This is an optimization exercise on Yosys and OpenROAD, whose aim is small area and a short achievable clock period, not a production implementation.
Function was checked by simulation only, so behaviour that the tests miss may differ from the original.
The series may have gaps, and a smaller design here may also do less where the tests do not look.
Power is estimated from default activity; no workload was simulated.

**flow/config.mk**
```make
export PLATFORM = sky130hd
export DESIGN_NAME = pipelined
export DESIGN_NICKNAME = pipelined
export VERILOG_FILES = /design/flow/design.v
export SDC_FILE = /design/flow/constraint.sdc
export NUM_CORES = 4
export LEC_CHECK = 0
export CAP_MARGIN = 20
export CORE_MARGIN = 2
export CORE_UTILIZATION = 30
export SLEW_MARGIN = 20
```
**flow/constraint.sdc**
```tcl
create_clock -name core_clock -period 18.5 [get_ports {i_clk}]
set_input_delay 3.7000 -clock core_clock [delete_from_list [all_inputs] [get_ports {i_clk}]]
set_output_delay 3.7000 -clock core_clock [all_outputs]
set_load 0.01 [all_outputs]
```
**flow/design.v**
```verilog
module full_adder (
    input a,
    input b,
    input cin, 
    output sum,
    output cout
); 
assign sum = a ^ b ^ cin;
assign cout = (a&b) | ((a^b) & cin);
endmodule 
module adder (
    input  [31:0] op_a,
    input  [31:0] op_b,
    input         cin ,
    output        cout,
    output [31:0] sum
);
logic [31:0]  cout_tmp; 
full_adder fa_0 (
    .a(op_a[0]), 
    .b(op_b[0]),
    .cin(cin),
    .cout(cout_tmp[0]),
    .sum(sum[0])
); 
genvar i; 
generate 
  for (i = 1; i < 32; i++) begin : fa
    full_adder fa_i (
        .a(op_a[i]), 
        .b(op_b[i]),
        .cin(cout_tmp[i-1]),
        .cout(cout_tmp[i]),
        .sum(sum[i])
    ); 
  end 
endgenerate 
assign cout = cout_tmp[31]; 
endmodule 
module shifter_left (
    input [31:0] a_in,
    input [4:0] shamt,
    output [31:0] a_out
); 
logic [31:0] a_left_1b; 
logic [31:0] a_left_2b; 
logic [31:0] a_left_4b; 
logic [31:0] a_left_8b; 
logic [31:0] a_left_16b;
assign a_left_1b = shamt[0] ? {a_in[30:0], 1'b0} : a_in;
assign a_left_2b = shamt[1] ? {a_left_1b[29:0], 2'b0} : a_left_1b;
assign a_left_4b = shamt[2] ? {a_left_2b[27:0], 4'b0} : a_left_2b;
assign a_left_8b = shamt[3] ? {a_left_4b[23:0], 8'b0} : a_left_4b;
assign a_left_16b = shamt[4] ? {a_left_8b[15:0], 16'b0} : a_left_8b;
assign a_out = a_left_16b;
endmodule 
module shifter_right_arth (
    input [31:0] a_in,
    input [4:0] shamt,
    output [31:0] a_out
); 
logic [31:0] a_right_1b; 
logic [31:0] a_right_2b; 
logic [31:0] a_right_4b; 
logic [31:0] a_right_8b; 
logic [31:0] a_right_16b;
assign a_right_1b = shamt[0] ? {a_in[31],a_in[31:1]} : a_in;
assign a_right_2b = shamt[1] ? {{2{a_right_1b[31]}}, a_right_1b[31:2]} : a_right_1b;
assign a_right_4b = shamt[2] ? {{4{a_right_2b[31]}}, a_right_2b[31:4]} : a_right_2b;
assign a_right_8b = shamt[3] ? {{8{a_right_4b[31]}}, a_right_4b[31:8]} : a_right_4b;
assign a_right_16b = shamt[4] ? {{16{a_right_8b[31]}}, a_right_8b[31:16]} : a_right_8b;
assign a_out = a_right_16b;
endmodule 
module shifter_right_logic (
    input [31:0] a_in,
    input [4:0] shamt,
    output [31:0] a_out
); 
logic [31:0] a_right_1b; 
logic [31:0] a_right_2b; 
logic [31:0] a_right_4b; 
logic [31:0] a_right_8b; 
logic [31:0] a_right_16b;
assign a_right_1b = shamt[0] ? {1'b0,a_in[31:1]} : a_in;
assign a_right_2b = shamt[1] ? {2'b0, a_right_1b[31:2]} : a_right_1b;
assign a_right_4b = shamt[2] ? {4'b0, a_right_2b[31:4]} : a_right_2b;
assign a_right_8b = shamt[3] ? {8'b0, a_right_4b[31:8]} : a_right_4b;
assign a_right_16b = shamt[4] ? {16'b0, a_right_8b[31:16]} : a_right_8b;
assign a_out = a_right_16b;
endmodule 
module alu (
    input  logic [31:0] i_operand_a,  
    input  logic [31:0] i_operand_b,  
    input  logic [3:0]  i_alu_op,     
    output logic [31:0] o_alu_data    
);
localparam logic [3:0] ADD  = 4'b0000;
localparam logic [3:0] SUB  = 4'b0001;
localparam logic [3:0] SLT  = 4'b0010;
localparam logic [3:0] SLTU = 4'b0011;
localparam logic [3:0] XOR  = 4'b0100;
localparam logic [3:0] OR   = 4'b0101;
localparam logic [3:0] AND  = 4'b0110;
localparam logic [3:0] SLL  = 4'b0111;
localparam logic [3:0] SRL  = 4'b1000;
localparam logic [3:0] SRA  = 4'b1001;
logic [31:0] b_path; 
logic  cin_path; 
logic [31:0] b_path_4op; 
logic cin_path_4op; 
logic [31:0] sum_path; 
logic [31:0] shrl_path; 
logic [31:0] shll_path; 
logic [31:0] shra_path; 
logic cout_path; 
logic sel_path; 
logic signA, signB, signDiff, overflow, res;
assign sel_path = (~i_alu_op[3]) & (~i_alu_op[2]) & (i_alu_op[1] | i_alu_op[0]);  
assign b_path     = sel_path ? (~i_operand_b) : i_operand_b; 
assign cin_path   = sel_path; 
adder adder_0 (
    .op_a(i_operand_a),
    .op_b(b_path),
    .cin(cin_path),
    .sum(sum_path),
    .cout(cout_path)
);
shifter_right_logic shrl0 (
    .a_in(i_operand_a),
    .shamt(i_operand_b[4:0]),
    .a_out(shrl_path)
);
shifter_left shll0 (
    .a_in(i_operand_a),
    .shamt(i_operand_b[4:0]),
    .a_out(shll_path)
);
shifter_right_arth shra0 (
    .a_in(i_operand_a),
    .shamt(i_operand_b[4:0]),
    .a_out(shra_path)
);
always_comb begin
    signA =0; 
	 signB=0; 
	 signDiff = 0;
	 overflow = 0; 
	 res = 0;
    case (i_alu_op)
    ADD: begin
        o_alu_data = sum_path[31:0];
    end
    SUB: begin
        o_alu_data = sum_path[31:0];
    end
    SLT: begin
    signA = i_operand_a[31]; 
    signB = i_operand_b[31];
    signDiff = sum_path[31]; 
    overflow = (signA ^ signB) & (signDiff ^ signA);  
    res = signDiff ^ overflow;
    o_alu_data = {31'h0, res};
    end
    SLTU: begin
    o_alu_data = {31'b0, ~cout_path};
    end
    XOR: begin
        o_alu_data = i_operand_a ^ i_operand_b;
    end
    OR: begin
        o_alu_data = i_operand_a | i_operand_b;
    end
    AND: begin
        o_alu_data = i_operand_a & i_operand_b;
    end
    SLL: begin
        o_alu_data = shll_path;
    end
    SRL: begin
        o_alu_data = shrl_path;
    end
    SRA: begin
        o_alu_data = shra_path;
    end
    default: begin
        o_alu_data = sum_path[31:0];
    end
    endcase
end
endmodule
module aludecode(
     input logic [2:0]      i_funct3, 
     input logic            i_funct7,
     input logic  [6:0]     i_opcode, 
     output logic [3:0]     o_alu_op     
);
    localparam logic [3:0] ADD  = 4'b0000;
    localparam logic [3:0] SUB  = 4'b0001;
    localparam logic [3:0] SLT  = 4'b0010;
    localparam logic [3:0] SLTU = 4'b0011;
    localparam logic [3:0] XOR  = 4'b0100;
    localparam logic [3:0] OR   = 4'b0101;
    localparam logic [3:0] AND  = 4'b0110;
    localparam logic [3:0] SLL  = 4'b0111;
    localparam logic [3:0] SRL  = 4'b1000;
    localparam logic [3:0] SRA  = 4'b1001;
    localparam R_TYPE           =   7'b0110011; 
    logic [3:0] sr; 
    assign sr = (i_funct7) ? SRA : SRL; 
    always_comb begin 
        if (i_opcode == R_TYPE) begin 
            o_alu_op = ADD;
            case({i_funct7, i_funct3})
                4'b0000: o_alu_op = ADD;
                4'b1000: o_alu_op = SUB; 
                4'b0001: o_alu_op = SLL; 
                4'b0010: o_alu_op = SLT; 
                4'b0011: o_alu_op = SLTU; 
                4'b0100: o_alu_op = XOR;
                4'b0101: o_alu_op = SRL; 
                4'b1101: o_alu_op = SRA;
                4'b0110: o_alu_op = OR;
                4'b0111: o_alu_op = AND;
                default: o_alu_op = ADD; 
            endcase
        end
        else begin 
            o_alu_op = ADD;
            case(i_funct3) 
                3'b000: o_alu_op = ADD;
                3'b001: o_alu_op = SLL; 
                3'b010: o_alu_op = SLT; 
                3'b011: o_alu_op = SLTU;  
                3'b100: o_alu_op = XOR; 
                3'b101: o_alu_op = sr;  
                3'b110: o_alu_op = OR; 
                3'b111: o_alu_op = AND; 
            endcase
        end
    end
endmodule
module brc (
    input  logic [31:0] i_rs1_data,  
    input  logic [31:0] i_rs2_data,  
    input logic  i_br_un,     
    output logic  o_br_less,    
    output logic  o_br_equal    
);
assign o_br_equal = ~|(i_rs1_data ^ i_rs2_data);
logic cout_path; 
logic [31:0] sum_path; 
logic signA, signB, signDiff, overflow;
adder adder_0 (
    .op_a(i_rs1_data),
    .op_b(~i_rs2_data),
    .cin(1'b1),
    .sum(sum_path),
    .cout(cout_path)
);
always_comb begin
	 signA=0;
	 signB=0;
	 signDiff=0;
	 overflow=0;
    case (i_br_un)
    1'b1: begin 
        signA = i_rs1_data[31]; 
        signB = i_rs2_data[31];
        signDiff = sum_path[31]; 
        overflow = (signA ^ signB) & (signDiff ^ signA);  
        o_br_less = signDiff ^ overflow;
    end
    1'b0: begin 
        o_br_less = ~cout_path;
    end
    default: begin 
        o_br_less = ~cout_path;
    end 
    endcase 
end 
endmodule
module imm_gen(
    input logic     [31:7]  i_inst, 
    input logic     [2:0]   i_imm_sel,
    output logic    [31:0]  o_imm
);
    localparam IMM_I_TYPE       =   3'b000; 
    localparam IMM_S_TYPE       =   3'b001; 
    localparam IMM_B_TYPE       =   3'b010; 
    localparam IMM_J_TYPE       =   3'b011; 
    localparam IMM_U_TYPE       =   3'b100;
    always_comb begin 
        case(i_imm_sel) 
            IMM_I_TYPE: o_imm = {{20{i_inst[31]}}, i_inst[31:20]}; 
            IMM_S_TYPE: o_imm = {{20{i_inst[31]}} ,i_inst[31:25], i_inst[11:7]};
            IMM_B_TYPE: o_imm = {{20{i_inst[31]}} ,i_inst[7], i_inst[30:25], i_inst[11:8], 1'b0};
            IMM_J_TYPE: o_imm = { {11{i_inst[31]}},i_inst[31], i_inst[19:12], i_inst[20], i_inst[30:25], i_inst[24:21], 1'b0};
            IMM_U_TYPE: o_imm = {i_inst[31:12], 12'd0};
            default: o_imm = 32'd0;
        endcase
    end 
endmodule
module controller(
    input            [31:0]    i_inst,
    output logic     [3:0]     o_alu_op, 
    output logic               o_reg_wen,
    output logic     [1:0]     o_alu_a_sel,
    output logic               o_alu_b_sel, 
    output logic     [2:0]     o_imm_sel,  
    output logic     [1:0]     o_wb_sel,
    output logic               o_dmem_we, 
    output logic               o_pc_sel, 
    output logic               o_insn_vld,
    output logic               o_lsu_signed,
    output logic     [1:0]     o_lsu_size   
);
    localparam IMM_I_TYPE       =   3'b000; 
    localparam IMM_S_TYPE       =   3'b001;
    localparam IMM_B_TYPE       =   3'b010; 
    localparam IMM_J_TYPE       =   3'b011; 
    localparam IMM_U_TYPE       =   3'b100;
    localparam  ADD  =   4'b0000;
    typedef enum logic [6:0] { R_TYPE           =   7'b0110011, 
                               R_TYPE_IMM       =   7'b0010011,
                               I_TYPE           =   7'b0000011, 
                               S_TYPE           =   7'b0100011,
                               B_TYPE           =   7'b1100011, 
                               J_TYPE           =   7'b1101111, 
                               JALR_TYPE        =   7'b1100111, 
                               LUI_TYPE         =   7'b0110111, 
                               AUIPC_TYPE       =   7'b0010111} inst_type; 
    inst_type opcode ;
    logic [3:0] alu_op; 
    always_comb begin
        opcode = inst_type'(i_inst[6:0]);
    end
    always_comb begin 
        case(opcode) 
            R_TYPE: begin 
                o_alu_op        =       alu_op;  
                o_reg_wen       =       1'b1;
                o_alu_a_sel     =       2'b00;
                o_alu_b_sel     =       1'b0; 
                o_imm_sel       =       3'b00;
                o_wb_sel        =       2'b01; 
                o_dmem_we       =       1'b0; 
                o_pc_sel        =       1'b0; 
                o_insn_vld      =       1'b1;  
            end 
            R_TYPE_IMM: begin
                 o_alu_op       =       alu_op; 
                 o_reg_wen      =       1'b1;
                 o_alu_a_sel    =       2'b00;
                 o_alu_b_sel    =       1'b1; 
                 o_imm_sel      =       IMM_I_TYPE; 
                 o_wb_sel       =       2'b01; 
                 o_dmem_we      =       1'b0; 
                 o_pc_sel        =      1'b0; 
                 o_insn_vld     =       1'b1;
            end 
            I_TYPE: begin  
                o_alu_op        =       ADD;  
                o_reg_wen       =       1'b1;
                o_alu_a_sel     =       2'b00;
                o_alu_b_sel     =       1'b1; 
                o_imm_sel       =       IMM_I_TYPE;
                o_wb_sel        =       2'b00; 
                o_dmem_we       =       1'b0; 
                o_pc_sel        =       1'b0; 
                o_insn_vld      =       1'b1;  
            end 
            S_TYPE: begin   
                o_alu_op        =       ADD;  
                o_reg_wen       =       1'b0;
                o_alu_a_sel     =       2'b00;
                o_alu_b_sel     =       1'b1; 
                o_imm_sel       =       IMM_S_TYPE;
                o_wb_sel        =       2'b0; 
                o_dmem_we       =       1'b1; 
                o_pc_sel        =       1'b0; 
                o_insn_vld      =       1'b1;  
            end 
            B_TYPE: begin  
                 o_alu_op        =      ADD;
                 o_reg_wen       =      1'b0;
                 o_alu_a_sel     =      2'b01;
                 o_alu_b_sel     =      1'b1;
                 o_imm_sel       =      IMM_B_TYPE;
                 o_wb_sel        =      2'b00;
                 o_dmem_we       =      1'b0;
                 o_pc_sel        =      1'b0; 
                 o_insn_vld      =      1'b1;
            end
            J_TYPE: begin 
                 o_alu_op        =      ADD;
                 o_reg_wen       =      1'b1;
                 o_alu_a_sel     =      2'b01;
                 o_alu_b_sel     =      1'b1;
                 o_imm_sel       =      IMM_J_TYPE;
                 o_wb_sel        =      2'b10;
                 o_dmem_we       =      1'b0;
                 o_pc_sel        =      1'b1; 
                 o_insn_vld      =      1'b1;
            end 
            JALR_TYPE: begin 
                 o_alu_op        =      ADD;
                 o_reg_wen       =      1'b1;
                 o_alu_a_sel     =      2'b00; 
                 o_alu_b_sel     =      1'b1;
                 o_imm_sel       =      IMM_I_TYPE;
                 o_wb_sel        =      2'b10;
                 o_dmem_we       =      1'b0;
                 o_pc_sel        =      1'b1; 
                 o_insn_vld      =      1'b1;
            end 
            LUI_TYPE: begin
                 o_alu_op        =      ADD;
                 o_reg_wen       =      1'b1;
                 o_alu_a_sel     =      2'b10; 
                 o_alu_b_sel     =      1'b1;
                 o_imm_sel       =      IMM_U_TYPE;
                 o_wb_sel        =      2'b01;
                 o_dmem_we       =      1'b0;
                 o_pc_sel        =      1'b0; 
                 o_insn_vld      =      1'b1;
            end
            AUIPC_TYPE: begin 
                 o_alu_op        =      ADD;
                 o_reg_wen       =      1'b1;
                 o_alu_a_sel     =      2'b01; 
                 o_alu_b_sel     =      1'b1;
                 o_imm_sel       =      IMM_U_TYPE;
                 o_wb_sel        =      2'b01;
                 o_dmem_we       =      1'b1;
                 o_pc_sel        =      1'b0; 
                 o_insn_vld      =      1'b1;
            end 
            default: begin 
                o_alu_op        =       4'd0; 
                o_reg_wen       =       1'b0;
                o_alu_a_sel     =       2'b00;
                o_alu_b_sel     =       1'b0; 
                o_imm_sel       =       3'b000; 
                o_wb_sel        =       2'b00; 
                o_dmem_we       =       1'b0; 
                o_pc_sel        =       1'b0; 
                o_insn_vld      =       1'b0; 
            end 
        endcase
    end 
     logic [2:0] funct3; 
     assign  funct3 = i_inst[14:12]; 
    always_comb begin 
        case(opcode)
        S_TYPE: begin
            o_lsu_signed = 1'b0; 
            o_lsu_size   = funct3[1:0]; 
        end 
        I_TYPE: begin 
            o_lsu_signed = funct3[2]; 
            o_lsu_size   = funct3[1:0];
        end
        default: begin
            o_lsu_signed = 1'b0; 
            o_lsu_size   = 2'b0;
        end 
        endcase 
    end 
    aludecode aludecode_inst(
        .i_opcode       (opcode), 
        .i_funct3       (i_inst[14:12]),   
        .i_funct7       (i_inst[30]),   
        .o_alu_op       (alu_op)
    );
endmodule
module regfile (
    input                       i_clk, 
    input                       i_reset,
    input         [4:0]         i_rs1_addr, 
    input         [4:0]         i_rs2_addr, 
    output logic  [31:0]        o_rs1_data, 
    output logic  [31:0]        o_rs2_data, 
    input         [4:0]         i_rd_addr, 
    input         [31:0]        i_rd_data,
    input                       i_rd_wren
);
    logic [31:0]  reg_mem [0:31]; 
    always_ff @(posedge i_clk, posedge i_reset)begin 
        if (i_reset) begin 
            for (int i=0; i<32; i++) begin 
                reg_mem[i] <= 32'd0;
            end
        end 
        else begin 
            if (i_rd_wren) begin 
                reg_mem[i_rd_addr] <= i_rd_data;
            end 
        end 
    end 
     always_comb begin 
        if (i_rd_wren && (i_rs1_addr==i_rd_addr) && (i_rs1_addr!=0)) begin
            o_rs1_data = i_rd_data;
        end 
        else begin 
            o_rs1_data = (i_rs1_addr == 5'd0) ? 32'd0 : reg_mem[i_rs1_addr];
        end 
     end
    always_comb begin 
        if (i_rd_wren && (i_rs2_addr==i_rd_addr) && (i_rs2_addr!=0)) begin
            o_rs2_data = i_rd_data;
        end 
        else begin 
            o_rs2_data = (i_rs2_addr == 5'd0) ? 32'd0 : reg_mem[i_rs2_addr];
        end 
     end
endmodule
module SimpleFIFO #(
    parameter DATA_WIDTH = 32,
    parameter DEPTH      = 2
) (
    input  logic                 clk,
    input  logic                 reset,
    input  logic                 purge,     
    input  logic                 wr_en,
    input  logic                 rd_en,
    input  logic [DATA_WIDTH-1:0] din,
    output logic [DATA_WIDTH-1:0] dout,
    output logic                 full,
    output logic                 empty
);
    localparam PTR_WIDTH = $clog2(DEPTH);
    logic [DATA_WIDTH-1:0] mem [0:DEPTH-1];
    logic [PTR_WIDTH-1:0]  wr_ptr, rd_ptr;
    logic [PTR_WIDTH:0]    count;
    always_ff @(posedge clk or posedge reset) begin
        if (reset) begin
            wr_ptr <= '0;
            rd_ptr <= '0;
            count  <= '0;
        end else if (purge) begin
            wr_ptr <= '0;
            rd_ptr <= '0;
            count  <= '0;
        end else begin
            if (wr_en && !full) begin
                mem[wr_ptr] <= din;
                wr_ptr <= wr_ptr + 1;
            end
            if (rd_en && !empty) begin
                rd_ptr <= rd_ptr + 1;
            end
            count <= count + (wr_en && !full ? 1 : 0) - (rd_en && !empty ? 1 : 0);
        end
    end
    assign dout = mem[rd_ptr];
    assign full  = (count == DEPTH);
    assign empty = (count == 0);
endmodule
module prefetch_buffer #(
    parameter ADDR_WIDTH = 32,
    parameter DATA_WIDTH = 32,
    parameter DEPTH      = 4
) (
    input  logic                   clk,
    input  logic                   reset,
    input  logic [ADDR_WIDTH-1:0]  pc_current,
    input  logic                   pc_stall,
    input  logic                   branch_flush,
    input  logic [ADDR_WIDTH-1:0]  branch_target,
    output logic [ADDR_WIDTH-1:0]  sram_addr,
    output logic                   sram_req,
    input  logic                   sram_valid,
    input  logic [DATA_WIDTH-1:0]  sram_data,
    output logic [DATA_WIDTH-1:0]  inst_out,
    output logic                   inst_valid
);
    typedef enum logic [1:0] {START, PREFILL, STEADY, FLUSH } state_t;
    state_t state, next_state;
    logic [ADDR_WIDTH-1:0] next_addr;
    logic fifo_full, fifo_empty;
    logic fifo_wr_en, fifo_rd_en;
    SimpleFIFO #(
        .DATA_WIDTH(DATA_WIDTH),
        .DEPTH(DEPTH)
    ) fifo_inst (
        .clk   (clk),
        .reset (reset),
        .purge (branch_flush),
        .wr_en (fifo_wr_en),
        .rd_en (fifo_rd_en),
        .din   (sram_data),
        .dout  (inst_out),
        .full  (fifo_full),
        .empty (fifo_empty)
    );
    always_ff @(posedge clk or posedge reset) begin
        if (reset) begin
            state     <= PREFILL;
            next_addr <= 0;
        end else begin
            state <= next_state;
            if (branch_flush) begin
                next_addr <= branch_target;
            end else if (sram_req) begin
                next_addr <= next_addr + 4;
            end
        end
    end
    assign sram_req     = (state == PREFILL) ? (pre_fill_counter <= DEPTH-1) : ((state == STEADY) && !fifo_full);
    assign sram_addr    = next_addr;
    assign inst_valid   = (state == STEADY);
    assign fifo_rd_en   = (state == STEADY) && !fifo_empty && !pc_stall;   
    assign fifo_wr_en   =  (state == PREFILL) ?  pre_fill_counter>=1 : ((state == STEADY) && !fifo_full); 
    logic [2:0] pre_fill_counter; 
    always_ff @(posedge clk or posedge reset) begin
        if (reset) begin
            pre_fill_counter <= 0;
        end 
        else if (state == PREFILL) begin
            pre_fill_counter <= pre_fill_counter + 1;
        end 
        else begin
            pre_fill_counter <= 0;
        end
    end
    always_comb begin
        next_state   = state;
        case (state)
            START: begin
                next_state = PREFILL;
            end
            PREFILL: begin
                if (pre_fill_counter == DEPTH-1) begin
                    next_state = STEADY;
                end
            end
            STEADY: begin
                if (branch_flush) begin
                    next_state = FLUSH;
                end
            end
            FLUSH: begin
                next_state = PREFILL;
            end
            default: next_state = PREFILL;
        endcase
    end
endmodule
module hazard_unit_always_non_taken (
    input  logic       i_clk, i_reset,
    input  logic [6:0] opcodeIF,  
    input  logic [6:0] opcodeEX,
    input  logic [4:0] rs1E, rs2E, 
    input  logic [4:0] rs1D, rs2D,         
    input  logic [4:0] ex_rd, mem_rd, wb_rd,    
    input  logic       ex_regwrite, mem_regwrite, wb_regwrite,
    input  logic [1:0] wb_sel,    
    input  logic       pc_sel_ex,  
    output logic       stallF,
    output logic       stallD,
    output logic       flushD,           
    output logic       flushE,       
    output logic       flushMEM, 
    output logic [1:0] forward_a, forward_b     
);
    always_comb begin
        forward_a = 2'b00;  
        forward_b = 2'b00;
        if (mem_regwrite && (mem_rd != 0) && (mem_rd == rs1E))
            forward_a = 2'b10;
        else if (wb_regwrite && (wb_rd != 0) && (wb_rd == rs1E))
            forward_a = 2'b01;
        if (mem_regwrite && (mem_rd != 0) && (mem_rd == rs2E))
            forward_b = 2'b10;
        else if (wb_regwrite && (wb_rd != 0) && (wb_rd == rs2E))
            forward_b = 2'b01;
    end
    wire lwStall = (wb_sel==2'b00) && ((ex_rd == rs1D) || (ex_rd == rs2D)) && (ex_rd != 0);
    wire branchFlush = pc_sel_ex; 
    assign stallD = lwStall;  
    assign stallF = lwStall;
    assign flushD = branchFlush;
    assign flushE = lwStall | branchFlush;
    assign flushMEM = 0 ;
endmodule
module lsu (
    input logic         i_clk,
    input logic         i_reset,
    input logic [31:0]  i_lsu_addr,
    input logic [31:0]  i_st_data,
    input logic [1:0]   i_lsu_size,   
    input logic         i_lsu_wren,
    input logic         i_lsu_signed,
    output logic [31:0] o_ld_data,
    output logic [31:0] o_io_ledr,
    output logic [31:0] o_io_ledg,
    output logic [6:0]  o_io_hex0, o_io_hex1, o_io_hex2, o_io_hex3,  
    output logic [6:0]  o_io_hex4, o_io_hex5, o_io_hex6, o_io_hex7,  
    output logic [31:0] o_io_lcd,
    input  logic [31:0] i_io_sw,
    output logic [31:0] o_dmem_addr_a,
    output logic [31:0] o_dmem_addr_b,
    output logic [31:0] o_dmem_wdata_a,
    output logic [31:0] o_dmem_wdata_b,
    output logic [3:0]  o_dmem_bmask_a,
    output logic [3:0]  o_dmem_bmask_b,
    output logic        o_dmem_wren_a,
    output logic        o_dmem_wren_b,
    input  logic [31:0] i_dmem_rdata_a,
    input  logic [31:0] i_dmem_rdata_b
);
    logic [31:0] aligned_addr;
    logic [1:0]  byte_offset;
    logic [31:0] mem_addr;
    logic [31:0] mem_addr_a;
    logic [31:0] mem_addr_b;
    logic        misalign; 
    logic [31:0] i_st_data_a; 
    logic [31:0] i_st_data_b; 
    logic [31:0] i_st_data_temp;
    logic        i_lsu_wren_a;
    logic        i_lsu_wren_b; 
    logic [31:0] r_data;
    logic [31:0] r_data_a;
    logic [31:0] r_data_b;
    logic [3:0]  mem_bmask; 
    logic [3:0]  mem_bmask_a;
    logic [3:0]  mem_bmask_b;
    logic [31:0] r_switch; 
    logic [31:0] r_seven_seg_0; 
    logic [31:0] r_seven_seg_1;
    logic [31:0] r_ledr; 
    logic [31:0] r_ledg;
    logic [31:0] r_lcd ; 
    assign o_dmem_addr_a  = mem_addr_a;
    assign o_dmem_addr_b  = mem_addr_b;
    assign o_dmem_wdata_a = i_st_data_a;
    assign o_dmem_wdata_b = i_st_data_b;
    assign o_dmem_bmask_a = mem_bmask_a;
    assign o_dmem_bmask_b = mem_bmask_b;
    assign o_dmem_wren_a  = i_lsu_wren_a;
    assign o_dmem_wren_b  = i_lsu_wren_b;
    assign r_data_a       = i_dmem_rdata_a;
    assign r_data_b       = i_dmem_rdata_b;
    assign misalign = ((i_lsu_size == 2'b10) && (byte_offset != 2'b00)) ? 1'b1 : 
                      ((i_lsu_size == 2'b01) && (byte_offset[0])) ? 1'b1 : 1'b0;
    always_comb begin 
        if (!misalign) begin
            mem_bmask_a = mem_bmask; 
            mem_bmask_b = 4'b0; 
            i_st_data_a = i_st_data_temp;  
            i_st_data_b = 32'b0;
            mem_addr_a = mem_addr; 
            mem_addr_b = 32'b0; 
            r_data = r_data_a; 
            i_lsu_wren_a = i_lsu_wren; 
            i_lsu_wren_b = 1'b0; 
        end else begin  
            mem_addr_a = mem_addr; 
            mem_addr_b = mem_addr + 1'b1;  
            i_lsu_wren_a = i_lsu_wren; 
            i_lsu_wren_b = i_lsu_wren; 
            if (i_lsu_size == 2'b10) begin 
                case (byte_offset)
                2'b01: begin
                    i_st_data_a = {i_st_data[23:0],8'b0};  
                    i_st_data_b = {24'b0,i_st_data[31:24]}; 
                    mem_bmask_a = 4'b1110; 
                    mem_bmask_b = 4'b0001;
                    r_data = {r_data_b[7:0],r_data_a[31:8]};
                end 
                2'b10: begin
                    i_st_data_a = {i_st_data[15:0],16'b0};  
                    i_st_data_b = {16'b0,i_st_data[31:16]}; 
                    mem_bmask_a = 4'b1100; 
                    mem_bmask_b = 4'b0011;
                    r_data = {r_data_b[15:0],r_data_a[31:16]};
                end 
                2'b11: begin 
                    i_st_data_a = {i_st_data[7:0],24'b0};  
                    i_st_data_b = {8'b0,i_st_data[31:8]}; 
                    mem_bmask_a = 4'b1000; 
                    mem_bmask_b = 4'b0111;
                    r_data = {r_data_b[23:0],r_data_a[31:24]};
                end 
                default: begin
                    i_st_data_a = {i_st_data[23:0],8'b0};  
                    i_st_data_b = {24'b0,i_st_data[31:24]}; 
                    mem_bmask_a = 4'b1110; 
                    mem_bmask_b = 4'b0001;
                    r_data = {r_data_b[7:0],r_data_a[31:8]};
                end 
                endcase 
            end else begin
                case(byte_offset)
                2'b01: begin
                    i_st_data_a = {8'b0,i_st_data[15:0],8'b0};  
                    i_st_data_b = 32'b0; 
                    mem_bmask_a = 4'b0110; 
                    mem_bmask_b = 4'b0000;
                    r_data = {16'b0,r_data_a[23:8]};
                end 
                2'b11: begin
                    i_st_data_a = {i_st_data[7:0],24'b0};  
                    i_st_data_b = {24'b0,i_st_data[15:8]}; 
                    i_st_data_a = {i_st_data[23:0],8'b0};  
                    i_st_data_b = {24'b0,i_st_data[31:24]};
                    mem_bmask_a = 4'b1000; 
                    mem_bmask_b = 4'b0001;
                    r_data = {16'b0,r_data_b[7:0],r_data_a[31:24]};
                end 
                default: begin
						  i_st_data_a = {8'b0,i_st_data[15:0],8'b0};  
                    i_st_data_b = 32'b0; 
                    mem_bmask_a = 4'b0110; 
                    mem_bmask_b = 4'b0000;
                    r_data = {16'b0,r_data_a[23:8]};
                end 
                endcase 
            end
        end 
    end 
    assign aligned_addr = {i_lsu_addr[31:2], 2'b00};
    assign byte_offset  = i_lsu_addr[1:0];
     assign mem_addr = {2'b0, i_lsu_addr[31:2]}; 
    always_comb begin 
        if (i_lsu_addr <= 32'h0000_7FFF) begin
            i_st_data_temp = i_st_data;
            case (i_lsu_size)
                2'b00: begin  
                i_st_data_temp = (byte_offset == 2'b00) ? {24'b0,i_st_data[7:0]} : 
                                 (byte_offset == 2'b01) ? {16'b0,i_st_data[7:0],8'b0} : 
                                 (byte_offset == 2'b10) ? {8'b0,i_st_data[7:0],16'b0} :
                                 (byte_offset == 2'b11) ? {i_st_data[7:0],24'b0} : {24'b0,i_st_data[7:0]};
                mem_bmask = (byte_offset == 2'b00) ? (4'b0001) : 
                            (byte_offset == 2'b01) ? (4'b0010) : 
                            (byte_offset == 2'b10) ? (4'b0100) :
                            (byte_offset == 2'b11) ? (4'b1000) : (4'b0001); 
                end
                2'b01: begin  
                mem_bmask = (byte_offset[1] == 1'b0) ? (4'b0011) : 
                            (byte_offset[1] == 1'b1) ? (4'b1100) : (4'b0011);
                i_st_data_temp = (byte_offset[1] == 1'b0) ? {16'b0,i_st_data[15:0]} : 
                                 (byte_offset[1] == 1'b1) ? {i_st_data[15:0], 16'b0} : {16'b0,i_st_data[15:0]};
                end
                default: begin 
                mem_bmask = 4'b1111;
					 i_st_data_temp = i_st_data; 
                end 
            endcase
        end else begin 
            mem_bmask = 4'b0000;
			   i_st_data_temp = i_st_data;	
        end 
    end
  always_ff @(posedge i_clk or posedge i_reset) begin
        if (i_reset) begin
            r_ledr <= 0;
            r_ledg <= 0;
            r_lcd  <= 0;
            r_seven_seg_0 <= 0;
            r_seven_seg_1 <= 0;
        end else begin 
	 if (i_lsu_wren) begin
            case (i_lsu_addr)
                32'h1000_0000: r_ledr <= i_st_data;
                32'h1000_1000: r_ledg <= i_st_data;
                32'h1000_2000: r_seven_seg_0 <= i_st_data;
                32'h1000_3000: r_seven_seg_1 <= i_st_data;
                32'h1000_4000: r_lcd   <= i_st_data;
            endcase
         end
      end 
    end
    assign r_switch = i_io_sw;
    assign o_io_lcd = {r_lcd[31],20'b0,r_lcd[10:0]};
    assign o_io_ledg = {24'b0,r_ledg[7:0]}; 
    assign o_io_ledr = {15'b0,r_ledr[16:0]};
    assign o_io_hex0 = r_seven_seg_0[6:0];
    assign o_io_hex1 = r_seven_seg_0[14:8];
    assign o_io_hex2 = r_seven_seg_0[22:16];
    assign o_io_hex3 = r_seven_seg_0[30:24];
    assign o_io_hex4 = r_seven_seg_1[6:0];
    assign o_io_hex5 = r_seven_seg_1[14:8];
    assign o_io_hex6 = r_seven_seg_1[22:16];
    assign o_io_hex7 = r_seven_seg_1[30:24];
    always_comb begin
        o_ld_data = 32'd0;
          if (i_lsu_addr <= 32'h0000_7FFF) begin
            case (i_lsu_size)
                2'b00: begin  
                    o_ld_data = (byte_offset == 2'b00) ? {{24{i_lsu_signed & r_data[7]}}, r_data[7:0]} :
                                (byte_offset == 2'b01) ? {{24{i_lsu_signed & r_data[15]}}, r_data[15:8]} :
                                (byte_offset == 2'b10) ? {{24{i_lsu_signed & r_data[23]}}, r_data[23:16]} :
                                                         {{24{i_lsu_signed & r_data[31]}}, r_data[31:24]};
                end
                2'b01: begin  
                    o_ld_data = (byte_offset[1] == 1'b1) ? {{16{i_lsu_signed&r_data[31]}},r_data[31:16]} : {{16{i_lsu_signed&r_data[15]}},r_data[15:0]}; 
                end
                2'b10: begin  
                    o_ld_data = r_data;
                end
                default: begin 
                    o_ld_data = r_data;
                end 
            endcase
    end else begin 
            case (i_lsu_addr)
                32'h1000_0000: o_ld_data = r_ledr;
                32'h1000_1000: o_ld_data = r_ledg;
                32'h1000_2000: o_ld_data = r_seven_seg_0;
                32'h1000_3000: o_ld_data = r_seven_seg_1;
                32'h1000_4000: o_ld_data = r_lcd;
                32'h1001_0000: o_ld_data = r_switch;
		default o_ld_data = r_data; 
            endcase
    end  
    end
endmodule
module pipelined(
    input  logic            i_clk, 
    input  logic            i_reset, 
    output logic [31:0]     o_pc_debug,
    output logic            o_ctrl, 
    output logic            o_mispred,
    output logic            o_insn_vld, 
    output logic [31:0]     o_io_ledr, 
    output logic [31:0]     o_io_ledg, 
    output logic [6:0]      o_io_hex0,
    output logic [6:0]      o_io_hex1,
    output logic [6:0]      o_io_hex2,
    output logic [6:0]      o_io_hex3,
    output logic [6:0]      o_io_hex4,
    output logic [6:0]      o_io_hex5,
    output logic [6:0]      o_io_hex6,
    output logic [6:0]      o_io_hex7,
    output logic [31:0]     o_io_lcd, 
    input  logic [31:0]     i_io_sw,
    output logic [31:0]     o_imem_addr,
    output logic            o_imem_req,
    input  logic [31:0]     i_imem_rdata,
    output logic [31:0]     o_dmem_addr_a,
    output logic [31:0]     o_dmem_addr_b,
    output logic [31:0]     o_dmem_wdata_a,
    output logic [31:0]     o_dmem_wdata_b,
    output logic [3:0]      o_dmem_bmask_a,
    output logic [3:0]      o_dmem_bmask_b,
    output logic            o_dmem_wren_a,
    output logic            o_dmem_wren_b,
    input  logic [31:0]     i_dmem_rdata_a,
    input  logic [31:0]     i_dmem_rdata_b
);
    logic [31:0]    pc, pc_next, pc_plus_4; 
    logic [31:0]    inst;
    logic [31:0]    alu_out, write_back_data; 
    logic [31:0]    rs1_data, rs2_data; 
    logic [31:0]    alu_opa, alu_opb;
    logic [31:0]    imm;
    logic [31:0]    dmem_rdata, dmem_wdata; 
    logic [1:0]     alu_a_sel; 
    logic           alu_b_sel; 
    logic [2:0]     imm_sel; 
    logic [3:0]     alu_op; 
    logic           reg_wen;
    logic [1:0]     wb_sel;
    logic           dmem_we; 
    logic           br_un; 
    logic           br_less, br_equal; 
    logic           pc_sel;
    logic           lsu_signed;
    logic [1:0]     lsu_size;
    logic [31:0]    imem_data_out;
    logic [31:0]    inst_if, pc_if; 
    localparam  BEQ        =   3'b000;
    localparam  BNE        =   3'b001;
    localparam  BLT        =   3'b100;
    localparam  BGE        =   3'b101;
    localparam  BLTU       =   3'b110;
    localparam  BGEU       =   3'b111;
    logic     stall_IF;
    logic     stall_ID;
    logic     flush_ID; 
    logic     flush_EX; 
    logic     flush_MEM; 
    typedef enum logic [6:0] { R_TYPE           =   7'b0110011, 
                               R_TYPE_IMM       =   7'b0010011,
                               I_TYPE           =   7'b0000011, 
                               S_TYPE           =   7'b0100011,
                               B_TYPE           =   7'b1100011, 
                               J_TYPE           =   7'b1101111, 
                               JALR_TYPE        =   7'b1100111, 
                               LUI_TYPE         =   7'b0110111, 
                               AUIPC_TYPE       =   7'b0010111} inst_type; 
    assign o_ctrl = 1; 
    assign o_mispred = 1; 
    logic [31:0] sram_addr; 
    logic        sram_addr_valid;
    assign o_imem_addr   = {2'd0, sram_addr[31:2]};
    assign o_imem_req    = sram_addr_valid;
    assign imem_data_out = i_imem_rdata;
    logic pc_sel_if; 
    logic inst_valid_if;
    logic [31:0] pc_if_delay;
    prefetch_buffer #(
        .ADDR_WIDTH(32), 
        .DATA_WIDTH(32),
        .DEPTH(2)
    ) prefetch_buffer_inst (
        .clk               (i_clk),
        .reset             (i_reset),
        .pc_current        (pc_if),
        .pc_stall          (stall_IF),
        .branch_flush      (flush_ID),
        .branch_target     (pc_next),
        .sram_addr         (sram_addr),
        .sram_valid        (1'b1), 
        .sram_req          (sram_addr_valid),
        .sram_data         (imem_data_out),
        .inst_out          (inst_if),
        .inst_valid        (inst_valid_if) 
    );
    always_ff @(posedge i_clk, posedge i_reset) begin 
        if (i_reset) begin 
            pc_if <= 0; 
        end 
        else if (~stall_IF && inst_valid_if) begin 
            pc_if <= pc_next; 
        end 
    end
    assign pc_plus_4 = pc_if + 32'd4;
    assign pc_next = pc_sel_if ? alu_out : pc_plus_4; 
    assign pc_sel_if = pc_sel;
    inst_type opcode_if;
    always_comb begin 
        opcode_if = inst_type'(inst_if[6:0]); 
    end
    typedef struct packed {
        logic [31:0] pc; 
        logic [31:0] inst; 
    } IF_ID_t;
    IF_ID_t reg_IF_ID;
    always_ff @(posedge i_clk, posedge i_reset) begin
        if (i_reset) begin 
            reg_IF_ID <= 0;
        end 
        else if (flush_ID) begin 
            reg_IF_ID <= 0; 
        end 
        else if (~stall_ID && inst_valid_if) begin 
            reg_IF_ID.pc <= pc_if;
            reg_IF_ID.inst <= inst_if; 
        end
    end 
    wire [31:0] inst_id = reg_IF_ID.inst;
    wire [31:0] pc_id   = reg_IF_ID.pc;
    logic [2:0] imm_sel_id; 
    logic       reg_wen_id;
    logic       pc_sel_id;
    logic       dmem_we_id;
    logic [1:0] alu_a_sel_id;
    logic       alu_b_sel_id; 
    logic [3:0]  alu_op_id;
    logic [1:0]  wb_sel_id; 
    logic [1:0]  lsu_size_id;
    logic        insn_vld_id;
    logic        lsu_signed_id;
    regfile regfile_inst(
        .i_clk          (i_clk),                
        .i_reset        (i_reset),              
        .i_rs1_addr     (inst_id[19:15]),           
        .i_rs2_addr     (inst_id[24:20]),           
        .o_rs1_data     (rs1_data),           
        .o_rs2_data     (rs2_data), 
        .i_rd_addr      (inst_wb[11:7]),            
        .i_rd_data      (write_back_data),            
        .i_rd_wren      (reg_wen_wb)      
    );
    imm_gen imm_gen_inst (
         .i_inst         (inst_id[31:7]),                     
         .i_imm_sel      (imm_sel_id),                
         .o_imm          (imm)          
    );
    controller controller_inst(
        .i_inst          (inst_id),
        .o_imm_sel       (imm_sel_id),
        .o_reg_wen       (reg_wen_id),
        .o_alu_op        (alu_op_id),
        .o_alu_a_sel     (alu_a_sel_id), 
        .o_alu_b_sel     (alu_b_sel_id),  
        .o_dmem_we       (dmem_we_id), 
        .o_pc_sel        (pc_sel_id),
        .o_insn_vld      (insn_vld_id),
        .o_lsu_signed    (lsu_signed_id),
        .o_lsu_size      (lsu_size_id),
        .o_wb_sel        (wb_sel_id) 
    );
    inst_type opcode_id;
    always_comb begin 
        opcode_id = inst_type'(inst_id[6:0]); 
    end
    typedef struct packed {
        logic [31:0] pc;
        logic [31:0] rs1_data;
        logic [31:0] rs2_data;
        logic [31:0] imm;
        logic [31:0] inst;
        logic [3:0]  alu_op;
        logic [1:0]  alu_a_sel;
        logic        alu_b_sel;
        logic        dmem_we;
        logic [1:0]  wb_sel;
        logic        lsu_signed;
        logic [1:0]  lsu_size;
        logic        insn_vld;
        logic        reg_wen;
        logic        pc_sel;
    } id_ex_reg_t;
    id_ex_reg_t reg_ID_EX;
    always_ff @(posedge i_clk, posedge i_reset) begin
        if (i_reset) begin 
            reg_ID_EX <= 0;
        end 
        else if (flush_EX) begin
            reg_ID_EX <= 0; 
        end 
        else begin 
            reg_ID_EX.pc <= pc_id;
            reg_ID_EX.rs1_data <= rs1_data;
            reg_ID_EX.rs2_data <= rs2_data;
            reg_ID_EX.imm <= imm;
            reg_ID_EX.inst <= inst_id;
            reg_ID_EX.alu_op <= alu_op_id;
            reg_ID_EX.alu_a_sel <= alu_a_sel_id;
            reg_ID_EX.alu_b_sel <= alu_b_sel_id;
            reg_ID_EX.dmem_we <= dmem_we_id;
            reg_ID_EX.wb_sel <= wb_sel_id;
            reg_ID_EX.lsu_signed <= lsu_signed_id;
            reg_ID_EX.lsu_size <= lsu_size_id;
            reg_ID_EX.insn_vld <= insn_vld_id;
            reg_ID_EX.reg_wen <= reg_wen_id;
            reg_ID_EX.pc_sel <= pc_sel_id;
        end
    end 
    wire [3:0]  alu_op_ex     = reg_ID_EX.alu_op;  
    wire [1:0]  alu_a_sel_ex  = reg_ID_EX.alu_a_sel;  
    wire        alu_b_sel_ex  = reg_ID_EX.alu_b_sel;  
    wire        dmem_we_ex    = reg_ID_EX.dmem_we;
    wire [1:0]  wb_sel_ex     = reg_ID_EX.wb_sel;
    wire        lsu_signed_ex = reg_ID_EX.lsu_signed;
    wire [1:0]  lsu_size_ex   = reg_ID_EX.lsu_size;
    wire        insn_vld_ex   = reg_ID_EX.insn_vld;
    wire        reg_wen_ex    = reg_ID_EX.reg_wen;
    wire        pc_sel_ex_id  = reg_ID_EX.pc_sel;  
    wire [31:0] rs1_data_ex  = reg_ID_EX.rs1_data;
    wire [31:0] rs2_data_ex  = reg_ID_EX.rs2_data;
    wire [31:0] imm_ex       = reg_ID_EX.imm;
    wire [31:0] inst_ex      = reg_ID_EX.inst;
    wire [31:0] pc_ex        = reg_ID_EX.pc;
    logic [2:0] funct3; 
    logic [6:0] opcode; 
    logic       pc_sel_ex;
    logic       reg_wen_wb;
    assign  opcode = inst_ex[6:0];
    assign  funct3 = inst_ex[14:12]; 
    assign pc_sel = (opcode == B_TYPE) ? pc_sel_ex : pc_sel_ex_id;
    always_comb begin   
        case(funct3)
            BEQ: begin 
                pc_sel_ex = br_equal; 
            end 
            BNE: begin 
                pc_sel_ex = ~br_equal; 
            end 
            BLT: begin 
                pc_sel_ex = br_less; 
            end 
            BGE: begin 
                pc_sel_ex = br_equal | ~br_less; 
            end
            BLTU: begin
                pc_sel_ex = br_less; 
            end
            BGEU: begin 
                pc_sel_ex = br_equal | ~br_less; 
            end
            default: begin
                pc_sel_ex = 1'b0;
            end
        endcase
    end 
    always_comb begin   
        case(funct3)
            BEQ: begin 
                br_un = 1'b0; 
            end 
            BNE: begin 
                br_un = 1'b0; 
            end 
            BLT: begin 
                br_un = 1'b1; 
            end 
            BGE: begin 
                br_un = 1'b1;     
            end
            BLTU: begin
                br_un = 1'b0; 
            end
            BGEU: begin 
                br_un = 1'b0; 
            end
            default: begin
                br_un = 1'b0;
            end
        endcase
    end 
    logic [1:0] forward_a, forward_b;
    alu alu_inst (
        .i_operand_a    (alu_opa),
        .i_operand_b    (alu_opb),
        .i_alu_op       (alu_op_ex),   
        .o_alu_data     (alu_out) 
    );
    always_comb begin 
        alu_opa = 0; 
        casez({forward_a, alu_a_sel_ex})
            {2'b00,2'b00}: alu_opa = rs1_data_ex; 
            {2'b00,2'b01}: alu_opa = pc_ex; 
            {2'b00,2'b10}: alu_opa = 0;
            {2'b10,2'b??}: alu_opa = alu_out_mem;
            {2'b01,2'b??}: alu_opa = write_back_data; 
            default: alu_opa = rs1_data_ex; 
        endcase
    end 
    always_comb begin
        alu_opb = 0; 
        casez({forward_b, alu_b_sel_ex})
            {2'b00,1'b0}: alu_opb = rs2_data_ex; 
            {2'b00,1'b1}: alu_opb = imm_ex; 
            {2'b10,1'b?}: alu_opb = alu_out_mem;
            {2'b01,1'b?}: alu_opb = alu_out_wb; 
            default: alu_opb = rs2_data_ex; 
        endcase
    end
    brc brc_inst (
        .i_rs1_data     (rs1_data_ex),
        .i_rs2_data     (rs2_data_ex),
        .i_br_un        (br_un), 
        .o_br_less      (br_less), 
        .o_br_equal     (br_equal)
    );
    inst_type opcode_ex;
    always_comb begin 
        opcode_ex = inst_type'(inst_ex[6:0]); 
    end
    typedef struct packed  {
        logic [31:0] pc;
        logic [31:0] alu_out;
        logic [31:0] rs2_data;
        logic [31:0] inst;
        logic        dmem_we;   
        logic [1:0]  wb_sel;    
        logic        lsu_signed;
        logic [1:0]  lsu_size;  
        logic        insn_vld;  
        logic        reg_wen;   
    } ex_mem_reg_t;
    ex_mem_reg_t reg_EX_MEM;
    always_ff @(posedge i_clk, posedge i_reset) begin
        if (i_reset) begin 
            reg_EX_MEM <= '0;
        end 
        else if (flush_MEM) begin 
            reg_EX_MEM <= '0; 
        end 
        else begin 
            reg_EX_MEM.pc <= pc_ex;
            reg_EX_MEM.alu_out <= alu_out;
            reg_EX_MEM.rs2_data <= rs2_data_ex;
            reg_EX_MEM.inst <= inst_ex;
            reg_EX_MEM.dmem_we <= dmem_we_ex;
            reg_EX_MEM.wb_sel <= wb_sel_ex;
            reg_EX_MEM.lsu_signed <= lsu_signed_ex;
            reg_EX_MEM.lsu_size <= lsu_size_ex;
            reg_EX_MEM.insn_vld <= insn_vld_ex;
            reg_EX_MEM.reg_wen <= reg_wen_ex; 
        end
    end 
    wire [31:0] pc_mem         =       reg_EX_MEM.pc;
    wire [31:0] alu_out_mem    =       reg_EX_MEM.alu_out;
    wire [31:0] rs2_data_mem   =       reg_EX_MEM.rs2_data;
    wire [31:0] inst_mem       =       reg_EX_MEM.inst;
    wire        dmem_we_mem    =       reg_EX_MEM.dmem_we;    
    wire [1:0]  wb_sel_mem     =       reg_EX_MEM.wb_sel;    
    wire        lsu_signed_mem =       reg_EX_MEM.lsu_signed;  
    wire [1:0]  lsu_size_mem   =       reg_EX_MEM.lsu_size;    
    wire        insn_vld_mem   =       reg_EX_MEM.insn_vld;  
    wire        reg_wen_mem    =       reg_EX_MEM.reg_wen;   
    logic [31:0]     io_ledr_mem;
    logic [31:0]     io_ledg_mem;
    logic [31:0]     io_lcd_mem;
    logic [6:0]     io_hex0_mem;
    logic [6:0]     io_hex1_mem;
    logic [6:0]     io_hex2_mem;
    logic [6:0]     io_hex3_mem;
    logic [6:0]     io_hex4_mem;
    logic [6:0]     io_hex5_mem;
    logic [6:0]     io_hex6_mem;
    logic [6:0]     io_hex7_mem;
    lsu lsu_inst (
          .i_clk        (i_clk),
          .i_reset      (i_reset),
          .i_lsu_addr   (alu_out_mem),
          .i_st_data    (dmem_wdata),
          .i_lsu_size    (lsu_size_mem),  
          .i_lsu_signed  (~lsu_signed_mem), 
          .i_lsu_wren   (dmem_we_mem),
          .o_ld_data    (dmem_rdata),
          .o_io_ledr    (io_ledr_mem),
          .o_io_ledg    (io_ledg_mem),
          .o_io_hex0    (io_hex0_mem),
          .o_io_hex1    (io_hex1_mem),
          .o_io_hex2    (io_hex2_mem),
          .o_io_hex3    (io_hex3_mem),
          .o_io_hex4    (io_hex4_mem),
          .o_io_hex5    (io_hex5_mem),
          .o_io_hex6    (io_hex6_mem),
          .o_io_hex7    (io_hex7_mem),
          .o_io_lcd     (io_lcd_mem),
          .i_io_sw      (i_io_sw),
          .o_dmem_addr_a  (o_dmem_addr_a),
          .o_dmem_addr_b  (o_dmem_addr_b),
          .o_dmem_wdata_a (o_dmem_wdata_a),
          .o_dmem_wdata_b (o_dmem_wdata_b),
          .o_dmem_bmask_a (o_dmem_bmask_a),
          .o_dmem_bmask_b (o_dmem_bmask_b),
          .o_dmem_wren_a  (o_dmem_wren_a),
          .o_dmem_wren_b  (o_dmem_wren_b),
          .i_dmem_rdata_a (i_dmem_rdata_a),
          .i_dmem_rdata_b (i_dmem_rdata_b)
    );
    assign dmem_wdata       = rs2_data_mem;
    wire [31:0] pc_plus_4_mem = pc_mem + 32'd4;
    inst_type opcode_mem;
    always_comb begin 
        opcode_mem = inst_type'(inst_mem[6:0]); 
    end
    typedef struct packed {
        logic [31:0]    pc;
        logic [31:0]    pc_plus_4;
        logic [31:0]    alu_out;
        logic [31:0]    dmem_rdata;
        logic [31:0]    inst; 
        logic [31:0]    io_ledr;
        logic [31:0]    io_ledg;
        logic [31:0]    io_lcd;
        logic [6:0]     io_hex0;
        logic [6:0]     io_hex1;
        logic [6:0]     io_hex2;
        logic [6:0]     io_hex3;
        logic [6:0]     io_hex4;
        logic [6:0]     io_hex5;
        logic [6:0]     io_hex6;
        logic [6:0]     io_hex7;
        logic           reg_wen;
        logic [1:0]     wb_sel; 
        logic           insn_vld;
    } mem_wb_reg_t;
    mem_wb_reg_t reg_MEM_WB;
    always_ff @(posedge i_clk, posedge i_reset) begin
        if (i_reset) begin 
            reg_MEM_WB <= 0;
        end 
        else begin 
            reg_MEM_WB.pc <= pc_mem;
            reg_MEM_WB.pc_plus_4 <= pc_plus_4_mem;
            reg_MEM_WB.alu_out <= alu_out_mem;
            reg_MEM_WB.dmem_rdata <= dmem_rdata;
            reg_MEM_WB.inst <= inst_mem;
            reg_MEM_WB.io_ledr <= io_ledr_mem;
            reg_MEM_WB.io_ledg <= io_ledg_mem;
            reg_MEM_WB.io_lcd <= io_lcd_mem;
            reg_MEM_WB.io_hex0 <= io_hex0_mem;
            reg_MEM_WB.io_hex1 <= io_hex1_mem;
            reg_MEM_WB.io_hex2 <= io_hex2_mem;
            reg_MEM_WB.io_hex3 <= io_hex3_mem;
            reg_MEM_WB.io_hex4 <= io_hex4_mem;
            reg_MEM_WB.io_hex5 <= io_hex5_mem;
            reg_MEM_WB.io_hex6 <= io_hex6_mem;
            reg_MEM_WB.io_hex7 <= io_hex7_mem;
            reg_MEM_WB.reg_wen <= reg_wen_mem;
            reg_MEM_WB.wb_sel <= wb_sel_mem;
            reg_MEM_WB.insn_vld <= insn_vld_mem;
        end
    end 
    wire [31:0]    pc_wb = reg_MEM_WB.pc;
    wire [31:0]    pc_plus_4_wb = reg_MEM_WB.pc_plus_4;
    wire [31:0]    alu_out_wb = reg_MEM_WB.alu_out;
    wire [31:0]    inst_wb = reg_MEM_WB.inst; 
    wire [31:0]    io_ledr_wb = reg_MEM_WB.io_ledr;
    wire [31:0]    io_ledg_wb = reg_MEM_WB.io_ledg;
    wire [31:0]    io_lcd_wb = reg_MEM_WB.io_lcd;
    wire [6:0]     io_hex0_wb = reg_MEM_WB.io_hex0;
    wire [6:0]     io_hex1_wb = reg_MEM_WB.io_hex1;
    wire [6:0]     io_hex2_wb = reg_MEM_WB.io_hex2;
    wire [6:0]     io_hex3_wb = reg_MEM_WB.io_hex3;
    wire [6:0]     io_hex4_wb = reg_MEM_WB.io_hex4;
    wire [6:0]     io_hex5_wb = reg_MEM_WB.io_hex5;
    wire [6:0]     io_hex6_wb = reg_MEM_WB.io_hex6;
    wire [6:0]     io_hex7_wb = reg_MEM_WB.io_hex7;
    wire [1:0]     wb_sel_wb = reg_MEM_WB.wb_sel; 
    wire           insn_vld_wb = reg_MEM_WB.insn_vld;
    assign         reg_wen_wb = reg_MEM_WB.reg_wen;
    always_comb begin
        write_back_data = dmem_rdata;
        case(wb_sel_wb)
            2'b00: write_back_data = dmem_rdata; 
            2'b01: write_back_data = alu_out_wb; 
            2'b10: write_back_data = pc_plus_4_wb;
	    default:write_back_data = dmem_rdata; 
        endcase
    end 
    inst_type opcode_wb;
    always_comb begin 
        opcode_wb = inst_type'(inst_wb[6:0]); 
    end
    assign o_io_ledr = io_ledr_wb; 
    assign o_io_ledg = io_ledg_wb; 
    assign o_io_lcd  = io_lcd_wb; 
    assign o_io_hex0 = io_hex0_wb;
    assign o_io_hex1 = io_hex1_wb;
    assign o_io_hex2 = io_hex2_wb;
    assign o_io_hex3 = io_hex3_wb;
    assign o_io_hex4 = io_hex4_wb;
    assign o_io_hex5 = io_hex5_wb;
    assign o_io_hex6 = io_hex6_wb;
    assign o_io_hex7 = io_hex7_wb;
    assign o_insn_vld = insn_vld_wb;
    assign o_pc_debug = pc_wb;
    hazard_unit_always_non_taken hazard_unit_inst (
        .i_clk         (i_clk),
        .i_reset       (i_reset),
        .opcodeIF      (inst_if[6:0]),  
        .opcodeEX      (inst_ex[6:0]),  
        .rs1E          (inst_ex[19:15]),  
        .rs2E          (inst_ex[24:20]),  
        .rs1D          (inst_id[19:15]),  
        .rs2D          (inst_id[24:20]),  
        .ex_rd         (inst_ex[11:7]),   
        .mem_rd        (inst_mem[11:7]),  
        .wb_rd         (inst_wb[11:7]),   
        .ex_regwrite   (reg_wen_ex), 
        .mem_regwrite  (reg_wen_mem), 
        .wb_regwrite   (reg_wen_wb), 
        .wb_sel        (wb_sel_ex), 
        .pc_sel_ex     (pc_sel),
        .stallF        (stall_IF), 
        .stallD        (stall_ID), 
        .flushE        (flush_EX), 
        .flushD        (flush_ID),
        .flushMEM      (flush_MEM),
        .forward_a     (forward_a), 
        .forward_b     (forward_b) 
    );
endmodule 
```
**flow/run.sh**
```bash
#!/bin/bash
# synth_recipe.tcl (not shown) runs the flow's synth.tcl, then flattens the netlist and writes it again
# the make line also repeats each setting of config.mk as NAME=value (left out here)
make -C /OpenROAD-flow-scripts/flow DESIGN_CONFIG=/design/flow/config.mk WORK_HOME=/design/flow/orfs CLKGATE_MAP_FILE= SYNTH_SCRIPT=/design/flow/synth_recipe.tcl finish
```
Figure 1. Nets reached from selected ports (run 1).
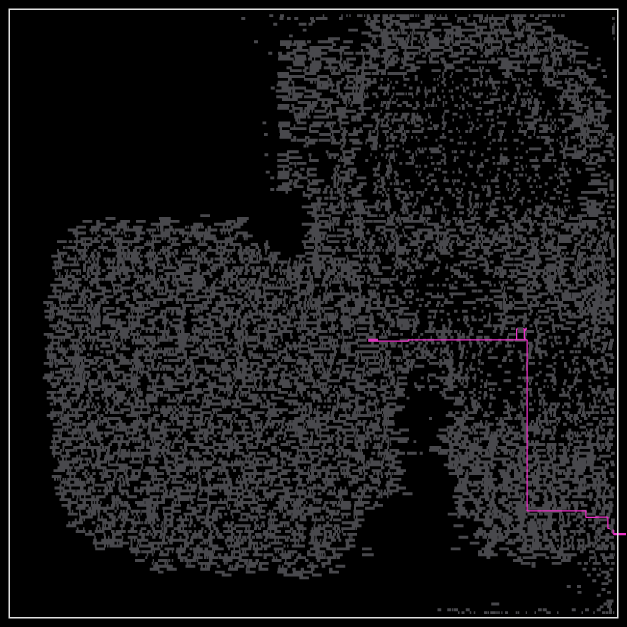
[magenta] o_dmem_wren_a | direction: output | edge: east | end cells: 1 | buffers: 1 | wire: 432 µm
Port Buf Inserts: 404
IO Count: 488

Figure 2. Signal wires on met3 (run 1).
Bar = 200 µm. Cells faint in the background.
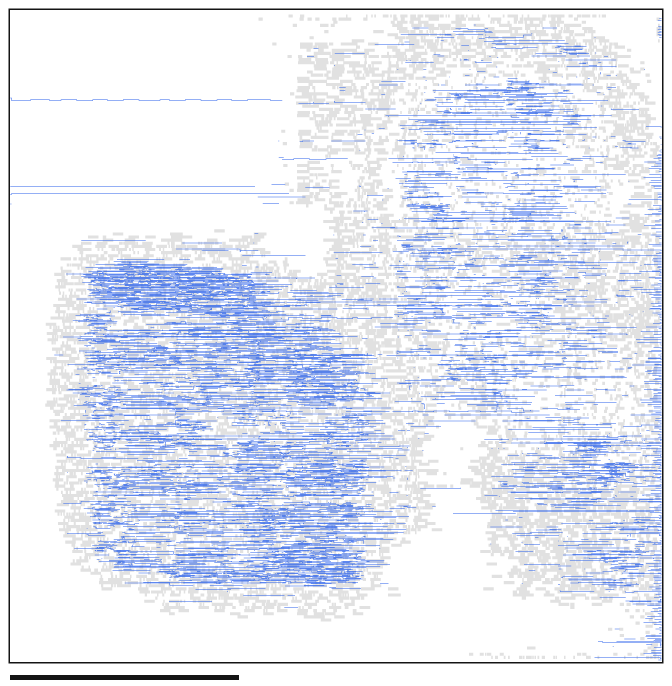
share of all routed wire: 12%
longest straight run: 255 µm
nets with wire on the layer: 1831
wire length on this layer: 65.5 mm
main direction: horizontal

Figure 3. Clock distribution (run 1).
Bar = 200 µm.
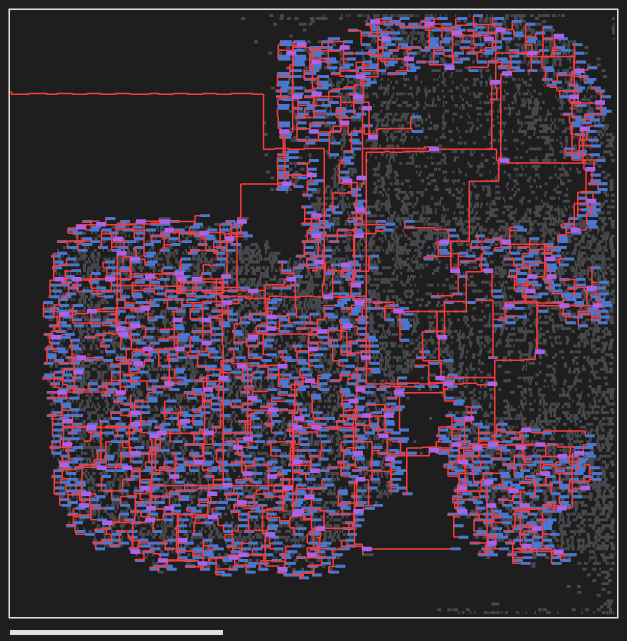
[purple] cells driving clock nets | count: 203
[red] clock wires | length: 25.3 mm
[blue] flip-flops | count: 1825
routed clock nets: 204
flops lie: spread over the die

==> results.py, run 1 <==
metrics = {
    "worst_setup_path": {
        "critPathKind": "in2reg",
        "slowest_stage": "or4b_2",
        "cpMostUsedCell": "fa_2",
        "required_ns": 19.26,
        "critPathLaunchType": "primary input",
        "worstSetupStartpoint": "i_dmem_rdata_a[18]",
        "r2r_slack_ns": 2.49,
        "r2r_end": "pc_if[31]",
        "setup.worst_path.end_class": "flop",
        "endpoint": "pc_if[31]",
        "worstPathMaxFanout": 3,
        "reg2reg_from": "reg_EX_MEM[3]",
        "crit_arrival_ns": 18.95,
    },
    "cells_and_area": {
        "nNetsFinal": 10570,
        "fillers": 32352,
        "final_cell_count_no_fill": 14663,
        "area_delta_synth_final_pct": 17.2,
    },
    "clocking": {
        "htreeDepth": 4,
        "cts_sinks": 1825,
        "cts_buffer_depth": 4,
        "numCtsBuffers": 203,
        "cts_tree": "built",
        "clkTransAtPathRegs_ns": 0.06,
        "ctsHoldBuffers": 0,
    },
    "drt": {
        "viasPerCell": 6.29,
        "drt_first_pass_iters": 14,
        "drc_errors": 0,
        "post_drt_wl_per_cell_um": 36.0,
        "antenna_left": 0,
        "vias": 92219,
        "wirelength_mm": 528,
    },
    "synth": {
        "async_reset_ff_share_pct": 96.5,
        "netlist.area_leader.share_pct": 45.9,
        "synth-main-ff-cell": "dfrtp_1",
        "synth_cell_types": 119,
        "synth_top_cell_by_area": "dfrtp_1",
        "post_synth_inst_count": 10232,
        "ys_seq_area_share_pct": 47.9,
        "ys_ff_latch": 1825,
        "avgSynthCellArea_um2": 9.38,
        "ys_top_cells_by_area": "dfrtp_1 46%, o21ai_0 6.3%, nand2_1 5.4%",
        "synth_edf_count": 64,
    },
    "global_route": {
        "antenna_found_initial": 59,
        "grt_pass1_vias": 85216,
        "grt_max_degree": 167,
        "gr-total-overflow": 0,
        "grt_usage_pct": 31.4,
    },
    "sta": {
        "finalSetupViolations": 0,
        "layout_min_cycle_time_ns": 18.20,
        "period_share_pct": 98.4,
        "rsz0062_at_grt": "false",
        "relSlewSlack_pct": 6.70,
        "max_freq_mhz": 55.0,
    },
    "placement": {
        "gp_congestion": 1.06,
        "placed_cells": 14267,
        "dp_hpwl_mm": 355,
    },
    "status": {
        "status": "finished clean",
    },
    "floorplan": {
        "fp-row-count": 207,
        "dieArea_um2": 325000,
        "dieHeight_um": 570,
        "start_util_pct": 30.2,
        "die_w_um": 570,
    },
    "hold_path": {
        "hp-class": "reg2reg",
    },
    "power": {
        "power_density_nw_per_um2": 218,
        "power_mw": 24.5,
        "p_leak_nw": 48.1,
    },
    "run": {
        "drv_cap": 0,
    },
}
[run 1: per-layer routing]
layer / GRT usage (%) / wire length [µm] / vias to the layer above
met5: 0.312 / 508 / -
met3: 10.3 / 65500 / 2085
met1: 39.3 / 198000 / 45492
met2: 45.7 / 220000 / 7155
li1: - / - / 37439
met4: 21.1 / 43800 / 48
[run 1: flip-flops by register name, summed over array words and instances, names as in the netlist, named ones only]
name and count:
prefetch_buffer_inst.pre_fill_counter 3, lsu_inst.r_ledg 32, lsu_inst.r_seven_seg_0 32, lsu_inst.r_lcd 32, lsu_inst.r_ledr 32, reg_MEM_WB 196
prefetch_buffer_inst.fifo_inst.count 2, prefetch_buffer_inst.state 2, pc_if 30, reg_IF_ID 64, prefetch_buffer_inst.fifo_inst.wr_ptr 1, prefetch_buffer_inst.fifo_inst.rd_ptr 1
reg_EX_MEM 109, reg_ID_EX 169, prefetch_buffer_inst.next_addr 30, prefetch_buffer_inst.fifo_inst.mem 64, lsu_inst.r_seven_seg_1 32, regfile_inst.reg_mem 992
[run 1: where the power goes]
group	switching (mW)	total [mW]	internal, mW
clock network	1.81	4.29	2.48
logic	9.14	13.2	4.03
registers	1.67	7.02	5.35
total	12.6	24.5	11.9
[run 1: worst max-delay path: cells and delay by family]
family,cells,cell delay [ns]
adder cells (fa/ha/maj),30,11.88
AND/OR/NAND/NOR,3,0.95
buffers and inverters,3,0.54
AO/OA/AOI/OAI,9,1.88
[run 1: synthesized netlist by cell type (all sizes together) (29+ instances only)]
| library cell | instances |
|---|---|
| dfrtp | 1760 |
| and3 | 134 |
| a22o | 274 |
| a21oi | 497 |
| o221ai | 53 |
| inv | 191 |
| nand3 | 211 |
| o211ai | 59 |
| o21ai | 1230 |
| buf | 400 |
| nand3b | 46 |
| nor4 | 43 |
| fa | 33 |
| and2 | 29 |
| a31oi | 48 |
| mux2i | 184 |
| xnor2 | 120 |
| nor2b | 36 |
| ha | 111 |
| a222oi | 77 |
| o31ai | 33 |
| or3 | 33 |
| nor3 | 208 |
| nand2b | 37 |
| nand2 | 1388 |
| a211oi | 101 |
| edfxtp | 64 |
| clkbuf | 744 |
| a22oi | 402 |
| o22ai | 104 |
| mux2 | 178 |
| nor2 | 518 |
| nand4 | 171 |
| a221oi | 300 |
| xor2 | 40 |
| a221o | 30 |
[run 1: logic make-up (layout without fill, tap and decap cells)]
logic type                 count (synthesis)  after routing  share of synthesized area, %
and+or+nand+nor                         2944           2944                          14.1
muxes                                    363            363                          4.03
buffers and inverters                   1338           1488                          6.30
xor gates and xnor gates                 160            160                          1.46
AOI/OAI and AO/OA                       3455           3455                          24.1
other                                      2            103                       0.00782
DFF                                     1825           1825                          47.9
adders and majority gates                145            145                          2.15
[run 1: how the worst min path moves through the flow]
| stage | start | slack (ns) | depth (start not counted) | end |
|---|---|---|---|---|
| floorplan | reg_ID_EX[1] | 0.33 | 0 | reg_EX_MEM[0] |
| global placement | reg_ID_EX[8] | 0.34 | 0 | reg_EX_MEM[7] |
| detailed placement | reg_ID_EX[8] | 0.34 | 0 | reg_EX_MEM[7] |
| CTS | reg_ID_EX[8] | 0.35 | 0 | reg_EX_MEM[7] |
| global route | reg_ID_EX[8] | 0.35 | 0 | reg_EX_MEM[7] |
| finish | reg_ID_EX[8] | 0.35 | 0 | reg_EX_MEM[7] |
[run 1: cell type report]
class                      count  area [µm²]  area share (%)
sequential                  1825       46000            40.9
multi-input combinational   7142       45400            40.4
timing repair buffer         930        8120            7.22
clock buffer                 281        5790            5.14
tap                         4180        5230            4.65
clock inverter                83        1120            1.00
inverter                     194         732           0.651
antenna                       28        70.1          0.0623
[run 1: stage by stage]
step                      utilization, %  hold WS (ns)  cell area, µm²  TNS (ns)  setup WS, ns
after global routing                35.3         0.352          112000         0        0.0493
after floorplan                        -         0.331           96300         -        -14.62
final                               35.3         0.350          112000         0         0.304
after global placement              33.0         0.337          105000    -36.07         -3.35
after CTS                           35.3         0.351          112000         0       0.00241
after detailed placement            33.0         0.337          105000    -34.72         -3.21
[run 1: what timing repair did]
action                     CTS  global route
gates resized for setup     50             8
pin swaps                   16            27
setup endpoints to repair   14             5
setup buffers                3             0
cloned                       0             0
==> run 2: a larger rewrite; changed files in full <==
==> flow/design.v <==
module alu (
    input  logic [31:0] i_operand_a,
    input  logic [31:0] i_operand_b,
    input  logic [3:0]  i_alu_op,
    output logic [31:0] o_alu_data
);
    wire sub = (i_alu_op == 4'd1) | (i_alu_op == 4'd2) | (i_alu_op == 4'd3);
    wire [31:0] bx = i_operand_b ^ {32{sub}};
    wire [33:0] s  = {1'b0, i_operand_a, 1'b1} + {1'b0, bx, sub};
    wire [31:0] sum  = s[32:1];
    wire        cout = s[33];
    wire slt  = (i_operand_a[31] ^ i_operand_b[31]) ? i_operand_a[31] : sum[31];
    wire sltu = ~cout;
    wire        left  = (i_alu_op == 4'd7);
    wire        arith = (i_alu_op == 4'd9);
    logic [31:0] a_rev, sr_rev;
    always_comb for (int i = 0; i < 32; i++) a_rev[i] = i_operand_a[31-i];
    wire [31:0] sh_in = left ? a_rev : i_operand_a;
    wire [63:0] sh_x  = {{32{arith & i_operand_a[31]}}, sh_in};
    wire [63:0] sr    = sh_x >> i_operand_b[4:0];
    always_comb for (int i = 0; i < 32; i++) sr_rev[i] = sr[31-i];
    wire [31:0] shout = left ? sr_rev : sr[31:0];
    always_comb begin
        case (i_alu_op)
            4'd2:    o_alu_data = {31'd0, slt};
            4'd3:    o_alu_data = {31'd0, sltu};
            4'd4:    o_alu_data = i_operand_a ^ i_operand_b;
            4'd5:    o_alu_data = i_operand_a | i_operand_b;
            4'd6:    o_alu_data = i_operand_a & i_operand_b;
            4'd7, 4'd8, 4'd9: o_alu_data = shout;
            default: o_alu_data = sum;
        endcase
    end
endmodule
module regfile (input i_clk, input i_reset, input [4:0] i_rs1_addr, input [4:0] i_rs2_addr,
 output logic [31:0] o_rs1_data, output logic [31:0] o_rs2_data, input [4:0] i_rd_addr, input [31:0] i_rd_data, input i_rd_wren);
    logic [31:0]  reg_mem [0:31];
    logic [31:0]  reg_vld;
    always_ff @(posedge i_clk) if (i_rd_wren && (i_rd_addr != 5'd0)) reg_mem[i_rd_addr] <= i_rd_data;
    always_ff @(posedge i_clk, posedge i_reset) if (i_reset) reg_vld <= '0; else if (i_rd_wren && (i_rd_addr != 5'd0)) reg_vld[i_rd_addr] <= 1'b1;
    logic [31:0] rd1, rd2;
    wire byp1 = i_rd_wren && (i_rs1_addr == i_rd_addr) && (i_rs1_addr != 5'd0);
    wire byp2 = i_rd_wren && (i_rs2_addr == i_rd_addr) && (i_rs2_addr != 5'd0);
    assign o_rs1_data = byp1 ? i_rd_data : rd1;
    assign o_rs2_data = byp2 ? i_rd_data : rd2;
    logic [31:0] s1, s2;
    always_comb begin
      for (int i=0;i<32;i++) begin
        s1[i] = (i_rs1_addr[4:2]==i[4:2]) && (i_rs1_addr[1:0]==i[1:0]) && reg_vld[i] && i!=0;
        s2[i] = (i_rs2_addr[4:2]==i[4:2]) && (i_rs2_addr[1:0]==i[1:0]) && reg_vld[i] && i!=0;
      end
      rd1 = 0; rd2 = 0;
      for (int i=1;i<32;i++) begin rd1 = rd1 | ({32{s1[i]}} & reg_mem[i]); rd2 = rd2 | ({32{s2[i]}} & reg_mem[i]); end
    end
endmodule
module ldfmt #(parameter int LDS_N = 27) (
    input  logic [LDS_N-1:0] s,
    input  logic [31:0]      ra,
    input  logic [31:0]      rb,
    input  logic [31:0]      p,
    input  logic [159:0]     c,       
    input  logic [31:0]      sw,
    output logic [31:0]      y
);
    localparam int LS_RA  = 0;
    localparam int LS_W1  = 1;
    localparam int LS_W2  = 2;
    localparam int LS_W3  = 3;
    localparam int LS_H3  = 4;
    localparam int LS_H1  = 5;
    localparam int LS_B0  = 6;    
    localparam int LS_BS0 = 10;   
    localparam int LS_HL  = 14;
    localparam int LS_HLS = 15;
    localparam int LS_HH  = 16;
    localparam int LS_HHS = 17;
    localparam int LS_HM  = 18;
    localparam int LS_HMS = 19;
    localparam int LS_C0  = 20;   
    localparam int LS_P   = 25;
    localparam int LS_SW  = 26;
    function automatic [31:0] rep(input logic b);
        rep = {32{b}};
    endfunction
    always_comb begin
        y = (rep(s[LS_RA]) & ra)
          | (rep(s[LS_W1]) & {rb[7:0],  ra[31:8]})
          | (rep(s[LS_W2]) & {rb[15:0], ra[31:16]})
          | (rep(s[LS_W3]) & {rb[23:0], ra[31:24]})
          | (rep(s[LS_H3]) & {16'd0, rb[7:0], ra[31:24]})
          | (rep(s[LS_H1]) & {16'd0, ra[23:8]})
          | (rep(s[LS_B0+0]) & {24'd0, ra[7:0]})
          | (rep(s[LS_B0+1]) & {24'd0, ra[15:8]})
          | (rep(s[LS_B0+2]) & {24'd0, ra[23:16]})
          | (rep(s[LS_B0+3]) & {24'd0, ra[31:24]})
          | {{24{s[LS_BS0+0] & ra[7]}},  8'd0}
          | {{24{s[LS_BS0+1] & ra[15]}}, 8'd0}
          | {{24{s[LS_BS0+2] & ra[23]}}, 8'd0}
          | {{24{s[LS_BS0+3] & ra[31]}}, 8'd0}
          | (rep(s[LS_HL]) & {16'd0, ra[15:0]})
          | {{16{s[LS_HLS] & ra[15]}}, 16'd0}
          | (rep(s[LS_HH]) & {16'd0, ra[31:16]})
          | {{16{s[LS_HHS] & ra[31]}}, 16'd0}
          | (rep(s[LS_HM]) & {16'd0, ra[23:8]})
          | {{16{s[LS_HMS] & ra[23]}}, 16'd0}
          | (rep(s[LS_C0+0]) & c[0 +: 32])
          | (rep(s[LS_C0+1]) & c[32 +: 32])
          | (rep(s[LS_C0+2]) & c[64 +: 32])
          | (rep(s[LS_C0+3]) & c[96 +: 32])
          | (rep(s[LS_C0+4]) & c[128 +: 32])
          | (rep(s[LS_P]) & p)
          | (rep(s[LS_SW]) & sw);
    end
endmodule
module lsu #(parameter int LDS_N = 27) (
    input  logic        i_clk,
    input  logic        i_reset,
    input  logic [31:0] i_lsu_addr,
    input  logic [31:0] i_st_data,
    input  logic [1:0]  i_lsu_size,    
    input  logic        i_lsu_wren,
    input  logic        i_lsu_sext,    
    output logic [LDS_N-1:0] o_ld_sel,      
    output logic [31:0] o_io_p,
    output logic [159:0] o_io_r,
    output logic [31:0] o_io_ledr,
    output logic [31:0] o_io_ledg,
    output logic [31:0] o_io_seg0,
    output logic [31:0] o_io_seg1,
    output logic [31:0] o_io_lcd,
    input  logic [31:0] i_io_sw,
    output logic [31:0] o_dmem_addr_a,
    output logic [31:0] o_dmem_addr_b,
    output logic [31:0] o_dmem_wdata_a,
    output logic [31:0] o_dmem_wdata_b,
    output logic [3:0]  o_dmem_bmask_a,
    output logic [3:0]  o_dmem_bmask_b,
    output logic        o_dmem_wren_a,
    output logic        o_dmem_wren_b,
    input  logic [31:0] i_dmem_rdata_a,
    input  logic [31:0] i_dmem_rdata_b
);
    localparam int LS_RA  = 0;
    localparam int LS_W1  = 1;
    localparam int LS_W2  = 2;
    localparam int LS_W3  = 3;
    localparam int LS_H3  = 4;
    localparam int LS_H1  = 5;
    localparam int LS_B0  = 6;    
    localparam int LS_BS0 = 10;   
    localparam int LS_HL  = 14;
    localparam int LS_HLS = 15;
    localparam int LS_HH  = 16;
    localparam int LS_HHS = 17;
    localparam int LS_HM  = 18;
    localparam int LS_HMS = 19;
    localparam int LS_C0  = 20;   
    localparam int LS_P   = 25;
    localparam int LS_SW  = 26;
    wire [1:0]  off    = i_lsu_addr[1:0];
    wire        is_w   = i_lsu_size[1];
    wire        is_h   = (i_lsu_size == 2'b01);
    wire        is_b   = (i_lsu_size == 2'b00);
    wire        mis    = (i_lsu_size == 2'b10 && off != 2'b00) || (is_h && off[0]);
    wire        in_mem = (i_lsu_addr[31:15] == 17'd0);
    wire [29:0] waddr  = i_lsu_addr[31:2];
    assign o_dmem_addr_a = {2'b00, waddr};
    assign o_dmem_addr_b = mis ? {1'b0, {1'b0, waddr} + 31'd1} : 32'd0;
    assign o_dmem_wren_a = i_lsu_wren;
    assign o_dmem_wren_b = i_lsu_wren & mis;
    wire [31:0] st = i_st_data;
    always_comb begin
        o_dmem_wdata_b = 32'd0;
        o_dmem_bmask_b = 4'b0000;
        if (!mis) begin
            if (!in_mem) begin
                o_dmem_bmask_a = 4'b0000;
                o_dmem_wdata_a = st;
            end else if (is_b) begin
                o_dmem_bmask_a = 4'b0001 << off;
                o_dmem_wdata_a = {24'd0, st[7:0]} << {off, 3'b000};
            end else if (is_h) begin
                o_dmem_bmask_a = off[1] ? 4'b1100 : 4'b0011;
                o_dmem_wdata_a = off[1] ? {st[15:0], 16'd0} : {16'd0, st[15:0]};
            end else begin
                o_dmem_bmask_a = 4'b1111;
                o_dmem_wdata_a = st;
            end
        end else if (is_w) begin
            case (off)
                2'b10: begin
                    o_dmem_wdata_a = {st[15:0], 16'd0}; o_dmem_bmask_a = 4'b1100;
                    o_dmem_wdata_b = {16'd0, st[31:16]}; o_dmem_bmask_b = 4'b0011;
                end
                2'b11: begin
                    o_dmem_wdata_a = {st[7:0], 24'd0};  o_dmem_bmask_a = 4'b1000;
                    o_dmem_wdata_b = {8'd0, st[31:8]};  o_dmem_bmask_b = 4'b0111;
                end
                default: begin
                    o_dmem_wdata_a = {st[23:0], 8'd0};  o_dmem_bmask_a = 4'b1110;
                    o_dmem_wdata_b = {24'd0, st[31:24]}; o_dmem_bmask_b = 4'b0001;
                end
            endcase
        end else if (off[1]) begin    
            o_dmem_wdata_a = {st[23:0], 8'd0};  o_dmem_bmask_a = 4'b1000;
            o_dmem_wdata_b = {24'd0, st[31:24]}; o_dmem_bmask_b = 4'b0001;
        end else begin                
            o_dmem_wdata_a = {8'd0, st[15:0], 8'd0}; o_dmem_bmask_a = 4'b0110;
        end
    end
    logic [31:0] io_cledr, io_cledg, io_cseg0, io_cseg1, io_clcd;
    logic [31:0] io_p;
    logic [2:0]  io_pend;    
    wire io_hit = (i_lsu_addr[31:15] == 17'h02000) && (i_lsu_addr[11:0] == 12'd0)
                  && (i_lsu_addr[14:12] <= 3'd4);
    always_ff @(posedge i_clk or posedge i_reset) begin
        if (i_reset) begin
            io_cledr <= 0; io_cledg <= 0; io_cseg0 <= 0; io_cseg1 <= 0; io_clcd <= 0;
            io_pend <= 3'd0;
        end else begin
            if (io_pend == 3'd1) io_cledr <= io_p;
            if (io_pend == 3'd2) io_cledg <= io_p;
            if (io_pend == 3'd3) io_cseg0 <= io_p;
            if (io_pend == 3'd4) io_cseg1 <= io_p;
            if (io_pend == 3'd5) io_clcd  <= io_p;
            io_pend <= (i_lsu_wren && io_hit) ? i_lsu_addr[14:12] + 3'd1 : 3'd0;
        end
    end
    always_ff @(posedge i_clk) io_p <= st;
    assign o_io_ledr = io_cledr;
    assign o_io_ledg = io_cledg;
    assign o_io_seg0 = io_cseg0;
    assign o_io_seg1 = io_cseg1;
    assign o_io_lcd  = io_clcd;
    wire io_rd  = (i_lsu_addr[31:15] == 17'h02000) && (i_lsu_addr[11:0] == 12'd0);
    wire io_any = io_rd && (i_lsu_addr[14:12] <= 3'd4);
    wire sw_sel = (i_lsu_addr == 32'h1001_0000);
    wire dflt   = !in_mem && !io_any && !sw_sel;
    wire sel_r  = (in_mem && is_w) || dflt;
    wire sx     = i_lsu_sext;
    logic [4:0] io_k, pend_k;
    always_comb begin
        for (int k = 0; k < 5; k++) begin
            io_k[k]   = io_rd && (i_lsu_addr[14:12] == k[2:0]);
            pend_k[k] = (io_pend == k[2:0] + 3'd1);
        end
    end
    always_comb begin
        o_ld_sel = '0;
        o_ld_sel[LS_RA] = sel_r && !mis;
        o_ld_sel[LS_W1] = sel_r && mis && is_w && off == 2'b01;
        o_ld_sel[LS_W2] = sel_r && mis && is_w && off == 2'b10;
        o_ld_sel[LS_W3] = sel_r && mis && is_w && off == 2'b11;
        o_ld_sel[LS_H3] = sel_r && mis && !is_w && off[1];
        o_ld_sel[LS_H1] = sel_r && mis && !is_w && !off[1];
        for (int k = 0; k < 4; k++) begin
            o_ld_sel[LS_B0 + k]  = in_mem && is_b && off == k[1:0];
            o_ld_sel[LS_BS0 + k] = in_mem && is_b && off == k[1:0] && sx;
        end
        o_ld_sel[LS_HL]  = in_mem && is_h && off == 2'b00;
        o_ld_sel[LS_HLS] = in_mem && is_h && off == 2'b00 && sx;
        o_ld_sel[LS_HH]  = in_mem && is_h && off == 2'b10;
        o_ld_sel[LS_HHS] = in_mem && is_h && off == 2'b10 && sx;
        o_ld_sel[LS_HM]  = in_mem && is_h && off == 2'b01;
        o_ld_sel[LS_HMS] = in_mem && is_h && off == 2'b01 && sx;
        for (int k = 0; k < 5; k++) o_ld_sel[LS_C0 + k] = io_k[k] && !pend_k[k];
        o_ld_sel[LS_P]  = |(io_k & pend_k);
        o_ld_sel[LS_SW] = sw_sel;
    end
    assign o_io_p    = io_p;
    assign o_io_r[0 +: 32] = io_cledr;
    assign o_io_r[32 +: 32] = io_cledg;
    assign o_io_r[64 +: 32] = io_cseg0;
    assign o_io_r[96 +: 32] = io_cseg1;
    assign o_io_r[128 +: 32] = io_clcd;
endmodule
module pipelined(
    input  logic            i_clk,
    input  logic            i_reset,
    output logic [31:0]     o_pc_debug,
    output logic            o_ctrl,
    output logic            o_mispred,
    output logic            o_insn_vld,
    output logic [31:0]     o_io_ledr,
    output logic [31:0]     o_io_ledg,
    output logic [6:0]      o_io_hex0,
    output logic [6:0]      o_io_hex1,
    output logic [6:0]      o_io_hex2,
    output logic [6:0]      o_io_hex3,
    output logic [6:0]      o_io_hex4,
    output logic [6:0]      o_io_hex5,
    output logic [6:0]      o_io_hex6,
    output logic [6:0]      o_io_hex7,
    output logic [31:0]     o_io_lcd,
    input  logic [31:0]     i_io_sw,
    output logic [31:0]     o_imem_addr,
    output logic            o_imem_req,
    input  logic [31:0]     i_imem_rdata,
    output logic [31:0]     o_dmem_addr_a,
    output logic [31:0]     o_dmem_addr_b,
    output logic [31:0]     o_dmem_wdata_a,
    output logic [31:0]     o_dmem_wdata_b,
    output logic [3:0]      o_dmem_bmask_a,
    output logic [3:0]      o_dmem_bmask_b,
    output logic            o_dmem_wren_a,
    output logic            o_dmem_wren_b,
    input  logic [31:0]     i_dmem_rdata_a,
    input  logic [31:0]     i_dmem_rdata_b
);
    localparam int LDS_N = 27;
    assign o_ctrl    = 1'b1;
    assign o_mispred = 1'b1;
    logic        stall;       
    logic        pc_sel;      
    logic [31:0] alu_out;
    logic [31:0] wb_data;
    logic [1:0]  pf_state;
    logic [31:2] fetch_addr;
    logic [31:0] fifo_mem0, fifo_mem1;
    logic        fifo_wp, fifo_rp;
    logic [1:0]  fifo_cnt;
    wire steady     = (pf_state == 2'd2);
    wire fifo_full  = (fifo_cnt == 2'd2);
    wire fifo_empty = (fifo_cnt == 2'd0);
    wire fetch_req  = (pf_state == 2'd0) | (pf_state == 2'd1) | (steady & ~fifo_full);
    wire fifo_wr    = ((pf_state == 2'd1) | steady) & ~fifo_full;
    wire fifo_rd    = steady & ~fifo_empty & ~stall;
    wire [31:0] inst_if = fifo_rp ? fifo_mem1 : fifo_mem0;
    assign o_imem_addr = {2'b00, fetch_addr};
    assign o_imem_req  = fetch_req;
    always_ff @(posedge i_clk or posedge i_reset) begin
        if (i_reset) begin
            pf_state   <= 2'd0;
            fetch_addr <= '0;
            fifo_wp    <= 1'b0;
            fifo_rp    <= 1'b0;
            fifo_cnt   <= 2'd0;
        end else begin
            case (pf_state)
                2'd0:    pf_state <= 2'd1;
                2'd1:    pf_state <= 2'd2;
                2'd2:    if (pc_sel) pf_state <= 2'd3;
                default: pf_state <= 2'd0;
            endcase
            if (pc_sel)         fetch_addr <= alu_out[31:2];
            else if (fetch_req) fetch_addr <= fetch_addr + 30'd1;
            if (pc_sel) begin
                fifo_wp  <= 1'b0;
                fifo_rp  <= 1'b0;
                fifo_cnt <= 2'd0;
            end else begin
                if (fifo_wr) fifo_wp <= ~fifo_wp;
                if (fifo_rd) fifo_rp <= ~fifo_rp;
                fifo_cnt <= fifo_cnt + {1'b0, fifo_wr} - {1'b0, fifo_rd};
            end
        end
    end
    always_ff @(posedge i_clk) begin
        if (fifo_wr & ~pc_sel & ~fifo_wp) fifo_mem0 <= i_imem_rdata;
        if (fifo_wr & ~pc_sel &  fifo_wp) fifo_mem1 <= i_imem_rdata;
    end
    logic [31:0] pc_if;
    wire if_adv = steady & ~stall;
    always_ff @(posedge i_clk or posedge i_reset) begin
        if (i_reset)     pc_if <= '0;
        else if (if_adv) pc_if <= pc_sel ? alu_out : pc_if + 32'd4;
    end
    logic [31:0] id_pc, id_inst;
    always_ff @(posedge i_clk or posedge i_reset) begin
        if (i_reset) begin
            id_pc <= '0; id_inst <= '0;
        end else if (pc_sel) begin
            id_pc <= '0; id_inst <= '0;
        end else if (if_adv) begin
            id_pc <= pc_if; id_inst <= inst_if;
        end
    end
    wire [6:0] opc = id_inst[6:0];
    wire [2:0] f3  = id_inst[14:12];
    wire [4:0] id_rs1 = id_inst[19:15];
    wire [4:0] id_rs2 = id_inst[24:20];
    wire [4:0] id_rd  = id_inst[11:7];
    wire op_r     = (opc == 7'b0110011);
    wire op_i     = (opc == 7'b0010011);
    wire op_l     = (opc == 7'b0000011);
    wire op_s     = (opc == 7'b0100011);
    wire op_b     = (opc == 7'b1100011);
    wire op_jal   = (opc == 7'b1101111);
    wire op_jalr  = (opc == 7'b1100111);
    wire op_lui   = (opc == 7'b0110111);
    wire op_auipc = (opc == 7'b0010111);
    wire       d_vld     = op_r | op_i | op_l | op_s | op_b | op_jal | op_jalr | op_lui | op_auipc;
    wire       d_reg_wen = op_r | op_i | op_l | op_jal | op_jalr | op_lui | op_auipc;
    wire [1:0] d_a_sel   = (op_b | op_jal | op_auipc) ? 2'b01 : op_lui ? 2'b10 : 2'b00;
    wire       d_b_sel   = d_vld & ~op_r;
    wire [1:0] d_wb_sel  = (op_r | op_i | op_lui | op_auipc) ? 2'b01 : (op_jal | op_jalr) ? 2'b10 : 2'b00;
    wire       d_dmem_we = op_s | op_auipc;
    wire       d_jump    = op_jal | op_jalr;
    wire       d_lsu_signed = op_l & f3[2];
    wire [1:0] d_lsu_size   = (op_l | op_s) ? f3[1:0] : 2'b00;
    logic [3:0] d_alu_op;
    always_comb begin
        d_alu_op = 4'd0;
        if (op_r) begin
            case ({id_inst[30], f3})
                4'b1000: d_alu_op = 4'd1;
                4'b0001: d_alu_op = 4'd7;
                4'b0010: d_alu_op = 4'd2;
                4'b0011: d_alu_op = 4'd3;
                4'b0100: d_alu_op = 4'd4;
                4'b0101: d_alu_op = 4'd8;
                4'b1101: d_alu_op = 4'd9;
                4'b0110: d_alu_op = 4'd5;
                4'b0111: d_alu_op = 4'd6;
                default: d_alu_op = 4'd0;
            endcase
        end else if (op_i) begin
            case (f3)
                3'b001:  d_alu_op = 4'd7;
                3'b010:  d_alu_op = 4'd2;
                3'b011:  d_alu_op = 4'd3;
                3'b100:  d_alu_op = 4'd4;
                3'b101:  d_alu_op = id_inst[30] ? 4'd9 : 4'd8;
                3'b110:  d_alu_op = 4'd5;
                3'b111:  d_alu_op = 4'd6;
                default: d_alu_op = 4'd0;
            endcase
        end
    end
    logic [31:0] d_imm;
    always_comb begin
        if (op_s)
            d_imm = {{20{id_inst[31]}}, id_inst[31:25], id_inst[11:7]};
        else if (op_b)
            d_imm = {{20{id_inst[31]}}, id_inst[7], id_inst[30:25], id_inst[11:8], 1'b0};
        else if (op_jal)
            d_imm = {{12{id_inst[31]}}, id_inst[19:12], id_inst[20], id_inst[30:21], 1'b0};
        else if (op_lui | op_auipc)
            d_imm = {id_inst[31:12], 12'd0};
        else
            d_imm = {{20{id_inst[31]}}, id_inst[31:20]};
    end
    logic        wb_reg_wen;
    logic [4:0]  wb_rd;
    logic [31:0] rs1_data, rs2_data;
    regfile regfile_inst (
        .i_clk      (i_clk),
        .i_reset    (i_reset),
        .i_rs1_addr (id_rs1),
        .i_rs2_addr (id_rs2),
        .o_rs1_data (rs1_data),
        .o_rs2_data (rs2_data),
        .i_rd_addr  (wb_rd),
        .i_rd_data  (wb_data),
        .i_rd_wren  (wb_reg_wen)
    );
    logic [31:0] ex_pc, ex_rs1, ex_rs2, ex_imm;
    logic [4:0]  ex_rd;
    logic [2:0]  ex_f3;
    logic        ex_isb, ex_jump;
    logic [3:0]  ex_alu_op;
    logic [1:0]  ex_a_sel;
    logic        ex_b_sel;
    logic        ex_dmem_we;
    logic [1:0]  ex_wb_sel;
    logic        ex_lsu_signed;
    logic [1:0]  ex_lsu_size;
    logic        ex_vld;
    logic        ex_reg_wen;
    logic [1:0]  ex_fa, ex_fb;    
    logic        mem_reg_wen;
    logic [4:0]  mem_rd;
    assign stall = (ex_wb_sel == 2'b00) && (ex_rd != 5'd0) && ((ex_rd == id_rs1) || (ex_rd == id_rs2));
    wire fa_mem = ex_reg_wen  && (ex_rd  != 5'd0) && (ex_rd  == id_rs1);
    wire fa_wb  = mem_reg_wen && (mem_rd != 5'd0) && (mem_rd == id_rs1);
    wire fb_mem = ex_reg_wen  && (ex_rd  != 5'd0) && (ex_rd  == id_rs2);
    wire fb_wb  = mem_reg_wen && (mem_rd != 5'd0) && (mem_rd == id_rs2);
    always_ff @(posedge i_clk or posedge i_reset) begin
        if (i_reset) begin
            ex_pc <= '0; ex_rs1 <= '0; ex_rs2 <= '0; ex_imm <= '0;
            ex_rd <= '0; ex_f3 <= '0; ex_isb <= 1'b0; ex_jump <= 1'b0;
            ex_alu_op <= '0; ex_a_sel <= '0; ex_b_sel <= 1'b0; ex_dmem_we <= 1'b0;
            ex_wb_sel <= '0; ex_lsu_signed <= 1'b0; ex_lsu_size <= '0; ex_vld <= 1'b0;
            ex_reg_wen <= 1'b0; ex_fa <= '0; ex_fb <= '0;
        end else if (stall | pc_sel) begin
            ex_pc <= '0; ex_rs1 <= '0; ex_rs2 <= '0; ex_imm <= '0;
            ex_rd <= '0; ex_f3 <= '0; ex_isb <= 1'b0; ex_jump <= 1'b0;
            ex_alu_op <= '0; ex_a_sel <= '0; ex_b_sel <= 1'b0; ex_dmem_we <= 1'b0;
            ex_wb_sel <= '0; ex_lsu_signed <= 1'b0; ex_lsu_size <= '0; ex_vld <= 1'b0;
            ex_reg_wen <= 1'b0; ex_fa <= '0; ex_fb <= '0;
        end else begin
            ex_pc <= id_pc; ex_rs1 <= rs1_data; ex_rs2 <= rs2_data; ex_imm <= d_imm;
            ex_rd <= id_rd; ex_f3 <= f3; ex_isb <= op_b; ex_jump <= d_jump;
            ex_alu_op <= d_alu_op; ex_a_sel <= d_a_sel; ex_b_sel <= d_b_sel; ex_dmem_we <= d_dmem_we;
            ex_wb_sel <= d_wb_sel; ex_lsu_signed <= d_lsu_signed; ex_lsu_size <= d_lsu_size; ex_vld <= d_vld;
            ex_reg_wen <= d_reg_wen;
            ex_fa <= {fa_mem, fa_wb & ~fa_mem};
            ex_fb <= {fb_mem, fb_wb & ~fb_mem};
        end
    end
    logic [31:0] mem_alu, wb_alu;
    logic [31:0] wb_pc;
    logic [1:0]  wb_sel;
    logic [LDS_N-1:0] ld_sel;
    logic [31:0] io_p;
    logic [159:0] io_r;
    wire [31:0] wb_pc4   = wb_pc + 32'd4;
    wire        wsel_ld  = (wb_sel == 2'b00) | (wb_sel == 2'b11);
    wire        wsel_alu = (wb_sel == 2'b01);
    wire        wsel_pc4 = (wb_sel == 2'b10);
    logic [31:0] opa, opb;
    logic [31:0] opa_ld, opa_base;
    wire ex_fa_wb = ex_fa[0] & ~ex_fa[1];
    ldfmt ldfmt_opa (
        .s (ld_sel & {LDS_N{wsel_ld & ex_fa_wb}}), .ra (i_dmem_rdata_a), .rb (i_dmem_rdata_b),
        .p (io_p), .c (io_r), .sw (i_io_sw), .y (opa_ld)
    );
    always_comb begin
        if (ex_a_sel == 2'b01)      opa_base = ex_pc;
        else if (ex_a_sel == 2'b10) opa_base = 32'd0;
        else                        opa_base = ex_rs1;
    end
    assign opa = opa_ld
               | ({32{ex_fa_wb & wsel_alu}} & wb_alu)
               | ({32{ex_fa_wb & wsel_pc4}} & wb_pc4)
               | ({32{ex_fa[1]}} & mem_alu)
               | ({32{ex_fa == 2'b00}} & opa_base);
    always_comb begin
        if (ex_fb[1])      opb = mem_alu;
        else if (ex_fb[0]) opb = wb_alu;
        else if (ex_b_sel) opb = ex_imm;
        else               opb = ex_rs2;
    end
    alu alu_inst (
        .i_operand_a (opa),
        .i_operand_b (opb),
        .i_alu_op    (ex_alu_op),
        .o_alu_data  (alu_out)
    );
    wire br_eq  = (ex_rs1 == ex_rs2);
    wire br_ltu = (ex_rs1 < ex_rs2);
    wire br_lt  = (ex_rs1[31] ^ ex_rs2[31]) ? ex_rs1[31] : br_ltu;
    logic br_taken;
    always_comb begin
        case (ex_f3)
            3'b000:  br_taken = br_eq;
            3'b001:  br_taken = ~br_eq;
            3'b100:  br_taken = br_lt;
            3'b101:  br_taken = ~br_lt;
            3'b110:  br_taken = br_ltu;
            3'b111:  br_taken = ~br_ltu;
            default: br_taken = 1'b0;
        endcase
    end
    assign pc_sel = ex_isb ? br_taken : ex_jump;
    logic [31:0] mem_pc, mem_rs2;
    logic        mem_dmem_we;
    logic [1:0]  mem_wb_sel;
    logic        mem_lsu_signed;
    logic [1:0]  mem_lsu_size;
    logic        mem_vld;
    always_ff @(posedge i_clk or posedge i_reset) begin
        if (i_reset) begin
            mem_pc <= '0; mem_alu <= '0; mem_rs2 <= '0; mem_rd <= '0;
            mem_dmem_we <= 1'b0; mem_wb_sel <= '0; mem_lsu_signed <= 1'b0; mem_lsu_size <= '0;
            mem_vld <= 1'b0; mem_reg_wen <= 1'b0;
        end else begin
            mem_pc <= ex_pc; mem_alu <= alu_out; mem_rs2 <= ex_rs2; mem_rd <= ex_rd;
            mem_dmem_we <= ex_dmem_we; mem_wb_sel <= ex_wb_sel; mem_lsu_signed <= ex_lsu_signed;
            mem_lsu_size <= ex_lsu_size; mem_vld <= ex_vld; mem_reg_wen <= ex_reg_wen;
        end
    end
    logic [31:0] io_ledr, io_ledg, io_seg0, io_seg1, io_lcd;
    lsu lsu_inst (
        .i_clk          (i_clk),
        .i_reset        (i_reset),
        .i_lsu_addr     (mem_alu),
        .i_st_data      (mem_rs2),
        .i_lsu_size     (mem_lsu_size),
        .i_lsu_wren     (mem_dmem_we),
        .i_lsu_sext     (~mem_lsu_signed),
        .o_ld_sel       (ld_sel),
        .o_io_p         (io_p),
        .o_io_r         (io_r),
        .o_io_ledr      (io_ledr),
        .o_io_ledg      (io_ledg),
        .o_io_seg0      (io_seg0),
        .o_io_seg1      (io_seg1),
        .o_io_lcd       (io_lcd),
        .i_io_sw        (i_io_sw),
        .o_dmem_addr_a  (o_dmem_addr_a),
        .o_dmem_addr_b  (o_dmem_addr_b),
        .o_dmem_wdata_a (o_dmem_wdata_a),
        .o_dmem_wdata_b (o_dmem_wdata_b),
        .o_dmem_bmask_a (o_dmem_bmask_a),
        .o_dmem_bmask_b (o_dmem_bmask_b),
        .o_dmem_wren_a  (o_dmem_wren_a),
        .o_dmem_wren_b  (o_dmem_wren_b),
        .i_dmem_rdata_a (i_dmem_rdata_a),
        .i_dmem_rdata_b (i_dmem_rdata_b)
    );
    logic        wb_vld;
    always_ff @(posedge i_clk or posedge i_reset) begin
        if (i_reset) begin
            wb_pc <= '0; wb_alu <= '0; wb_rd <= '0; wb_reg_wen <= 1'b0; wb_sel <= '0; wb_vld <= 1'b0;
        end else begin
            wb_pc <= mem_pc; wb_alu <= mem_alu; wb_rd <= mem_rd; wb_reg_wen <= mem_reg_wen;
            wb_sel <= mem_wb_sel; wb_vld <= mem_vld;
        end
    end
    logic [31:0] wb_ld;
    ldfmt ldfmt_wb (
        .s (ld_sel & {LDS_N{wsel_ld}}), .ra (i_dmem_rdata_a), .rb (i_dmem_rdata_b),
        .p (io_p), .c (io_r), .sw (i_io_sw), .y (wb_ld)
    );
    assign wb_data = wb_ld | ({32{wsel_alu}} & wb_alu) | ({32{wsel_pc4}} & wb_pc4);
    assign o_pc_debug = wb_pc;
    assign o_insn_vld = wb_vld;
    assign o_io_ledr  = {15'd0, io_ledr[16:0]};
    assign o_io_ledg  = {24'd0, io_ledg[7:0]};
    assign o_io_lcd   = {io_lcd[31], 20'd0, io_lcd[10:0]};
    assign o_io_hex0  = io_seg0[6:0];
    assign o_io_hex1  = io_seg0[14:8];
    assign o_io_hex2  = io_seg0[22:16];
    assign o_io_hex3  = io_seg0[30:24];
    assign o_io_hex4  = io_seg1[6:0];
    assign o_io_hex5  = io_seg1[14:8];
    assign o_io_hex6  = io_seg1[22:16];
    assign o_io_hex7  = io_seg1[30:24];
endmodule
Figure 4. Clock distribution (run 2).
Bar = 200 µm.
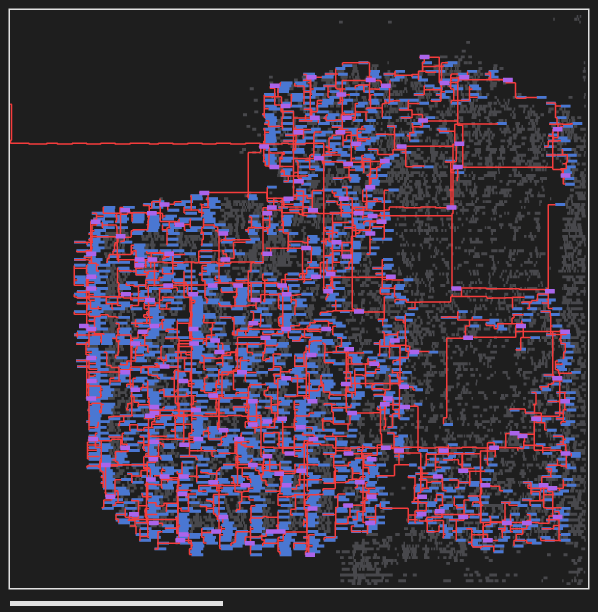
part of the power in the clock network: 24.0%
skew final: 0.0914 ns
Clock Power: 3.89 mW
worst skew pair latency: 0.90 ns

==> results.py, run 2 <==
metrics = {
    "worst_setup_path": {
        "critPathLaunchType": "primary input",
        "setup.worst_path.end_class": "flop",
        "crit_arrival_ns": 11.45,
        "required_ns": 19.21,
    },
    "drt": {
        "drt_first_pass_iters": 10,
        "drc_errors": 0,
        "dr_wl_met3_mm": 67.8,
        "vias": 79180,
    },
    "synth": {
        "netlist.area_leader.share_pct": 36.4,
        "ys_ff_latch": 1753,
        "synthAdderAreaFrac_pct": 2.17,
        "synth_top_family_by_area": "compound AO/OA/AOI/OAI gates",
        "ys_top_cells_by_area": "edfxtp_1 36%, dfrtp_1 19%, a221oi_1 3.5%",
        "avgSynthCellArea_um2": 11.0,
        "synth-compound-area-share_pct": 19.9,
        "async_reset_ff_share_pct": 37.9,
        "yosysMostFrequentCell": "edfxtp_1",
        "synth_xor_area_share_pct": 1.75,
        "synthTopCellsByCount": "1056 x edfxtp_1, 792 x nand2_1, 665 x dfrtp_1, 522 x nor2_1, 498 x clkbuf_1",
        "muxShareOfSynthArea_pct": 1.67,
    },
    "status": {
        "status": "finished clean",
    },
    "hold_path": {
        "hp-start": "mem_pc[22]",
        "hp-class": "reg2reg",
    },
    "sta": {
        "relSlewSlack_pct": 13.4,
    },
    "floorplan": {
        "dieArea_um2": 295000,
        "die_w_um": 543,
        "start_util_pct": 30.2,
    },
    "clocking": {
        "numCtsBuffers": 184,
        "cts_tree": "built",
        "clkTransAtPathRegs_ns": 0.07,
        "cts_sinks": 1753,
        "cts_setup_buffers": 0,
        "ctsHoldBuffers": 0,
    },
    "cells_and_area": {
        "nNetsFinal": 8316,
        "largest_reg_flops": 992,
        "area_delta_synth_final_pct": 16.8,
        "final_core_util_pct": 35.3,
    },
    "placement": {
        "dp_hpwl_mm": 309,
        "numPortBuffers": 404,
        "placed_cells": 11729,
        "gp_congestion": 1.04,
    },
    "power": {
        "power_density_nw_per_um2": 159,
        "p_leak_nw": 37.6,
    },
    "global_route": {
        "grt_pass1_vias": 73490,
        "antenna_found_initial": 48,
    },
}
Figure 5. Path with the least slack (run 2).
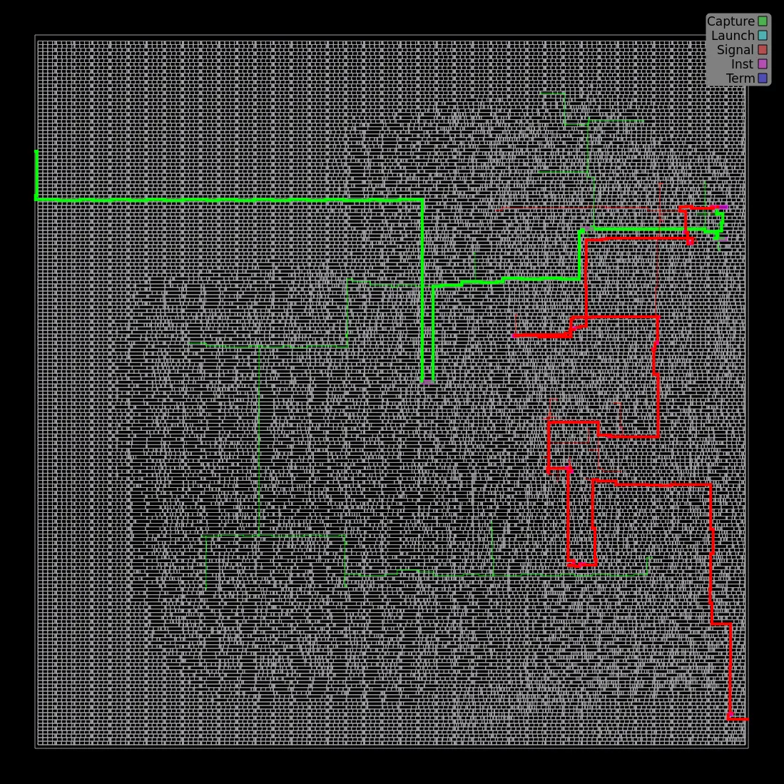
Post-Layout Cell Count: 12110
worst setup margin: 7.76 ns
min Tclk post-route: 10.74 ns
setup_tns: 0 ns

## run 2: cell type report
class / instances / area (µm²)
inverters: 170 / 642
flip-flops and latches: 1753 / 49000
clock inverters: 107 / 1300
diodes: 40 / 100
fillers: 28299 / 187000
well taps: 3880 / 4850
repair buffers: 673 / 6090
multi-input cells: 5253 / 34900
clock buffers: 234 / 5000
## run 2: logic make-up after synthesis
kind of cell,Yosys count
fa+ha+maj,151
compound gates,2294
xor+xnor,174
buf+inv,965
flops,1753
mux,135
other cells,2
simple gates,2424
## run 2: critical path, stage by stage
cell and delay (ns):
clkdlybuf4s50_1 0.83, mux2_2 0.50, nand3_1 0.21, a211oi_1 0.16, o21bai_2 0.51, nand2_1 0.57, nor4_1 1.14, nor2_1 0.12
buf_4 0.22, o21ai_1 0.59, a221oi_1 0.30, a31oi_1 0.83, a221oi_1 0.23, a211oi_1 0.99, nor2_1 0.19, mux2_2 0.32
## run 2: routing by layer
| layer | GRT usage (%) | vias to the layer above |
|---|---|---|
| li1 | - | 30618 |
| met1 | 37.0 | 38708 |
| met2 | 45.4 | 7722 |
| met3 | 10.7 | 2104 |
| met4 | 20.8 | 28 |
| met5 | 0.146 | - |
## run 2: report_power, final
group | leakage, nW | switching [mW] | internal (mW) | total [mW]
registers | 18.5 | 0.841 | 5.15 | 5.99
clock network | 3.03 | 1.70 | 2.19 | 3.89
logic | 16.1 | 4.53 | 1.80 | 6.33
total | 37.6 | 7.08 | 9.14 | 16.2
## run 2: through the flow
stage | hold slack (ns) | instance area (µm²) | setup WS [ns] | power, mW
after floorplan | 0.331 | 87500 | 5.71 | 8.91
final | 0.345 | 102000 | 7.76 | 16.2
after global routing | 0.352 | 102000 | 7.79 | 16.6
after detailed placement | 0.335 | 95400 | 7.40 | 12.1
after CTS | 0.346 | 102000 | 8.26 | 15.9
after global placement | 0.331 | 95400 | 7.40 | 12.1
## run 2: final timing paths
kind,depth (start not counted),slack (ns),end
setup / recovery,16,7.76,fetch_addr[16]
hold / removal,0,0.34,wb_pc[22]
setup reg to reg,27,8.80,fetch_addr[30]
hold reg to reg,0,0.34,wb_pc[22]
max in group asynchronous,6,12.09,ex_rs2[27]
min in group asynchronous,3,3.28,lsu_inst.io_cseg0[26]
## Run 3: what changed since run 2
--- a/flow/config.mk
+++ b/flow/config.mk
@@ -8,4 +8,4 @@
 export CAP_MARGIN = 20
 export CORE_MARGIN = 2
-export CORE_UTILIZATION = 30
+export CORE_UTILIZATION = 55
 export SLEW_MARGIN = 20
Figure 6. Path with the least slack (run 3).
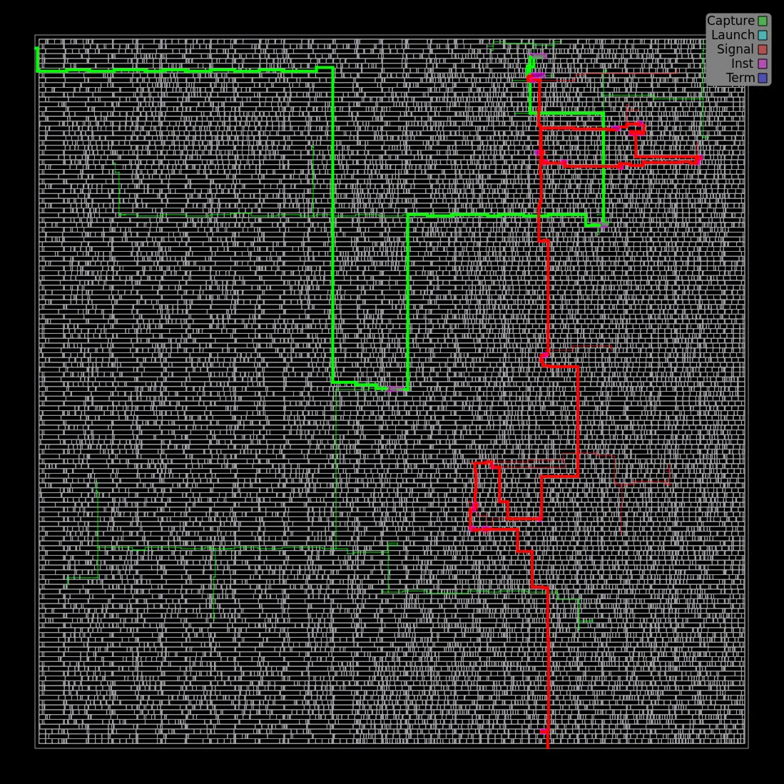
Post-Layout Cell Count: 10265
min Tclk post-route: 10.49 ns

==> results.py, run 3 <==
metrics = {
    "cells_and_area": {
        "largest_reg_flops": 992,
        "fillers": 12627,
        "top_register": "regfile_inst.reg_mem",
    },
    "clocking": {
        "cts_sinks": 1753,
        "ctsHoldBuffers": 0,
        "clkLatencyLatePin_ns": 0.88,
        "cts_buffer_depth": 3,
        "htreeDepth": 4,
        "post_cts_resized": 0,
        "cts_setup_buffers": 0,
        "cts_tree": "built",
    },
    "worst_setup_path": {
        "worstPathMaxFanout": 11,
        "r2r_slack_ns": 8.82,
        "required_ns": 19.15,
        "critPathKind": "in2reg",
        "setup.worst_path.end_class": "flop",
        "critPathLaunchType": "primary input",
        "r2r_end": "pc_if[28]",
    },
    "synth": {
        "synthTopCellsByCount": "1056 x edfxtp_1, 792 x nand2_1, 665 x dfrtp_1, 522 x nor2_1, 498 x clkbuf_1",
        "ys_ff_latch": 1753,
        "netlist.area_leader.share_pct": 36.4,
        "ys_seq_area_share_pct": 56.2,
        "synth-main-ff-cell": "edfxtp_1",
        "ys_top_cells_by_area": "edfxtp_1 36%, dfrtp_1 19%, a221oi_1 3.5%",
        "post_synth_inst_count": 7898,
        "avgSynthCellArea_um2": 11.0,
        "synth_cell_types": 107,
        "yosysMostFrequentCell": "edfxtp_1",
    },
    "drt": {
        "drc_errors": 0,
        "wl_met1_mm": 142,
        "viasPerCell": 7.80,
        "wl_met2_mm": 175,
        "post_drt_wl_per_cell_um": 41.7,
    },
    "hold_path": {
        "hold-path-cell-count": 0,
        "hp-start": "mem_pc[29]",
        "hp-class": "reg2reg",
    },
    "floorplan": {
        "num_io_pins": 488,
        "start_util_pct": 55.2,
        "dieHeight_um": 402,
        "dieArea_um2": 162000,
    },
    "sta": {
        "period_share_pct": 56.7,
        "relSlewSlack_pct": 11.4,
        "finalSetupViolations": 0,
        "rsz0062_at_grt": "false",
        "whs_ns": 0.345,
        "max_freq_mhz": 95.4,
    },
    "global_route": {
        "grt_usage_pct": 51.5,
        "gr-total-overflow": 0,
        "grt_max_degree": 168,
        "grt_pass1_vias": 73765,
    },
    "status": {
        "status": "finished clean",
    },
    "power": {
        "p_leak_nw": 37.6,
        "power_density_nw_per_um2": 160,
    },
    "run": {
        "drv_cap": 0,
    },
}
Figure 7. Nets reached from selected ports (run 3).
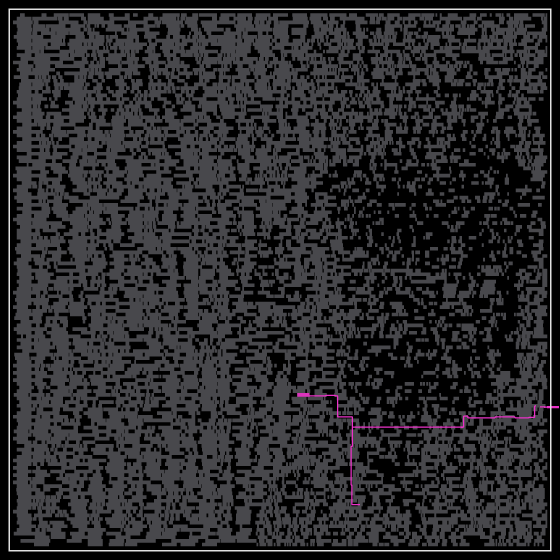
[magenta] o_dmem_wren_a | direction: output | edge: east | end cells: 1 | buffers: 1 | wire: 285 µm

run 3: cell counts after synthesis:
Identical to the previous run, type by type.
run 3: layer usage:
layer | GRT usage, % | vias to the layer above
met2 | 73.0 | 8529
met5 | 0.268 | -
met4 | 38.6 | 16
met1 | 63.7 | 38365
li1 | - | 30570
met3 | 20.0 | 2568
run 3: worst max path at each step:
stage | startpoint | endpoint | slack (ns) | cells after the start
detailed placement | i_dmem_rdata_a[7] | pc_if[28] | 7.71 | 22
floorplan | i_reset | ex_a_sel[0] | 5.71 | 1
CTS | i_dmem_rdata_a[7] | pc_if[28] | 8.53 | 22
global route | i_dmem_rdata_a[7] | fetch_addr[30] | 8.05 | 24
global placement | i_dmem_rdata_a[7] | pc_if[28] | 7.74 | 22
finish | i_dmem_rdata_a[7] | pc_if[28] | 8.01 | 22
run 3: critical path, stage by stage:
cell and delay, ns:
clkdlybuf4s50_1 0.58, mux2_2 0.35, a32oi_1 0.30, or3_1 0.15, a21o_1 0.50, nand2_1 0.35, nor3_1 0.88, nor2_1 0.11
buf_4 0.23, ha_1 0.24, a2111oi_0 0.53, nand2_1 0.12, or4_1 0.48, o21a_1 0.24, o21ai_0 0.19, buf_4 0.17
o211ai_1 0.16, a31o_2 0.27, a211oi_1 0.24, nor3_1 0.09, nor4bb_1 0.98, a221oi_1 0.23
run 3: cell families (layout without fill, tap and decap cells):
kind of cell	after synthesis	in the layout	share of synthesized area, %
AND/OR/NAND/NOR	2424	2424	13.3
AO/OA/AOI/OAI	2294	2294	19.9
flip-flops	1753	1753	56.2
buffers and inverters	965	1166	5.06
XOR/XNOR	174	174	1.75
adder cells (fa/ha/maj)	151	151	2.17
multiplexers	135	135	1.67
other	2	96	0.00861
run 3: cell type report:
cell class	count	share of cell area, %
Timing Repair Buffer	664	6.07
Antenna cell	21	0.0531
Clock inverter	89	1.09
Multi-Input combinational cell	5253	35.0
Clock buffer	243	5.09
Inverter	170	0.648
Tap cell	2072	2.62
Sequential cell	1753	49.5
run 3: power by group:
group          switching (mW)  leakage (nW)  internal, mW
Sequential              0.845          18.5          5.15
Clock                    1.64          2.94          2.11
Combinational            4.36          16.1          1.78
Total                    6.85          37.6          9.04
run 3: per-stage QoR:
step	power (mW)	instance area (µm²)	worst slack, ns
floorplan	8.91	87500	5.71
global placement	11.7	92800	7.74
CTS	15.5	99000	8.53
detailed placement	11.8	92800	7.71
finish	15.9	99000	8.01
global route	16.2	99000	8.05
## Run 4: what changed since run 3
--- a/flow/design.v
+++ b/flow/design.v
@@ -5,31 +5,37 @@
     output logic [31:0] o_alu_data
 );
-    wire sub = (i_alu_op == 4'd1) | (i_alu_op == 4'd2) | (i_alu_op == 4'd3);
+    wire [3:0] op = i_alu_op;
+    wire sub    = (op == 4'd1) | (op == 4'd2) | (op == 4'd3);
+    wire s_sum  = (op == 4'd0) | (op == 4'd1) | (op >= 4'd10);
+    wire s_slt  = (op == 4'd2);
+    wire s_sltu = (op == 4'd3);
+    wire s_xor  = (op == 4'd4);
+    wire s_or   = (op == 4'd5);
+    wire s_and  = (op == 4'd6);
+    wire s_sh   = (op == 4'd7) | (op == 4'd8) | (op == 4'd9);
+    wire [31:0] a  = i_operand_a;
     wire [31:0] bx = i_operand_b ^ {32{sub}};
-    wire [33:0] s  = {1'b0, i_operand_a, 1'b1} + {1'b0, bx, sub};
+    wire [31:0] p  = a ^ bx;
+    wire [31:0] g  = a & bx;
+    wire [33:0] s  = {1'b0, a, 1'b1} + {1'b0, bx, sub};
     wire [31:0] sum  = s[32:1];
     wire        cout = s[33];
-    wire slt  = (i_operand_a[31] ^ i_operand_b[31]) ? i_operand_a[31] : sum[31];
+    wire slt  = (a[31] ^ i_operand_b[31]) ? a[31] : sum[31];
     wire sltu = ~cout;
-    wire        left  = (i_alu_op == 4'd7);
-    wire        arith = (i_alu_op == 4'd9);
+    wire        left  = (op == 4'd7);
+    wire        arith = (op == 4'd9);
     logic [31:0] a_rev, sr_rev;
-    always_comb for (int i = 0; i < 32; i++) a_rev[i] = i_operand_a[31-i];
-    wire [31:0] sh_in = left ? a_rev : i_operand_a;
-    wire [63:0] sh_x  = {{32{arith & i_operand_a[31]}}, sh_in};
+    always_comb for (int i = 0; i < 32; i++) a_rev[i] = a[31-i];
+    wire [31:0] sh_in = left ? a_rev : a;
+    wire [63:0] sh_x  = {{32{arith & a[31]}}, sh_in};
     wire [63:0] sr    = sh_x >> i_operand_b[4:0];
     always_comb for (int i = 0; i < 32; i++) sr_rev[i] = sr[31-i];
     wire [31:0] shout = left ? sr_rev : sr[31:0];
-    always_comb begin
-        case (i_alu_op)
-            4'd2:    o_alu_data = {31'd0, slt};
-            4'd3:    o_alu_data = {31'd0, sltu};
-            4'd4:    o_alu_data = i_operand_a ^ i_operand_b;
-            4'd5:    o_alu_data = i_operand_a | i_operand_b;
-            4'd6:    o_alu_data = i_operand_a & i_operand_b;
-            4'd7, 4'd8, 4'd9: o_alu_data = shout;
-            default: o_alu_data = sum;
-        endcase
-    end
+    assign o_alu_data = ({32{s_sum}} & sum)
+                      | {31'd0, (s_slt & slt) | (s_sltu & sltu)}
+                      | ({32{s_xor}} & (a ^ i_operand_b))
+                      | ({32{s_or}} & (a | i_operand_b))
+                      | ({32{s_and}} & (a & i_operand_b))
+                      | ({32{s_sh}}  & shout);
 endmodule
 module regfile (input i_clk, input i_reset, input [4:0] i_rs1_addr, input [4:0] i_rs2_addr,
@@ -366,12 +372,15 @@
         else if (if_adv) pc_if <= pc_sel ? alu_out : pc_if + 32'd4;
     end
-    logic [31:0] id_pc, id_inst;
+    logic [31:0] id_inst;
+    logic        id_vld;
+    wire  [31:0] id_pc = pc_if - 32'd4;
     always_ff @(posedge i_clk or posedge i_reset) begin
-        if (i_reset) begin
-            id_pc <= '0; id_inst <= '0;
-        end else if (pc_sel) begin
-            id_pc <= '0; id_inst <= '0;
-        end else if (if_adv) begin
-            id_pc <= pc_if; id_inst <= inst_if;
+        if (i_reset)     id_vld <= 1'b0;
+        else if (pc_sel) id_vld <= 1'b0;
+        else if (if_adv) id_vld <= 1'b1;
+    end
+    always_ff @(posedge i_clk) begin
+        if (if_adv) begin
+            id_inst <= inst_if;
         end
     end
@@ -471,24 +480,28 @@
     logic        mem_reg_wen;
     logic [4:0]  mem_rd;
-    assign stall = (ex_wb_sel == 2'b00) && (ex_rd != 5'd0) && ((ex_rd == id_rs1) || (ex_rd == id_rs2));
+    assign stall = id_vld && (ex_wb_sel == 2'b00) && (ex_rd != 5'd0) && ((ex_rd == id_rs1) || (ex_rd == id_rs2));
     wire fa_mem = ex_reg_wen  && (ex_rd  != 5'd0) && (ex_rd  == id_rs1);
     wire fa_wb  = mem_reg_wen && (mem_rd != 5'd0) && (mem_rd == id_rs1);
     wire fb_mem = ex_reg_wen  && (ex_rd  != 5'd0) && (ex_rd  == id_rs2);
     wire fb_wb  = mem_reg_wen && (mem_rd != 5'd0) && (mem_rd == id_rs2);
+    wire ex_bubble = stall | pc_sel | ~id_vld;
+    always_ff @(posedge i_clk) begin
+        ex_rs1 <= rs1_data; ex_rs2 <= rs2_data; ex_imm <= d_imm;
+    end
     always_ff @(posedge i_clk or posedge i_reset) begin
         if (i_reset) begin
-            ex_pc <= '0; ex_rs1 <= '0; ex_rs2 <= '0; ex_imm <= '0;
+            ex_pc <= '0;
             ex_rd <= '0; ex_f3 <= '0; ex_isb <= 1'b0; ex_jump <= 1'b0;
-            ex_alu_op <= '0; ex_a_sel <= '0; ex_b_sel <= 1'b0; ex_dmem_we <= 1'b0;
+            ex_alu_op <= 4'd6; ex_a_sel <= 2'b10; ex_b_sel <= 1'b0; ex_dmem_we <= 1'b0;
             ex_wb_sel <= '0; ex_lsu_signed <= 1'b0; ex_lsu_size <= '0; ex_vld <= 1'b0;
             ex_reg_wen <= 1'b0; ex_fa <= '0; ex_fb <= '0;
-        end else if (stall | pc_sel) begin
-            ex_pc <= '0; ex_rs1 <= '0; ex_rs2 <= '0; ex_imm <= '0;
+        end else if (ex_bubble) begin
+            ex_pc <= '0;
             ex_rd <= '0; ex_f3 <= '0; ex_isb <= 1'b0; ex_jump <= 1'b0;
-            ex_alu_op <= '0; ex_a_sel <= '0; ex_b_sel <= 1'b0; ex_dmem_we <= 1'b0;
+            ex_alu_op <= 4'd6; ex_a_sel <= 2'b10; ex_b_sel <= 1'b0; ex_dmem_we <= 1'b0;
             ex_wb_sel <= '0; ex_lsu_signed <= 1'b0; ex_lsu_size <= '0; ex_vld <= 1'b0;
             ex_reg_wen <= 1'b0; ex_fa <= '0; ex_fb <= '0;
         end else begin
-            ex_pc <= id_pc; ex_rs1 <= rs1_data; ex_rs2 <= rs2_data; ex_imm <= d_imm;
+            ex_pc <= id_pc;
             ex_rd <= id_rd; ex_f3 <= f3; ex_isb <= op_b; ex_jump <= d_jump;
             ex_alu_op <= d_alu_op; ex_a_sel <= d_a_sel; ex_b_sel <= d_b_sel; ex_dmem_we <= d_dmem_we;
@@ -560,11 +573,14 @@
     logic [1:0]  mem_lsu_size;
     logic        mem_vld;
+    always_ff @(posedge i_clk) begin
+        mem_rs2 <= ex_rs2; mem_rd <= ex_rd;
+    end
     always_ff @(posedge i_clk or posedge i_reset) begin
         if (i_reset) begin
-            mem_pc <= '0; mem_alu <= '0; mem_rs2 <= '0; mem_rd <= '0;
+            mem_pc <= '0; mem_alu <= '0;
             mem_dmem_we <= 1'b0; mem_wb_sel <= '0; mem_lsu_signed <= 1'b0; mem_lsu_size <= '0;
             mem_vld <= 1'b0; mem_reg_wen <= 1'b0;
         end else begin
-            mem_pc <= ex_pc; mem_alu <= alu_out; mem_rs2 <= ex_rs2; mem_rd <= ex_rd;
+            mem_pc <= ex_pc; mem_alu <= alu_out;
             mem_dmem_we <= ex_dmem_we; mem_wb_sel <= ex_wb_sel; mem_lsu_signed <= ex_lsu_signed;
             mem_lsu_size <= ex_lsu_size; mem_vld <= ex_vld; mem_reg_wen <= ex_reg_wen;
@@ -601,10 +617,12 @@
     );
     logic        wb_vld;
+    always_ff @(posedge i_clk) begin
+        wb_alu <= mem_alu; wb_rd <= mem_rd;
+    end
     always_ff @(posedge i_clk or posedge i_reset) begin
         if (i_reset) begin
-            wb_pc <= '0; wb_alu <= '0; wb_rd <= '0; wb_reg_wen <= 1'b0; wb_sel <= '0; wb_vld <= 1'b0;
+            wb_pc <= '0; wb_reg_wen <= 1'b0; wb_sel <= '0; wb_vld <= 1'b0;
         end else begin
-            wb_pc <= mem_pc; wb_alu <= mem_alu; wb_rd <= mem_rd; wb_reg_wen <= mem_reg_wen;
-            wb_sel <= mem_wb_sel; wb_vld <= mem_vld;
+            wb_pc <= mem_pc; wb_reg_wen <= mem_reg_wen; wb_sel <= mem_wb_sel; wb_vld <= mem_vld;
         end
     end
==> flow/flow/run.sh (new file) <==
#!/bin/bash
# Layout: the standard flow (standard.sh, unchanged synthesis), with two
# layout knobs the flow settings do not reach:
#  - port buffers are sky130_fd_sc_hd__buf_1 (the default picks a delay cell);
set -euo pipefail
bash standard.sh SETUP_SLACK_MARGIN=10 "BUFFER_PORTS_ARGS=-buffer_cell sky130_fd_sc_hd__buf_1" finish > run_standard.log 2>&1
==> flow/standard.sh (new file) <==
#!/bin/bash
# synth_recipe.tcl (not shown) runs the flow's synth.tcl, then flattens the netlist and writes it again
# the make line also repeats each setting of config.mk as NAME=value (left out here)
make -C /OpenROAD-flow-scripts/flow DESIGN_CONFIG=/design/flow/config.mk WORK_HOME=/design/flow/orfs CLKGATE_MAP_FILE= SYNTH_SCRIPT=/design/flow/synth_recipe.tcl "${@:-finish}"
--- a/flow/config.mk
+++ b/flow/config.mk
@@ -6,4 +6,5 @@
 export NUM_CORES = 4
 export LEC_CHECK = 0
+export ABC_AREA = 1
 export CAP_MARGIN = 20
 export CORE_MARGIN = 2
removed: flow/run.sh
Figure 8. Clock distribution (run 4).
Bar = 100 µm.
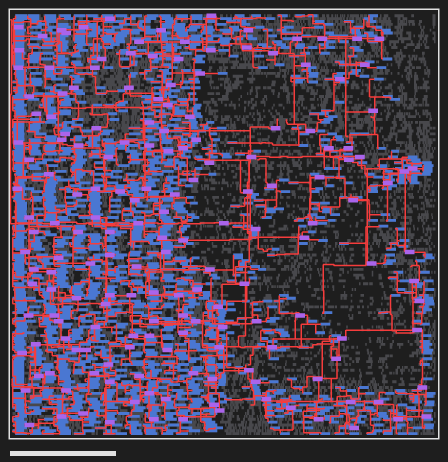
[red] clock wires | length: 20.3 mm
[blue] flip-flops | count: 1726
[purple] cells driving clock nets | count: 175
routed clock nets: 176
Clock Power: 3.68 mW
worst skew pair latency: 0.87 ns

==> results.py, run 4 <==
metrics = {
    "status": {
        "status": "finished clean",
    },
    "placement": {
        "dp_hpwl_mm": 303,
        "gp_congestion": 1.10,
        "numPortBuffers": 404,
        "placed_cells": 11700,
    },
    "worst_setup_path": {
        "r2r_end": "fetch_addr[20]",
        "r2r_slack_ns": 10.28,
        "critPathKind": "reg2out",
        "ff2ff_path_depth": 36,
        "worstPathMaxFanout": 57,
        "critPathLaunchType": "flop",
        "crit_arrival_ns": 4.82,
        "setup.worst_path.end_class": "primary output",
        "required_ns": 14.80,
        "reg2reg_from": "mem_alu[10]",
    },
    "global_route": {
        "grt_pass1_vias": 76486,
        "grt_usage_pct": 50.9,
        "antenna_found_initial": 56,
        "grt_max_degree": 148,
        "gr-total-overflow": 0,
    },
    "drt": {
        "drt_first_pass_iters": 9,
        "post_drt_wl_per_cell_um": 35.3,
        "vias": 83175,
        "wirelength_mm": 426,
        "viasPerCell": 6.89,
        "drc_errors": 0,
        "antenna_left": 0,
    },
    "floorplan": {
        "die_w_um": 404,
        "dieArea_um2": 163000,
        "fp-row-count": 146,
        "dieHeight_um": 404,
        "start_util_pct": 55.5,
        "num_io_pins": 488,
    },
    "synth": {
        "synth_top_cell_by_area": "edfxtp_1",
        "netlist.area_leader.share_pct": 37.1,
        "post_synth_inst_count": 9521,
        "synth-main-ff-cell": "edfxtp_1",
        "synth_top_family_by_area": "simple AND/OR/NAND/NOR gates",
        "synth_area_um2": 88000,
        "synth_cell_types": 87,
        "synth_xor_area_share_pct": 1.16,
        "ys_ff_latch": 1726,
        "synthAdderAreaFrac_pct": 2.15,
        "ys_seq_area_share_pct": 54.1,
        "avgSynthCellArea_um2": 9.24,
        "synth-simple-area-share_pct": 19.7,
        "synth-compound-area-share_pct": 14.2,
        "yosysMostFrequentCell": "nand2_1",
        "muxShareOfSynthArea_pct": 0.410,
        "ys_top_cells_by_area": "edfxtp_1 37%, dfrtp_1 12%, nand2_1 8.2%",
        "async_reset_ff_share_pct": 25.0,
        "synth_edf_count": 1088,
        "synthTopCellsByCount": "1919 x nand2_1, 1088 x edfxtp_1, 1028 x inv_1, 744 x nand3_1, 637 x nor2_1",
    },
    "sta": {
        "hold_viol": 0,
        "finalSetupViolations": 0,
        "skew_ns": 0.0761,
        "max_freq_mhz": 117,
        "rsz0062_at_grt": "true",
        "period_share_pct": 46.1,
        "tns_ns": 0,
        "relSlewSlack_pct": 10.2,
    },
    "run": {
        "drv_cap": 0,
    },
    "power": {
        "power_density_nw_per_um2": 147,
        "p_leak_nw": 38.4,
        "power_mw": 14.4,
    },
    "hold_path": {
        "hp-class": "reg2reg",
        "hold-path-cell-count": 0,
        "worstHoldEndpoint": "wb_pc[25]",
        "hp-start": "mem_pc[25]",
    },
    "cells_and_area": {
        "largest_reg_flops": 992,
        "top_register": "regfile_inst.reg_mem",
        "area_delta_synth_final_pct": 11.6,
        "nNetsFinal": 10106,
        "fillers": 13067,
    },
    "clocking": {
        "numCtsBuffers": 175,
        "cts_tree": "built",
        "ctsHoldBuffers": 0,
        "cts_buffer_depth": 3,
        "cts_sinks": 1726,
        "htreeDepth": 4,
        "clkTransAtPathRegs_ns": 0.07,
    },
}
Figure 9. Path with the least slack (run 4).
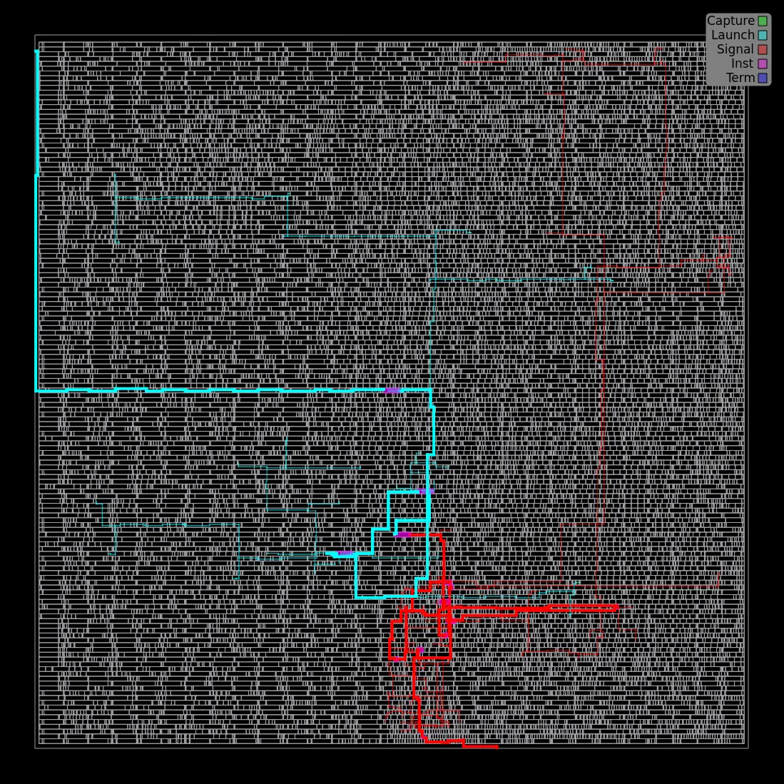
worst setup margin: 9.98 ns
Post-Layout Cell Count: 12072
min Tclk post-route: 8.52 ns
post-layout util: 61.9%

run 4: cell count changes in the layout (fill, tap and decap cells not counted), moves of 116 or more:
cell,change
nand3_1,+459
and3_1,-118
o22ai_1,+237
nand2_1,+1120
inv_1,+854
o21ai_0,+325
clkdlybuf4s50_1,-404
dfrtp_1,-237
buf_1,+403
a22oi_1,-371
a22o_1,-250
dfxtp_1,+174
a221oi_1,-116
run 4: per-stage QoR:
step	hold slack (ns)	worst slack, ns	area [µm²]
floorplan	0.331	8.97	88200
global placement	0.332	8.81	91700
detailed placement	0.335	8.76	91700
CTS	0.344	10.0	97700
global route	0.353	9.91	98100
finish	0.344	9.98	98100
run 4: report_power, final:
group	switching, mW	internal (mW)	total (mW)
sequential	0.601	4.97	5.57
combinational	3.90	1.23	5.13
clock	1.63	2.05	3.68
run 4: worst max-delay path by stage:
stage / start / end / slack [ns] / depth (start not counted)
after floorplan: i_reset / ex_a_sel[0] / 8.97 / 1
after global placement: i_dmem_rdata_a[18] / pc_if[26] / 8.81 / 29
after detailed placement: i_dmem_rdata_a[18] / pc_if[26] / 8.76 / 29
after CTS: mem_lsu_size[1] / o_dmem_wdata_b[7] / 10.0 / 9
after global routing: mem_alu[2] / o_dmem_addr_b[29] / 9.91 / 27
final: mem_lsu_size[1] / o_dmem_wdata_b[7] / 9.98 / 9
run 4: cells by family after synthesis:
group / after synthesis
simple gates: 3896
compound gates: 1906
flops: 1726
buf+inv: 1692
fa+ha+maj: 151
xor+xnor: 116
mux: 32
other cells: 2
run 4: worst max-delay path, cell delays in order (launching register included):
cell and delay [ns]:
dfrtp_2 0.59, nor2_2 0.48, inv_1 0.35, o21ai_4 0.25, buf_8 0.45, inv_4 0.39, nor2_4 0.35, clkinvlp_4 0.31
a221oi_1 0.47, buf_1 0.27
run 4: final cells by class:
class	count	area, µm²	area share, %
repair buffers	665	3540	3.61
clock buffers	235	4940	5.03
diodes	24	60.1	0.0612
clock inverters	93	1000	1.02
inverters	1081	4100	4.18
flip-flops and latches	1726	47600	48.5
multi-input cells	6176	34300	34.9
well taps	2072	2590	2.64
run 4: timing repair:
action | CTS | global route
endpoints found under the setup margin | 51 | 42
resized for setup | 17 | 44
pin swaps | 2 | 15
buffers inserted | 4 | 13
run 4: per-layer routing:
layer / routed length (µm) / up-vias / share of wire, % / GRT usage, %
li1: - / 33865 / - / -
met1: 143000 / 39523 / 33 / 61.7
met2: 176000 / 7654 / 41 / 73.3
met3: 63000 / 2079 / 15 / 18.9
met4: 44000 / 54 / 10 / 40.0
met5: 469 / - / 0.11 / 0
## Run 5: what changed since run 4
==> flow/run.sh (new file) <==
#!/bin/bash
# synth_recipe.tcl (not shown) runs the flow's synth.tcl, then flattens the netlist and writes it again
# the make line also repeats each setting of config.mk as NAME=value (left out here)
make -C /OpenROAD-flow-scripts/flow DESIGN_CONFIG=/design/flow/config.mk WORK_HOME=/design/flow/orfs CLKGATE_MAP_FILE= SYNTH_SCRIPT=/design/flow/synth_recipe.tcl finish
--- a/flow/config.mk
+++ b/flow/config.mk
@@ -10,3 +10,4 @@
 export CORE_MARGIN = 2
 export CORE_UTILIZATION = 55
+export CTS_BUF_LIST = sky130_fd_sc_hd__clkbuf_8
 export SLEW_MARGIN = 20
removed: flow/flow/run.sh
removed: flow/standard.sh
Figure 10. Wire density map (run 5).
The die is cut into 20 by 20 equal tiles; dark blue is low, red is high, scaled to the fullest tile. Values are wire area over tile area, all layers added.
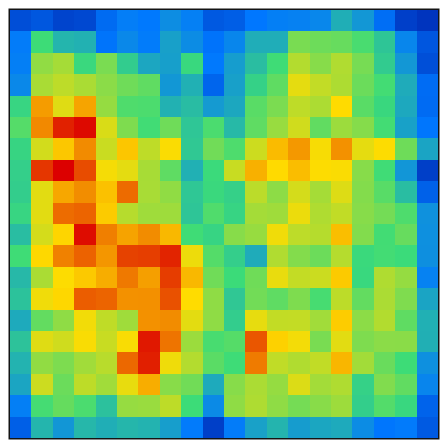
emptiest ninth of the die: north
tiles over half the peak: 66%
densest ninth of the die: west

==> results.py, run 5 <==
metrics = {
    "status": {
        "status": "finished clean",
    },
    "global_route": {
        "grt_usage_pct": 50.4,
        "grt_max_degree": 93,
        "grt_pass1_vias": 76817,
        "antenna_found_initial": 46,
    },
    "drt": {
        "post_drt_wl_per_cell_um": 34.3,
        "viasPerCell": 6.79,
        "drt_first_pass_iters": 11,
        "wirelength_mm": 420,
        "antenna_left": 0,
    },
    "floorplan": {
        "dieArea_um2": 163000,
        "start_util_pct": 55.5,
        "dieHeight_um": 404,
        "num_io_pins": 488,
        "fp-row-count": 146,
    },
    "cells_and_area": {
        "area_delta_synth_final_pct": 13.8,
        "nNetsFinal": 10221,
        "largest_reg_flops": 992,
        "top_register": "regfile_inst.reg_mem",
        "postLayoutCellArea_um2": 100000,
    },
    "placement": {
        "dp_hpwl_mm": 301,
        "numPortBuffers": 404,
        "dpl_cell_area_um2": 94300,
    },
    "worst_setup_path": {
        "critPathKind": "reg2out",
        "worstPathMaxFanout": 57,
        "setup.worst_path.end_class": "primary output",
        "crit_arrival_ns": 6.20,
    },
    "clocking": {
        "clkLatencyLatePin_ns": 1.14,
        "htreeDepth": 5,
        "ctsHoldBuffers": 0,
        "cts_sinks": 1726,
        "cts_buffer_depth": 4,
    },
    "power": {
        "power_density_nw_per_um2": 141,
    },
    "synth": {
        "synth-main-ff-cell": "edfxtp_1",
        "netlist.area_leader.share_pct": 37.1,
        "synth_edf_count": 1088,
        "async_reset_ff_share_pct": 25.0,
        "synth_area_um2": 88000,
        "synth_cell_types": 87,
        "yosysMostFrequentCell": "nand2_1",
        "ys_seq_area_share_pct": 54.1,
        "synth_top_cell_by_area": "edfxtp_1",
        "synthTopCellsByCount": "1919 x nand2_1, 1088 x edfxtp_1, 1028 x inv_1, 744 x nand3_1, 637 x nor2_1",
        "ys_top_cells_by_area": "edfxtp_1 37%, dfrtp_1 12%, nand2_1 8.2%",
    },
    "sta": {
        "finalSetupViolations": 0,
        "period_share_pct": 53.5,
        "hold_viol": 0,
        "relSlewSlack_pct": 10.2,
        "max_freq_mhz": 101,
        "tns_ns": 0,
    },
    "hold_path": {
        "hp-class": "reg2reg",
    },
    "run": {
        "drv_cap": 0,
    },
}
Figure 11. The routed nets (run 5).
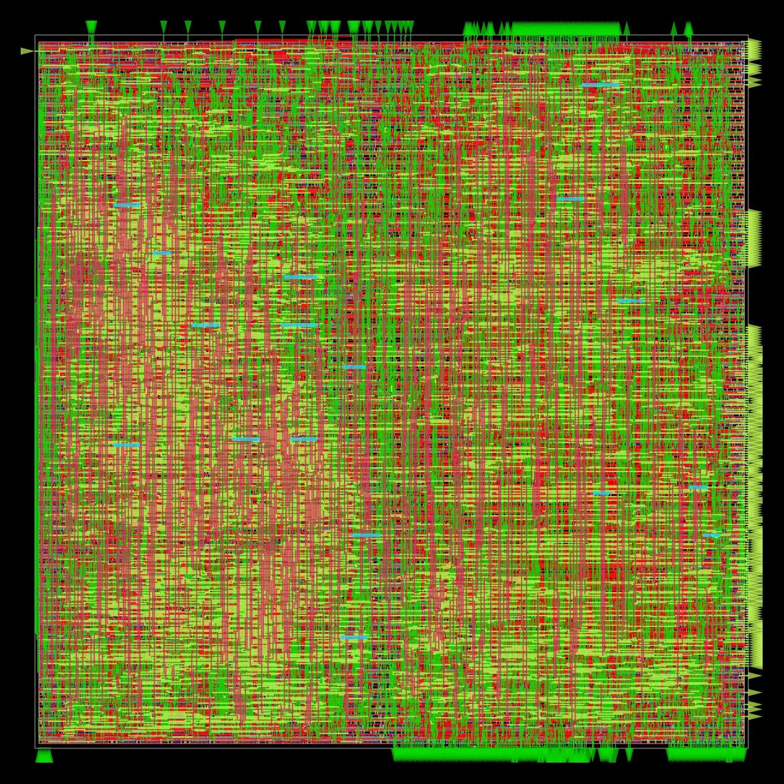
highest routed layer: met5
Detail Route met2 WL: 174 mm
Vias: 83133
met1 wire length: 139 mm
met3 wire len: 62.6 mm

[run 5: cell count changes in the layout (fill, tap and decap cells not counted), moves of 8 or more]
cell             before   now
clkdlybuf4s50_1       0   404
buf_1               403     0
clkbuf_8             10   329
clkbuf_16           185     0
inv_1              1017  1126
clkbuf_1             34     0
clkinv_1             57    70
inv_6                11     2
nor2_1              593   602
clkinvlp_4           16     8
nor2_4               51    43
[run 5: path summary, 6_finish.rpt]
kind / cells after the start / start / endpoint / slack, ns
setup / recovery: 10 / mem_lsu_size[1] / o_dmem_wdata_b[7] / 8.60
hold / removal: 0 / ex_rs2[29] / mem_rs2[29] / 0.30
setup reg to reg: 35 / mem_alu[31] / pc_if[24] / 9.42
hold reg to reg: 0 / ex_rs2[29] / mem_rs2[29] / 0.30
max in group asynchronous: 4 / i_reset / pc_if[13] / 13.17
min in group asynchronous: 2 / i_reset / lsu_inst.io_cseg1[1] / 3.08
[run 5: cell type report]
type,instances,area [µm²]
Inverter,1081,4090
Multi-Input combinational cell,6176,34200
Fill cell,12888,58500
Clock inverter,179,1000
Sequential cell,1726,47600
Timing Repair Buffer,657,6020
Tap cell,2072,2590
Antenna cell,22,55.1
Clock buffer,329,4530
[run 5: where the power goes]
part,switching [mW],total (mW),internal (mW)
Sequential,0.606,5.58,4.97
Combinational,3.86,5.22,1.36
Clock,1.61,3.37,1.76
Total,6.07,14.2,8.09
[run 5: worst max-delay path, cell delays in order, from the launching register on]
cell and delay, ns:
dfrtp_1 0.71, nor2_2 0.59, inv_1 0.38, o21ai_4 0.23
buf_4 0.66, inv_2 0.19, buf_4 0.38, nor2_1 0.33
clkinv_1 0.36, a221oi_1 0.54, clkdlybuf4s50_1 0.69
[run 5: per-stage QoR]
stage	utilization [%]	total power, mW	setup slack (ns)	hold slack [ns]	cells
6_report	63.1	14.2	8.60	0.299	12242
3_5_place_dp	59.5	10.5	8.63	0.335	11701
3_3_place_gp	59.4	10.4	8.67	0.331	11700
2_1_floorplan	-	8.09	2.77	0.331	9594
5_1_grt	63.1	14.5	8.37	0.302	12225
4_1_cts	62.9	13.8	8.83	0.294	12209
[run 5: kinds of logic (layout without fill, tap and decap cells)]
group | count (synthesis) | after routing | share of synthesized area (%)
other | 2 | 97 | 0.00854
AO/OA/AOI/OAI | 1906 | 1906 | 14.2
flip-flops | 1726 | 1726 | 54.1
AND/OR/NAND/NOR | 3896 | 3896 | 19.7
multiplexers | 32 | 32 | 0.410
XOR/XNOR | 116 | 116 | 1.16
buffers and inverters | 1692 | 2246 | 8.28
adder cells (fa/ha/maj) | 151 | 151 | 2.15
[run 5: routing by layer]
metal / up-vias / routed length [µm] / global-route usage (%)
li1: 34128 / - / -
met1: 39302 / 139000 / 60.3
met2: 7570 / 174000 / 72.3
met3: 2099 / 62600 / 19.1
met4: 34 / 44100 / 41.2
met5: - / 215 / 0
## Run 6: what changed since run 5
--- a/flow/design.v
+++ b/flow/design.v
@@ -3,5 +3,6 @@
     input  logic [31:0] i_operand_b,
     input  logic [3:0]  i_alu_op,
-    output logic [31:0] o_alu_data
+    output logic [31:0] o_alu_data,
+    output logic [31:0] o_sum         
 );
     wire [3:0] op = i_alu_op;
@@ -21,4 +22,5 @@
     wire [31:0] sum  = s[32:1];
     wire        cout = s[33];
+    assign o_sum = sum;
     wire slt  = (a[31] ^ i_operand_b[31]) ? a[31] : sum[31];
     wire sltu = ~cout;
@@ -127,4 +129,7 @@
     input  logic        i_lsu_wren,
     input  logic        i_lsu_sext,    
+    input  logic        i_lsu_mis,     
+    input  logic [4:0]  i_zhi,         
+    input  logic [7:0]  i_ones,        
     output logic [LDS_N-1:0] o_ld_sel,      
     output logic [31:0] o_io_p,
@@ -168,9 +173,20 @@
     wire        is_h   = (i_lsu_size == 2'b01);
     wire        is_b   = (i_lsu_size == 2'b00);
-    wire        mis    = (i_lsu_size == 2'b10 && off != 2'b00) || (is_h && off[0]);
+    wire        mis    = i_lsu_mis;    
     wire        in_mem = (i_lsu_addr[31:15] == 17'd0);
     wire [29:0] waddr  = i_lsu_addr[31:2];
     assign o_dmem_addr_a = {2'b00, waddr};
-    assign o_dmem_addr_b = mis ? {1'b0, {1'b0, waddr} + 31'd1} : 32'd0;
+    logic [30:0] waddr_inc;
+    always_comb begin
+        for (int j = 0; j < 30; j++) begin
+            logic c;
+            c = 1'b1;
+            for (int k = 0; k < 8; k++) if (k < j / 4) c = c & i_ones[k];
+            for (int k = 0; k < 30; k++) if (k >= (j / 4) * 4 && k < j) c = c & waddr[k];
+            waddr_inc[j] = waddr[j] ^ c;
+        end
+        waddr_inc[30] = &i_ones;
+    end
+    assign o_dmem_addr_b = mis ? {1'b0, waddr_inc} : 32'd0;
     assign o_dmem_wren_a = i_lsu_wren;
     assign o_dmem_wren_b = i_lsu_wren & mis;
@@ -180,5 +196,5 @@
         o_dmem_bmask_b = 4'b0000;
         if (!mis) begin
-            if (!in_mem) begin
+            if (!(&i_zhi)) begin    
                 o_dmem_bmask_a = 4'b0000;
                 o_dmem_wdata_a = st;
@@ -320,4 +336,5 @@
     logic        pc_sel;      
     logic [31:0] alu_out;
+    logic [31:0] alu_sum;     
     logic [31:0] wb_data;
     logic [1:0]  pf_state;
@@ -349,5 +366,5 @@
                 default: pf_state <= 2'd0;
             endcase
-            if (pc_sel)         fetch_addr <= alu_out[31:2];
+            if (pc_sel)         fetch_addr <= alu_sum[31:2];
             else if (fetch_req) fetch_addr <= fetch_addr + 30'd1;
             if (pc_sel) begin
@@ -370,5 +387,5 @@
     always_ff @(posedge i_clk or posedge i_reset) begin
         if (i_reset)     pc_if <= '0;
-        else if (if_adv) pc_if <= pc_sel ? alu_out : pc_if + 32'd4;
+        else if (if_adv) pc_if <= pc_sel ? alu_sum : pc_if + 32'd4;
     end
     logic [31:0] id_inst;
@@ -549,5 +566,6 @@
         .i_operand_b (opb),
         .i_alu_op    (ex_alu_op),
-        .o_alu_data  (alu_out)
+        .o_alu_data  (alu_out),
+        .o_sum       (alu_sum)
     );
     wire br_eq  = (ex_rs1 == ex_rs2);
@@ -573,4 +591,16 @@
     logic [1:0]  mem_lsu_size;
     logic        mem_vld;
+    logic        mem_mis;
+    logic [7:0]  mem_ones;
+    logic [7:0]  ex_ones;
+    always_comb begin
+        for (int g = 0; g < 7; g++) ex_ones[g] = &alu_sum[4*g+2 +: 4];
+        ex_ones[7] = &alu_sum[31:30];
+    end
+    always_ff @(posedge i_clk) mem_ones <= ex_ones;
+    logic [4:0]  mem_zhi;
+    always_ff @(posedge i_clk)
+        mem_zhi <= {~alu_sum[31], alu_sum[30:27] == 4'd0, alu_sum[26:23] == 4'd0,
+                    alu_sum[22:19] == 4'd0, alu_sum[18:15] == 4'd0};
     always_ff @(posedge i_clk) begin
         mem_rs2 <= ex_rs2; mem_rd <= ex_rd;
@@ -580,9 +610,10 @@
             mem_pc <= '0; mem_alu <= '0;
             mem_dmem_we <= 1'b0; mem_wb_sel <= '0; mem_lsu_signed <= 1'b0; mem_lsu_size <= '0;
-            mem_vld <= 1'b0; mem_reg_wen <= 1'b0;
+            mem_vld <= 1'b0; mem_reg_wen <= 1'b0; mem_mis <= 1'b0;
         end else begin
             mem_pc <= ex_pc; mem_alu <= alu_out;
             mem_dmem_we <= ex_dmem_we; mem_wb_sel <= ex_wb_sel; mem_lsu_signed <= ex_lsu_signed;
             mem_lsu_size <= ex_lsu_size; mem_vld <= ex_vld; mem_reg_wen <= ex_reg_wen;
+            mem_mis <= (ex_lsu_size == 2'b10 && alu_sum[1:0] != 2'b00) || (ex_lsu_size == 2'b01 && alu_sum[0]);
         end
     end
@@ -596,4 +627,7 @@
         .i_lsu_wren     (mem_dmem_we),
         .i_lsu_sext     (~mem_lsu_signed),
+        .i_lsu_mis      (mem_mis),
+        .i_ones         (mem_ones),
+        .i_zhi          (mem_zhi),
         .o_ld_sel       (ld_sel),
         .o_io_p         (io_p),
==> flow/flow/run.sh (new file) <==
#!/bin/bash
# Layout: the standard flow (standard.sh, unchanged synthesis), with two
# layout knobs the flow settings do not reach:
#  - port buffers are sky130_fd_sc_hd__buf_1 (the default picks a delay cell);
set -euo pipefail
bash standard.sh SETUP_SLACK_MARGIN=11 "BUFFER_PORTS_ARGS=-buffer_cell sky130_fd_sc_hd__buf_1" finish > run_standard.log 2>&1
==> flow/standard.sh (new file) <==
#!/bin/bash
# synth_recipe.tcl (not shown) runs the flow's synth.tcl, then flattens the netlist and writes it again
# the make line also repeats each setting of config.mk as NAME=value (left out here)
make -C /OpenROAD-flow-scripts/flow DESIGN_CONFIG=/design/flow/config.mk WORK_HOME=/design/flow/orfs CLKGATE_MAP_FILE= SYNTH_SCRIPT=/design/flow/synth_recipe.tcl "${@:-finish}"
--- a/flow/config.mk
+++ b/flow/config.mk
@@ -7,7 +7,8 @@
 export LEC_CHECK = 0
 export ABC_AREA = 1
-export CAP_MARGIN = 20
+export CAP_MARGIN = 30
 export CORE_MARGIN = 2
 export CORE_UTILIZATION = 55
-export CTS_BUF_LIST = sky130_fd_sc_hd__clkbuf_8
-export SLEW_MARGIN = 20
+export CTS_CLUSTER_DIAMETER = 80
+export CTS_CLUSTER_SIZE = 30
+export SLEW_MARGIN = 30
removed: flow/run.sh
Figure 12. Wire density map (run 6).
The die is cut into 20 by 20 equal tiles; dark blue is low, red is high, scaled to the fullest tile. Values are wire area over tile area, all layers added.
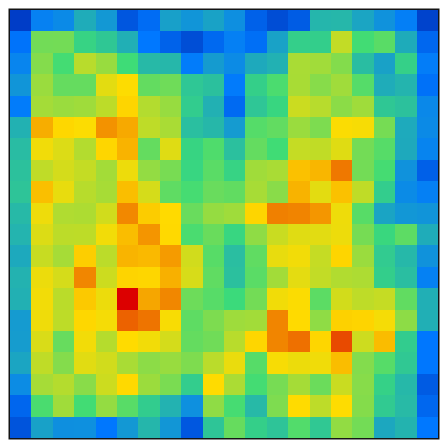
mean over tiles: 0.48
fullest tile: 0.86
emptiest ninth of the die: north
tiles over half the peak: 65%
densest ninth of the die: west
Tot GR Track Use: 50.0%
wire per inst: 34.8 µm
Vias: 81306
total wire length: 419 mm

==> results.py, run 6 <==
metrics = {
    "power": {
        "peakVddDrop_v": 0.000135,
        "power_density_nw_per_um2": 140,
        "power_mw": 13.6,
        "p_leak_nw": 38.0,
    },
    "worst_setup_path": {
        "r2r_end": "mem_alu[28]",
        "path_depth": 23,
        "critical_path.cell_chain": "buf_1 > nand3_1 > nand2_1 > nand2_4 > nand2_4 > inv_4 > nor2_1 > a211oi_2 > buf_4 > nand2_1 > ha_1 > a21oi_1 > inv_1 > a31oi_1 > o21ai_0 > a31oi_1 > nand2_1 > nand2_1 > nand3_1 > nand3_1 > nand3_1 > nor2_1 > nand3_1",
        "critPathLaunchType": "primary input",
        "critPathKind": "in2reg",
        "crit_buf_inv": 4,
        "reg2reg_from": "ex_fa[1]",
        "r2r_slack_ns": 11.15,
        "crit_arrival_ns": 8.11,
        "setup.worst_path.end_class": "flop",
        "cpMostUsedCell": "nand3_1",
        "worstSetupStartpoint": "i_dmem_rdata_a[31]",
        "ff2ff_path_depth": 30,
        "cp_top_family": "simple AND/OR/NAND/NOR gates",
        "slowest_stage": "buf_1",
        "required_ns": 19.16,
        "endpoint": "mem_alu[29]",
        "critPathMaxStageDelay_ns": 0.44,
        "worstPathMaxFanout": 7,
    },
    "clocking": {
        "clkTransAtPathRegs_ns": 0.11,
        "cts_buffer_depth": 3,
        "htreeDepth": 3,
        "root_buffer": "clkbuf_16",
        "clkLatencyLatePin_ns": 0.83,
        "numCtsBuffers": 98,
        "cts_tree": "built",
        "cts_sinks": 1740,
    },
    "sta": {
        "rsz0062_at_grt": "true",
        "max_freq_mhz": 134,
        "layout_min_cycle_time_ns": 7.44,
        "drv_slew": 0,
        "finalSetupViolations": 0,
        "hold_viol": 0,
        "tns_ns": 0,
        "worst_pin_slew_ns": 1.18,
        "skew_ns": 0.0795,
        "relSlewSlack_pct": 20.7,
        "fin_ws_ns": 11.06,
        "period_share_pct": 40.2,
    },
    "status": {
        "status": "finished clean",
    },
    "floorplan": {
        "dieHeight_um": 405,
        "start_util_pct": 55.2,
        "dieArea_um2": 164000,
        "num_io_pins": 488,
        "fp-row-count": 147,
        "die_w_um": 405,
        "design.core.area_um2": 160000,
    },
    "cells_and_area": {
        "postLayoutCellArea_um2": 96800,
        "nNetsFinal": 10108,
        "area_delta_synth_final_pct": 9.41,
        "layout_commonest_cell": "nand2_1",
        "largest_reg_flops": 992,
        "mostFrequentLayoutCells": "1889 x nand2_1, 1088 x edfxtp_1, 1077 x inv_1",
        "top_register": "regfile_inst.reg_mem",
        "drive_gt1_share_pct": 8.14,
    },
    "synth": {
        "synthTopCellsByCount": "1896 x nand2_1, 1088 x edfxtp_1, 1084 x inv_1, 838 x nand3_1, 626 x nor2_1",
        "ys_top_cells_by_area": "edfxtp_1 37%, dfrtp_1 12%, nand2_1 8.0%",
        "synth_top_cell_by_area": "edfxtp_1",
        "synth_cell_types": 76,
        "post_synth_inst_count": 9586,
        "ys_seq_area_share_pct": 54.1,
        "yosysMostFrequentCell": "nand2_1",
        "avgSynthCellArea_um2": 9.23,
        "netlist.area_leader.share_pct": 36.9,
        "ys_ff_latch": 1740,
        "synth_edf_count": 1088,
        "synth_area_um2": 88500,
        "synth-main-ff-cell": "edfxtp_1",
        "async_reset_ff_share_pct": 24.9,
        "synth_warnings": 5,
    },
    "hold_path": {
        "hp-class": "reg2reg",
    },
    "placement": {
        "placed_cells": 11855,
        "place_ws_ns": 9.63,
        "dp_hpwl_mm": 308,
        "gp_congestion": 1.10,
        "dpl_cell_area_um2": 92800,
        "numPortBuffers": 404,
    },
    "global_route": {
        "grt_pass1_wl_mm": 571,
        "grt_pass1_vias": 73771,
        "antenna_found_initial": 48,
        "gr-total-overflow": 0,
        "grt_max_degree": 159,
    },
    "drt": {
        "drtIter0Drc": 14622,
        "drt_first_pass_iters": 11,
        "viasPerCell": 6.74,
        "drc_errors": 0,
        "antenna_left": 0,
    },
    "run": {
        "drv_cap": 0,
    },
}
Figure 13. Path with the least slack (run 6).
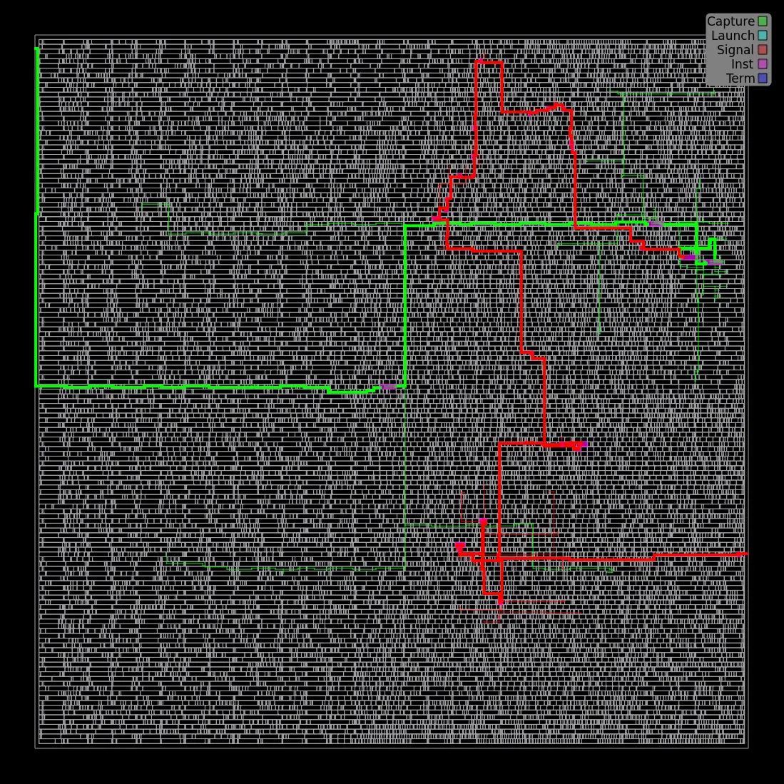
Post-Layout Cell Count: 12057
post-layout util: 60.4%

[run 6: cell types whose count changed in the layout (fill, tap and decap cells not counted), moves of 28 or more]
cell and change:
o211ai_1 +29, o221ai_1 +32, clkinv_1 -40, clkbuf_8 -328
nand2_1 -28, a221oi_1 -51, nand3_1 +83, clkdlybuf4s50_1 -404
buf_1 +402, clkbuf_16 +98, inv_1 -49, o21ai_0 -87
[run 6: cell type report]
class / count / area, µm²
antenna: 17 / 42.5
clock buffer: 104 / 2480
clock inverter: 70 / 1040
fill: 13763 / 63400
inverter: 1145 / 4310
multi-input combinational: 6152 / 34700
sequential: 1740 / 47900
tap: 2160 / 2700
timing repair buffer: 669 / 3640
[run 6: per-layer routing]
metal	routed length, µm	vias up	global-route usage [%]
met5	314	-	0
met3	58700	1675	16.6
met2	176000	6952	72.9
met1	140000	38832	60.5
met4	44700	46	40.6
li1	-	33801	-
[run 6: cells by family (layout without fill, tap and decap cells)]
kind of cell | Yosys count | after routing | share of synthesized area, %
xor+xnor | 145 | 145 | 1.45
simple gates | 3856 | 3856 | 19.0
buf+inv | 1767 | 1988 | 8.51
fa+ha+maj | 172 | 172 | 2.43
mux | 35 | 35 | 0.445
compound gates | 1869 | 1869 | 14.0
other cells | 2 | 92 | 0.00849
flops | 1740 | 1740 | 54.1
[run 6: power by group]
part | total, mW | internal, mW | switching (mW)
Sequential | 5.66 | 5.02 | 0.633
Combinational | 5.25 | 1.28 | 3.97
Clock | 2.66 | 1.11 | 1.55
[run 6: repair_timing]
action                                  CTS  global route
endpoints found under the setup margin   34            49
resized for setup                         8            37
gates cloned                              0             0
buffers inserted                          2             1
hold buffers                              0             0
pin swaps                                 1             1
[run 6: per-stage QoR]
| stage | util [%] | hold WS (ns) |
|---|---|---|
| after floorplan | - | 0.331 |
| after global placement | 57.7 | 0.332 |
| after detailed placement | 57.9 | 0.335 |
| after CTS | 60.2 | 0.354 |
| after global routing | 60.4 | 0.365 |
| final | 60.4 | 0.354 |
[run 6: worst min path at each step]
stage                     cells after the start                 to  slack, ns        start
after floorplan                               0  lsu_inst.io_p[31]       0.33  mem_rs2[31]
after global placement                        0          wb_pc[19]       0.33   mem_pc[19]
after detailed placement                      0        mem_dmem_we       0.33   ex_dmem_we
after CTS                                     0        mem_dmem_we       0.35   ex_dmem_we
after global routing                          0           wb_pc[3]       0.37    mem_pc[3]
final                                         0        mem_dmem_we       0.35   ex_dmem_we
## Run 7: what changed since run 6
--- a/flow/config.mk
+++ b/flow/config.mk
@@ -10,5 +10,5 @@
 export CORE_MARGIN = 2
 export CORE_UTILIZATION = 55
-export CTS_CLUSTER_DIAMETER = 80
-export CTS_CLUSTER_SIZE = 30
+export CTS_CLUSTER_DIAMETER = 60
+export CTS_CLUSTER_SIZE = 20
 export SLEW_MARGIN = 30
Figure 14. Path with the least slack (run 7).
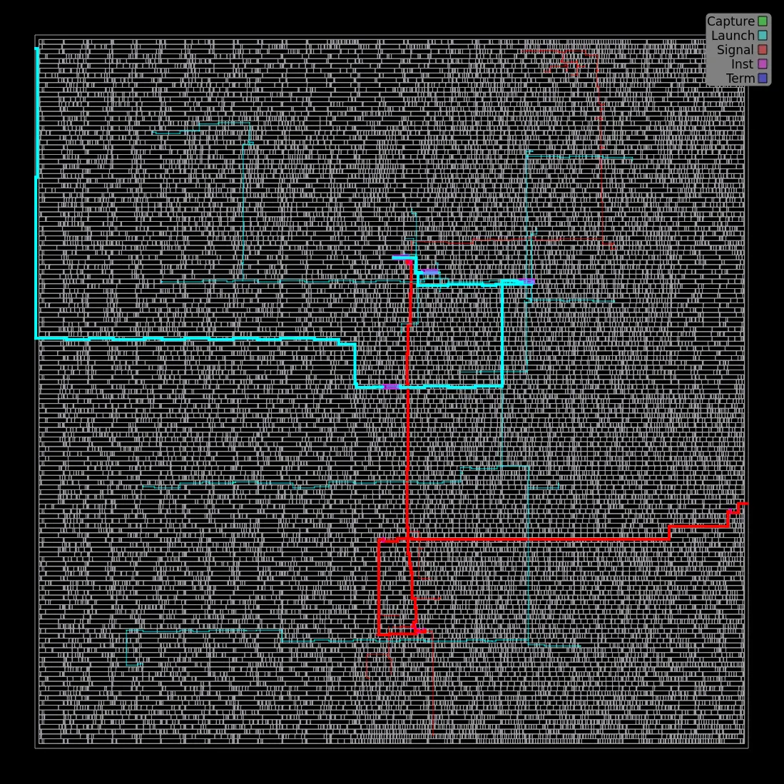
Post-Layout Cell Count: 12135
post-layout util: 61.3%
min Tclk post-route: 7.46 ns
worst setup margin: 11.04 ns

==> results.py, run 7 <==
metrics = {
    "sta": {
        "period_share_pct": 40.3,
        "relSlewSlack_pct": 20.8,
        "hold_viol": 0,
        "skew_ns": 0.0445,
        "whs_ns": 0.350,
        "finalSetupViolations": 0,
        "drv_slew": 0,
        "rsz0062_at_grt": "true",
        "worst_pin_slew_ns": 1.19,
        "tns_ns": 0,
        "max_freq_mhz": 134,
    },
    "worst_setup_path": {
        "critical_path.cell_chain": "buf_4 > nand2_2 > nor2_1 > nand2_1 > o21ai_1 > buf_1",
        "crit_buf_inv": 2,
        "required_ns": 14.80,
        "reg2reg_from": "ex_fa[1]",
        "critPathKind": "reg2out",
        "critPathLaunchType": "flop",
        "setup.worst_path.end_class": "primary output",
        "cp_top_family": "simple AND/OR/NAND/NOR gates",
        "critPathMaxStageDelay_ns": 0.88,
        "worstSetupStartpoint": "mem_mis",
        "slowest_stage": "o21ai_1",
        "worstPathMaxFanout": 34,
        "crit_arrival_ns": 3.76,
    },
    "synth": {
        "synthTopCellsByCount": "1896 x nand2_1, 1088 x edfxtp_1, 1084 x inv_1, 838 x nand3_1, 626 x nor2_1",
        "synth_edf_count": 1088,
        "synth_warnings": 5,
        "synth-main-ff-cell": "edfxtp_1",
        "async_reset_ff_share_pct": 24.9,
        "post_synth_inst_count": 9586,
        "synth_cell_types": 76,
        "yosysMostFrequentCell": "nand2_1",
        "synth_area_um2": 88500,
        "ys_seq_area_share_pct": 54.1,
        "ys_ff_latch": 1740,
        "avgSynthCellArea_um2": 9.23,
        "ys_top_cells_by_area": "edfxtp_1 37%, dfrtp_1 12%, nand2_1 8.0%",
        "synth_top_cell_by_area": "edfxtp_1",
        "netlist.area_leader.share_pct": 36.9,
    },
    "cells_and_area": {
        "layout_commonest_cell": "nand2_1",
        "largest_reg_flops": 992,
        "top_register": "regfile_inst.reg_mem",
        "drive_gt1_share_pct": 8.80,
        "area_delta_synth_final_pct": 10.9,
        "mostFrequentLayoutCells": "1890 x nand2_1, 1088 x edfxtp_1, 1077 x inv_1",
        "fillers": 13608,
        "nNetsFinal": 10157,
        "postLayoutCellArea_um2": 98200,
    },
    "clocking": {
        "clkLatencyLatePin_ns": 0.89,
        "cts_buffer_depth": 3,
        "htreeDepth": 4,
        "ctsHoldBuffers": 0,
        "numCtsBuffers": 145,
        "root_buffer": "clkbuf_16",
        "clkTransAtPathRegs_ns": 0.07,
        "cts_sinks": 1740,
        "cts_tree": "built",
    },
    "drt": {
        "wirelength_mm": 422,
        "drt_first_pass_iters": 9,
        "drtIter0Drc": 14408,
        "viasPerCell": 6.73,
        "antenna_left": 0,
        "drc_errors": 0,
        "vias": 81705,
        "post_drt_wl_per_cell_um": 34.8,
    },
    "power": {
        "power_mw": 14.2,
        "peakVddDrop_v": 0.000125,
        "power_density_nw_per_um2": 144,
        "p_leak_nw": 38.6,
    },
    "floorplan": {
        "dieArea_um2": 164000,
        "die_w_um": 405,
        "design.core.area_um2": 160000,
        "fp-row-count": 147,
        "start_util_pct": 55.2,
        "dieHeight_um": 405,
        "num_io_pins": 488,
    },
    "hold_path": {
        "hp-class": "reg2reg",
        "hp-start": "mem_pc[21]",
    },
    "global_route": {
        "grt_usage_pct": 50.4,
        "grt_pass1_wl_mm": 574,
        "gr-total-overflow": 0,
        "grt_pass1_vias": 74336,
        "antenna_found_initial": 41,
        "grt_max_degree": 159,
    },
    "run": {
        "drv_cap": 0,
    },
    "placement": {
        "dpl_cell_area_um2": 92800,
        "place_ws_ns": 9.63,
        "gp_congestion": 1.10,
        "dp_hpwl_mm": 308,
        "numPortBuffers": 404,
    },
    "status": {
        "status": "finished clean",
    },
}
Figure 15. Nets reached from selected ports (run 7).
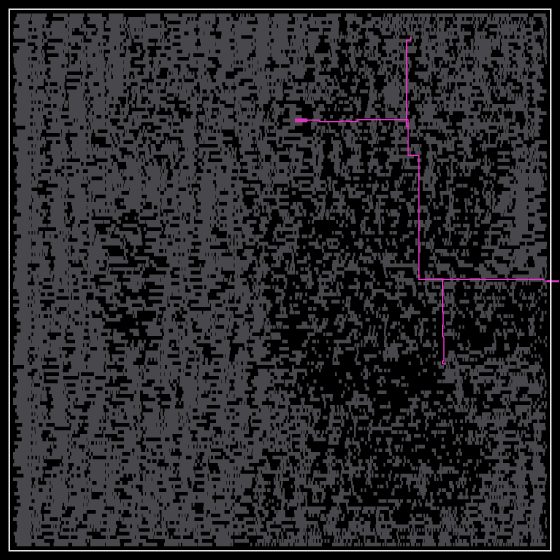

==> run 7: cell types whose count changed in the layout (fill, tap and decap cells not counted), sizes merged, moves of 2 or more <==
| cell | before | now |
|---|---|---|
| clkbuf | 106 | 165 |
| clkinv | 55 | 65 |
| bufinv | 2 | 6 |
| clkinvlp | 6 | 13 |
| diode | 17 | 15 |
==> run 7: what timing repair did <==
action	CTS	global route
setup buffers	0	2
endpoints found under the setup margin	34	56
gates cloned	0	0
pin swaps	0	2
gates resized for setup	9	31
endpoints found under the hold margin	0	0
==> run 7: through the flow <==
| stage | cells | utilization, % |
|---|---|---|
| global placement | 11845 | 57.7 |
| global route | 12121 | 61.3 |
| floorplan | 9659 | - |
| detailed placement | 11855 | 57.9 |
| CTS | 12107 | 61.0 |
| finish | 12135 | 61.3 |
==> run 7: logic make-up after synthesis <==
group | synth area share [%]
AO/OA/AOI/OAI | 14.0
multiplexers | 0.445
buffers and inverters | 8.51
other | 0.00849
adder cells (fa/ha/maj) | 2.43
AND/OR/NAND/NOR | 19.0
flip-flops | 54.1
XOR/XNOR | 1.45
==> run 7: report_power, final <==
group / switching [mW] / internal (mW)
logic: 3.96 / 1.27
registers: 0.632 / 5.02
clock network: 1.63 / 1.64
total: 6.23 / 7.93
==> run 7: area by class of cell <==
type	instances	area, µm²	area share (%)
antenna	15	37.5	0.0382
clock buffer	160	3790	3.86
clock inverter	92	1110	1.13
inverter	1145	4310	4.39
multi-input combinational	6152	34700	35.3
sequential	1740	47900	48.8
tap	2160	2700	2.75
timing repair buffer	671	3670	3.74
==> run 7: worst paths after layout <==
path / end / slack (ns) / depth (start not counted)
max: o_dmem_wdata_b[12] / 11.04 / 6
min: wb_pc[21] / 0.35 / 0
max reg2reg: pc_if[28] / 11.09 / 28
min reg2reg: wb_pc[21] / 0.35 / 0
max in group asynchronous: pc_if[22] / 13.28 / 6
min in group asynchronous: lsu_inst.io_cseg0[20] / 3.05 / 3
==> run 7: per-layer routing <==
| layer | track usage, % | vias to the layer above | routed length [µm] |
|---|---|---|---|
| li1 | - | 33932 | - |
| met1 | 60.5 | 39268 | 142000 |
| met2 | 73.1 | 6804 | 178000 |
| met3 | 18.0 | 1659 | 58500 |
| met4 | 40.9 | 42 | 43700 |
| met5 | 0 | - | 321 |
## Run 8: what changed since run 7
==> flow/flow/run.sh (replaced) <==
#!/bin/bash
# Layout: the standard flow (standard.sh, unchanged synthesis), with two
# layout knobs the flow settings do not reach:
#  - port buffers are sky130_fd_sc_hd__buf_2 (the default picks a delay cell);
set -euo pipefail
bash standard.sh SETUP_SLACK_MARGIN=11 "BUFFER_PORTS_ARGS=-buffer_cell sky130_fd_sc_hd__buf_2" finish > run_standard.log 2>&1
--- a/flow/config.mk
+++ b/flow/config.mk
@@ -7,8 +7,8 @@
 export LEC_CHECK = 0
 export ABC_AREA = 1
-export CAP_MARGIN = 30
+export CAP_MARGIN = 35
 export CORE_MARGIN = 2
 export CORE_UTILIZATION = 55
 export CTS_CLUSTER_DIAMETER = 60
 export CTS_CLUSTER_SIZE = 20
-export SLEW_MARGIN = 30
+export SLEW_MARGIN = 35
Figure 16. Wire density map (run 8).
The die is cut into 20 by 20 equal tiles; dark blue is low, red is high, scaled to the fullest tile. Values are wire area over tile area, all layers added.
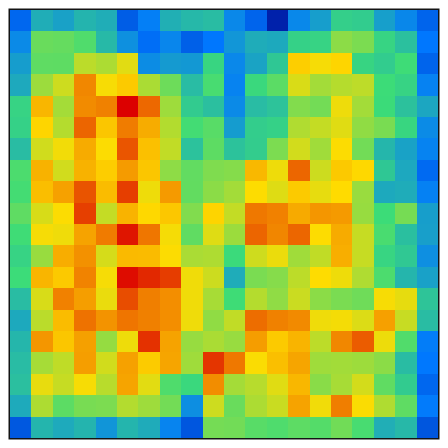
densest ninth of the die: west
mean over tiles: 0.48
emptiest ninth of the die: north
tiles over half the peak: 70%
fullest tile: 0.80

==> results.py, run 8 <==
metrics = {
    "status": {
        "status": "finished clean",
    },
    "sta": {
        "period_share_pct": 41.6,
        "skew_ns": 0.0847,
        "layout_min_cycle_time_ns": 7.69,
        "max_freq_mhz": 130,
        "tns_ns": 0,
        "finalSetupViolations": 0,
        "rsz0062_at_grt": "true",
        "worst_pin_slew_ns": 1.15,
        "hold_viol": 0,
        "relSlewSlack_pct": 22.9,
        "fin_ws_ns": 10.81,
    },
    "clocking": {
        "numCtsBuffers": 142,
        "htreeDepth": 4,
        "cts_sinks": 1740,
        "cts_tree": "built",
        "clkLatencyLatePin_ns": 0.85,
        "cts_buffer_depth": 3,
        "root_buffer": "clkbuf_16",
        "ctsHoldBuffers": 0,
    },
    "synth": {
        "post_synth_inst_count": 9586,
        "synth-main-ff-cell": "edfxtp_1",
        "synth_area_um2": 88500,
        "synth_edf_count": 1088,
        "netlist.area_leader.share_pct": 36.9,
        "async_reset_ff_share_pct": 24.9,
        "ys_seq_area_share_pct": 54.1,
        "ys_ff_latch": 1740,
        "yosysMostFrequentCell": "nand2_1",
        "synth_warnings": 5,
        "synth_top_cell_by_area": "edfxtp_1",
        "ys_top_cells_by_area": "edfxtp_1 37%, dfrtp_1 12%, nand2_1 8.0%",
    },
    "cells_and_area": {
        "fillers": 13294,
        "final_core_util_pct": 61.7,
        "top_register": "regfile_inst.reg_mem",
        "postLayoutCellArea_um2": 98900,
        "mostFrequentLayoutCells": "1888 x nand2_1, 1088 x edfxtp_1, 1076 x inv_1",
        "final_cell_count_no_fill": 12155,
    },
    "global_route": {
        "grt_max_degree": 167,
        "grt_usage_pct": 51.1,
        "antenna_found_initial": 60,
        "grt_pass1_wl_mm": 582,
    },
    "hold_path": {
        "hp-class": "reg2reg",
        "worstHoldEndpoint": "wb_pc[13]",
        "hold-path-cell-count": 0,
    },
    "power": {
        "switching_share_pct": 44.2,
        "power_switching_mw": 6.28,
        "p_int_mw": 7.93,
        "clkPwrFrac_pct": 22.4,
        "power_density_nw_per_um2": 144,
        "p_seq_share_pct": 39.6,
        "peakVddDrop_v": 0.000129,
        "power_mw": 14.2,
    },
    "placement": {
        "dp_hpwl_mm": 312,
        "numPortBuffers": 404,
        "dpl_cell_area_um2": 93500,
        "place_ws_ns": 9.54,
        "placed_cells": 11868,
        "gp_congestion": 1.10,
    },
    "floorplan": {
        "fp-row-count": 147,
        "dieArea_um2": 164000,
        "design.core.area_um2": 160000,
        "start_util_pct": 55.2,
    },
    "worst_setup_path": {
        "worstPathMaxFanout": 33,
        "crit_arrival_ns": 3.99,
        "critPathLaunchType": "flop",
        "ff2ff_path_depth": 34,
        "critPathKind": "reg2out",
        "setup.worst_path.end_class": "primary output",
        "r2r_slack_ns": 11.21,
        "required_ns": 14.80,
    },
    "drt": {
        "drtIter0Drc": 15956,
        "vias": 83069,
        "antenna_left": 0,
        "post_drt_wl_per_cell_um": 35.1,
        "drt_first_pass_iters": 7,
    },
    "run": {
        "drv_cap": 0,
    },
}
Figure 17. Nets reached from selected ports (run 8).
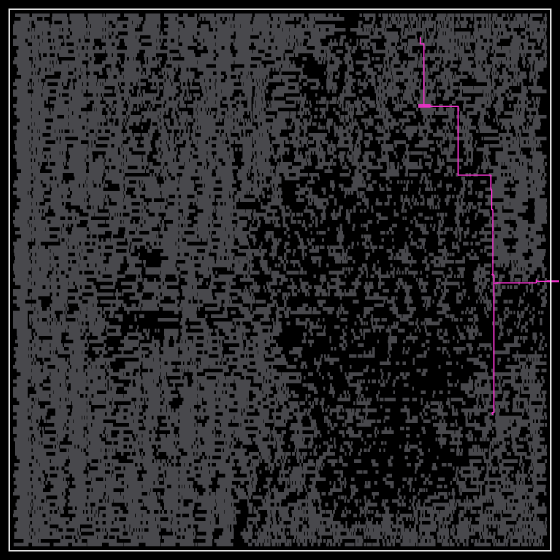
[magenta] o_dmem_wren_a | direction: output | edge: east | end cells: 1 | buffers: 1 | wire: 384 µm

run 8: cell count changes in the layout (fill, tap and decap cells not counted), moves of 6 or more:
cell / delta
buf_1: -400
buf_2: +399
buf_4: +6
clkbuf_1: +11
diode_2: +12
run 8: power by group through the flow:
stage	registers (mW)	logic [mW]	clock network, mW
after CTS	5.59	5.07	3.17
after detailed placement	5.67	5.03	0
after global placement	5.66	4.89	0
final	5.63	5.39	3.19
after floorplan	5.38	2.85	0
after global routing	5.64	5.59	3.30
run 8: repair_timing:
item                       in CTS  in global routing
resized for setup              14                 31
setup endpoints to repair      54                 49
pin swaps                       0                  1
setup buffers                   0                  1
run 8: worst max-delay path by stage:
| stage | start | endpoint | slack, ns | depth (start not counted) |
|---|---|---|---|---|
| floorplan | i_reset | ex_a_sel[0] | 8.96 | 1 |
| global placement | i_dmem_rdata_a[7] | mem_alu[22] | 9.54 | 24 |
| detailed placement | i_dmem_rdata_a[7] | mem_alu[22] | 9.54 | 24 |
| CTS | i_dmem_rdata_a[7] | mem_alu[22] | 10.95 | 26 |
| global route | mem_mis | o_dmem_wdata_b[0] | 10.82 | 6 |
| finish | mem_mis | o_dmem_wdata_b[3] | 10.81 | 6 |
run 8: cell families after synthesis:
| kind of cell | share of synthesized area (%) |
|---|---|
| flops | 54.1 |
| buf+inv | 8.51 |
| fa+ha+maj | 2.43 |
| simple gates | 19.0 |
| mux | 0.445 |
| compound gates | 14.0 |
| xor+xnor | 1.45 |
| other cells | 0.00849 |
run 8: layout make-up:
cell class              count  area (µm²)  share of cell area, %
inverters                1145        4320                   4.36
clock buffers             171        3810                   3.85
multi-input cells        6152       34800                   35.2
clock inverters            81        1000                   1.01
flip-flops and latches   1740       47900                   48.4
diodes                     27        67.6                 0.0683
well taps                2160        2700                   2.73
repair buffers            679        4310                   4.35
run 8: worst max-delay path: stages, from the launching register on:
cell	delay, ns
dfrtp_1	0.49
clkinv_1	0.11
buf_4	0.29
nor2_1	0.60
clkinv_1	0.54
a221oi_2	0.82
buf_2	0.27
run 8: routing by layer:
metal / vias up / wire length (µm) / track usage, %
met1: 39595 / 142000 / 62.3
met5: - / 253 / 0
met2: 7710 / 179000 / 74.1
met4: 30 / 44800 / 41.6
met3: 1791 / 60800 / 16.7
li1: 33943 / - / -
## Run 9: what changed since run 8
--- a/flow/config.mk
+++ b/flow/config.mk
@@ -10,5 +10,5 @@
 export CORE_MARGIN = 2
 export CORE_UTILIZATION = 55
-export CTS_CLUSTER_DIAMETER = 60
-export CTS_CLUSTER_SIZE = 20
+export CTS_CLUSTER_DIAMETER = 80
+export CTS_CLUSTER_SIZE = 30
 export SLEW_MARGIN = 35
Figure 18. Signal wires on met3 (run 9).
Bar = 100 µm. Cells faint in the background.
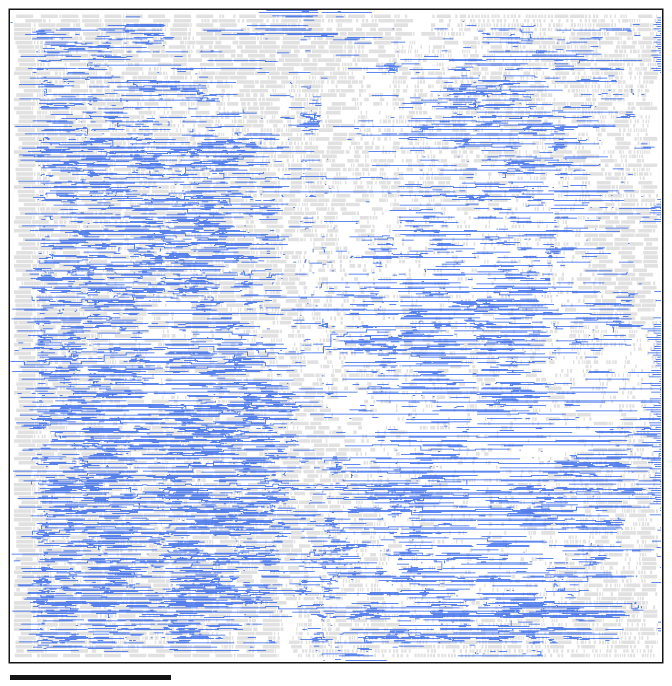
share of all routed wire: 14%
wire length on this layer: 59.9 mm
main direction: horizontal
longest straight run: 157 µm
Vias: 82636
total wire length: 425 mm
M3 GR Usage: 16.9%

==> results.py, run 9 <==
metrics = {
    "clocking": {
        "htreeDepth": 3,
        "root_buffer": "clkbuf_16",
        "clkLatencyLatePin_ns": 0.86,
        "numCtsBuffers": 98,
        "cts_tree": "built",
        "cts_sinks": 1740,
    },
    "worst_setup_path": {
        "required_ns": 14.80,
        "worstPathMaxFanout": 33,
        "crit_arrival_ns": 4.03,
        "cpMostUsedCell": "clkinv_1",
        "setup.worst_path.end_class": "primary output",
        "critPathKind": "reg2out",
        "r2r_end": "mem_alu[30]",
        "slowest_stage": "a221oi_2",
        "r2r_slack_ns": 11.21,
        "reg2reg_from": "ex_fa[1]",
        "cp_top_family": "buffers and inverters",
        "critPathMaxStageDelay_ns": 0.81,
        "crit_buf_inv": 4,
    },
    "sta": {
        "layout_min_cycle_time_ns": 7.73,
        "skew_ns": 0.0914,
        "fin_ws_ns": 10.77,
        "worst_pin_slew_ns": 1.15,
        "tns_ns": 0,
        "hold_viol": 0,
        "period_share_pct": 41.8,
        "max_freq_mhz": 129,
        "rsz0062_at_grt": "true",
        "whs_ns": 0.347,
        "relSlewSlack_pct": 22.9,
        "drv_slew": 0,
    },
    "power": {
        "p_leak_nw": 39.6,
        "power_density_nw_per_um2": 140,
    },
    "global_route": {
        "grt_max_degree": 167,
        "antenna_found_initial": 57,
        "gr-total-overflow": 0,
        "grt_pass1_vias": 74469,
        "grt_usage_pct": 50.7,
        "grt_pass1_wl_mm": 578,
    },
    "hold_path": {
        "worstHoldEndpoint": "mem_rs2[9]",
        "hold-path-cell-count": 0,
        "hp-class": "reg2reg",
        "hp-start": "ex_rs2[9]",
    },
    "synth": {
        "async_reset_ff_share_pct": 24.9,
        "ys_ff_latch": 1740,
        "synth_edf_count": 1088,
        "avgSynthCellArea_um2": 9.23,
        "synthTopCellsByCount": "1896 x nand2_1, 1088 x edfxtp_1, 1084 x inv_1, 838 x nand3_1, 626 x nor2_1",
        "synth_cell_types": 76,
        "synth_area_um2": 88500,
        "synth-main-ff-cell": "edfxtp_1",
        "post_synth_inst_count": 9586,
        "yosysMostFrequentCell": "nand2_1",
        "synth_top_cell_by_area": "edfxtp_1",
    },
    "floorplan": {
        "design.core.area_um2": 160000,
        "dieArea_um2": 164000,
        "die_w_um": 405,
        "fp-row-count": 147,
    },
    "placement": {
        "dp_hpwl_mm": 312,
        "gp_congestion": 1.10,
        "place_ws_ns": 9.54,
        "placed_cells": 11868,
        "numPortBuffers": 404,
    },
    "cells_and_area": {
        "top_register": "regfile_inst.reg_mem",
        "nNetsFinal": 10120,
        "drive_gt1_share_pct": 12.6,
        "layout_commonest_cell": "nand2_1",
        "final_core_util_pct": 61.1,
        "final_cell_count_no_fill": 12088,
        "mostFrequentLayoutCells": "1889 x nand2_1, 1088 x edfxtp_1, 1075 x inv_1",
        "largest_reg_flops": 992,
    },
    "drt": {
        "drt_first_pass_iters": 10,
        "antenna_left": 0,
        "viasPerCell": 6.84,
        "drc_errors": 0,
        "drtIter0Drc": 15242,
    },
    "status": {
        "status": "finished clean",
    },
}
Figure 19. The routed nets (run 9).
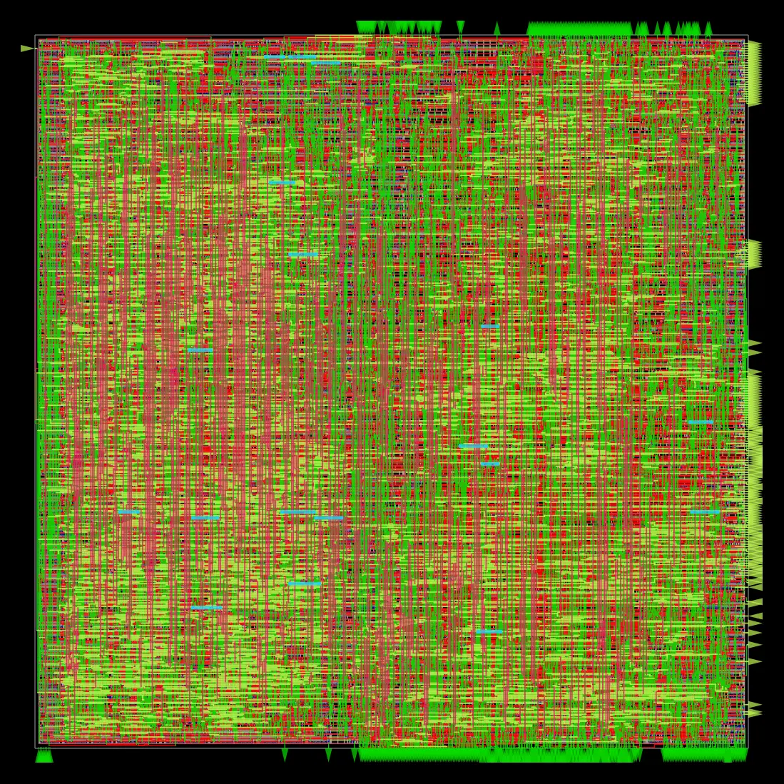
met1 wire length: 142 mm
wire per inst: 35.2 µm

## run 9: cell counts after synthesis
No cell type changed its count.
## run 9: what timing repair did
action | CTS | global route
hold endpoints to repair | 0 | 0
endpoints found under the setup margin | 58 | 61
hold buffers | 0 | 0
gates resized for setup | 12 | 34
pin swaps | 0 | 1
setup buffers | 0 | 1
## run 9: worst max-delay path by stage
stage	end	slack (ns)	depth (start not counted)
after floorplan	ex_a_sel[0]	8.96	1
after global placement	mem_alu[22]	9.54	24
after detailed placement	mem_alu[22]	9.54	24
after CTS	o_dmem_wdata_b[12]	10.99	6
after global routing	o_dmem_wdata_b[3]	10.84	6
final	o_dmem_wdata_b[3]	10.77	6
## run 9: cell families (layout without fill, tap and decap cells)
family	after synthesis	after routing	share of synthesized area [%]
compound gates	1869	1869	14.0
buf+inv	1767	2006	8.51
fa+ha+maj	172	172	2.43
flops	1740	1740	54.1
other cells	2	105	0.00849
simple gates	3856	3856	19.0
mux	35	35	0.445
xor+xnor	145	145	1.45
## run 9: routing by layer
layer	track usage, %	part of all wire [%]
met3	16.9	14
met1	61.5	33
met4	40.3	10
met5	0.506	0.056
met2	74.0	42
## run 9: stage by stage
stage	total power [mW]	area (µm²)
detailed placement	10.7	93500
global placement	10.6	93000
finish	13.7	97800
CTS	13.3	97300
global route	14.0	97800
floorplan	8.22	88800
## run 9: final cells by class
cell class | count | area [µm²]
clock buffers | 105 | 2500
well taps | 2160 | 2700
fillers | 13423 | 62400
inverters | 1145 | 4320
multi-input cells | 6152 | 34800
flip-flops and latches | 1740 | 47900
clock inverters | 75 | 1190
diodes | 30 | 75.1
repair buffers | 681 | 4330
## run 9: report_power, final
| part | leakage (nW) | switching [mW] | internal, mW |
|---|---|---|---|
| clock | 1.75 | 1.56 | 1.13 |
| sequential | 17.1 | 0.606 | 5.02 |
| combinational | 20.7 | 4.04 | 1.34 |
| total | 39.6 | 6.20 | 7.49 |
## run 9: worst register-to-register path: stages (launching register included)
cell and delay, ns:
dfrtp_1 0.34, buf_4 0.30, nor2_4 0.07, buf_4 0.25, nand2_1 0.60, clkinvlp_4 0.71, a211oi_2 0.81, o211ai_1 0.25
a21oi_1 0.20, nand2_1 0.08, nor2_1 0.61, nand2_1 0.43, ha_1 0.49, nand3_1 0.09, nand2_1 0.19, nand3_1 0.10
nand2_1 0.15, nand3_1 0.09, nand2_1 0.16, nand3_1 0.09, nand2_1 0.19, a41oi_2 0.17, xor2_2 0.25, buf_4 0.18
a211oi_1 0.23, nand3_1 0.11
## Run 10: what changed since run 9
--- a/flow/design.v
+++ b/flow/design.v
@@ -131,4 +131,8 @@
     input  logic        i_lsu_mis,     
     input  logic [4:0]  i_zhi,         
+    input  logic [31:0] i_wa,          
+    input  logic [3:0]  i_ba,
+    input  logic [31:0] i_wb,          
+    input  logic [3:0]  i_bb,
     input  logic [7:0]  i_ones,        
     output logic [LDS_N-1:0] o_ld_sel,      
@@ -191,44 +195,10 @@
     assign o_dmem_wren_a = i_lsu_wren;
     assign o_dmem_wren_b = i_lsu_wren & mis;
+    wire oor = !mis && !(&i_zhi);    
+    assign o_dmem_wdata_a = oor ? i_st_data : i_wa;
+    assign o_dmem_bmask_a = oor ? 4'b0000 : i_ba;
+    assign o_dmem_wdata_b = i_wb;
+    assign o_dmem_bmask_b = i_bb;
     wire [31:0] st = i_st_data;
-    always_comb begin
-        o_dmem_wdata_b = 32'd0;
-        o_dmem_bmask_b = 4'b0000;
-        if (!mis) begin
-            if (!(&i_zhi)) begin    
-                o_dmem_bmask_a = 4'b0000;
-                o_dmem_wdata_a = st;
-            end else if (is_b) begin
-                o_dmem_bmask_a = 4'b0001 << off;
-                o_dmem_wdata_a = {24'd0, st[7:0]} << {off, 3'b000};
-            end else if (is_h) begin
-                o_dmem_bmask_a = off[1] ? 4'b1100 : 4'b0011;
-                o_dmem_wdata_a = off[1] ? {st[15:0], 16'd0} : {16'd0, st[15:0]};
-            end else begin
-                o_dmem_bmask_a = 4'b1111;
-                o_dmem_wdata_a = st;
-            end
-        end else if (is_w) begin
-            case (off)
-                2'b10: begin
-                    o_dmem_wdata_a = {st[15:0], 16'd0}; o_dmem_bmask_a = 4'b1100;
-                    o_dmem_wdata_b = {16'd0, st[31:16]}; o_dmem_bmask_b = 4'b0011;
-                end
-                2'b11: begin
-                    o_dmem_wdata_a = {st[7:0], 24'd0};  o_dmem_bmask_a = 4'b1000;
-                    o_dmem_wdata_b = {8'd0, st[31:8]};  o_dmem_bmask_b = 4'b0111;
-                end
-                default: begin
-                    o_dmem_wdata_a = {st[23:0], 8'd0};  o_dmem_bmask_a = 4'b1110;
-                    o_dmem_wdata_b = {24'd0, st[31:24]}; o_dmem_bmask_b = 4'b0001;
-                end
-            endcase
-        end else if (off[1]) begin    
-            o_dmem_wdata_a = {st[23:0], 8'd0};  o_dmem_bmask_a = 4'b1000;
-            o_dmem_wdata_b = {24'd0, st[31:24]}; o_dmem_bmask_b = 4'b0001;
-        end else begin                
-            o_dmem_wdata_a = {8'd0, st[15:0], 8'd0}; o_dmem_bmask_a = 4'b0110;
-        end
-    end
     logic [31:0] io_cledr, io_cledg, io_cseg0, io_cseg1, io_clcd;
     logic [31:0] io_p;
@@ -592,4 +562,5 @@
     logic        mem_vld;
     logic        mem_mis;
+    wire         ex_mis = (ex_lsu_size == 2'b10 && alu_sum[1:0] != 2'b00) || (ex_lsu_size == 2'b01 && alu_sum[0]);
     logic [7:0]  mem_ones;
     logic [7:0]  ex_ones;
@@ -600,4 +571,46 @@
     always_ff @(posedge i_clk) mem_ones <= ex_ones;
     logic [4:0]  mem_zhi;
+    logic [31:0] mem_wa, mem_wb;
+    logic [3:0]  mem_ba, mem_bb;
+    always_ff @(posedge i_clk) begin
+        logic [31:0] st;
+        logic [1:0]  off;
+        st  = ex_rs2;
+        off = alu_sum[1:0];
+        mem_wb <= 32'd0;
+        mem_bb <= 4'b0000;
+        if (!ex_mis) begin
+            if (ex_lsu_size == 2'b00) begin
+                mem_ba <= 4'b0001 << off;
+                mem_wa <= {24'd0, st[7:0]} << {off, 3'b000};
+            end else if (ex_lsu_size == 2'b01) begin
+                mem_ba <= off[1] ? 4'b1100 : 4'b0011;
+                mem_wa <= off[1] ? {st[15:0], 16'd0} : {16'd0, st[15:0]};
+            end else begin
+                mem_ba <= 4'b1111;
+                mem_wa <= st;
+            end
+        end else if (ex_lsu_size[1]) begin
+            case (off)
+                2'b10: begin
+                    mem_wa <= {st[15:0], 16'd0}; mem_ba <= 4'b1100;
+                    mem_wb <= {16'd0, st[31:16]}; mem_bb <= 4'b0011;
+                end
+                2'b11: begin
+                    mem_wa <= {st[7:0], 24'd0};  mem_ba <= 4'b1000;
+                    mem_wb <= {8'd0, st[31:8]};  mem_bb <= 4'b0111;
+                end
+                default: begin
+                    mem_wa <= {st[23:0], 8'd0};  mem_ba <= 4'b1110;
+                    mem_wb <= {24'd0, st[31:24]}; mem_bb <= 4'b0001;
+                end
+            endcase
+        end else if (off[1]) begin    
+            mem_wa <= {st[23:0], 8'd0};  mem_ba <= 4'b1000;
+            mem_wb <= {24'd0, st[31:24]}; mem_bb <= 4'b0001;
+        end else begin                
+            mem_wa <= {8'd0, st[15:0], 8'd0}; mem_ba <= 4'b0110;
+        end
+    end
     always_ff @(posedge i_clk)
         mem_zhi <= {~alu_sum[31], alu_sum[30:27] == 4'd0, alu_sum[26:23] == 4'd0,
@@ -615,5 +628,5 @@
             mem_dmem_we <= ex_dmem_we; mem_wb_sel <= ex_wb_sel; mem_lsu_signed <= ex_lsu_signed;
             mem_lsu_size <= ex_lsu_size; mem_vld <= ex_vld; mem_reg_wen <= ex_reg_wen;
-            mem_mis <= (ex_lsu_size == 2'b10 && alu_sum[1:0] != 2'b00) || (ex_lsu_size == 2'b01 && alu_sum[0]);
+            mem_mis <= ex_mis;
         end
     end
@@ -629,4 +642,8 @@
         .i_lsu_mis      (mem_mis),
         .i_ones         (mem_ones),
+        .i_wa           (mem_wa),
+        .i_ba           (mem_ba),
+        .i_wb           (mem_wb),
+        .i_bb           (mem_bb),
         .i_zhi          (mem_zhi),
         .o_ld_sel       (ld_sel),
--- a/flow/config.mk
+++ b/flow/config.mk
@@ -10,5 +10,5 @@
 export CORE_MARGIN = 2
 export CORE_UTILIZATION = 55
-export CTS_CLUSTER_DIAMETER = 80
-export CTS_CLUSTER_SIZE = 30
+export CTS_CLUSTER_DIAMETER = 60
+export CTS_CLUSTER_SIZE = 20
 export SLEW_MARGIN = 35
Figure 20. Path with the least slack (run 10).
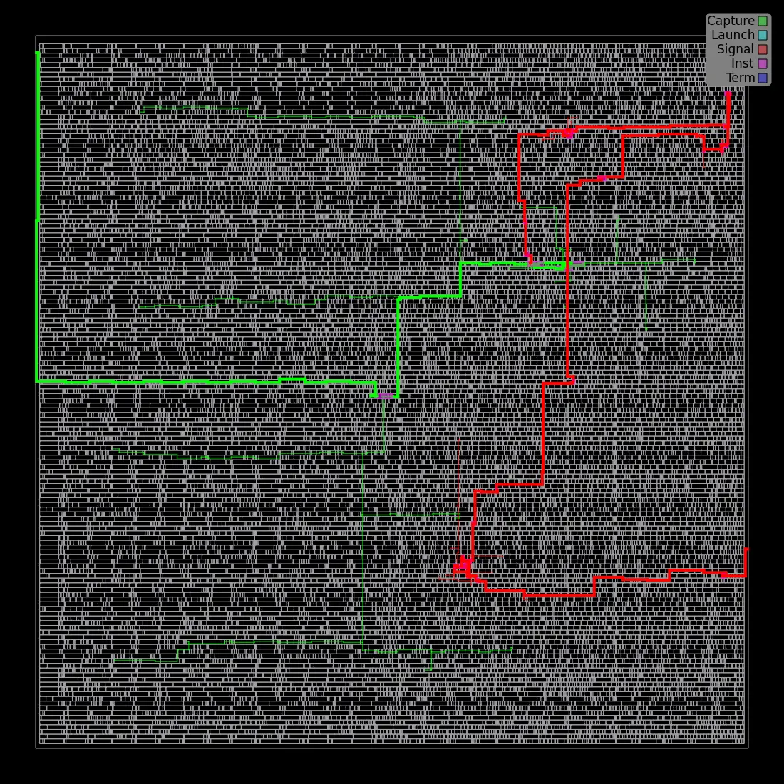
min Tclk post-route: 7.50 ns
Post-Layout Cell Count: 12455
worst setup margin: 11.00 ns

==> results.py, run 10 <==
metrics = {
    "worst_setup_path": {
        "required_ns": 19.22,
        "critPathLaunchType": "primary input",
        "setup.worst_path.end_class": "flop",
        "worstPathMaxFanout": 6,
        "crit_arrival_ns": 8.22,
        "critPathKind": "in2reg",
    },
    "placement": {
        "gp_congestion": 1.09,
        "dpl_cell_area_um2": 95800,
        "placed_cells": 12175,
    },
    "clocking": {
        "numCtsBuffers": 131,
        "clkLatencyLatePin_ns": 0.87,
        "clkTransAtPathRegs_ns": 0.08,
        "htreeDepth": 4,
        "cts_buffer_depth": 3,
        "ctsHoldBuffers": 0,
        "cts_tree": "built",
    },
    "synth": {
        "synth_warnings": 5,
        "synth_top_family_by_area": "simple AND/OR/NAND/NOR gates",
        "synth-simple-area-share_pct": 19.7,
        "synthAdderAreaFrac_pct": 2.37,
        "netlist.area_leader.share_pct": 36.0,
        "synth_area_um2": 90600,
        "synthTopCellsByCount": "2137 x nand2_1, 1088 x edfxtp_1, 1002 x inv_1, 837 x nand3_1, 698 x nor2_1",
        "avgSynthCellArea_um2": 9.17,
        "synth-compound-area-share_pct": 13.9,
        "synth-main-ff-cell": "edfxtp_1",
        "synth_xor_area_share_pct": 1.49,
        "ys_seq_area_share_pct": 54.2,
    },
    "sta": {
        "max_freq_mhz": 133,
        "finalSetupViolations": 0,
        "relSlewSlack_pct": 25.5,
        "tns_ns": 0,
        "period_share_pct": 40.5,
        "hold_viol": 0,
        "whs_ns": 0.352,
        "drv_slew": 0,
        "skew_ns": 0.0454,
        "rsz0062_at_grt": "false",
    },
    "cells_and_area": {
        "top_register": "regfile_inst.reg_mem",
        "mostFrequentLayoutCells": "2117 x nand2_1, 1088 x edfxtp_1, 991 x inv_1",
        "fillers": 13365,
        "nNetsFinal": 10450,
        "area_delta_synth_final_pct": 11.1,
        "largest_reg_flops": 992,
        "layout_commonest_cell": "nand2_1",
        "postLayoutCellArea_um2": 101000,
        "final_core_util_pct": 61.7,
        "drive_gt1_share_pct": 12.1,
    },
    "floorplan": {
        "num_io_pins": 488,
        "die_w_um": 410,
        "dieHeight_um": 410,
        "start_util_pct": 55.6,
    },
    "run": {
        "drv_cap": 0,
    },
    "drt": {
        "drt_first_pass_iters": 10,
        "antenna_left": 0,
        "drc_errors": 0,
        "viasPerCell": 6.83,
        "drtIter0Drc": 16129,
    },
    "global_route": {
        "grt_max_degree": 84,
        "gr-total-overflow": 0,
        "grt_pass1_wl_mm": 600,
        "antenna_found_initial": 51,
    },
    "power": {
        "p_leak_nw": 41.2,
        "power_density_nw_per_um2": 144,
    },
    "status": {
        "status": "finished clean",
    },
}
Figure 21. Wire density map (run 10).
The die is cut into 20 by 20 equal tiles; dark blue is low, red is high, scaled to the fullest tile. Values are wire area over tile area, all layers added.
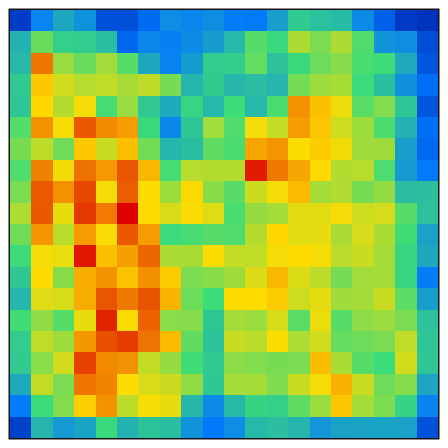
tiles over half the peak: 68%
mean over tiles: 0.49
densest ninth of the die: west
fullest tile: 0.83
wire per inst: 35.3 µm
Tot GR Track Use: 51.1%
Vias: 85070
total wire length: 440 mm

run 10: changes by cell type after synthesis, moves of 20 or more:
| cell | delta |
|---|---|
| dfxtp_1 | +63 |
| inv_1 | -82 |
| nand2_1 | +241 |
| nor2_1 | +72 |
| o21ai_0 | +21 |
| o21ai_1 | +20 |
| o221ai_1 | -26 |
run 10: metrics by stage:
step	power [mW]	setup slack, ns
after floorplan	8.57	8.96
after global placement	11.0	9.42
after detailed placement	11.2	9.43
after CTS	14.1	10.93
after global routing	14.8	10.98
final	14.5	11.00
run 10: cells by family after synthesis:
logic type | after synthesis
AND/OR/NAND/NOR | 4137
AO/OA/AOI/OAI | 1904
flip-flops | 1803
buffers and inverters | 1686
adder cells (fa/ha/maj) | 172
XOR/XNOR | 152
multiplexers | 33
other | 2
run 10: timing repair:
item,CTS,global route
setup buffers,0,6
pin swaps,1,4
gates cloned,1,0
resized for setup,25,40
endpoints found under the setup margin,95,82
hold endpoints to repair,0,0
run 10: final timing paths:
| kind | to | slack (ns) | cells past startpoint | start |
|---|---|---|---|---|
| setup / recovery | mem_alu[30] | 11.00 | 24 | i_dmem_rdata_a[31] |
| hold / removal | wb_pc[15] | 0.35 | 0 | mem_pc[15] |
| setup reg to reg | fetch_addr[20] | 11.05 | 27 | ex_fa[1] |
| hold reg to reg | wb_pc[15] | 0.35 | 0 | mem_pc[15] |
| max in group asynchronous | pc_if[6] | 13.01 | 5 | i_reset |
| min in group asynchronous | lsu_inst.io_cledr[8] | 2.86 | 2 | i_reset |
run 10: layout make-up:
| cell class | count | area [µm²] | area share (%) |
|---|---|---|---|
| tap | 2175 | 2720 | 2.70 |
| inverter | 1058 | 3990 | 3.96 |
| sequential | 1803 | 49200 | 48.8 |
| clock buffer | 176 | 3660 | 3.64 |
| multi-input combinational | 6474 | 36000 | 35.7 |
| antenna | 31 | 77.6 | 0.0770 |
| clock inverter | 58 | 651 | 0.646 |
| timing repair buffer | 680 | 4480 | 4.45 |
run 10: critical path, cell delays in order:
cell      delay (ns)
buf_2           0.19
inv_1           0.20
nor2_1          0.06
inv_1           0.10
nor2_4          0.08
inv_1           0.16
nand2_1         0.08
o21ai_0         0.23
nand4_1         0.17
nor2_1          0.42
nand2_1         0.34
ha_1            0.50
nand2_1         0.16
inv_1           0.07
a21oi_1         0.17
o21ai_0         0.13
a221oi_1        0.34
nand2_1         0.24
nand3_1         0.12
nand2_1         0.10
xor2_1          0.17
inv_1           0.18
o21ai_0         0.12
nand3b_1        0.18
run 10: power by group:
part           internal (mW)  leakage, nW  switching, mW
clock                   1.46         2.08           1.55
sequential              5.15         17.6          0.672
combinational           1.39         21.5           4.29
run 10: metal layers:
metal | share of wire [%] | GRT usage [%] | vias to the layer above
li1 | - | - | 34940
met1 | 34 | 62.9 | 40532
met2 | 42 | 74.4 | 7652
met3 | 14 | 16.8 | 1908
met4 | 10 | 39.4 | 38
met5 | 0.056 | 0.0862 | -
## Run 11: what changed since run 10
--- a/flow/design.v
+++ b/flow/design.v
@@ -131,10 +131,10 @@
     input  logic        i_lsu_mis,     
     input  logic [4:0]  i_zhi,         
-    input  logic [31:0] i_wa,          
-    input  logic [3:0]  i_ba,
-    input  logic [31:0] i_wb,          
-    input  logic [3:0]  i_bb,
     input  logic [7:0]  i_ones,        
-    output logic [LDS_N-1:0] o_ld_sel,      
+    output logic [LDS_N-1:0] o_ld_sel_nx,   
+    input  logic [31:0] i_nx_addr,     
+    input  logic [1:0]  i_nx_size,     
+    input  logic        i_nx_sext,     
+    input  logic        i_nx_mis,      
     output logic [31:0] o_io_p,
     output logic [159:0] o_io_r,
@@ -195,10 +195,44 @@
     assign o_dmem_wren_a = i_lsu_wren;
     assign o_dmem_wren_b = i_lsu_wren & mis;
-    wire oor = !mis && !(&i_zhi);    
-    assign o_dmem_wdata_a = oor ? i_st_data : i_wa;
-    assign o_dmem_bmask_a = oor ? 4'b0000 : i_ba;
-    assign o_dmem_wdata_b = i_wb;
-    assign o_dmem_bmask_b = i_bb;
     wire [31:0] st = i_st_data;
+    always_comb begin
+        o_dmem_wdata_b = 32'd0;
+        o_dmem_bmask_b = 4'b0000;
+        if (!mis) begin
+            if (!(&i_zhi)) begin    
+                o_dmem_bmask_a = 4'b0000;
+                o_dmem_wdata_a = st;
+            end else if (is_b) begin
+                o_dmem_bmask_a = 4'b0001 << off;
+                o_dmem_wdata_a = {24'd0, st[7:0]} << {off, 3'b000};
+            end else if (is_h) begin
+                o_dmem_bmask_a = off[1] ? 4'b1100 : 4'b0011;
+                o_dmem_wdata_a = off[1] ? {st[15:0], 16'd0} : {16'd0, st[15:0]};
+            end else begin
+                o_dmem_bmask_a = 4'b1111;
+                o_dmem_wdata_a = st;
+            end
+        end else if (is_w) begin
+            case (off)
+                2'b10: begin
+                    o_dmem_wdata_a = {st[15:0], 16'd0}; o_dmem_bmask_a = 4'b1100;
+                    o_dmem_wdata_b = {16'd0, st[31:16]}; o_dmem_bmask_b = 4'b0011;
+                end
+                2'b11: begin
+                    o_dmem_wdata_a = {st[7:0], 24'd0};  o_dmem_bmask_a = 4'b1000;
+                    o_dmem_wdata_b = {8'd0, st[31:8]};  o_dmem_bmask_b = 4'b0111;
+                end
+                default: begin
+                    o_dmem_wdata_a = {st[23:0], 8'd0};  o_dmem_bmask_a = 4'b1110;
+                    o_dmem_wdata_b = {24'd0, st[31:24]}; o_dmem_bmask_b = 4'b0001;
+                end
+            endcase
+        end else if (off[1]) begin    
+            o_dmem_wdata_a = {st[23:0], 8'd0};  o_dmem_bmask_a = 4'b1000;
+            o_dmem_wdata_b = {24'd0, st[31:24]}; o_dmem_bmask_b = 4'b0001;
+        end else begin                
+            o_dmem_wdata_a = {8'd0, st[15:0], 8'd0}; o_dmem_bmask_a = 4'b0110;
+        end
+    end
     logic [31:0] io_cledr, io_cledg, io_cseg0, io_cseg1, io_clcd;
     logic [31:0] io_p;
@@ -206,4 +240,5 @@
     wire io_hit = (i_lsu_addr[31:15] == 17'h02000) && (i_lsu_addr[11:0] == 12'd0)
                   && (i_lsu_addr[14:12] <= 3'd4);
+    wire [2:0] io_pend_nx = (i_lsu_wren && io_hit) ? i_lsu_addr[14:12] + 3'd1 : 3'd0;
     always_ff @(posedge i_clk or posedge i_reset) begin
         if (i_reset) begin
@@ -216,5 +251,5 @@
             if (io_pend == 3'd4) io_cseg1 <= io_p;
             if (io_pend == 3'd5) io_clcd  <= io_p;
-            io_pend <= (i_lsu_wren && io_hit) ? i_lsu_addr[14:12] + 3'd1 : 3'd0;
+            io_pend <= io_pend_nx;
         end
     end
@@ -225,38 +260,45 @@
     assign o_io_seg1 = io_cseg1;
     assign o_io_lcd  = io_clcd;
-    wire io_rd  = (i_lsu_addr[31:15] == 17'h02000) && (i_lsu_addr[11:0] == 12'd0);
-    wire io_any = io_rd && (i_lsu_addr[14:12] <= 3'd4);
-    wire sw_sel = (i_lsu_addr == 32'h1001_0000);
-    wire dflt   = !in_mem && !io_any && !sw_sel;
-    wire sel_r  = (in_mem && is_w) || dflt;
-    wire sx     = i_lsu_sext;
-    logic [4:0] io_k, pend_k;
+    wire [31:0] na       = i_nx_addr;
+    wire [1:0]  noff     = na[1:0];
+    wire        n_is_w   = i_nx_size[1];
+    wire        n_is_h   = (i_nx_size == 2'b01);
+    wire        n_is_b   = (i_nx_size == 2'b00);
+    wire        n_in_mem = (na[31:15] == 17'd0);
+    wire        n_io_rd  = (na[31:15] == 17'h02000) && (na[11:0] == 12'd0);
+    wire        n_io_any = n_io_rd && (na[14:12] <= 3'd4);
+    wire        n_sw     = (na == 32'h1001_0000);
+    wire        n_dflt   = !n_in_mem && !n_io_any && !n_sw;
+    wire        n_sel_r  = (n_in_mem && n_is_w) || n_dflt;
+    wire        nmis     = i_nx_mis;
+    wire        nsx      = i_nx_sext;
+    logic [4:0] n_io_k, n_pend_k;
     always_comb begin
         for (int k = 0; k < 5; k++) begin
-            io_k[k]   = io_rd && (i_lsu_addr[14:12] == k[2:0]);
-            pend_k[k] = (io_pend == k[2:0] + 3'd1);
+            n_io_k[k]   = n_io_rd && (na[14:12] == k[2:0]);
+            n_pend_k[k] = (io_pend_nx == k[2:0] + 3'd1);
         end
     end
     always_comb begin
-        o_ld_sel = '0;
-        o_ld_sel[LS_RA] = sel_r && !mis;
-        o_ld_sel[LS_W1] = sel_r && mis && is_w && off == 2'b01;
-        o_ld_sel[LS_W2] = sel_r && mis && is_w && off == 2'b10;
-        o_ld_sel[LS_W3] = sel_r && mis && is_w && off == 2'b11;
-        o_ld_sel[LS_H3] = sel_r && mis && !is_w && off[1];
-        o_ld_sel[LS_H1] = sel_r && mis && !is_w && !off[1];
+        o_ld_sel_nx = '0;
+        o_ld_sel_nx[LS_RA] = n_sel_r && !nmis;
+        o_ld_sel_nx[LS_W1] = n_sel_r && nmis && n_is_w && noff == 2'b01;
+        o_ld_sel_nx[LS_W2] = n_sel_r && nmis && n_is_w && noff == 2'b10;
+        o_ld_sel_nx[LS_W3] = n_sel_r && nmis && n_is_w && noff == 2'b11;
+        o_ld_sel_nx[LS_H3] = n_sel_r && nmis && !n_is_w && noff[1];
+        o_ld_sel_nx[LS_H1] = n_sel_r && nmis && !n_is_w && !noff[1];
         for (int k = 0; k < 4; k++) begin
-            o_ld_sel[LS_B0 + k]  = in_mem && is_b && off == k[1:0];
-            o_ld_sel[LS_BS0 + k] = in_mem && is_b && off == k[1:0] && sx;
+            o_ld_sel_nx[LS_B0 + k]  = n_in_mem && n_is_b && noff == k[1:0];
+            o_ld_sel_nx[LS_BS0 + k] = n_in_mem && n_is_b && noff == k[1:0] && nsx;
         end
-        o_ld_sel[LS_HL]  = in_mem && is_h && off == 2'b00;
-        o_ld_sel[LS_HLS] = in_mem && is_h && off == 2'b00 && sx;
-        o_ld_sel[LS_HH]  = in_mem && is_h && off == 2'b10;
-        o_ld_sel[LS_HHS] = in_mem && is_h && off == 2'b10 && sx;
-        o_ld_sel[LS_HM]  = in_mem && is_h && off == 2'b01;
-        o_ld_sel[LS_HMS] = in_mem && is_h && off == 2'b01 && sx;
-        for (int k = 0; k < 5; k++) o_ld_sel[LS_C0 + k] = io_k[k] && !pend_k[k];
-        o_ld_sel[LS_P]  = |(io_k & pend_k);
-        o_ld_sel[LS_SW] = sw_sel;
+        o_ld_sel_nx[LS_HL]  = n_in_mem && n_is_h && noff == 2'b00;
+        o_ld_sel_nx[LS_HLS] = n_in_mem && n_is_h && noff == 2'b00 && nsx;
+        o_ld_sel_nx[LS_HH]  = n_in_mem && n_is_h && noff == 2'b10;
+        o_ld_sel_nx[LS_HHS] = n_in_mem && n_is_h && noff == 2'b10 && nsx;
+        o_ld_sel_nx[LS_HM]  = n_in_mem && n_is_h && noff == 2'b01;
+        o_ld_sel_nx[LS_HMS] = n_in_mem && n_is_h && noff == 2'b01 && nsx;
+        for (int k = 0; k < 5; k++) o_ld_sel_nx[LS_C0 + k] = n_io_k[k] && !n_pend_k[k];
+        o_ld_sel_nx[LS_P]  = |(n_io_k & n_pend_k);
+        o_ld_sel_nx[LS_SW] = n_sw;
     end
     assign o_io_p    = io_p;
@@ -502,5 +544,6 @@
     logic [31:0] wb_pc;
     logic [1:0]  wb_sel;
-    logic [LDS_N-1:0] ld_sel;
+    logic [LDS_N-1:0] ld_sel, ld_sel_nx;
+    always_ff @(posedge i_clk) ld_sel <= ld_sel_nx;
     logic [31:0] io_p;
     logic [159:0] io_r;
@@ -571,46 +614,4 @@
     always_ff @(posedge i_clk) mem_ones <= ex_ones;
     logic [4:0]  mem_zhi;
-    logic [31:0] mem_wa, mem_wb;
-    logic [3:0]  mem_ba, mem_bb;
-    always_ff @(posedge i_clk) begin
-        logic [31:0] st;
-        logic [1:0]  off;
-        st  = ex_rs2;
-        off = alu_sum[1:0];
-        mem_wb <= 32'd0;
-        mem_bb <= 4'b0000;
-        if (!ex_mis) begin
-            if (ex_lsu_size == 2'b00) begin
-                mem_ba <= 4'b0001 << off;
-                mem_wa <= {24'd0, st[7:0]} << {off, 3'b000};
-            end else if (ex_lsu_size == 2'b01) begin
-                mem_ba <= off[1] ? 4'b1100 : 4'b0011;
-                mem_wa <= off[1] ? {st[15:0], 16'd0} : {16'd0, st[15:0]};
-            end else begin
-                mem_ba <= 4'b1111;
-                mem_wa <= st;
-            end
-        end else if (ex_lsu_size[1]) begin
-            case (off)
-                2'b10: begin
-                    mem_wa <= {st[15:0], 16'd0}; mem_ba <= 4'b1100;
-                    mem_wb <= {16'd0, st[31:16]}; mem_bb <= 4'b0011;
-                end
-                2'b11: begin
-                    mem_wa <= {st[7:0], 24'd0};  mem_ba <= 4'b1000;
-                    mem_wb <= {8'd0, st[31:8]};  mem_bb <= 4'b0111;
-                end
-                default: begin
-                    mem_wa <= {st[23:0], 8'd0};  mem_ba <= 4'b1110;
-                    mem_wb <= {24'd0, st[31:24]}; mem_bb <= 4'b0001;
-                end
-            endcase
-        end else if (off[1]) begin    
-            mem_wa <= {st[23:0], 8'd0};  mem_ba <= 4'b1000;
-            mem_wb <= {24'd0, st[31:24]}; mem_bb <= 4'b0001;
-        end else begin                
-            mem_wa <= {8'd0, st[15:0], 8'd0}; mem_ba <= 4'b0110;
-        end
-    end
     always_ff @(posedge i_clk)
         mem_zhi <= {~alu_sum[31], alu_sum[30:27] == 4'd0, alu_sum[26:23] == 4'd0,
@@ -642,10 +643,10 @@
         .i_lsu_mis      (mem_mis),
         .i_ones         (mem_ones),
-        .i_wa           (mem_wa),
-        .i_ba           (mem_ba),
-        .i_wb           (mem_wb),
-        .i_bb           (mem_bb),
         .i_zhi          (mem_zhi),
-        .o_ld_sel       (ld_sel),
+        .o_ld_sel_nx    (ld_sel_nx),
+        .i_nx_addr      (alu_out),
+        .i_nx_size      (ex_lsu_size),
+        .i_nx_sext      (~ex_lsu_signed),
+        .i_nx_mis       (ex_mis),
         .o_io_p         (io_p),
         .o_io_r         (io_r),
==> flow/flow/run.sh (replaced) <==
#!/bin/bash
# Layout: the standard flow (standard.sh, unchanged synthesis), with two
# layout knobs the flow settings do not reach:
#  - port buffers are sky130_fd_sc_hd__buf_1 (the default picks a delay cell);
set -euo pipefail
bash standard.sh SETUP_SLACK_MARGIN=11 "BUFFER_PORTS_ARGS=-buffer_cell sky130_fd_sc_hd__buf_1" finish > run_standard.log 2>&1
--- a/flow/config.mk
+++ b/flow/config.mk
@@ -7,8 +7,8 @@
 export LEC_CHECK = 0
 export ABC_AREA = 1
-export CAP_MARGIN = 35
+export CAP_MARGIN = 30
 export CORE_MARGIN = 2
 export CORE_UTILIZATION = 55
-export CTS_CLUSTER_DIAMETER = 60
-export CTS_CLUSTER_SIZE = 20
-export SLEW_MARGIN = 35
+export CTS_CLUSTER_DIAMETER = 80
+export CTS_CLUSTER_SIZE = 30
+export SLEW_MARGIN = 30
Figure 22. Path with the least slack (run 11).
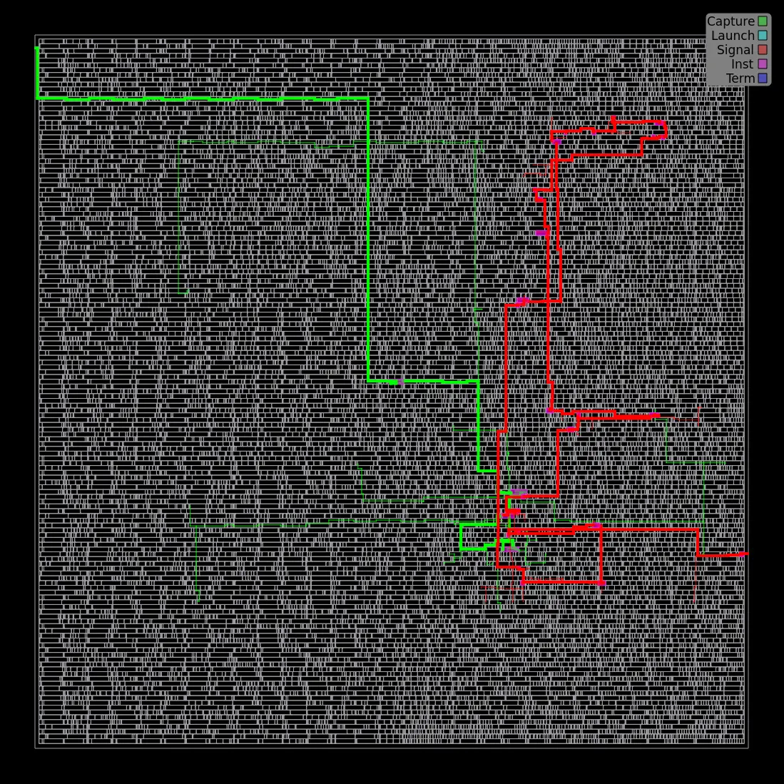
min Tclk post-route: 7.57 ns
worst setup margin: 10.93 ns
post-layout util: 61.2%
Post-Layout Cell Count: 12084

==> results.py, run 11 <==
metrics = {
    "clocking": {
        "cts_buffer_depth": 3,
        "cts_sinks": 1766,
        "clkLatencyLatePin_ns": 0.82,
        "numCtsBuffers": 96,
        "clkTransAtPathRegs_ns": 0.11,
        "cts_tree": "built",
        "root_buffer": "clkbuf_16",
        "htreeDepth": 3,
    },
    "worst_setup_path": {
        "crit_arrival_ns": 8.25,
        "cp_top_family": "simple AND/OR/NAND/NOR gates",
        "critPathMaxStageDelay_ns": 0.39,
        "setup.worst_path.end_class": "flop",
        "r2r_slack_ns": 11.69,
        "required_ns": 19.18,
        "slowest_stage": "ha_1",
        "critPathLaunchType": "primary input",
        "critPathKind": "in2reg",
        "cpMostUsedCell": "nand3_1",
        "crit_buf_inv": 3,
    },
    "floorplan": {
        "num_io_pins": 488,
        "fp-row-count": 147,
        "start_util_pct": 55.2,
        "die_w_um": 405,
        "dieArea_um2": 164000,
        "dieHeight_um": 405,
        "design.core.area_um2": 160000,
    },
    "synth": {
        "synthTopCellsByCount": "2155 x nand2_1, 1134 x inv_1, 1088 x edfxtp_1, 717 x nand3_1, 650 x nor2_1",
        "yosysMostFrequentCell": "nand2_1",
        "async_reset_ff_share_pct": 24.5,
        "synth_top_cell_by_area": "edfxtp_1",
        "avgSynthCellArea_um2": 9.16,
        "synth-main-ff-cell": "edfxtp_1",
        "synth_cell_types": 76,
        "synth_edf_count": 1088,
        "synth_area_um2": 88400,
        "ys_seq_area_share_pct": 54.8,
        "synth_warnings": 5,
        "post_synth_inst_count": 9651,
    },
    "drt": {
        "viasPerCell": 6.59,
        "antenna_left": 0,
        "drc_errors": 0,
        "drtIter0Drc": 12969,
    },
    "sta": {
        "max_freq_mhz": 132,
        "period_share_pct": 40.9,
        "skew_ns": 0.0590,
        "tns_ns": 0,
        "drv_slew": 0,
        "rsz0062_at_grt": "true",
        "worst_pin_slew_ns": 1.18,
    },
    "global_route": {
        "grt_max_degree": 186,
        "grt_pass1_vias": 73322,
        "gr-total-overflow": 0,
        "grt_pass1_wl_mm": 544,
        "antenna_found_initial": 27,
    },
    "placement": {
        "numPortBuffers": 404,
        "place_ws_ns": 9.03,
        "gp_congestion": 1.10,
        "dp_hpwl_mm": 285,
    },
    "power": {
        "comb_power_share_pct": 40.8,
        "p_leak_nw": 39.0,
        "peakVddDrop_v": 0.000127,
        "p_seq_share_pct": 40.2,
        "p_int_mw": 7.70,
        "power_density_nw_per_um2": 143,
        "clkPwrFrac_pct": 19.0,
        "switching_share_pct": 45.1,
    },
    "cells_and_area": {
        "area_delta_synth_final_pct": 10.8,
        "top_register": "regfile_inst.reg_mem",
        "mostFrequentLayoutCells": "2111 x nand2_1, 1126 x inv_1, 1088 x edfxtp_1",
        "nNetsFinal": 10210,
        "layout_commonest_cell": "nand2_1",
    },
    "run": {
        "drv_cap": 0,
    },
    "hold_path": {
        "hp-class": "reg2reg",
    },
    "status": {
        "status": "finished clean",
    },
}
Figure 23. Signal wires on met3 (run 11).
Bar = 100 µm. Cells faint in the background.
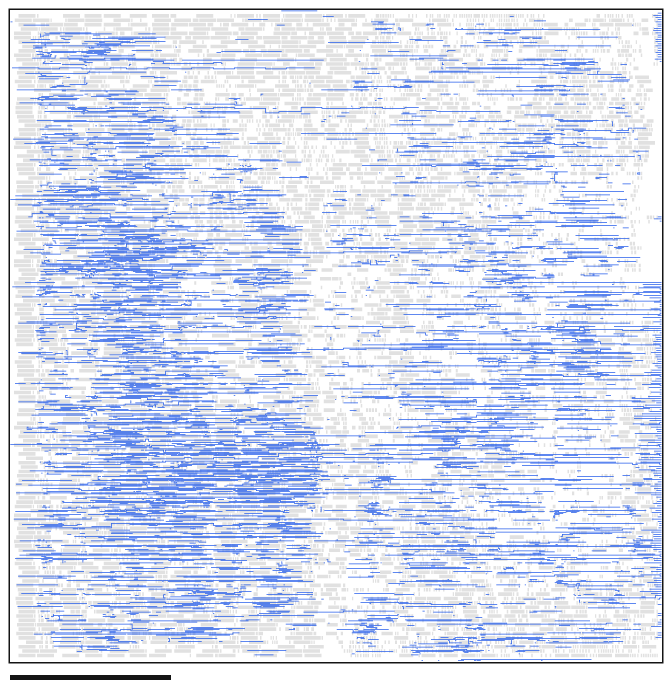
main direction: horizontal
nets with wire on the layer: 1668
Vias: 79614
M3 GR Usage: 12.9%
total wire length: 395 mm

==> run 11: worst paths after layout <==
check                                    from                       to  depth (start not counted)
max                        i_dmem_rdata_a[23]                ld_sel[5]                         27
min                                 mem_pc[4]                 wb_pc[4]                          0
max reg2reg                         wb_sel[0]                ld_sel[4]                         33
min reg2reg                         mem_pc[4]                 wb_pc[4]                          0
max in group asynchronous             i_reset  regfile_inst.reg_vld[3]                          6
min in group asynchronous             i_reset    lsu_inst.io_cledg[13]                          3
==> run 11: cells by family after synthesis <==
logic type	count (synthesis)	share of synthesized area, %
xor gates and xnor gates	124	1.23
other	2	0.00850
and+or+nand+nor	4022	19.6
muxes	32	0.408
adders and majority gates	169	2.39
DFF	1766	54.8
AOI/OAI and AO/OA	1751	13.0
buffers and inverters	1785	8.64
==> run 11: power groups by stage <==
stage                     sequential (mW)  combinational [mW]  clock [mW]
after floorplan                      5.40                3.01           0
after global placement               5.69                5.03           0
after detailed placement             5.70                5.08           0
after CTS                            5.62                5.26        2.65
after global routing                 5.66                6.02        2.78
final                                5.64                5.72        2.66
==> run 11: cell type report <==
class,count,area (µm²)
tap,2086,2610
antenna,10,25.0
clock buffer,106,2490
fill,13653,62100
inverter,1183,4460
multi-input combinational,6174,35000
timing repair buffer,690,3790
clock inverter,69,1120
sequential,1766,48400
==> run 11: through the flow <==
step | instances | total power, mW | utilization [%] | hold WS [ns] | cell area (µm²)
CTS | 12027 | 13.5 | 60.4 | 0.335 | 96600
floorplan | 9724 | 8.40 | - | 0.331 | 88600
global route | 12074 | 14.5 | 61.1 | 0.353 | 97800
finish | 12084 | 14.0 | 61.2 | 0.345 | 97900
global placement | 11839 | 10.7 | 57.6 | 0.332 | 92100
detailed placement | 11844 | 10.8 | 57.7 | 0.335 | 92300
==> run 11: repair_timing <==
action	in CTS	in global routing
gates cloned	0	1
setup buffers	8	40
pin swaps	14	50
gates resized for setup	126	149
endpoints found under the setup margin	52	33
hold buffers	0	0
==> run 11: worst reg2reg max path: cells and delay by family, from the launching register on <==
family,cells,cell delay [ns]
AO/OA/AOI/OAI,5,1.55
XOR/XNOR,1,0.21
adder cells (fa/ha/maj),2,0.88
buffers and inverters,6,1.33
flip-flops,1,0.44
AND/OR/NAND/NOR,19,2.34
==> run 11: metal layers <==
layer / share of wire (%) / vias up / global-route usage (%)
met5: 0.024 / - / 0
met4: 11 / 14 / 41.4
met3: 12 / 1581 / 12.9
met2: 43 / 6182 / 70.2
met1: 34 / 38134 / 56.7
li1: - / 33703 / -

## Gallery

The routed nets.
Plate I
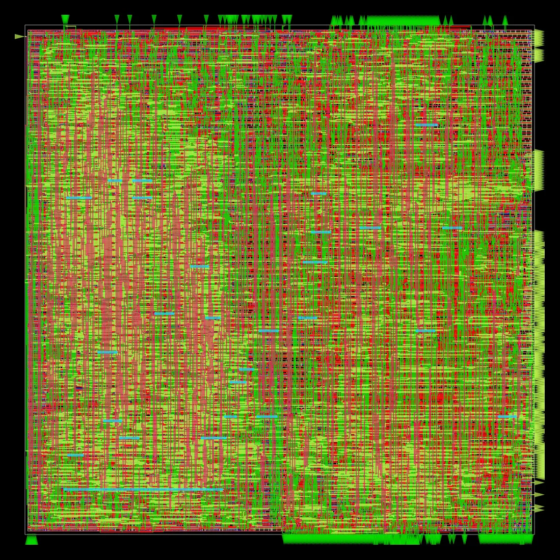
Plate II
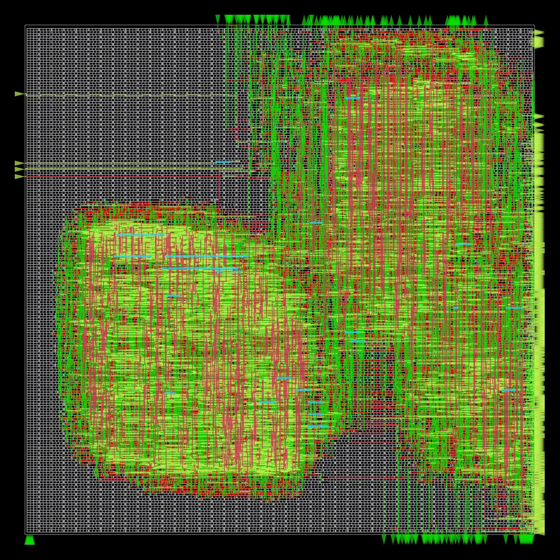
Plate III
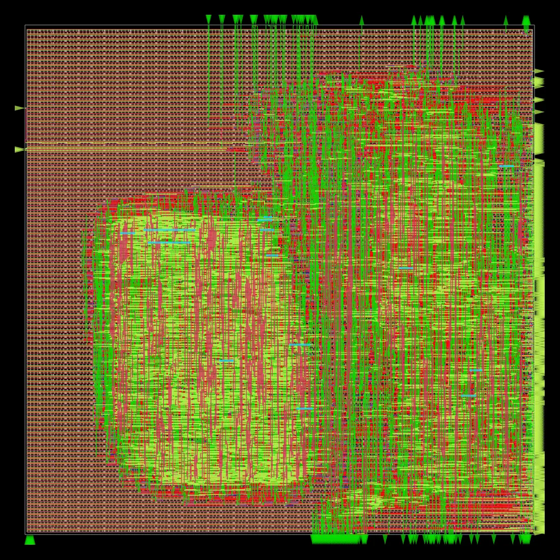
run 2 -> Plate III
run 4 -> Plate I
run 1 -> Plate II
- highest track usage: Plate I

-- separate check: timing with driven ports --
How much do the figures lean on ideal ports? The routed layouts below were timed once more, with nothing changed but the port constraints. Step 1 (the two cells are an assumption about what drives the block):
set clk [get_ports {i_clk}]
set_driving_cell -lib_cell sky130_fd_sc_hd__clkbuf_16 $clk
set_driving_cell -lib_cell sky130_fd_sc_hd__buf_2 [delete_from_list [all_inputs] $clk]
Step 2 also shifts input and output timing later by t, the mid clock arrival at the registers, as if the neighbouring blocks saw the same clock. Three values: ideal, step 1, step 2; two values: the first two.
| run | t (ns) | setup WS [ns] | worst setup path at the end | worst data-port slew with drivers (ns) | pins driven straight from the clock port |
|---|---|---|---|---|---|
| run 1 | 1.002 | 0.304 / 0.375 / -0.627 | input to register | 0.22 | 1 |
| run 2 | 0.945 | 7.757 / 7.815 / 6.870 | input to register | 0.21 | 1 |
| run 3 | 0.930 | 8.015 / 8.077 / 7.147 | input to register | 0.12 | 1 |
| run 4 | 0.926 | 9.976 / 9.879 / 9.184 | input to register | 0.16 | 1 |
| run 5 | 1.151 | 8.597 / 8.502 / 8.212 | input to register | 0.15 | 1 |
| run 6 | 0.886 | 11.059 / 10.982 / 10.162 | input to register | 0.20 | 1 |
| run 7 | 0.964 | 11.042 / 10.949 / 10.199 | input to register | 0.20 | 1 |
| run 8 | 0.908 | 10.811 / 10.714 / 10.356 | input to register | 0.19 | 1 |
| run 9 | 0.920 | 10.775 / 10.667 / 10.359 | input to register | 0.19 | 1 |
| run 10 | 0.941 | 10.999 / 11.032 / 10.116 | input to register | 0.18 | 1 |
| run 11 | 0.875 | 10.931 / 10.909 / 10.123 | input to register | 0.08 | 1 |
With both steps, setup timing fails in run 1, where it was met with ideal ports. For run 1, which loses most, drivers alone change the setup slack by +0.071 ns; drivers and shift together by -0.931 ns.
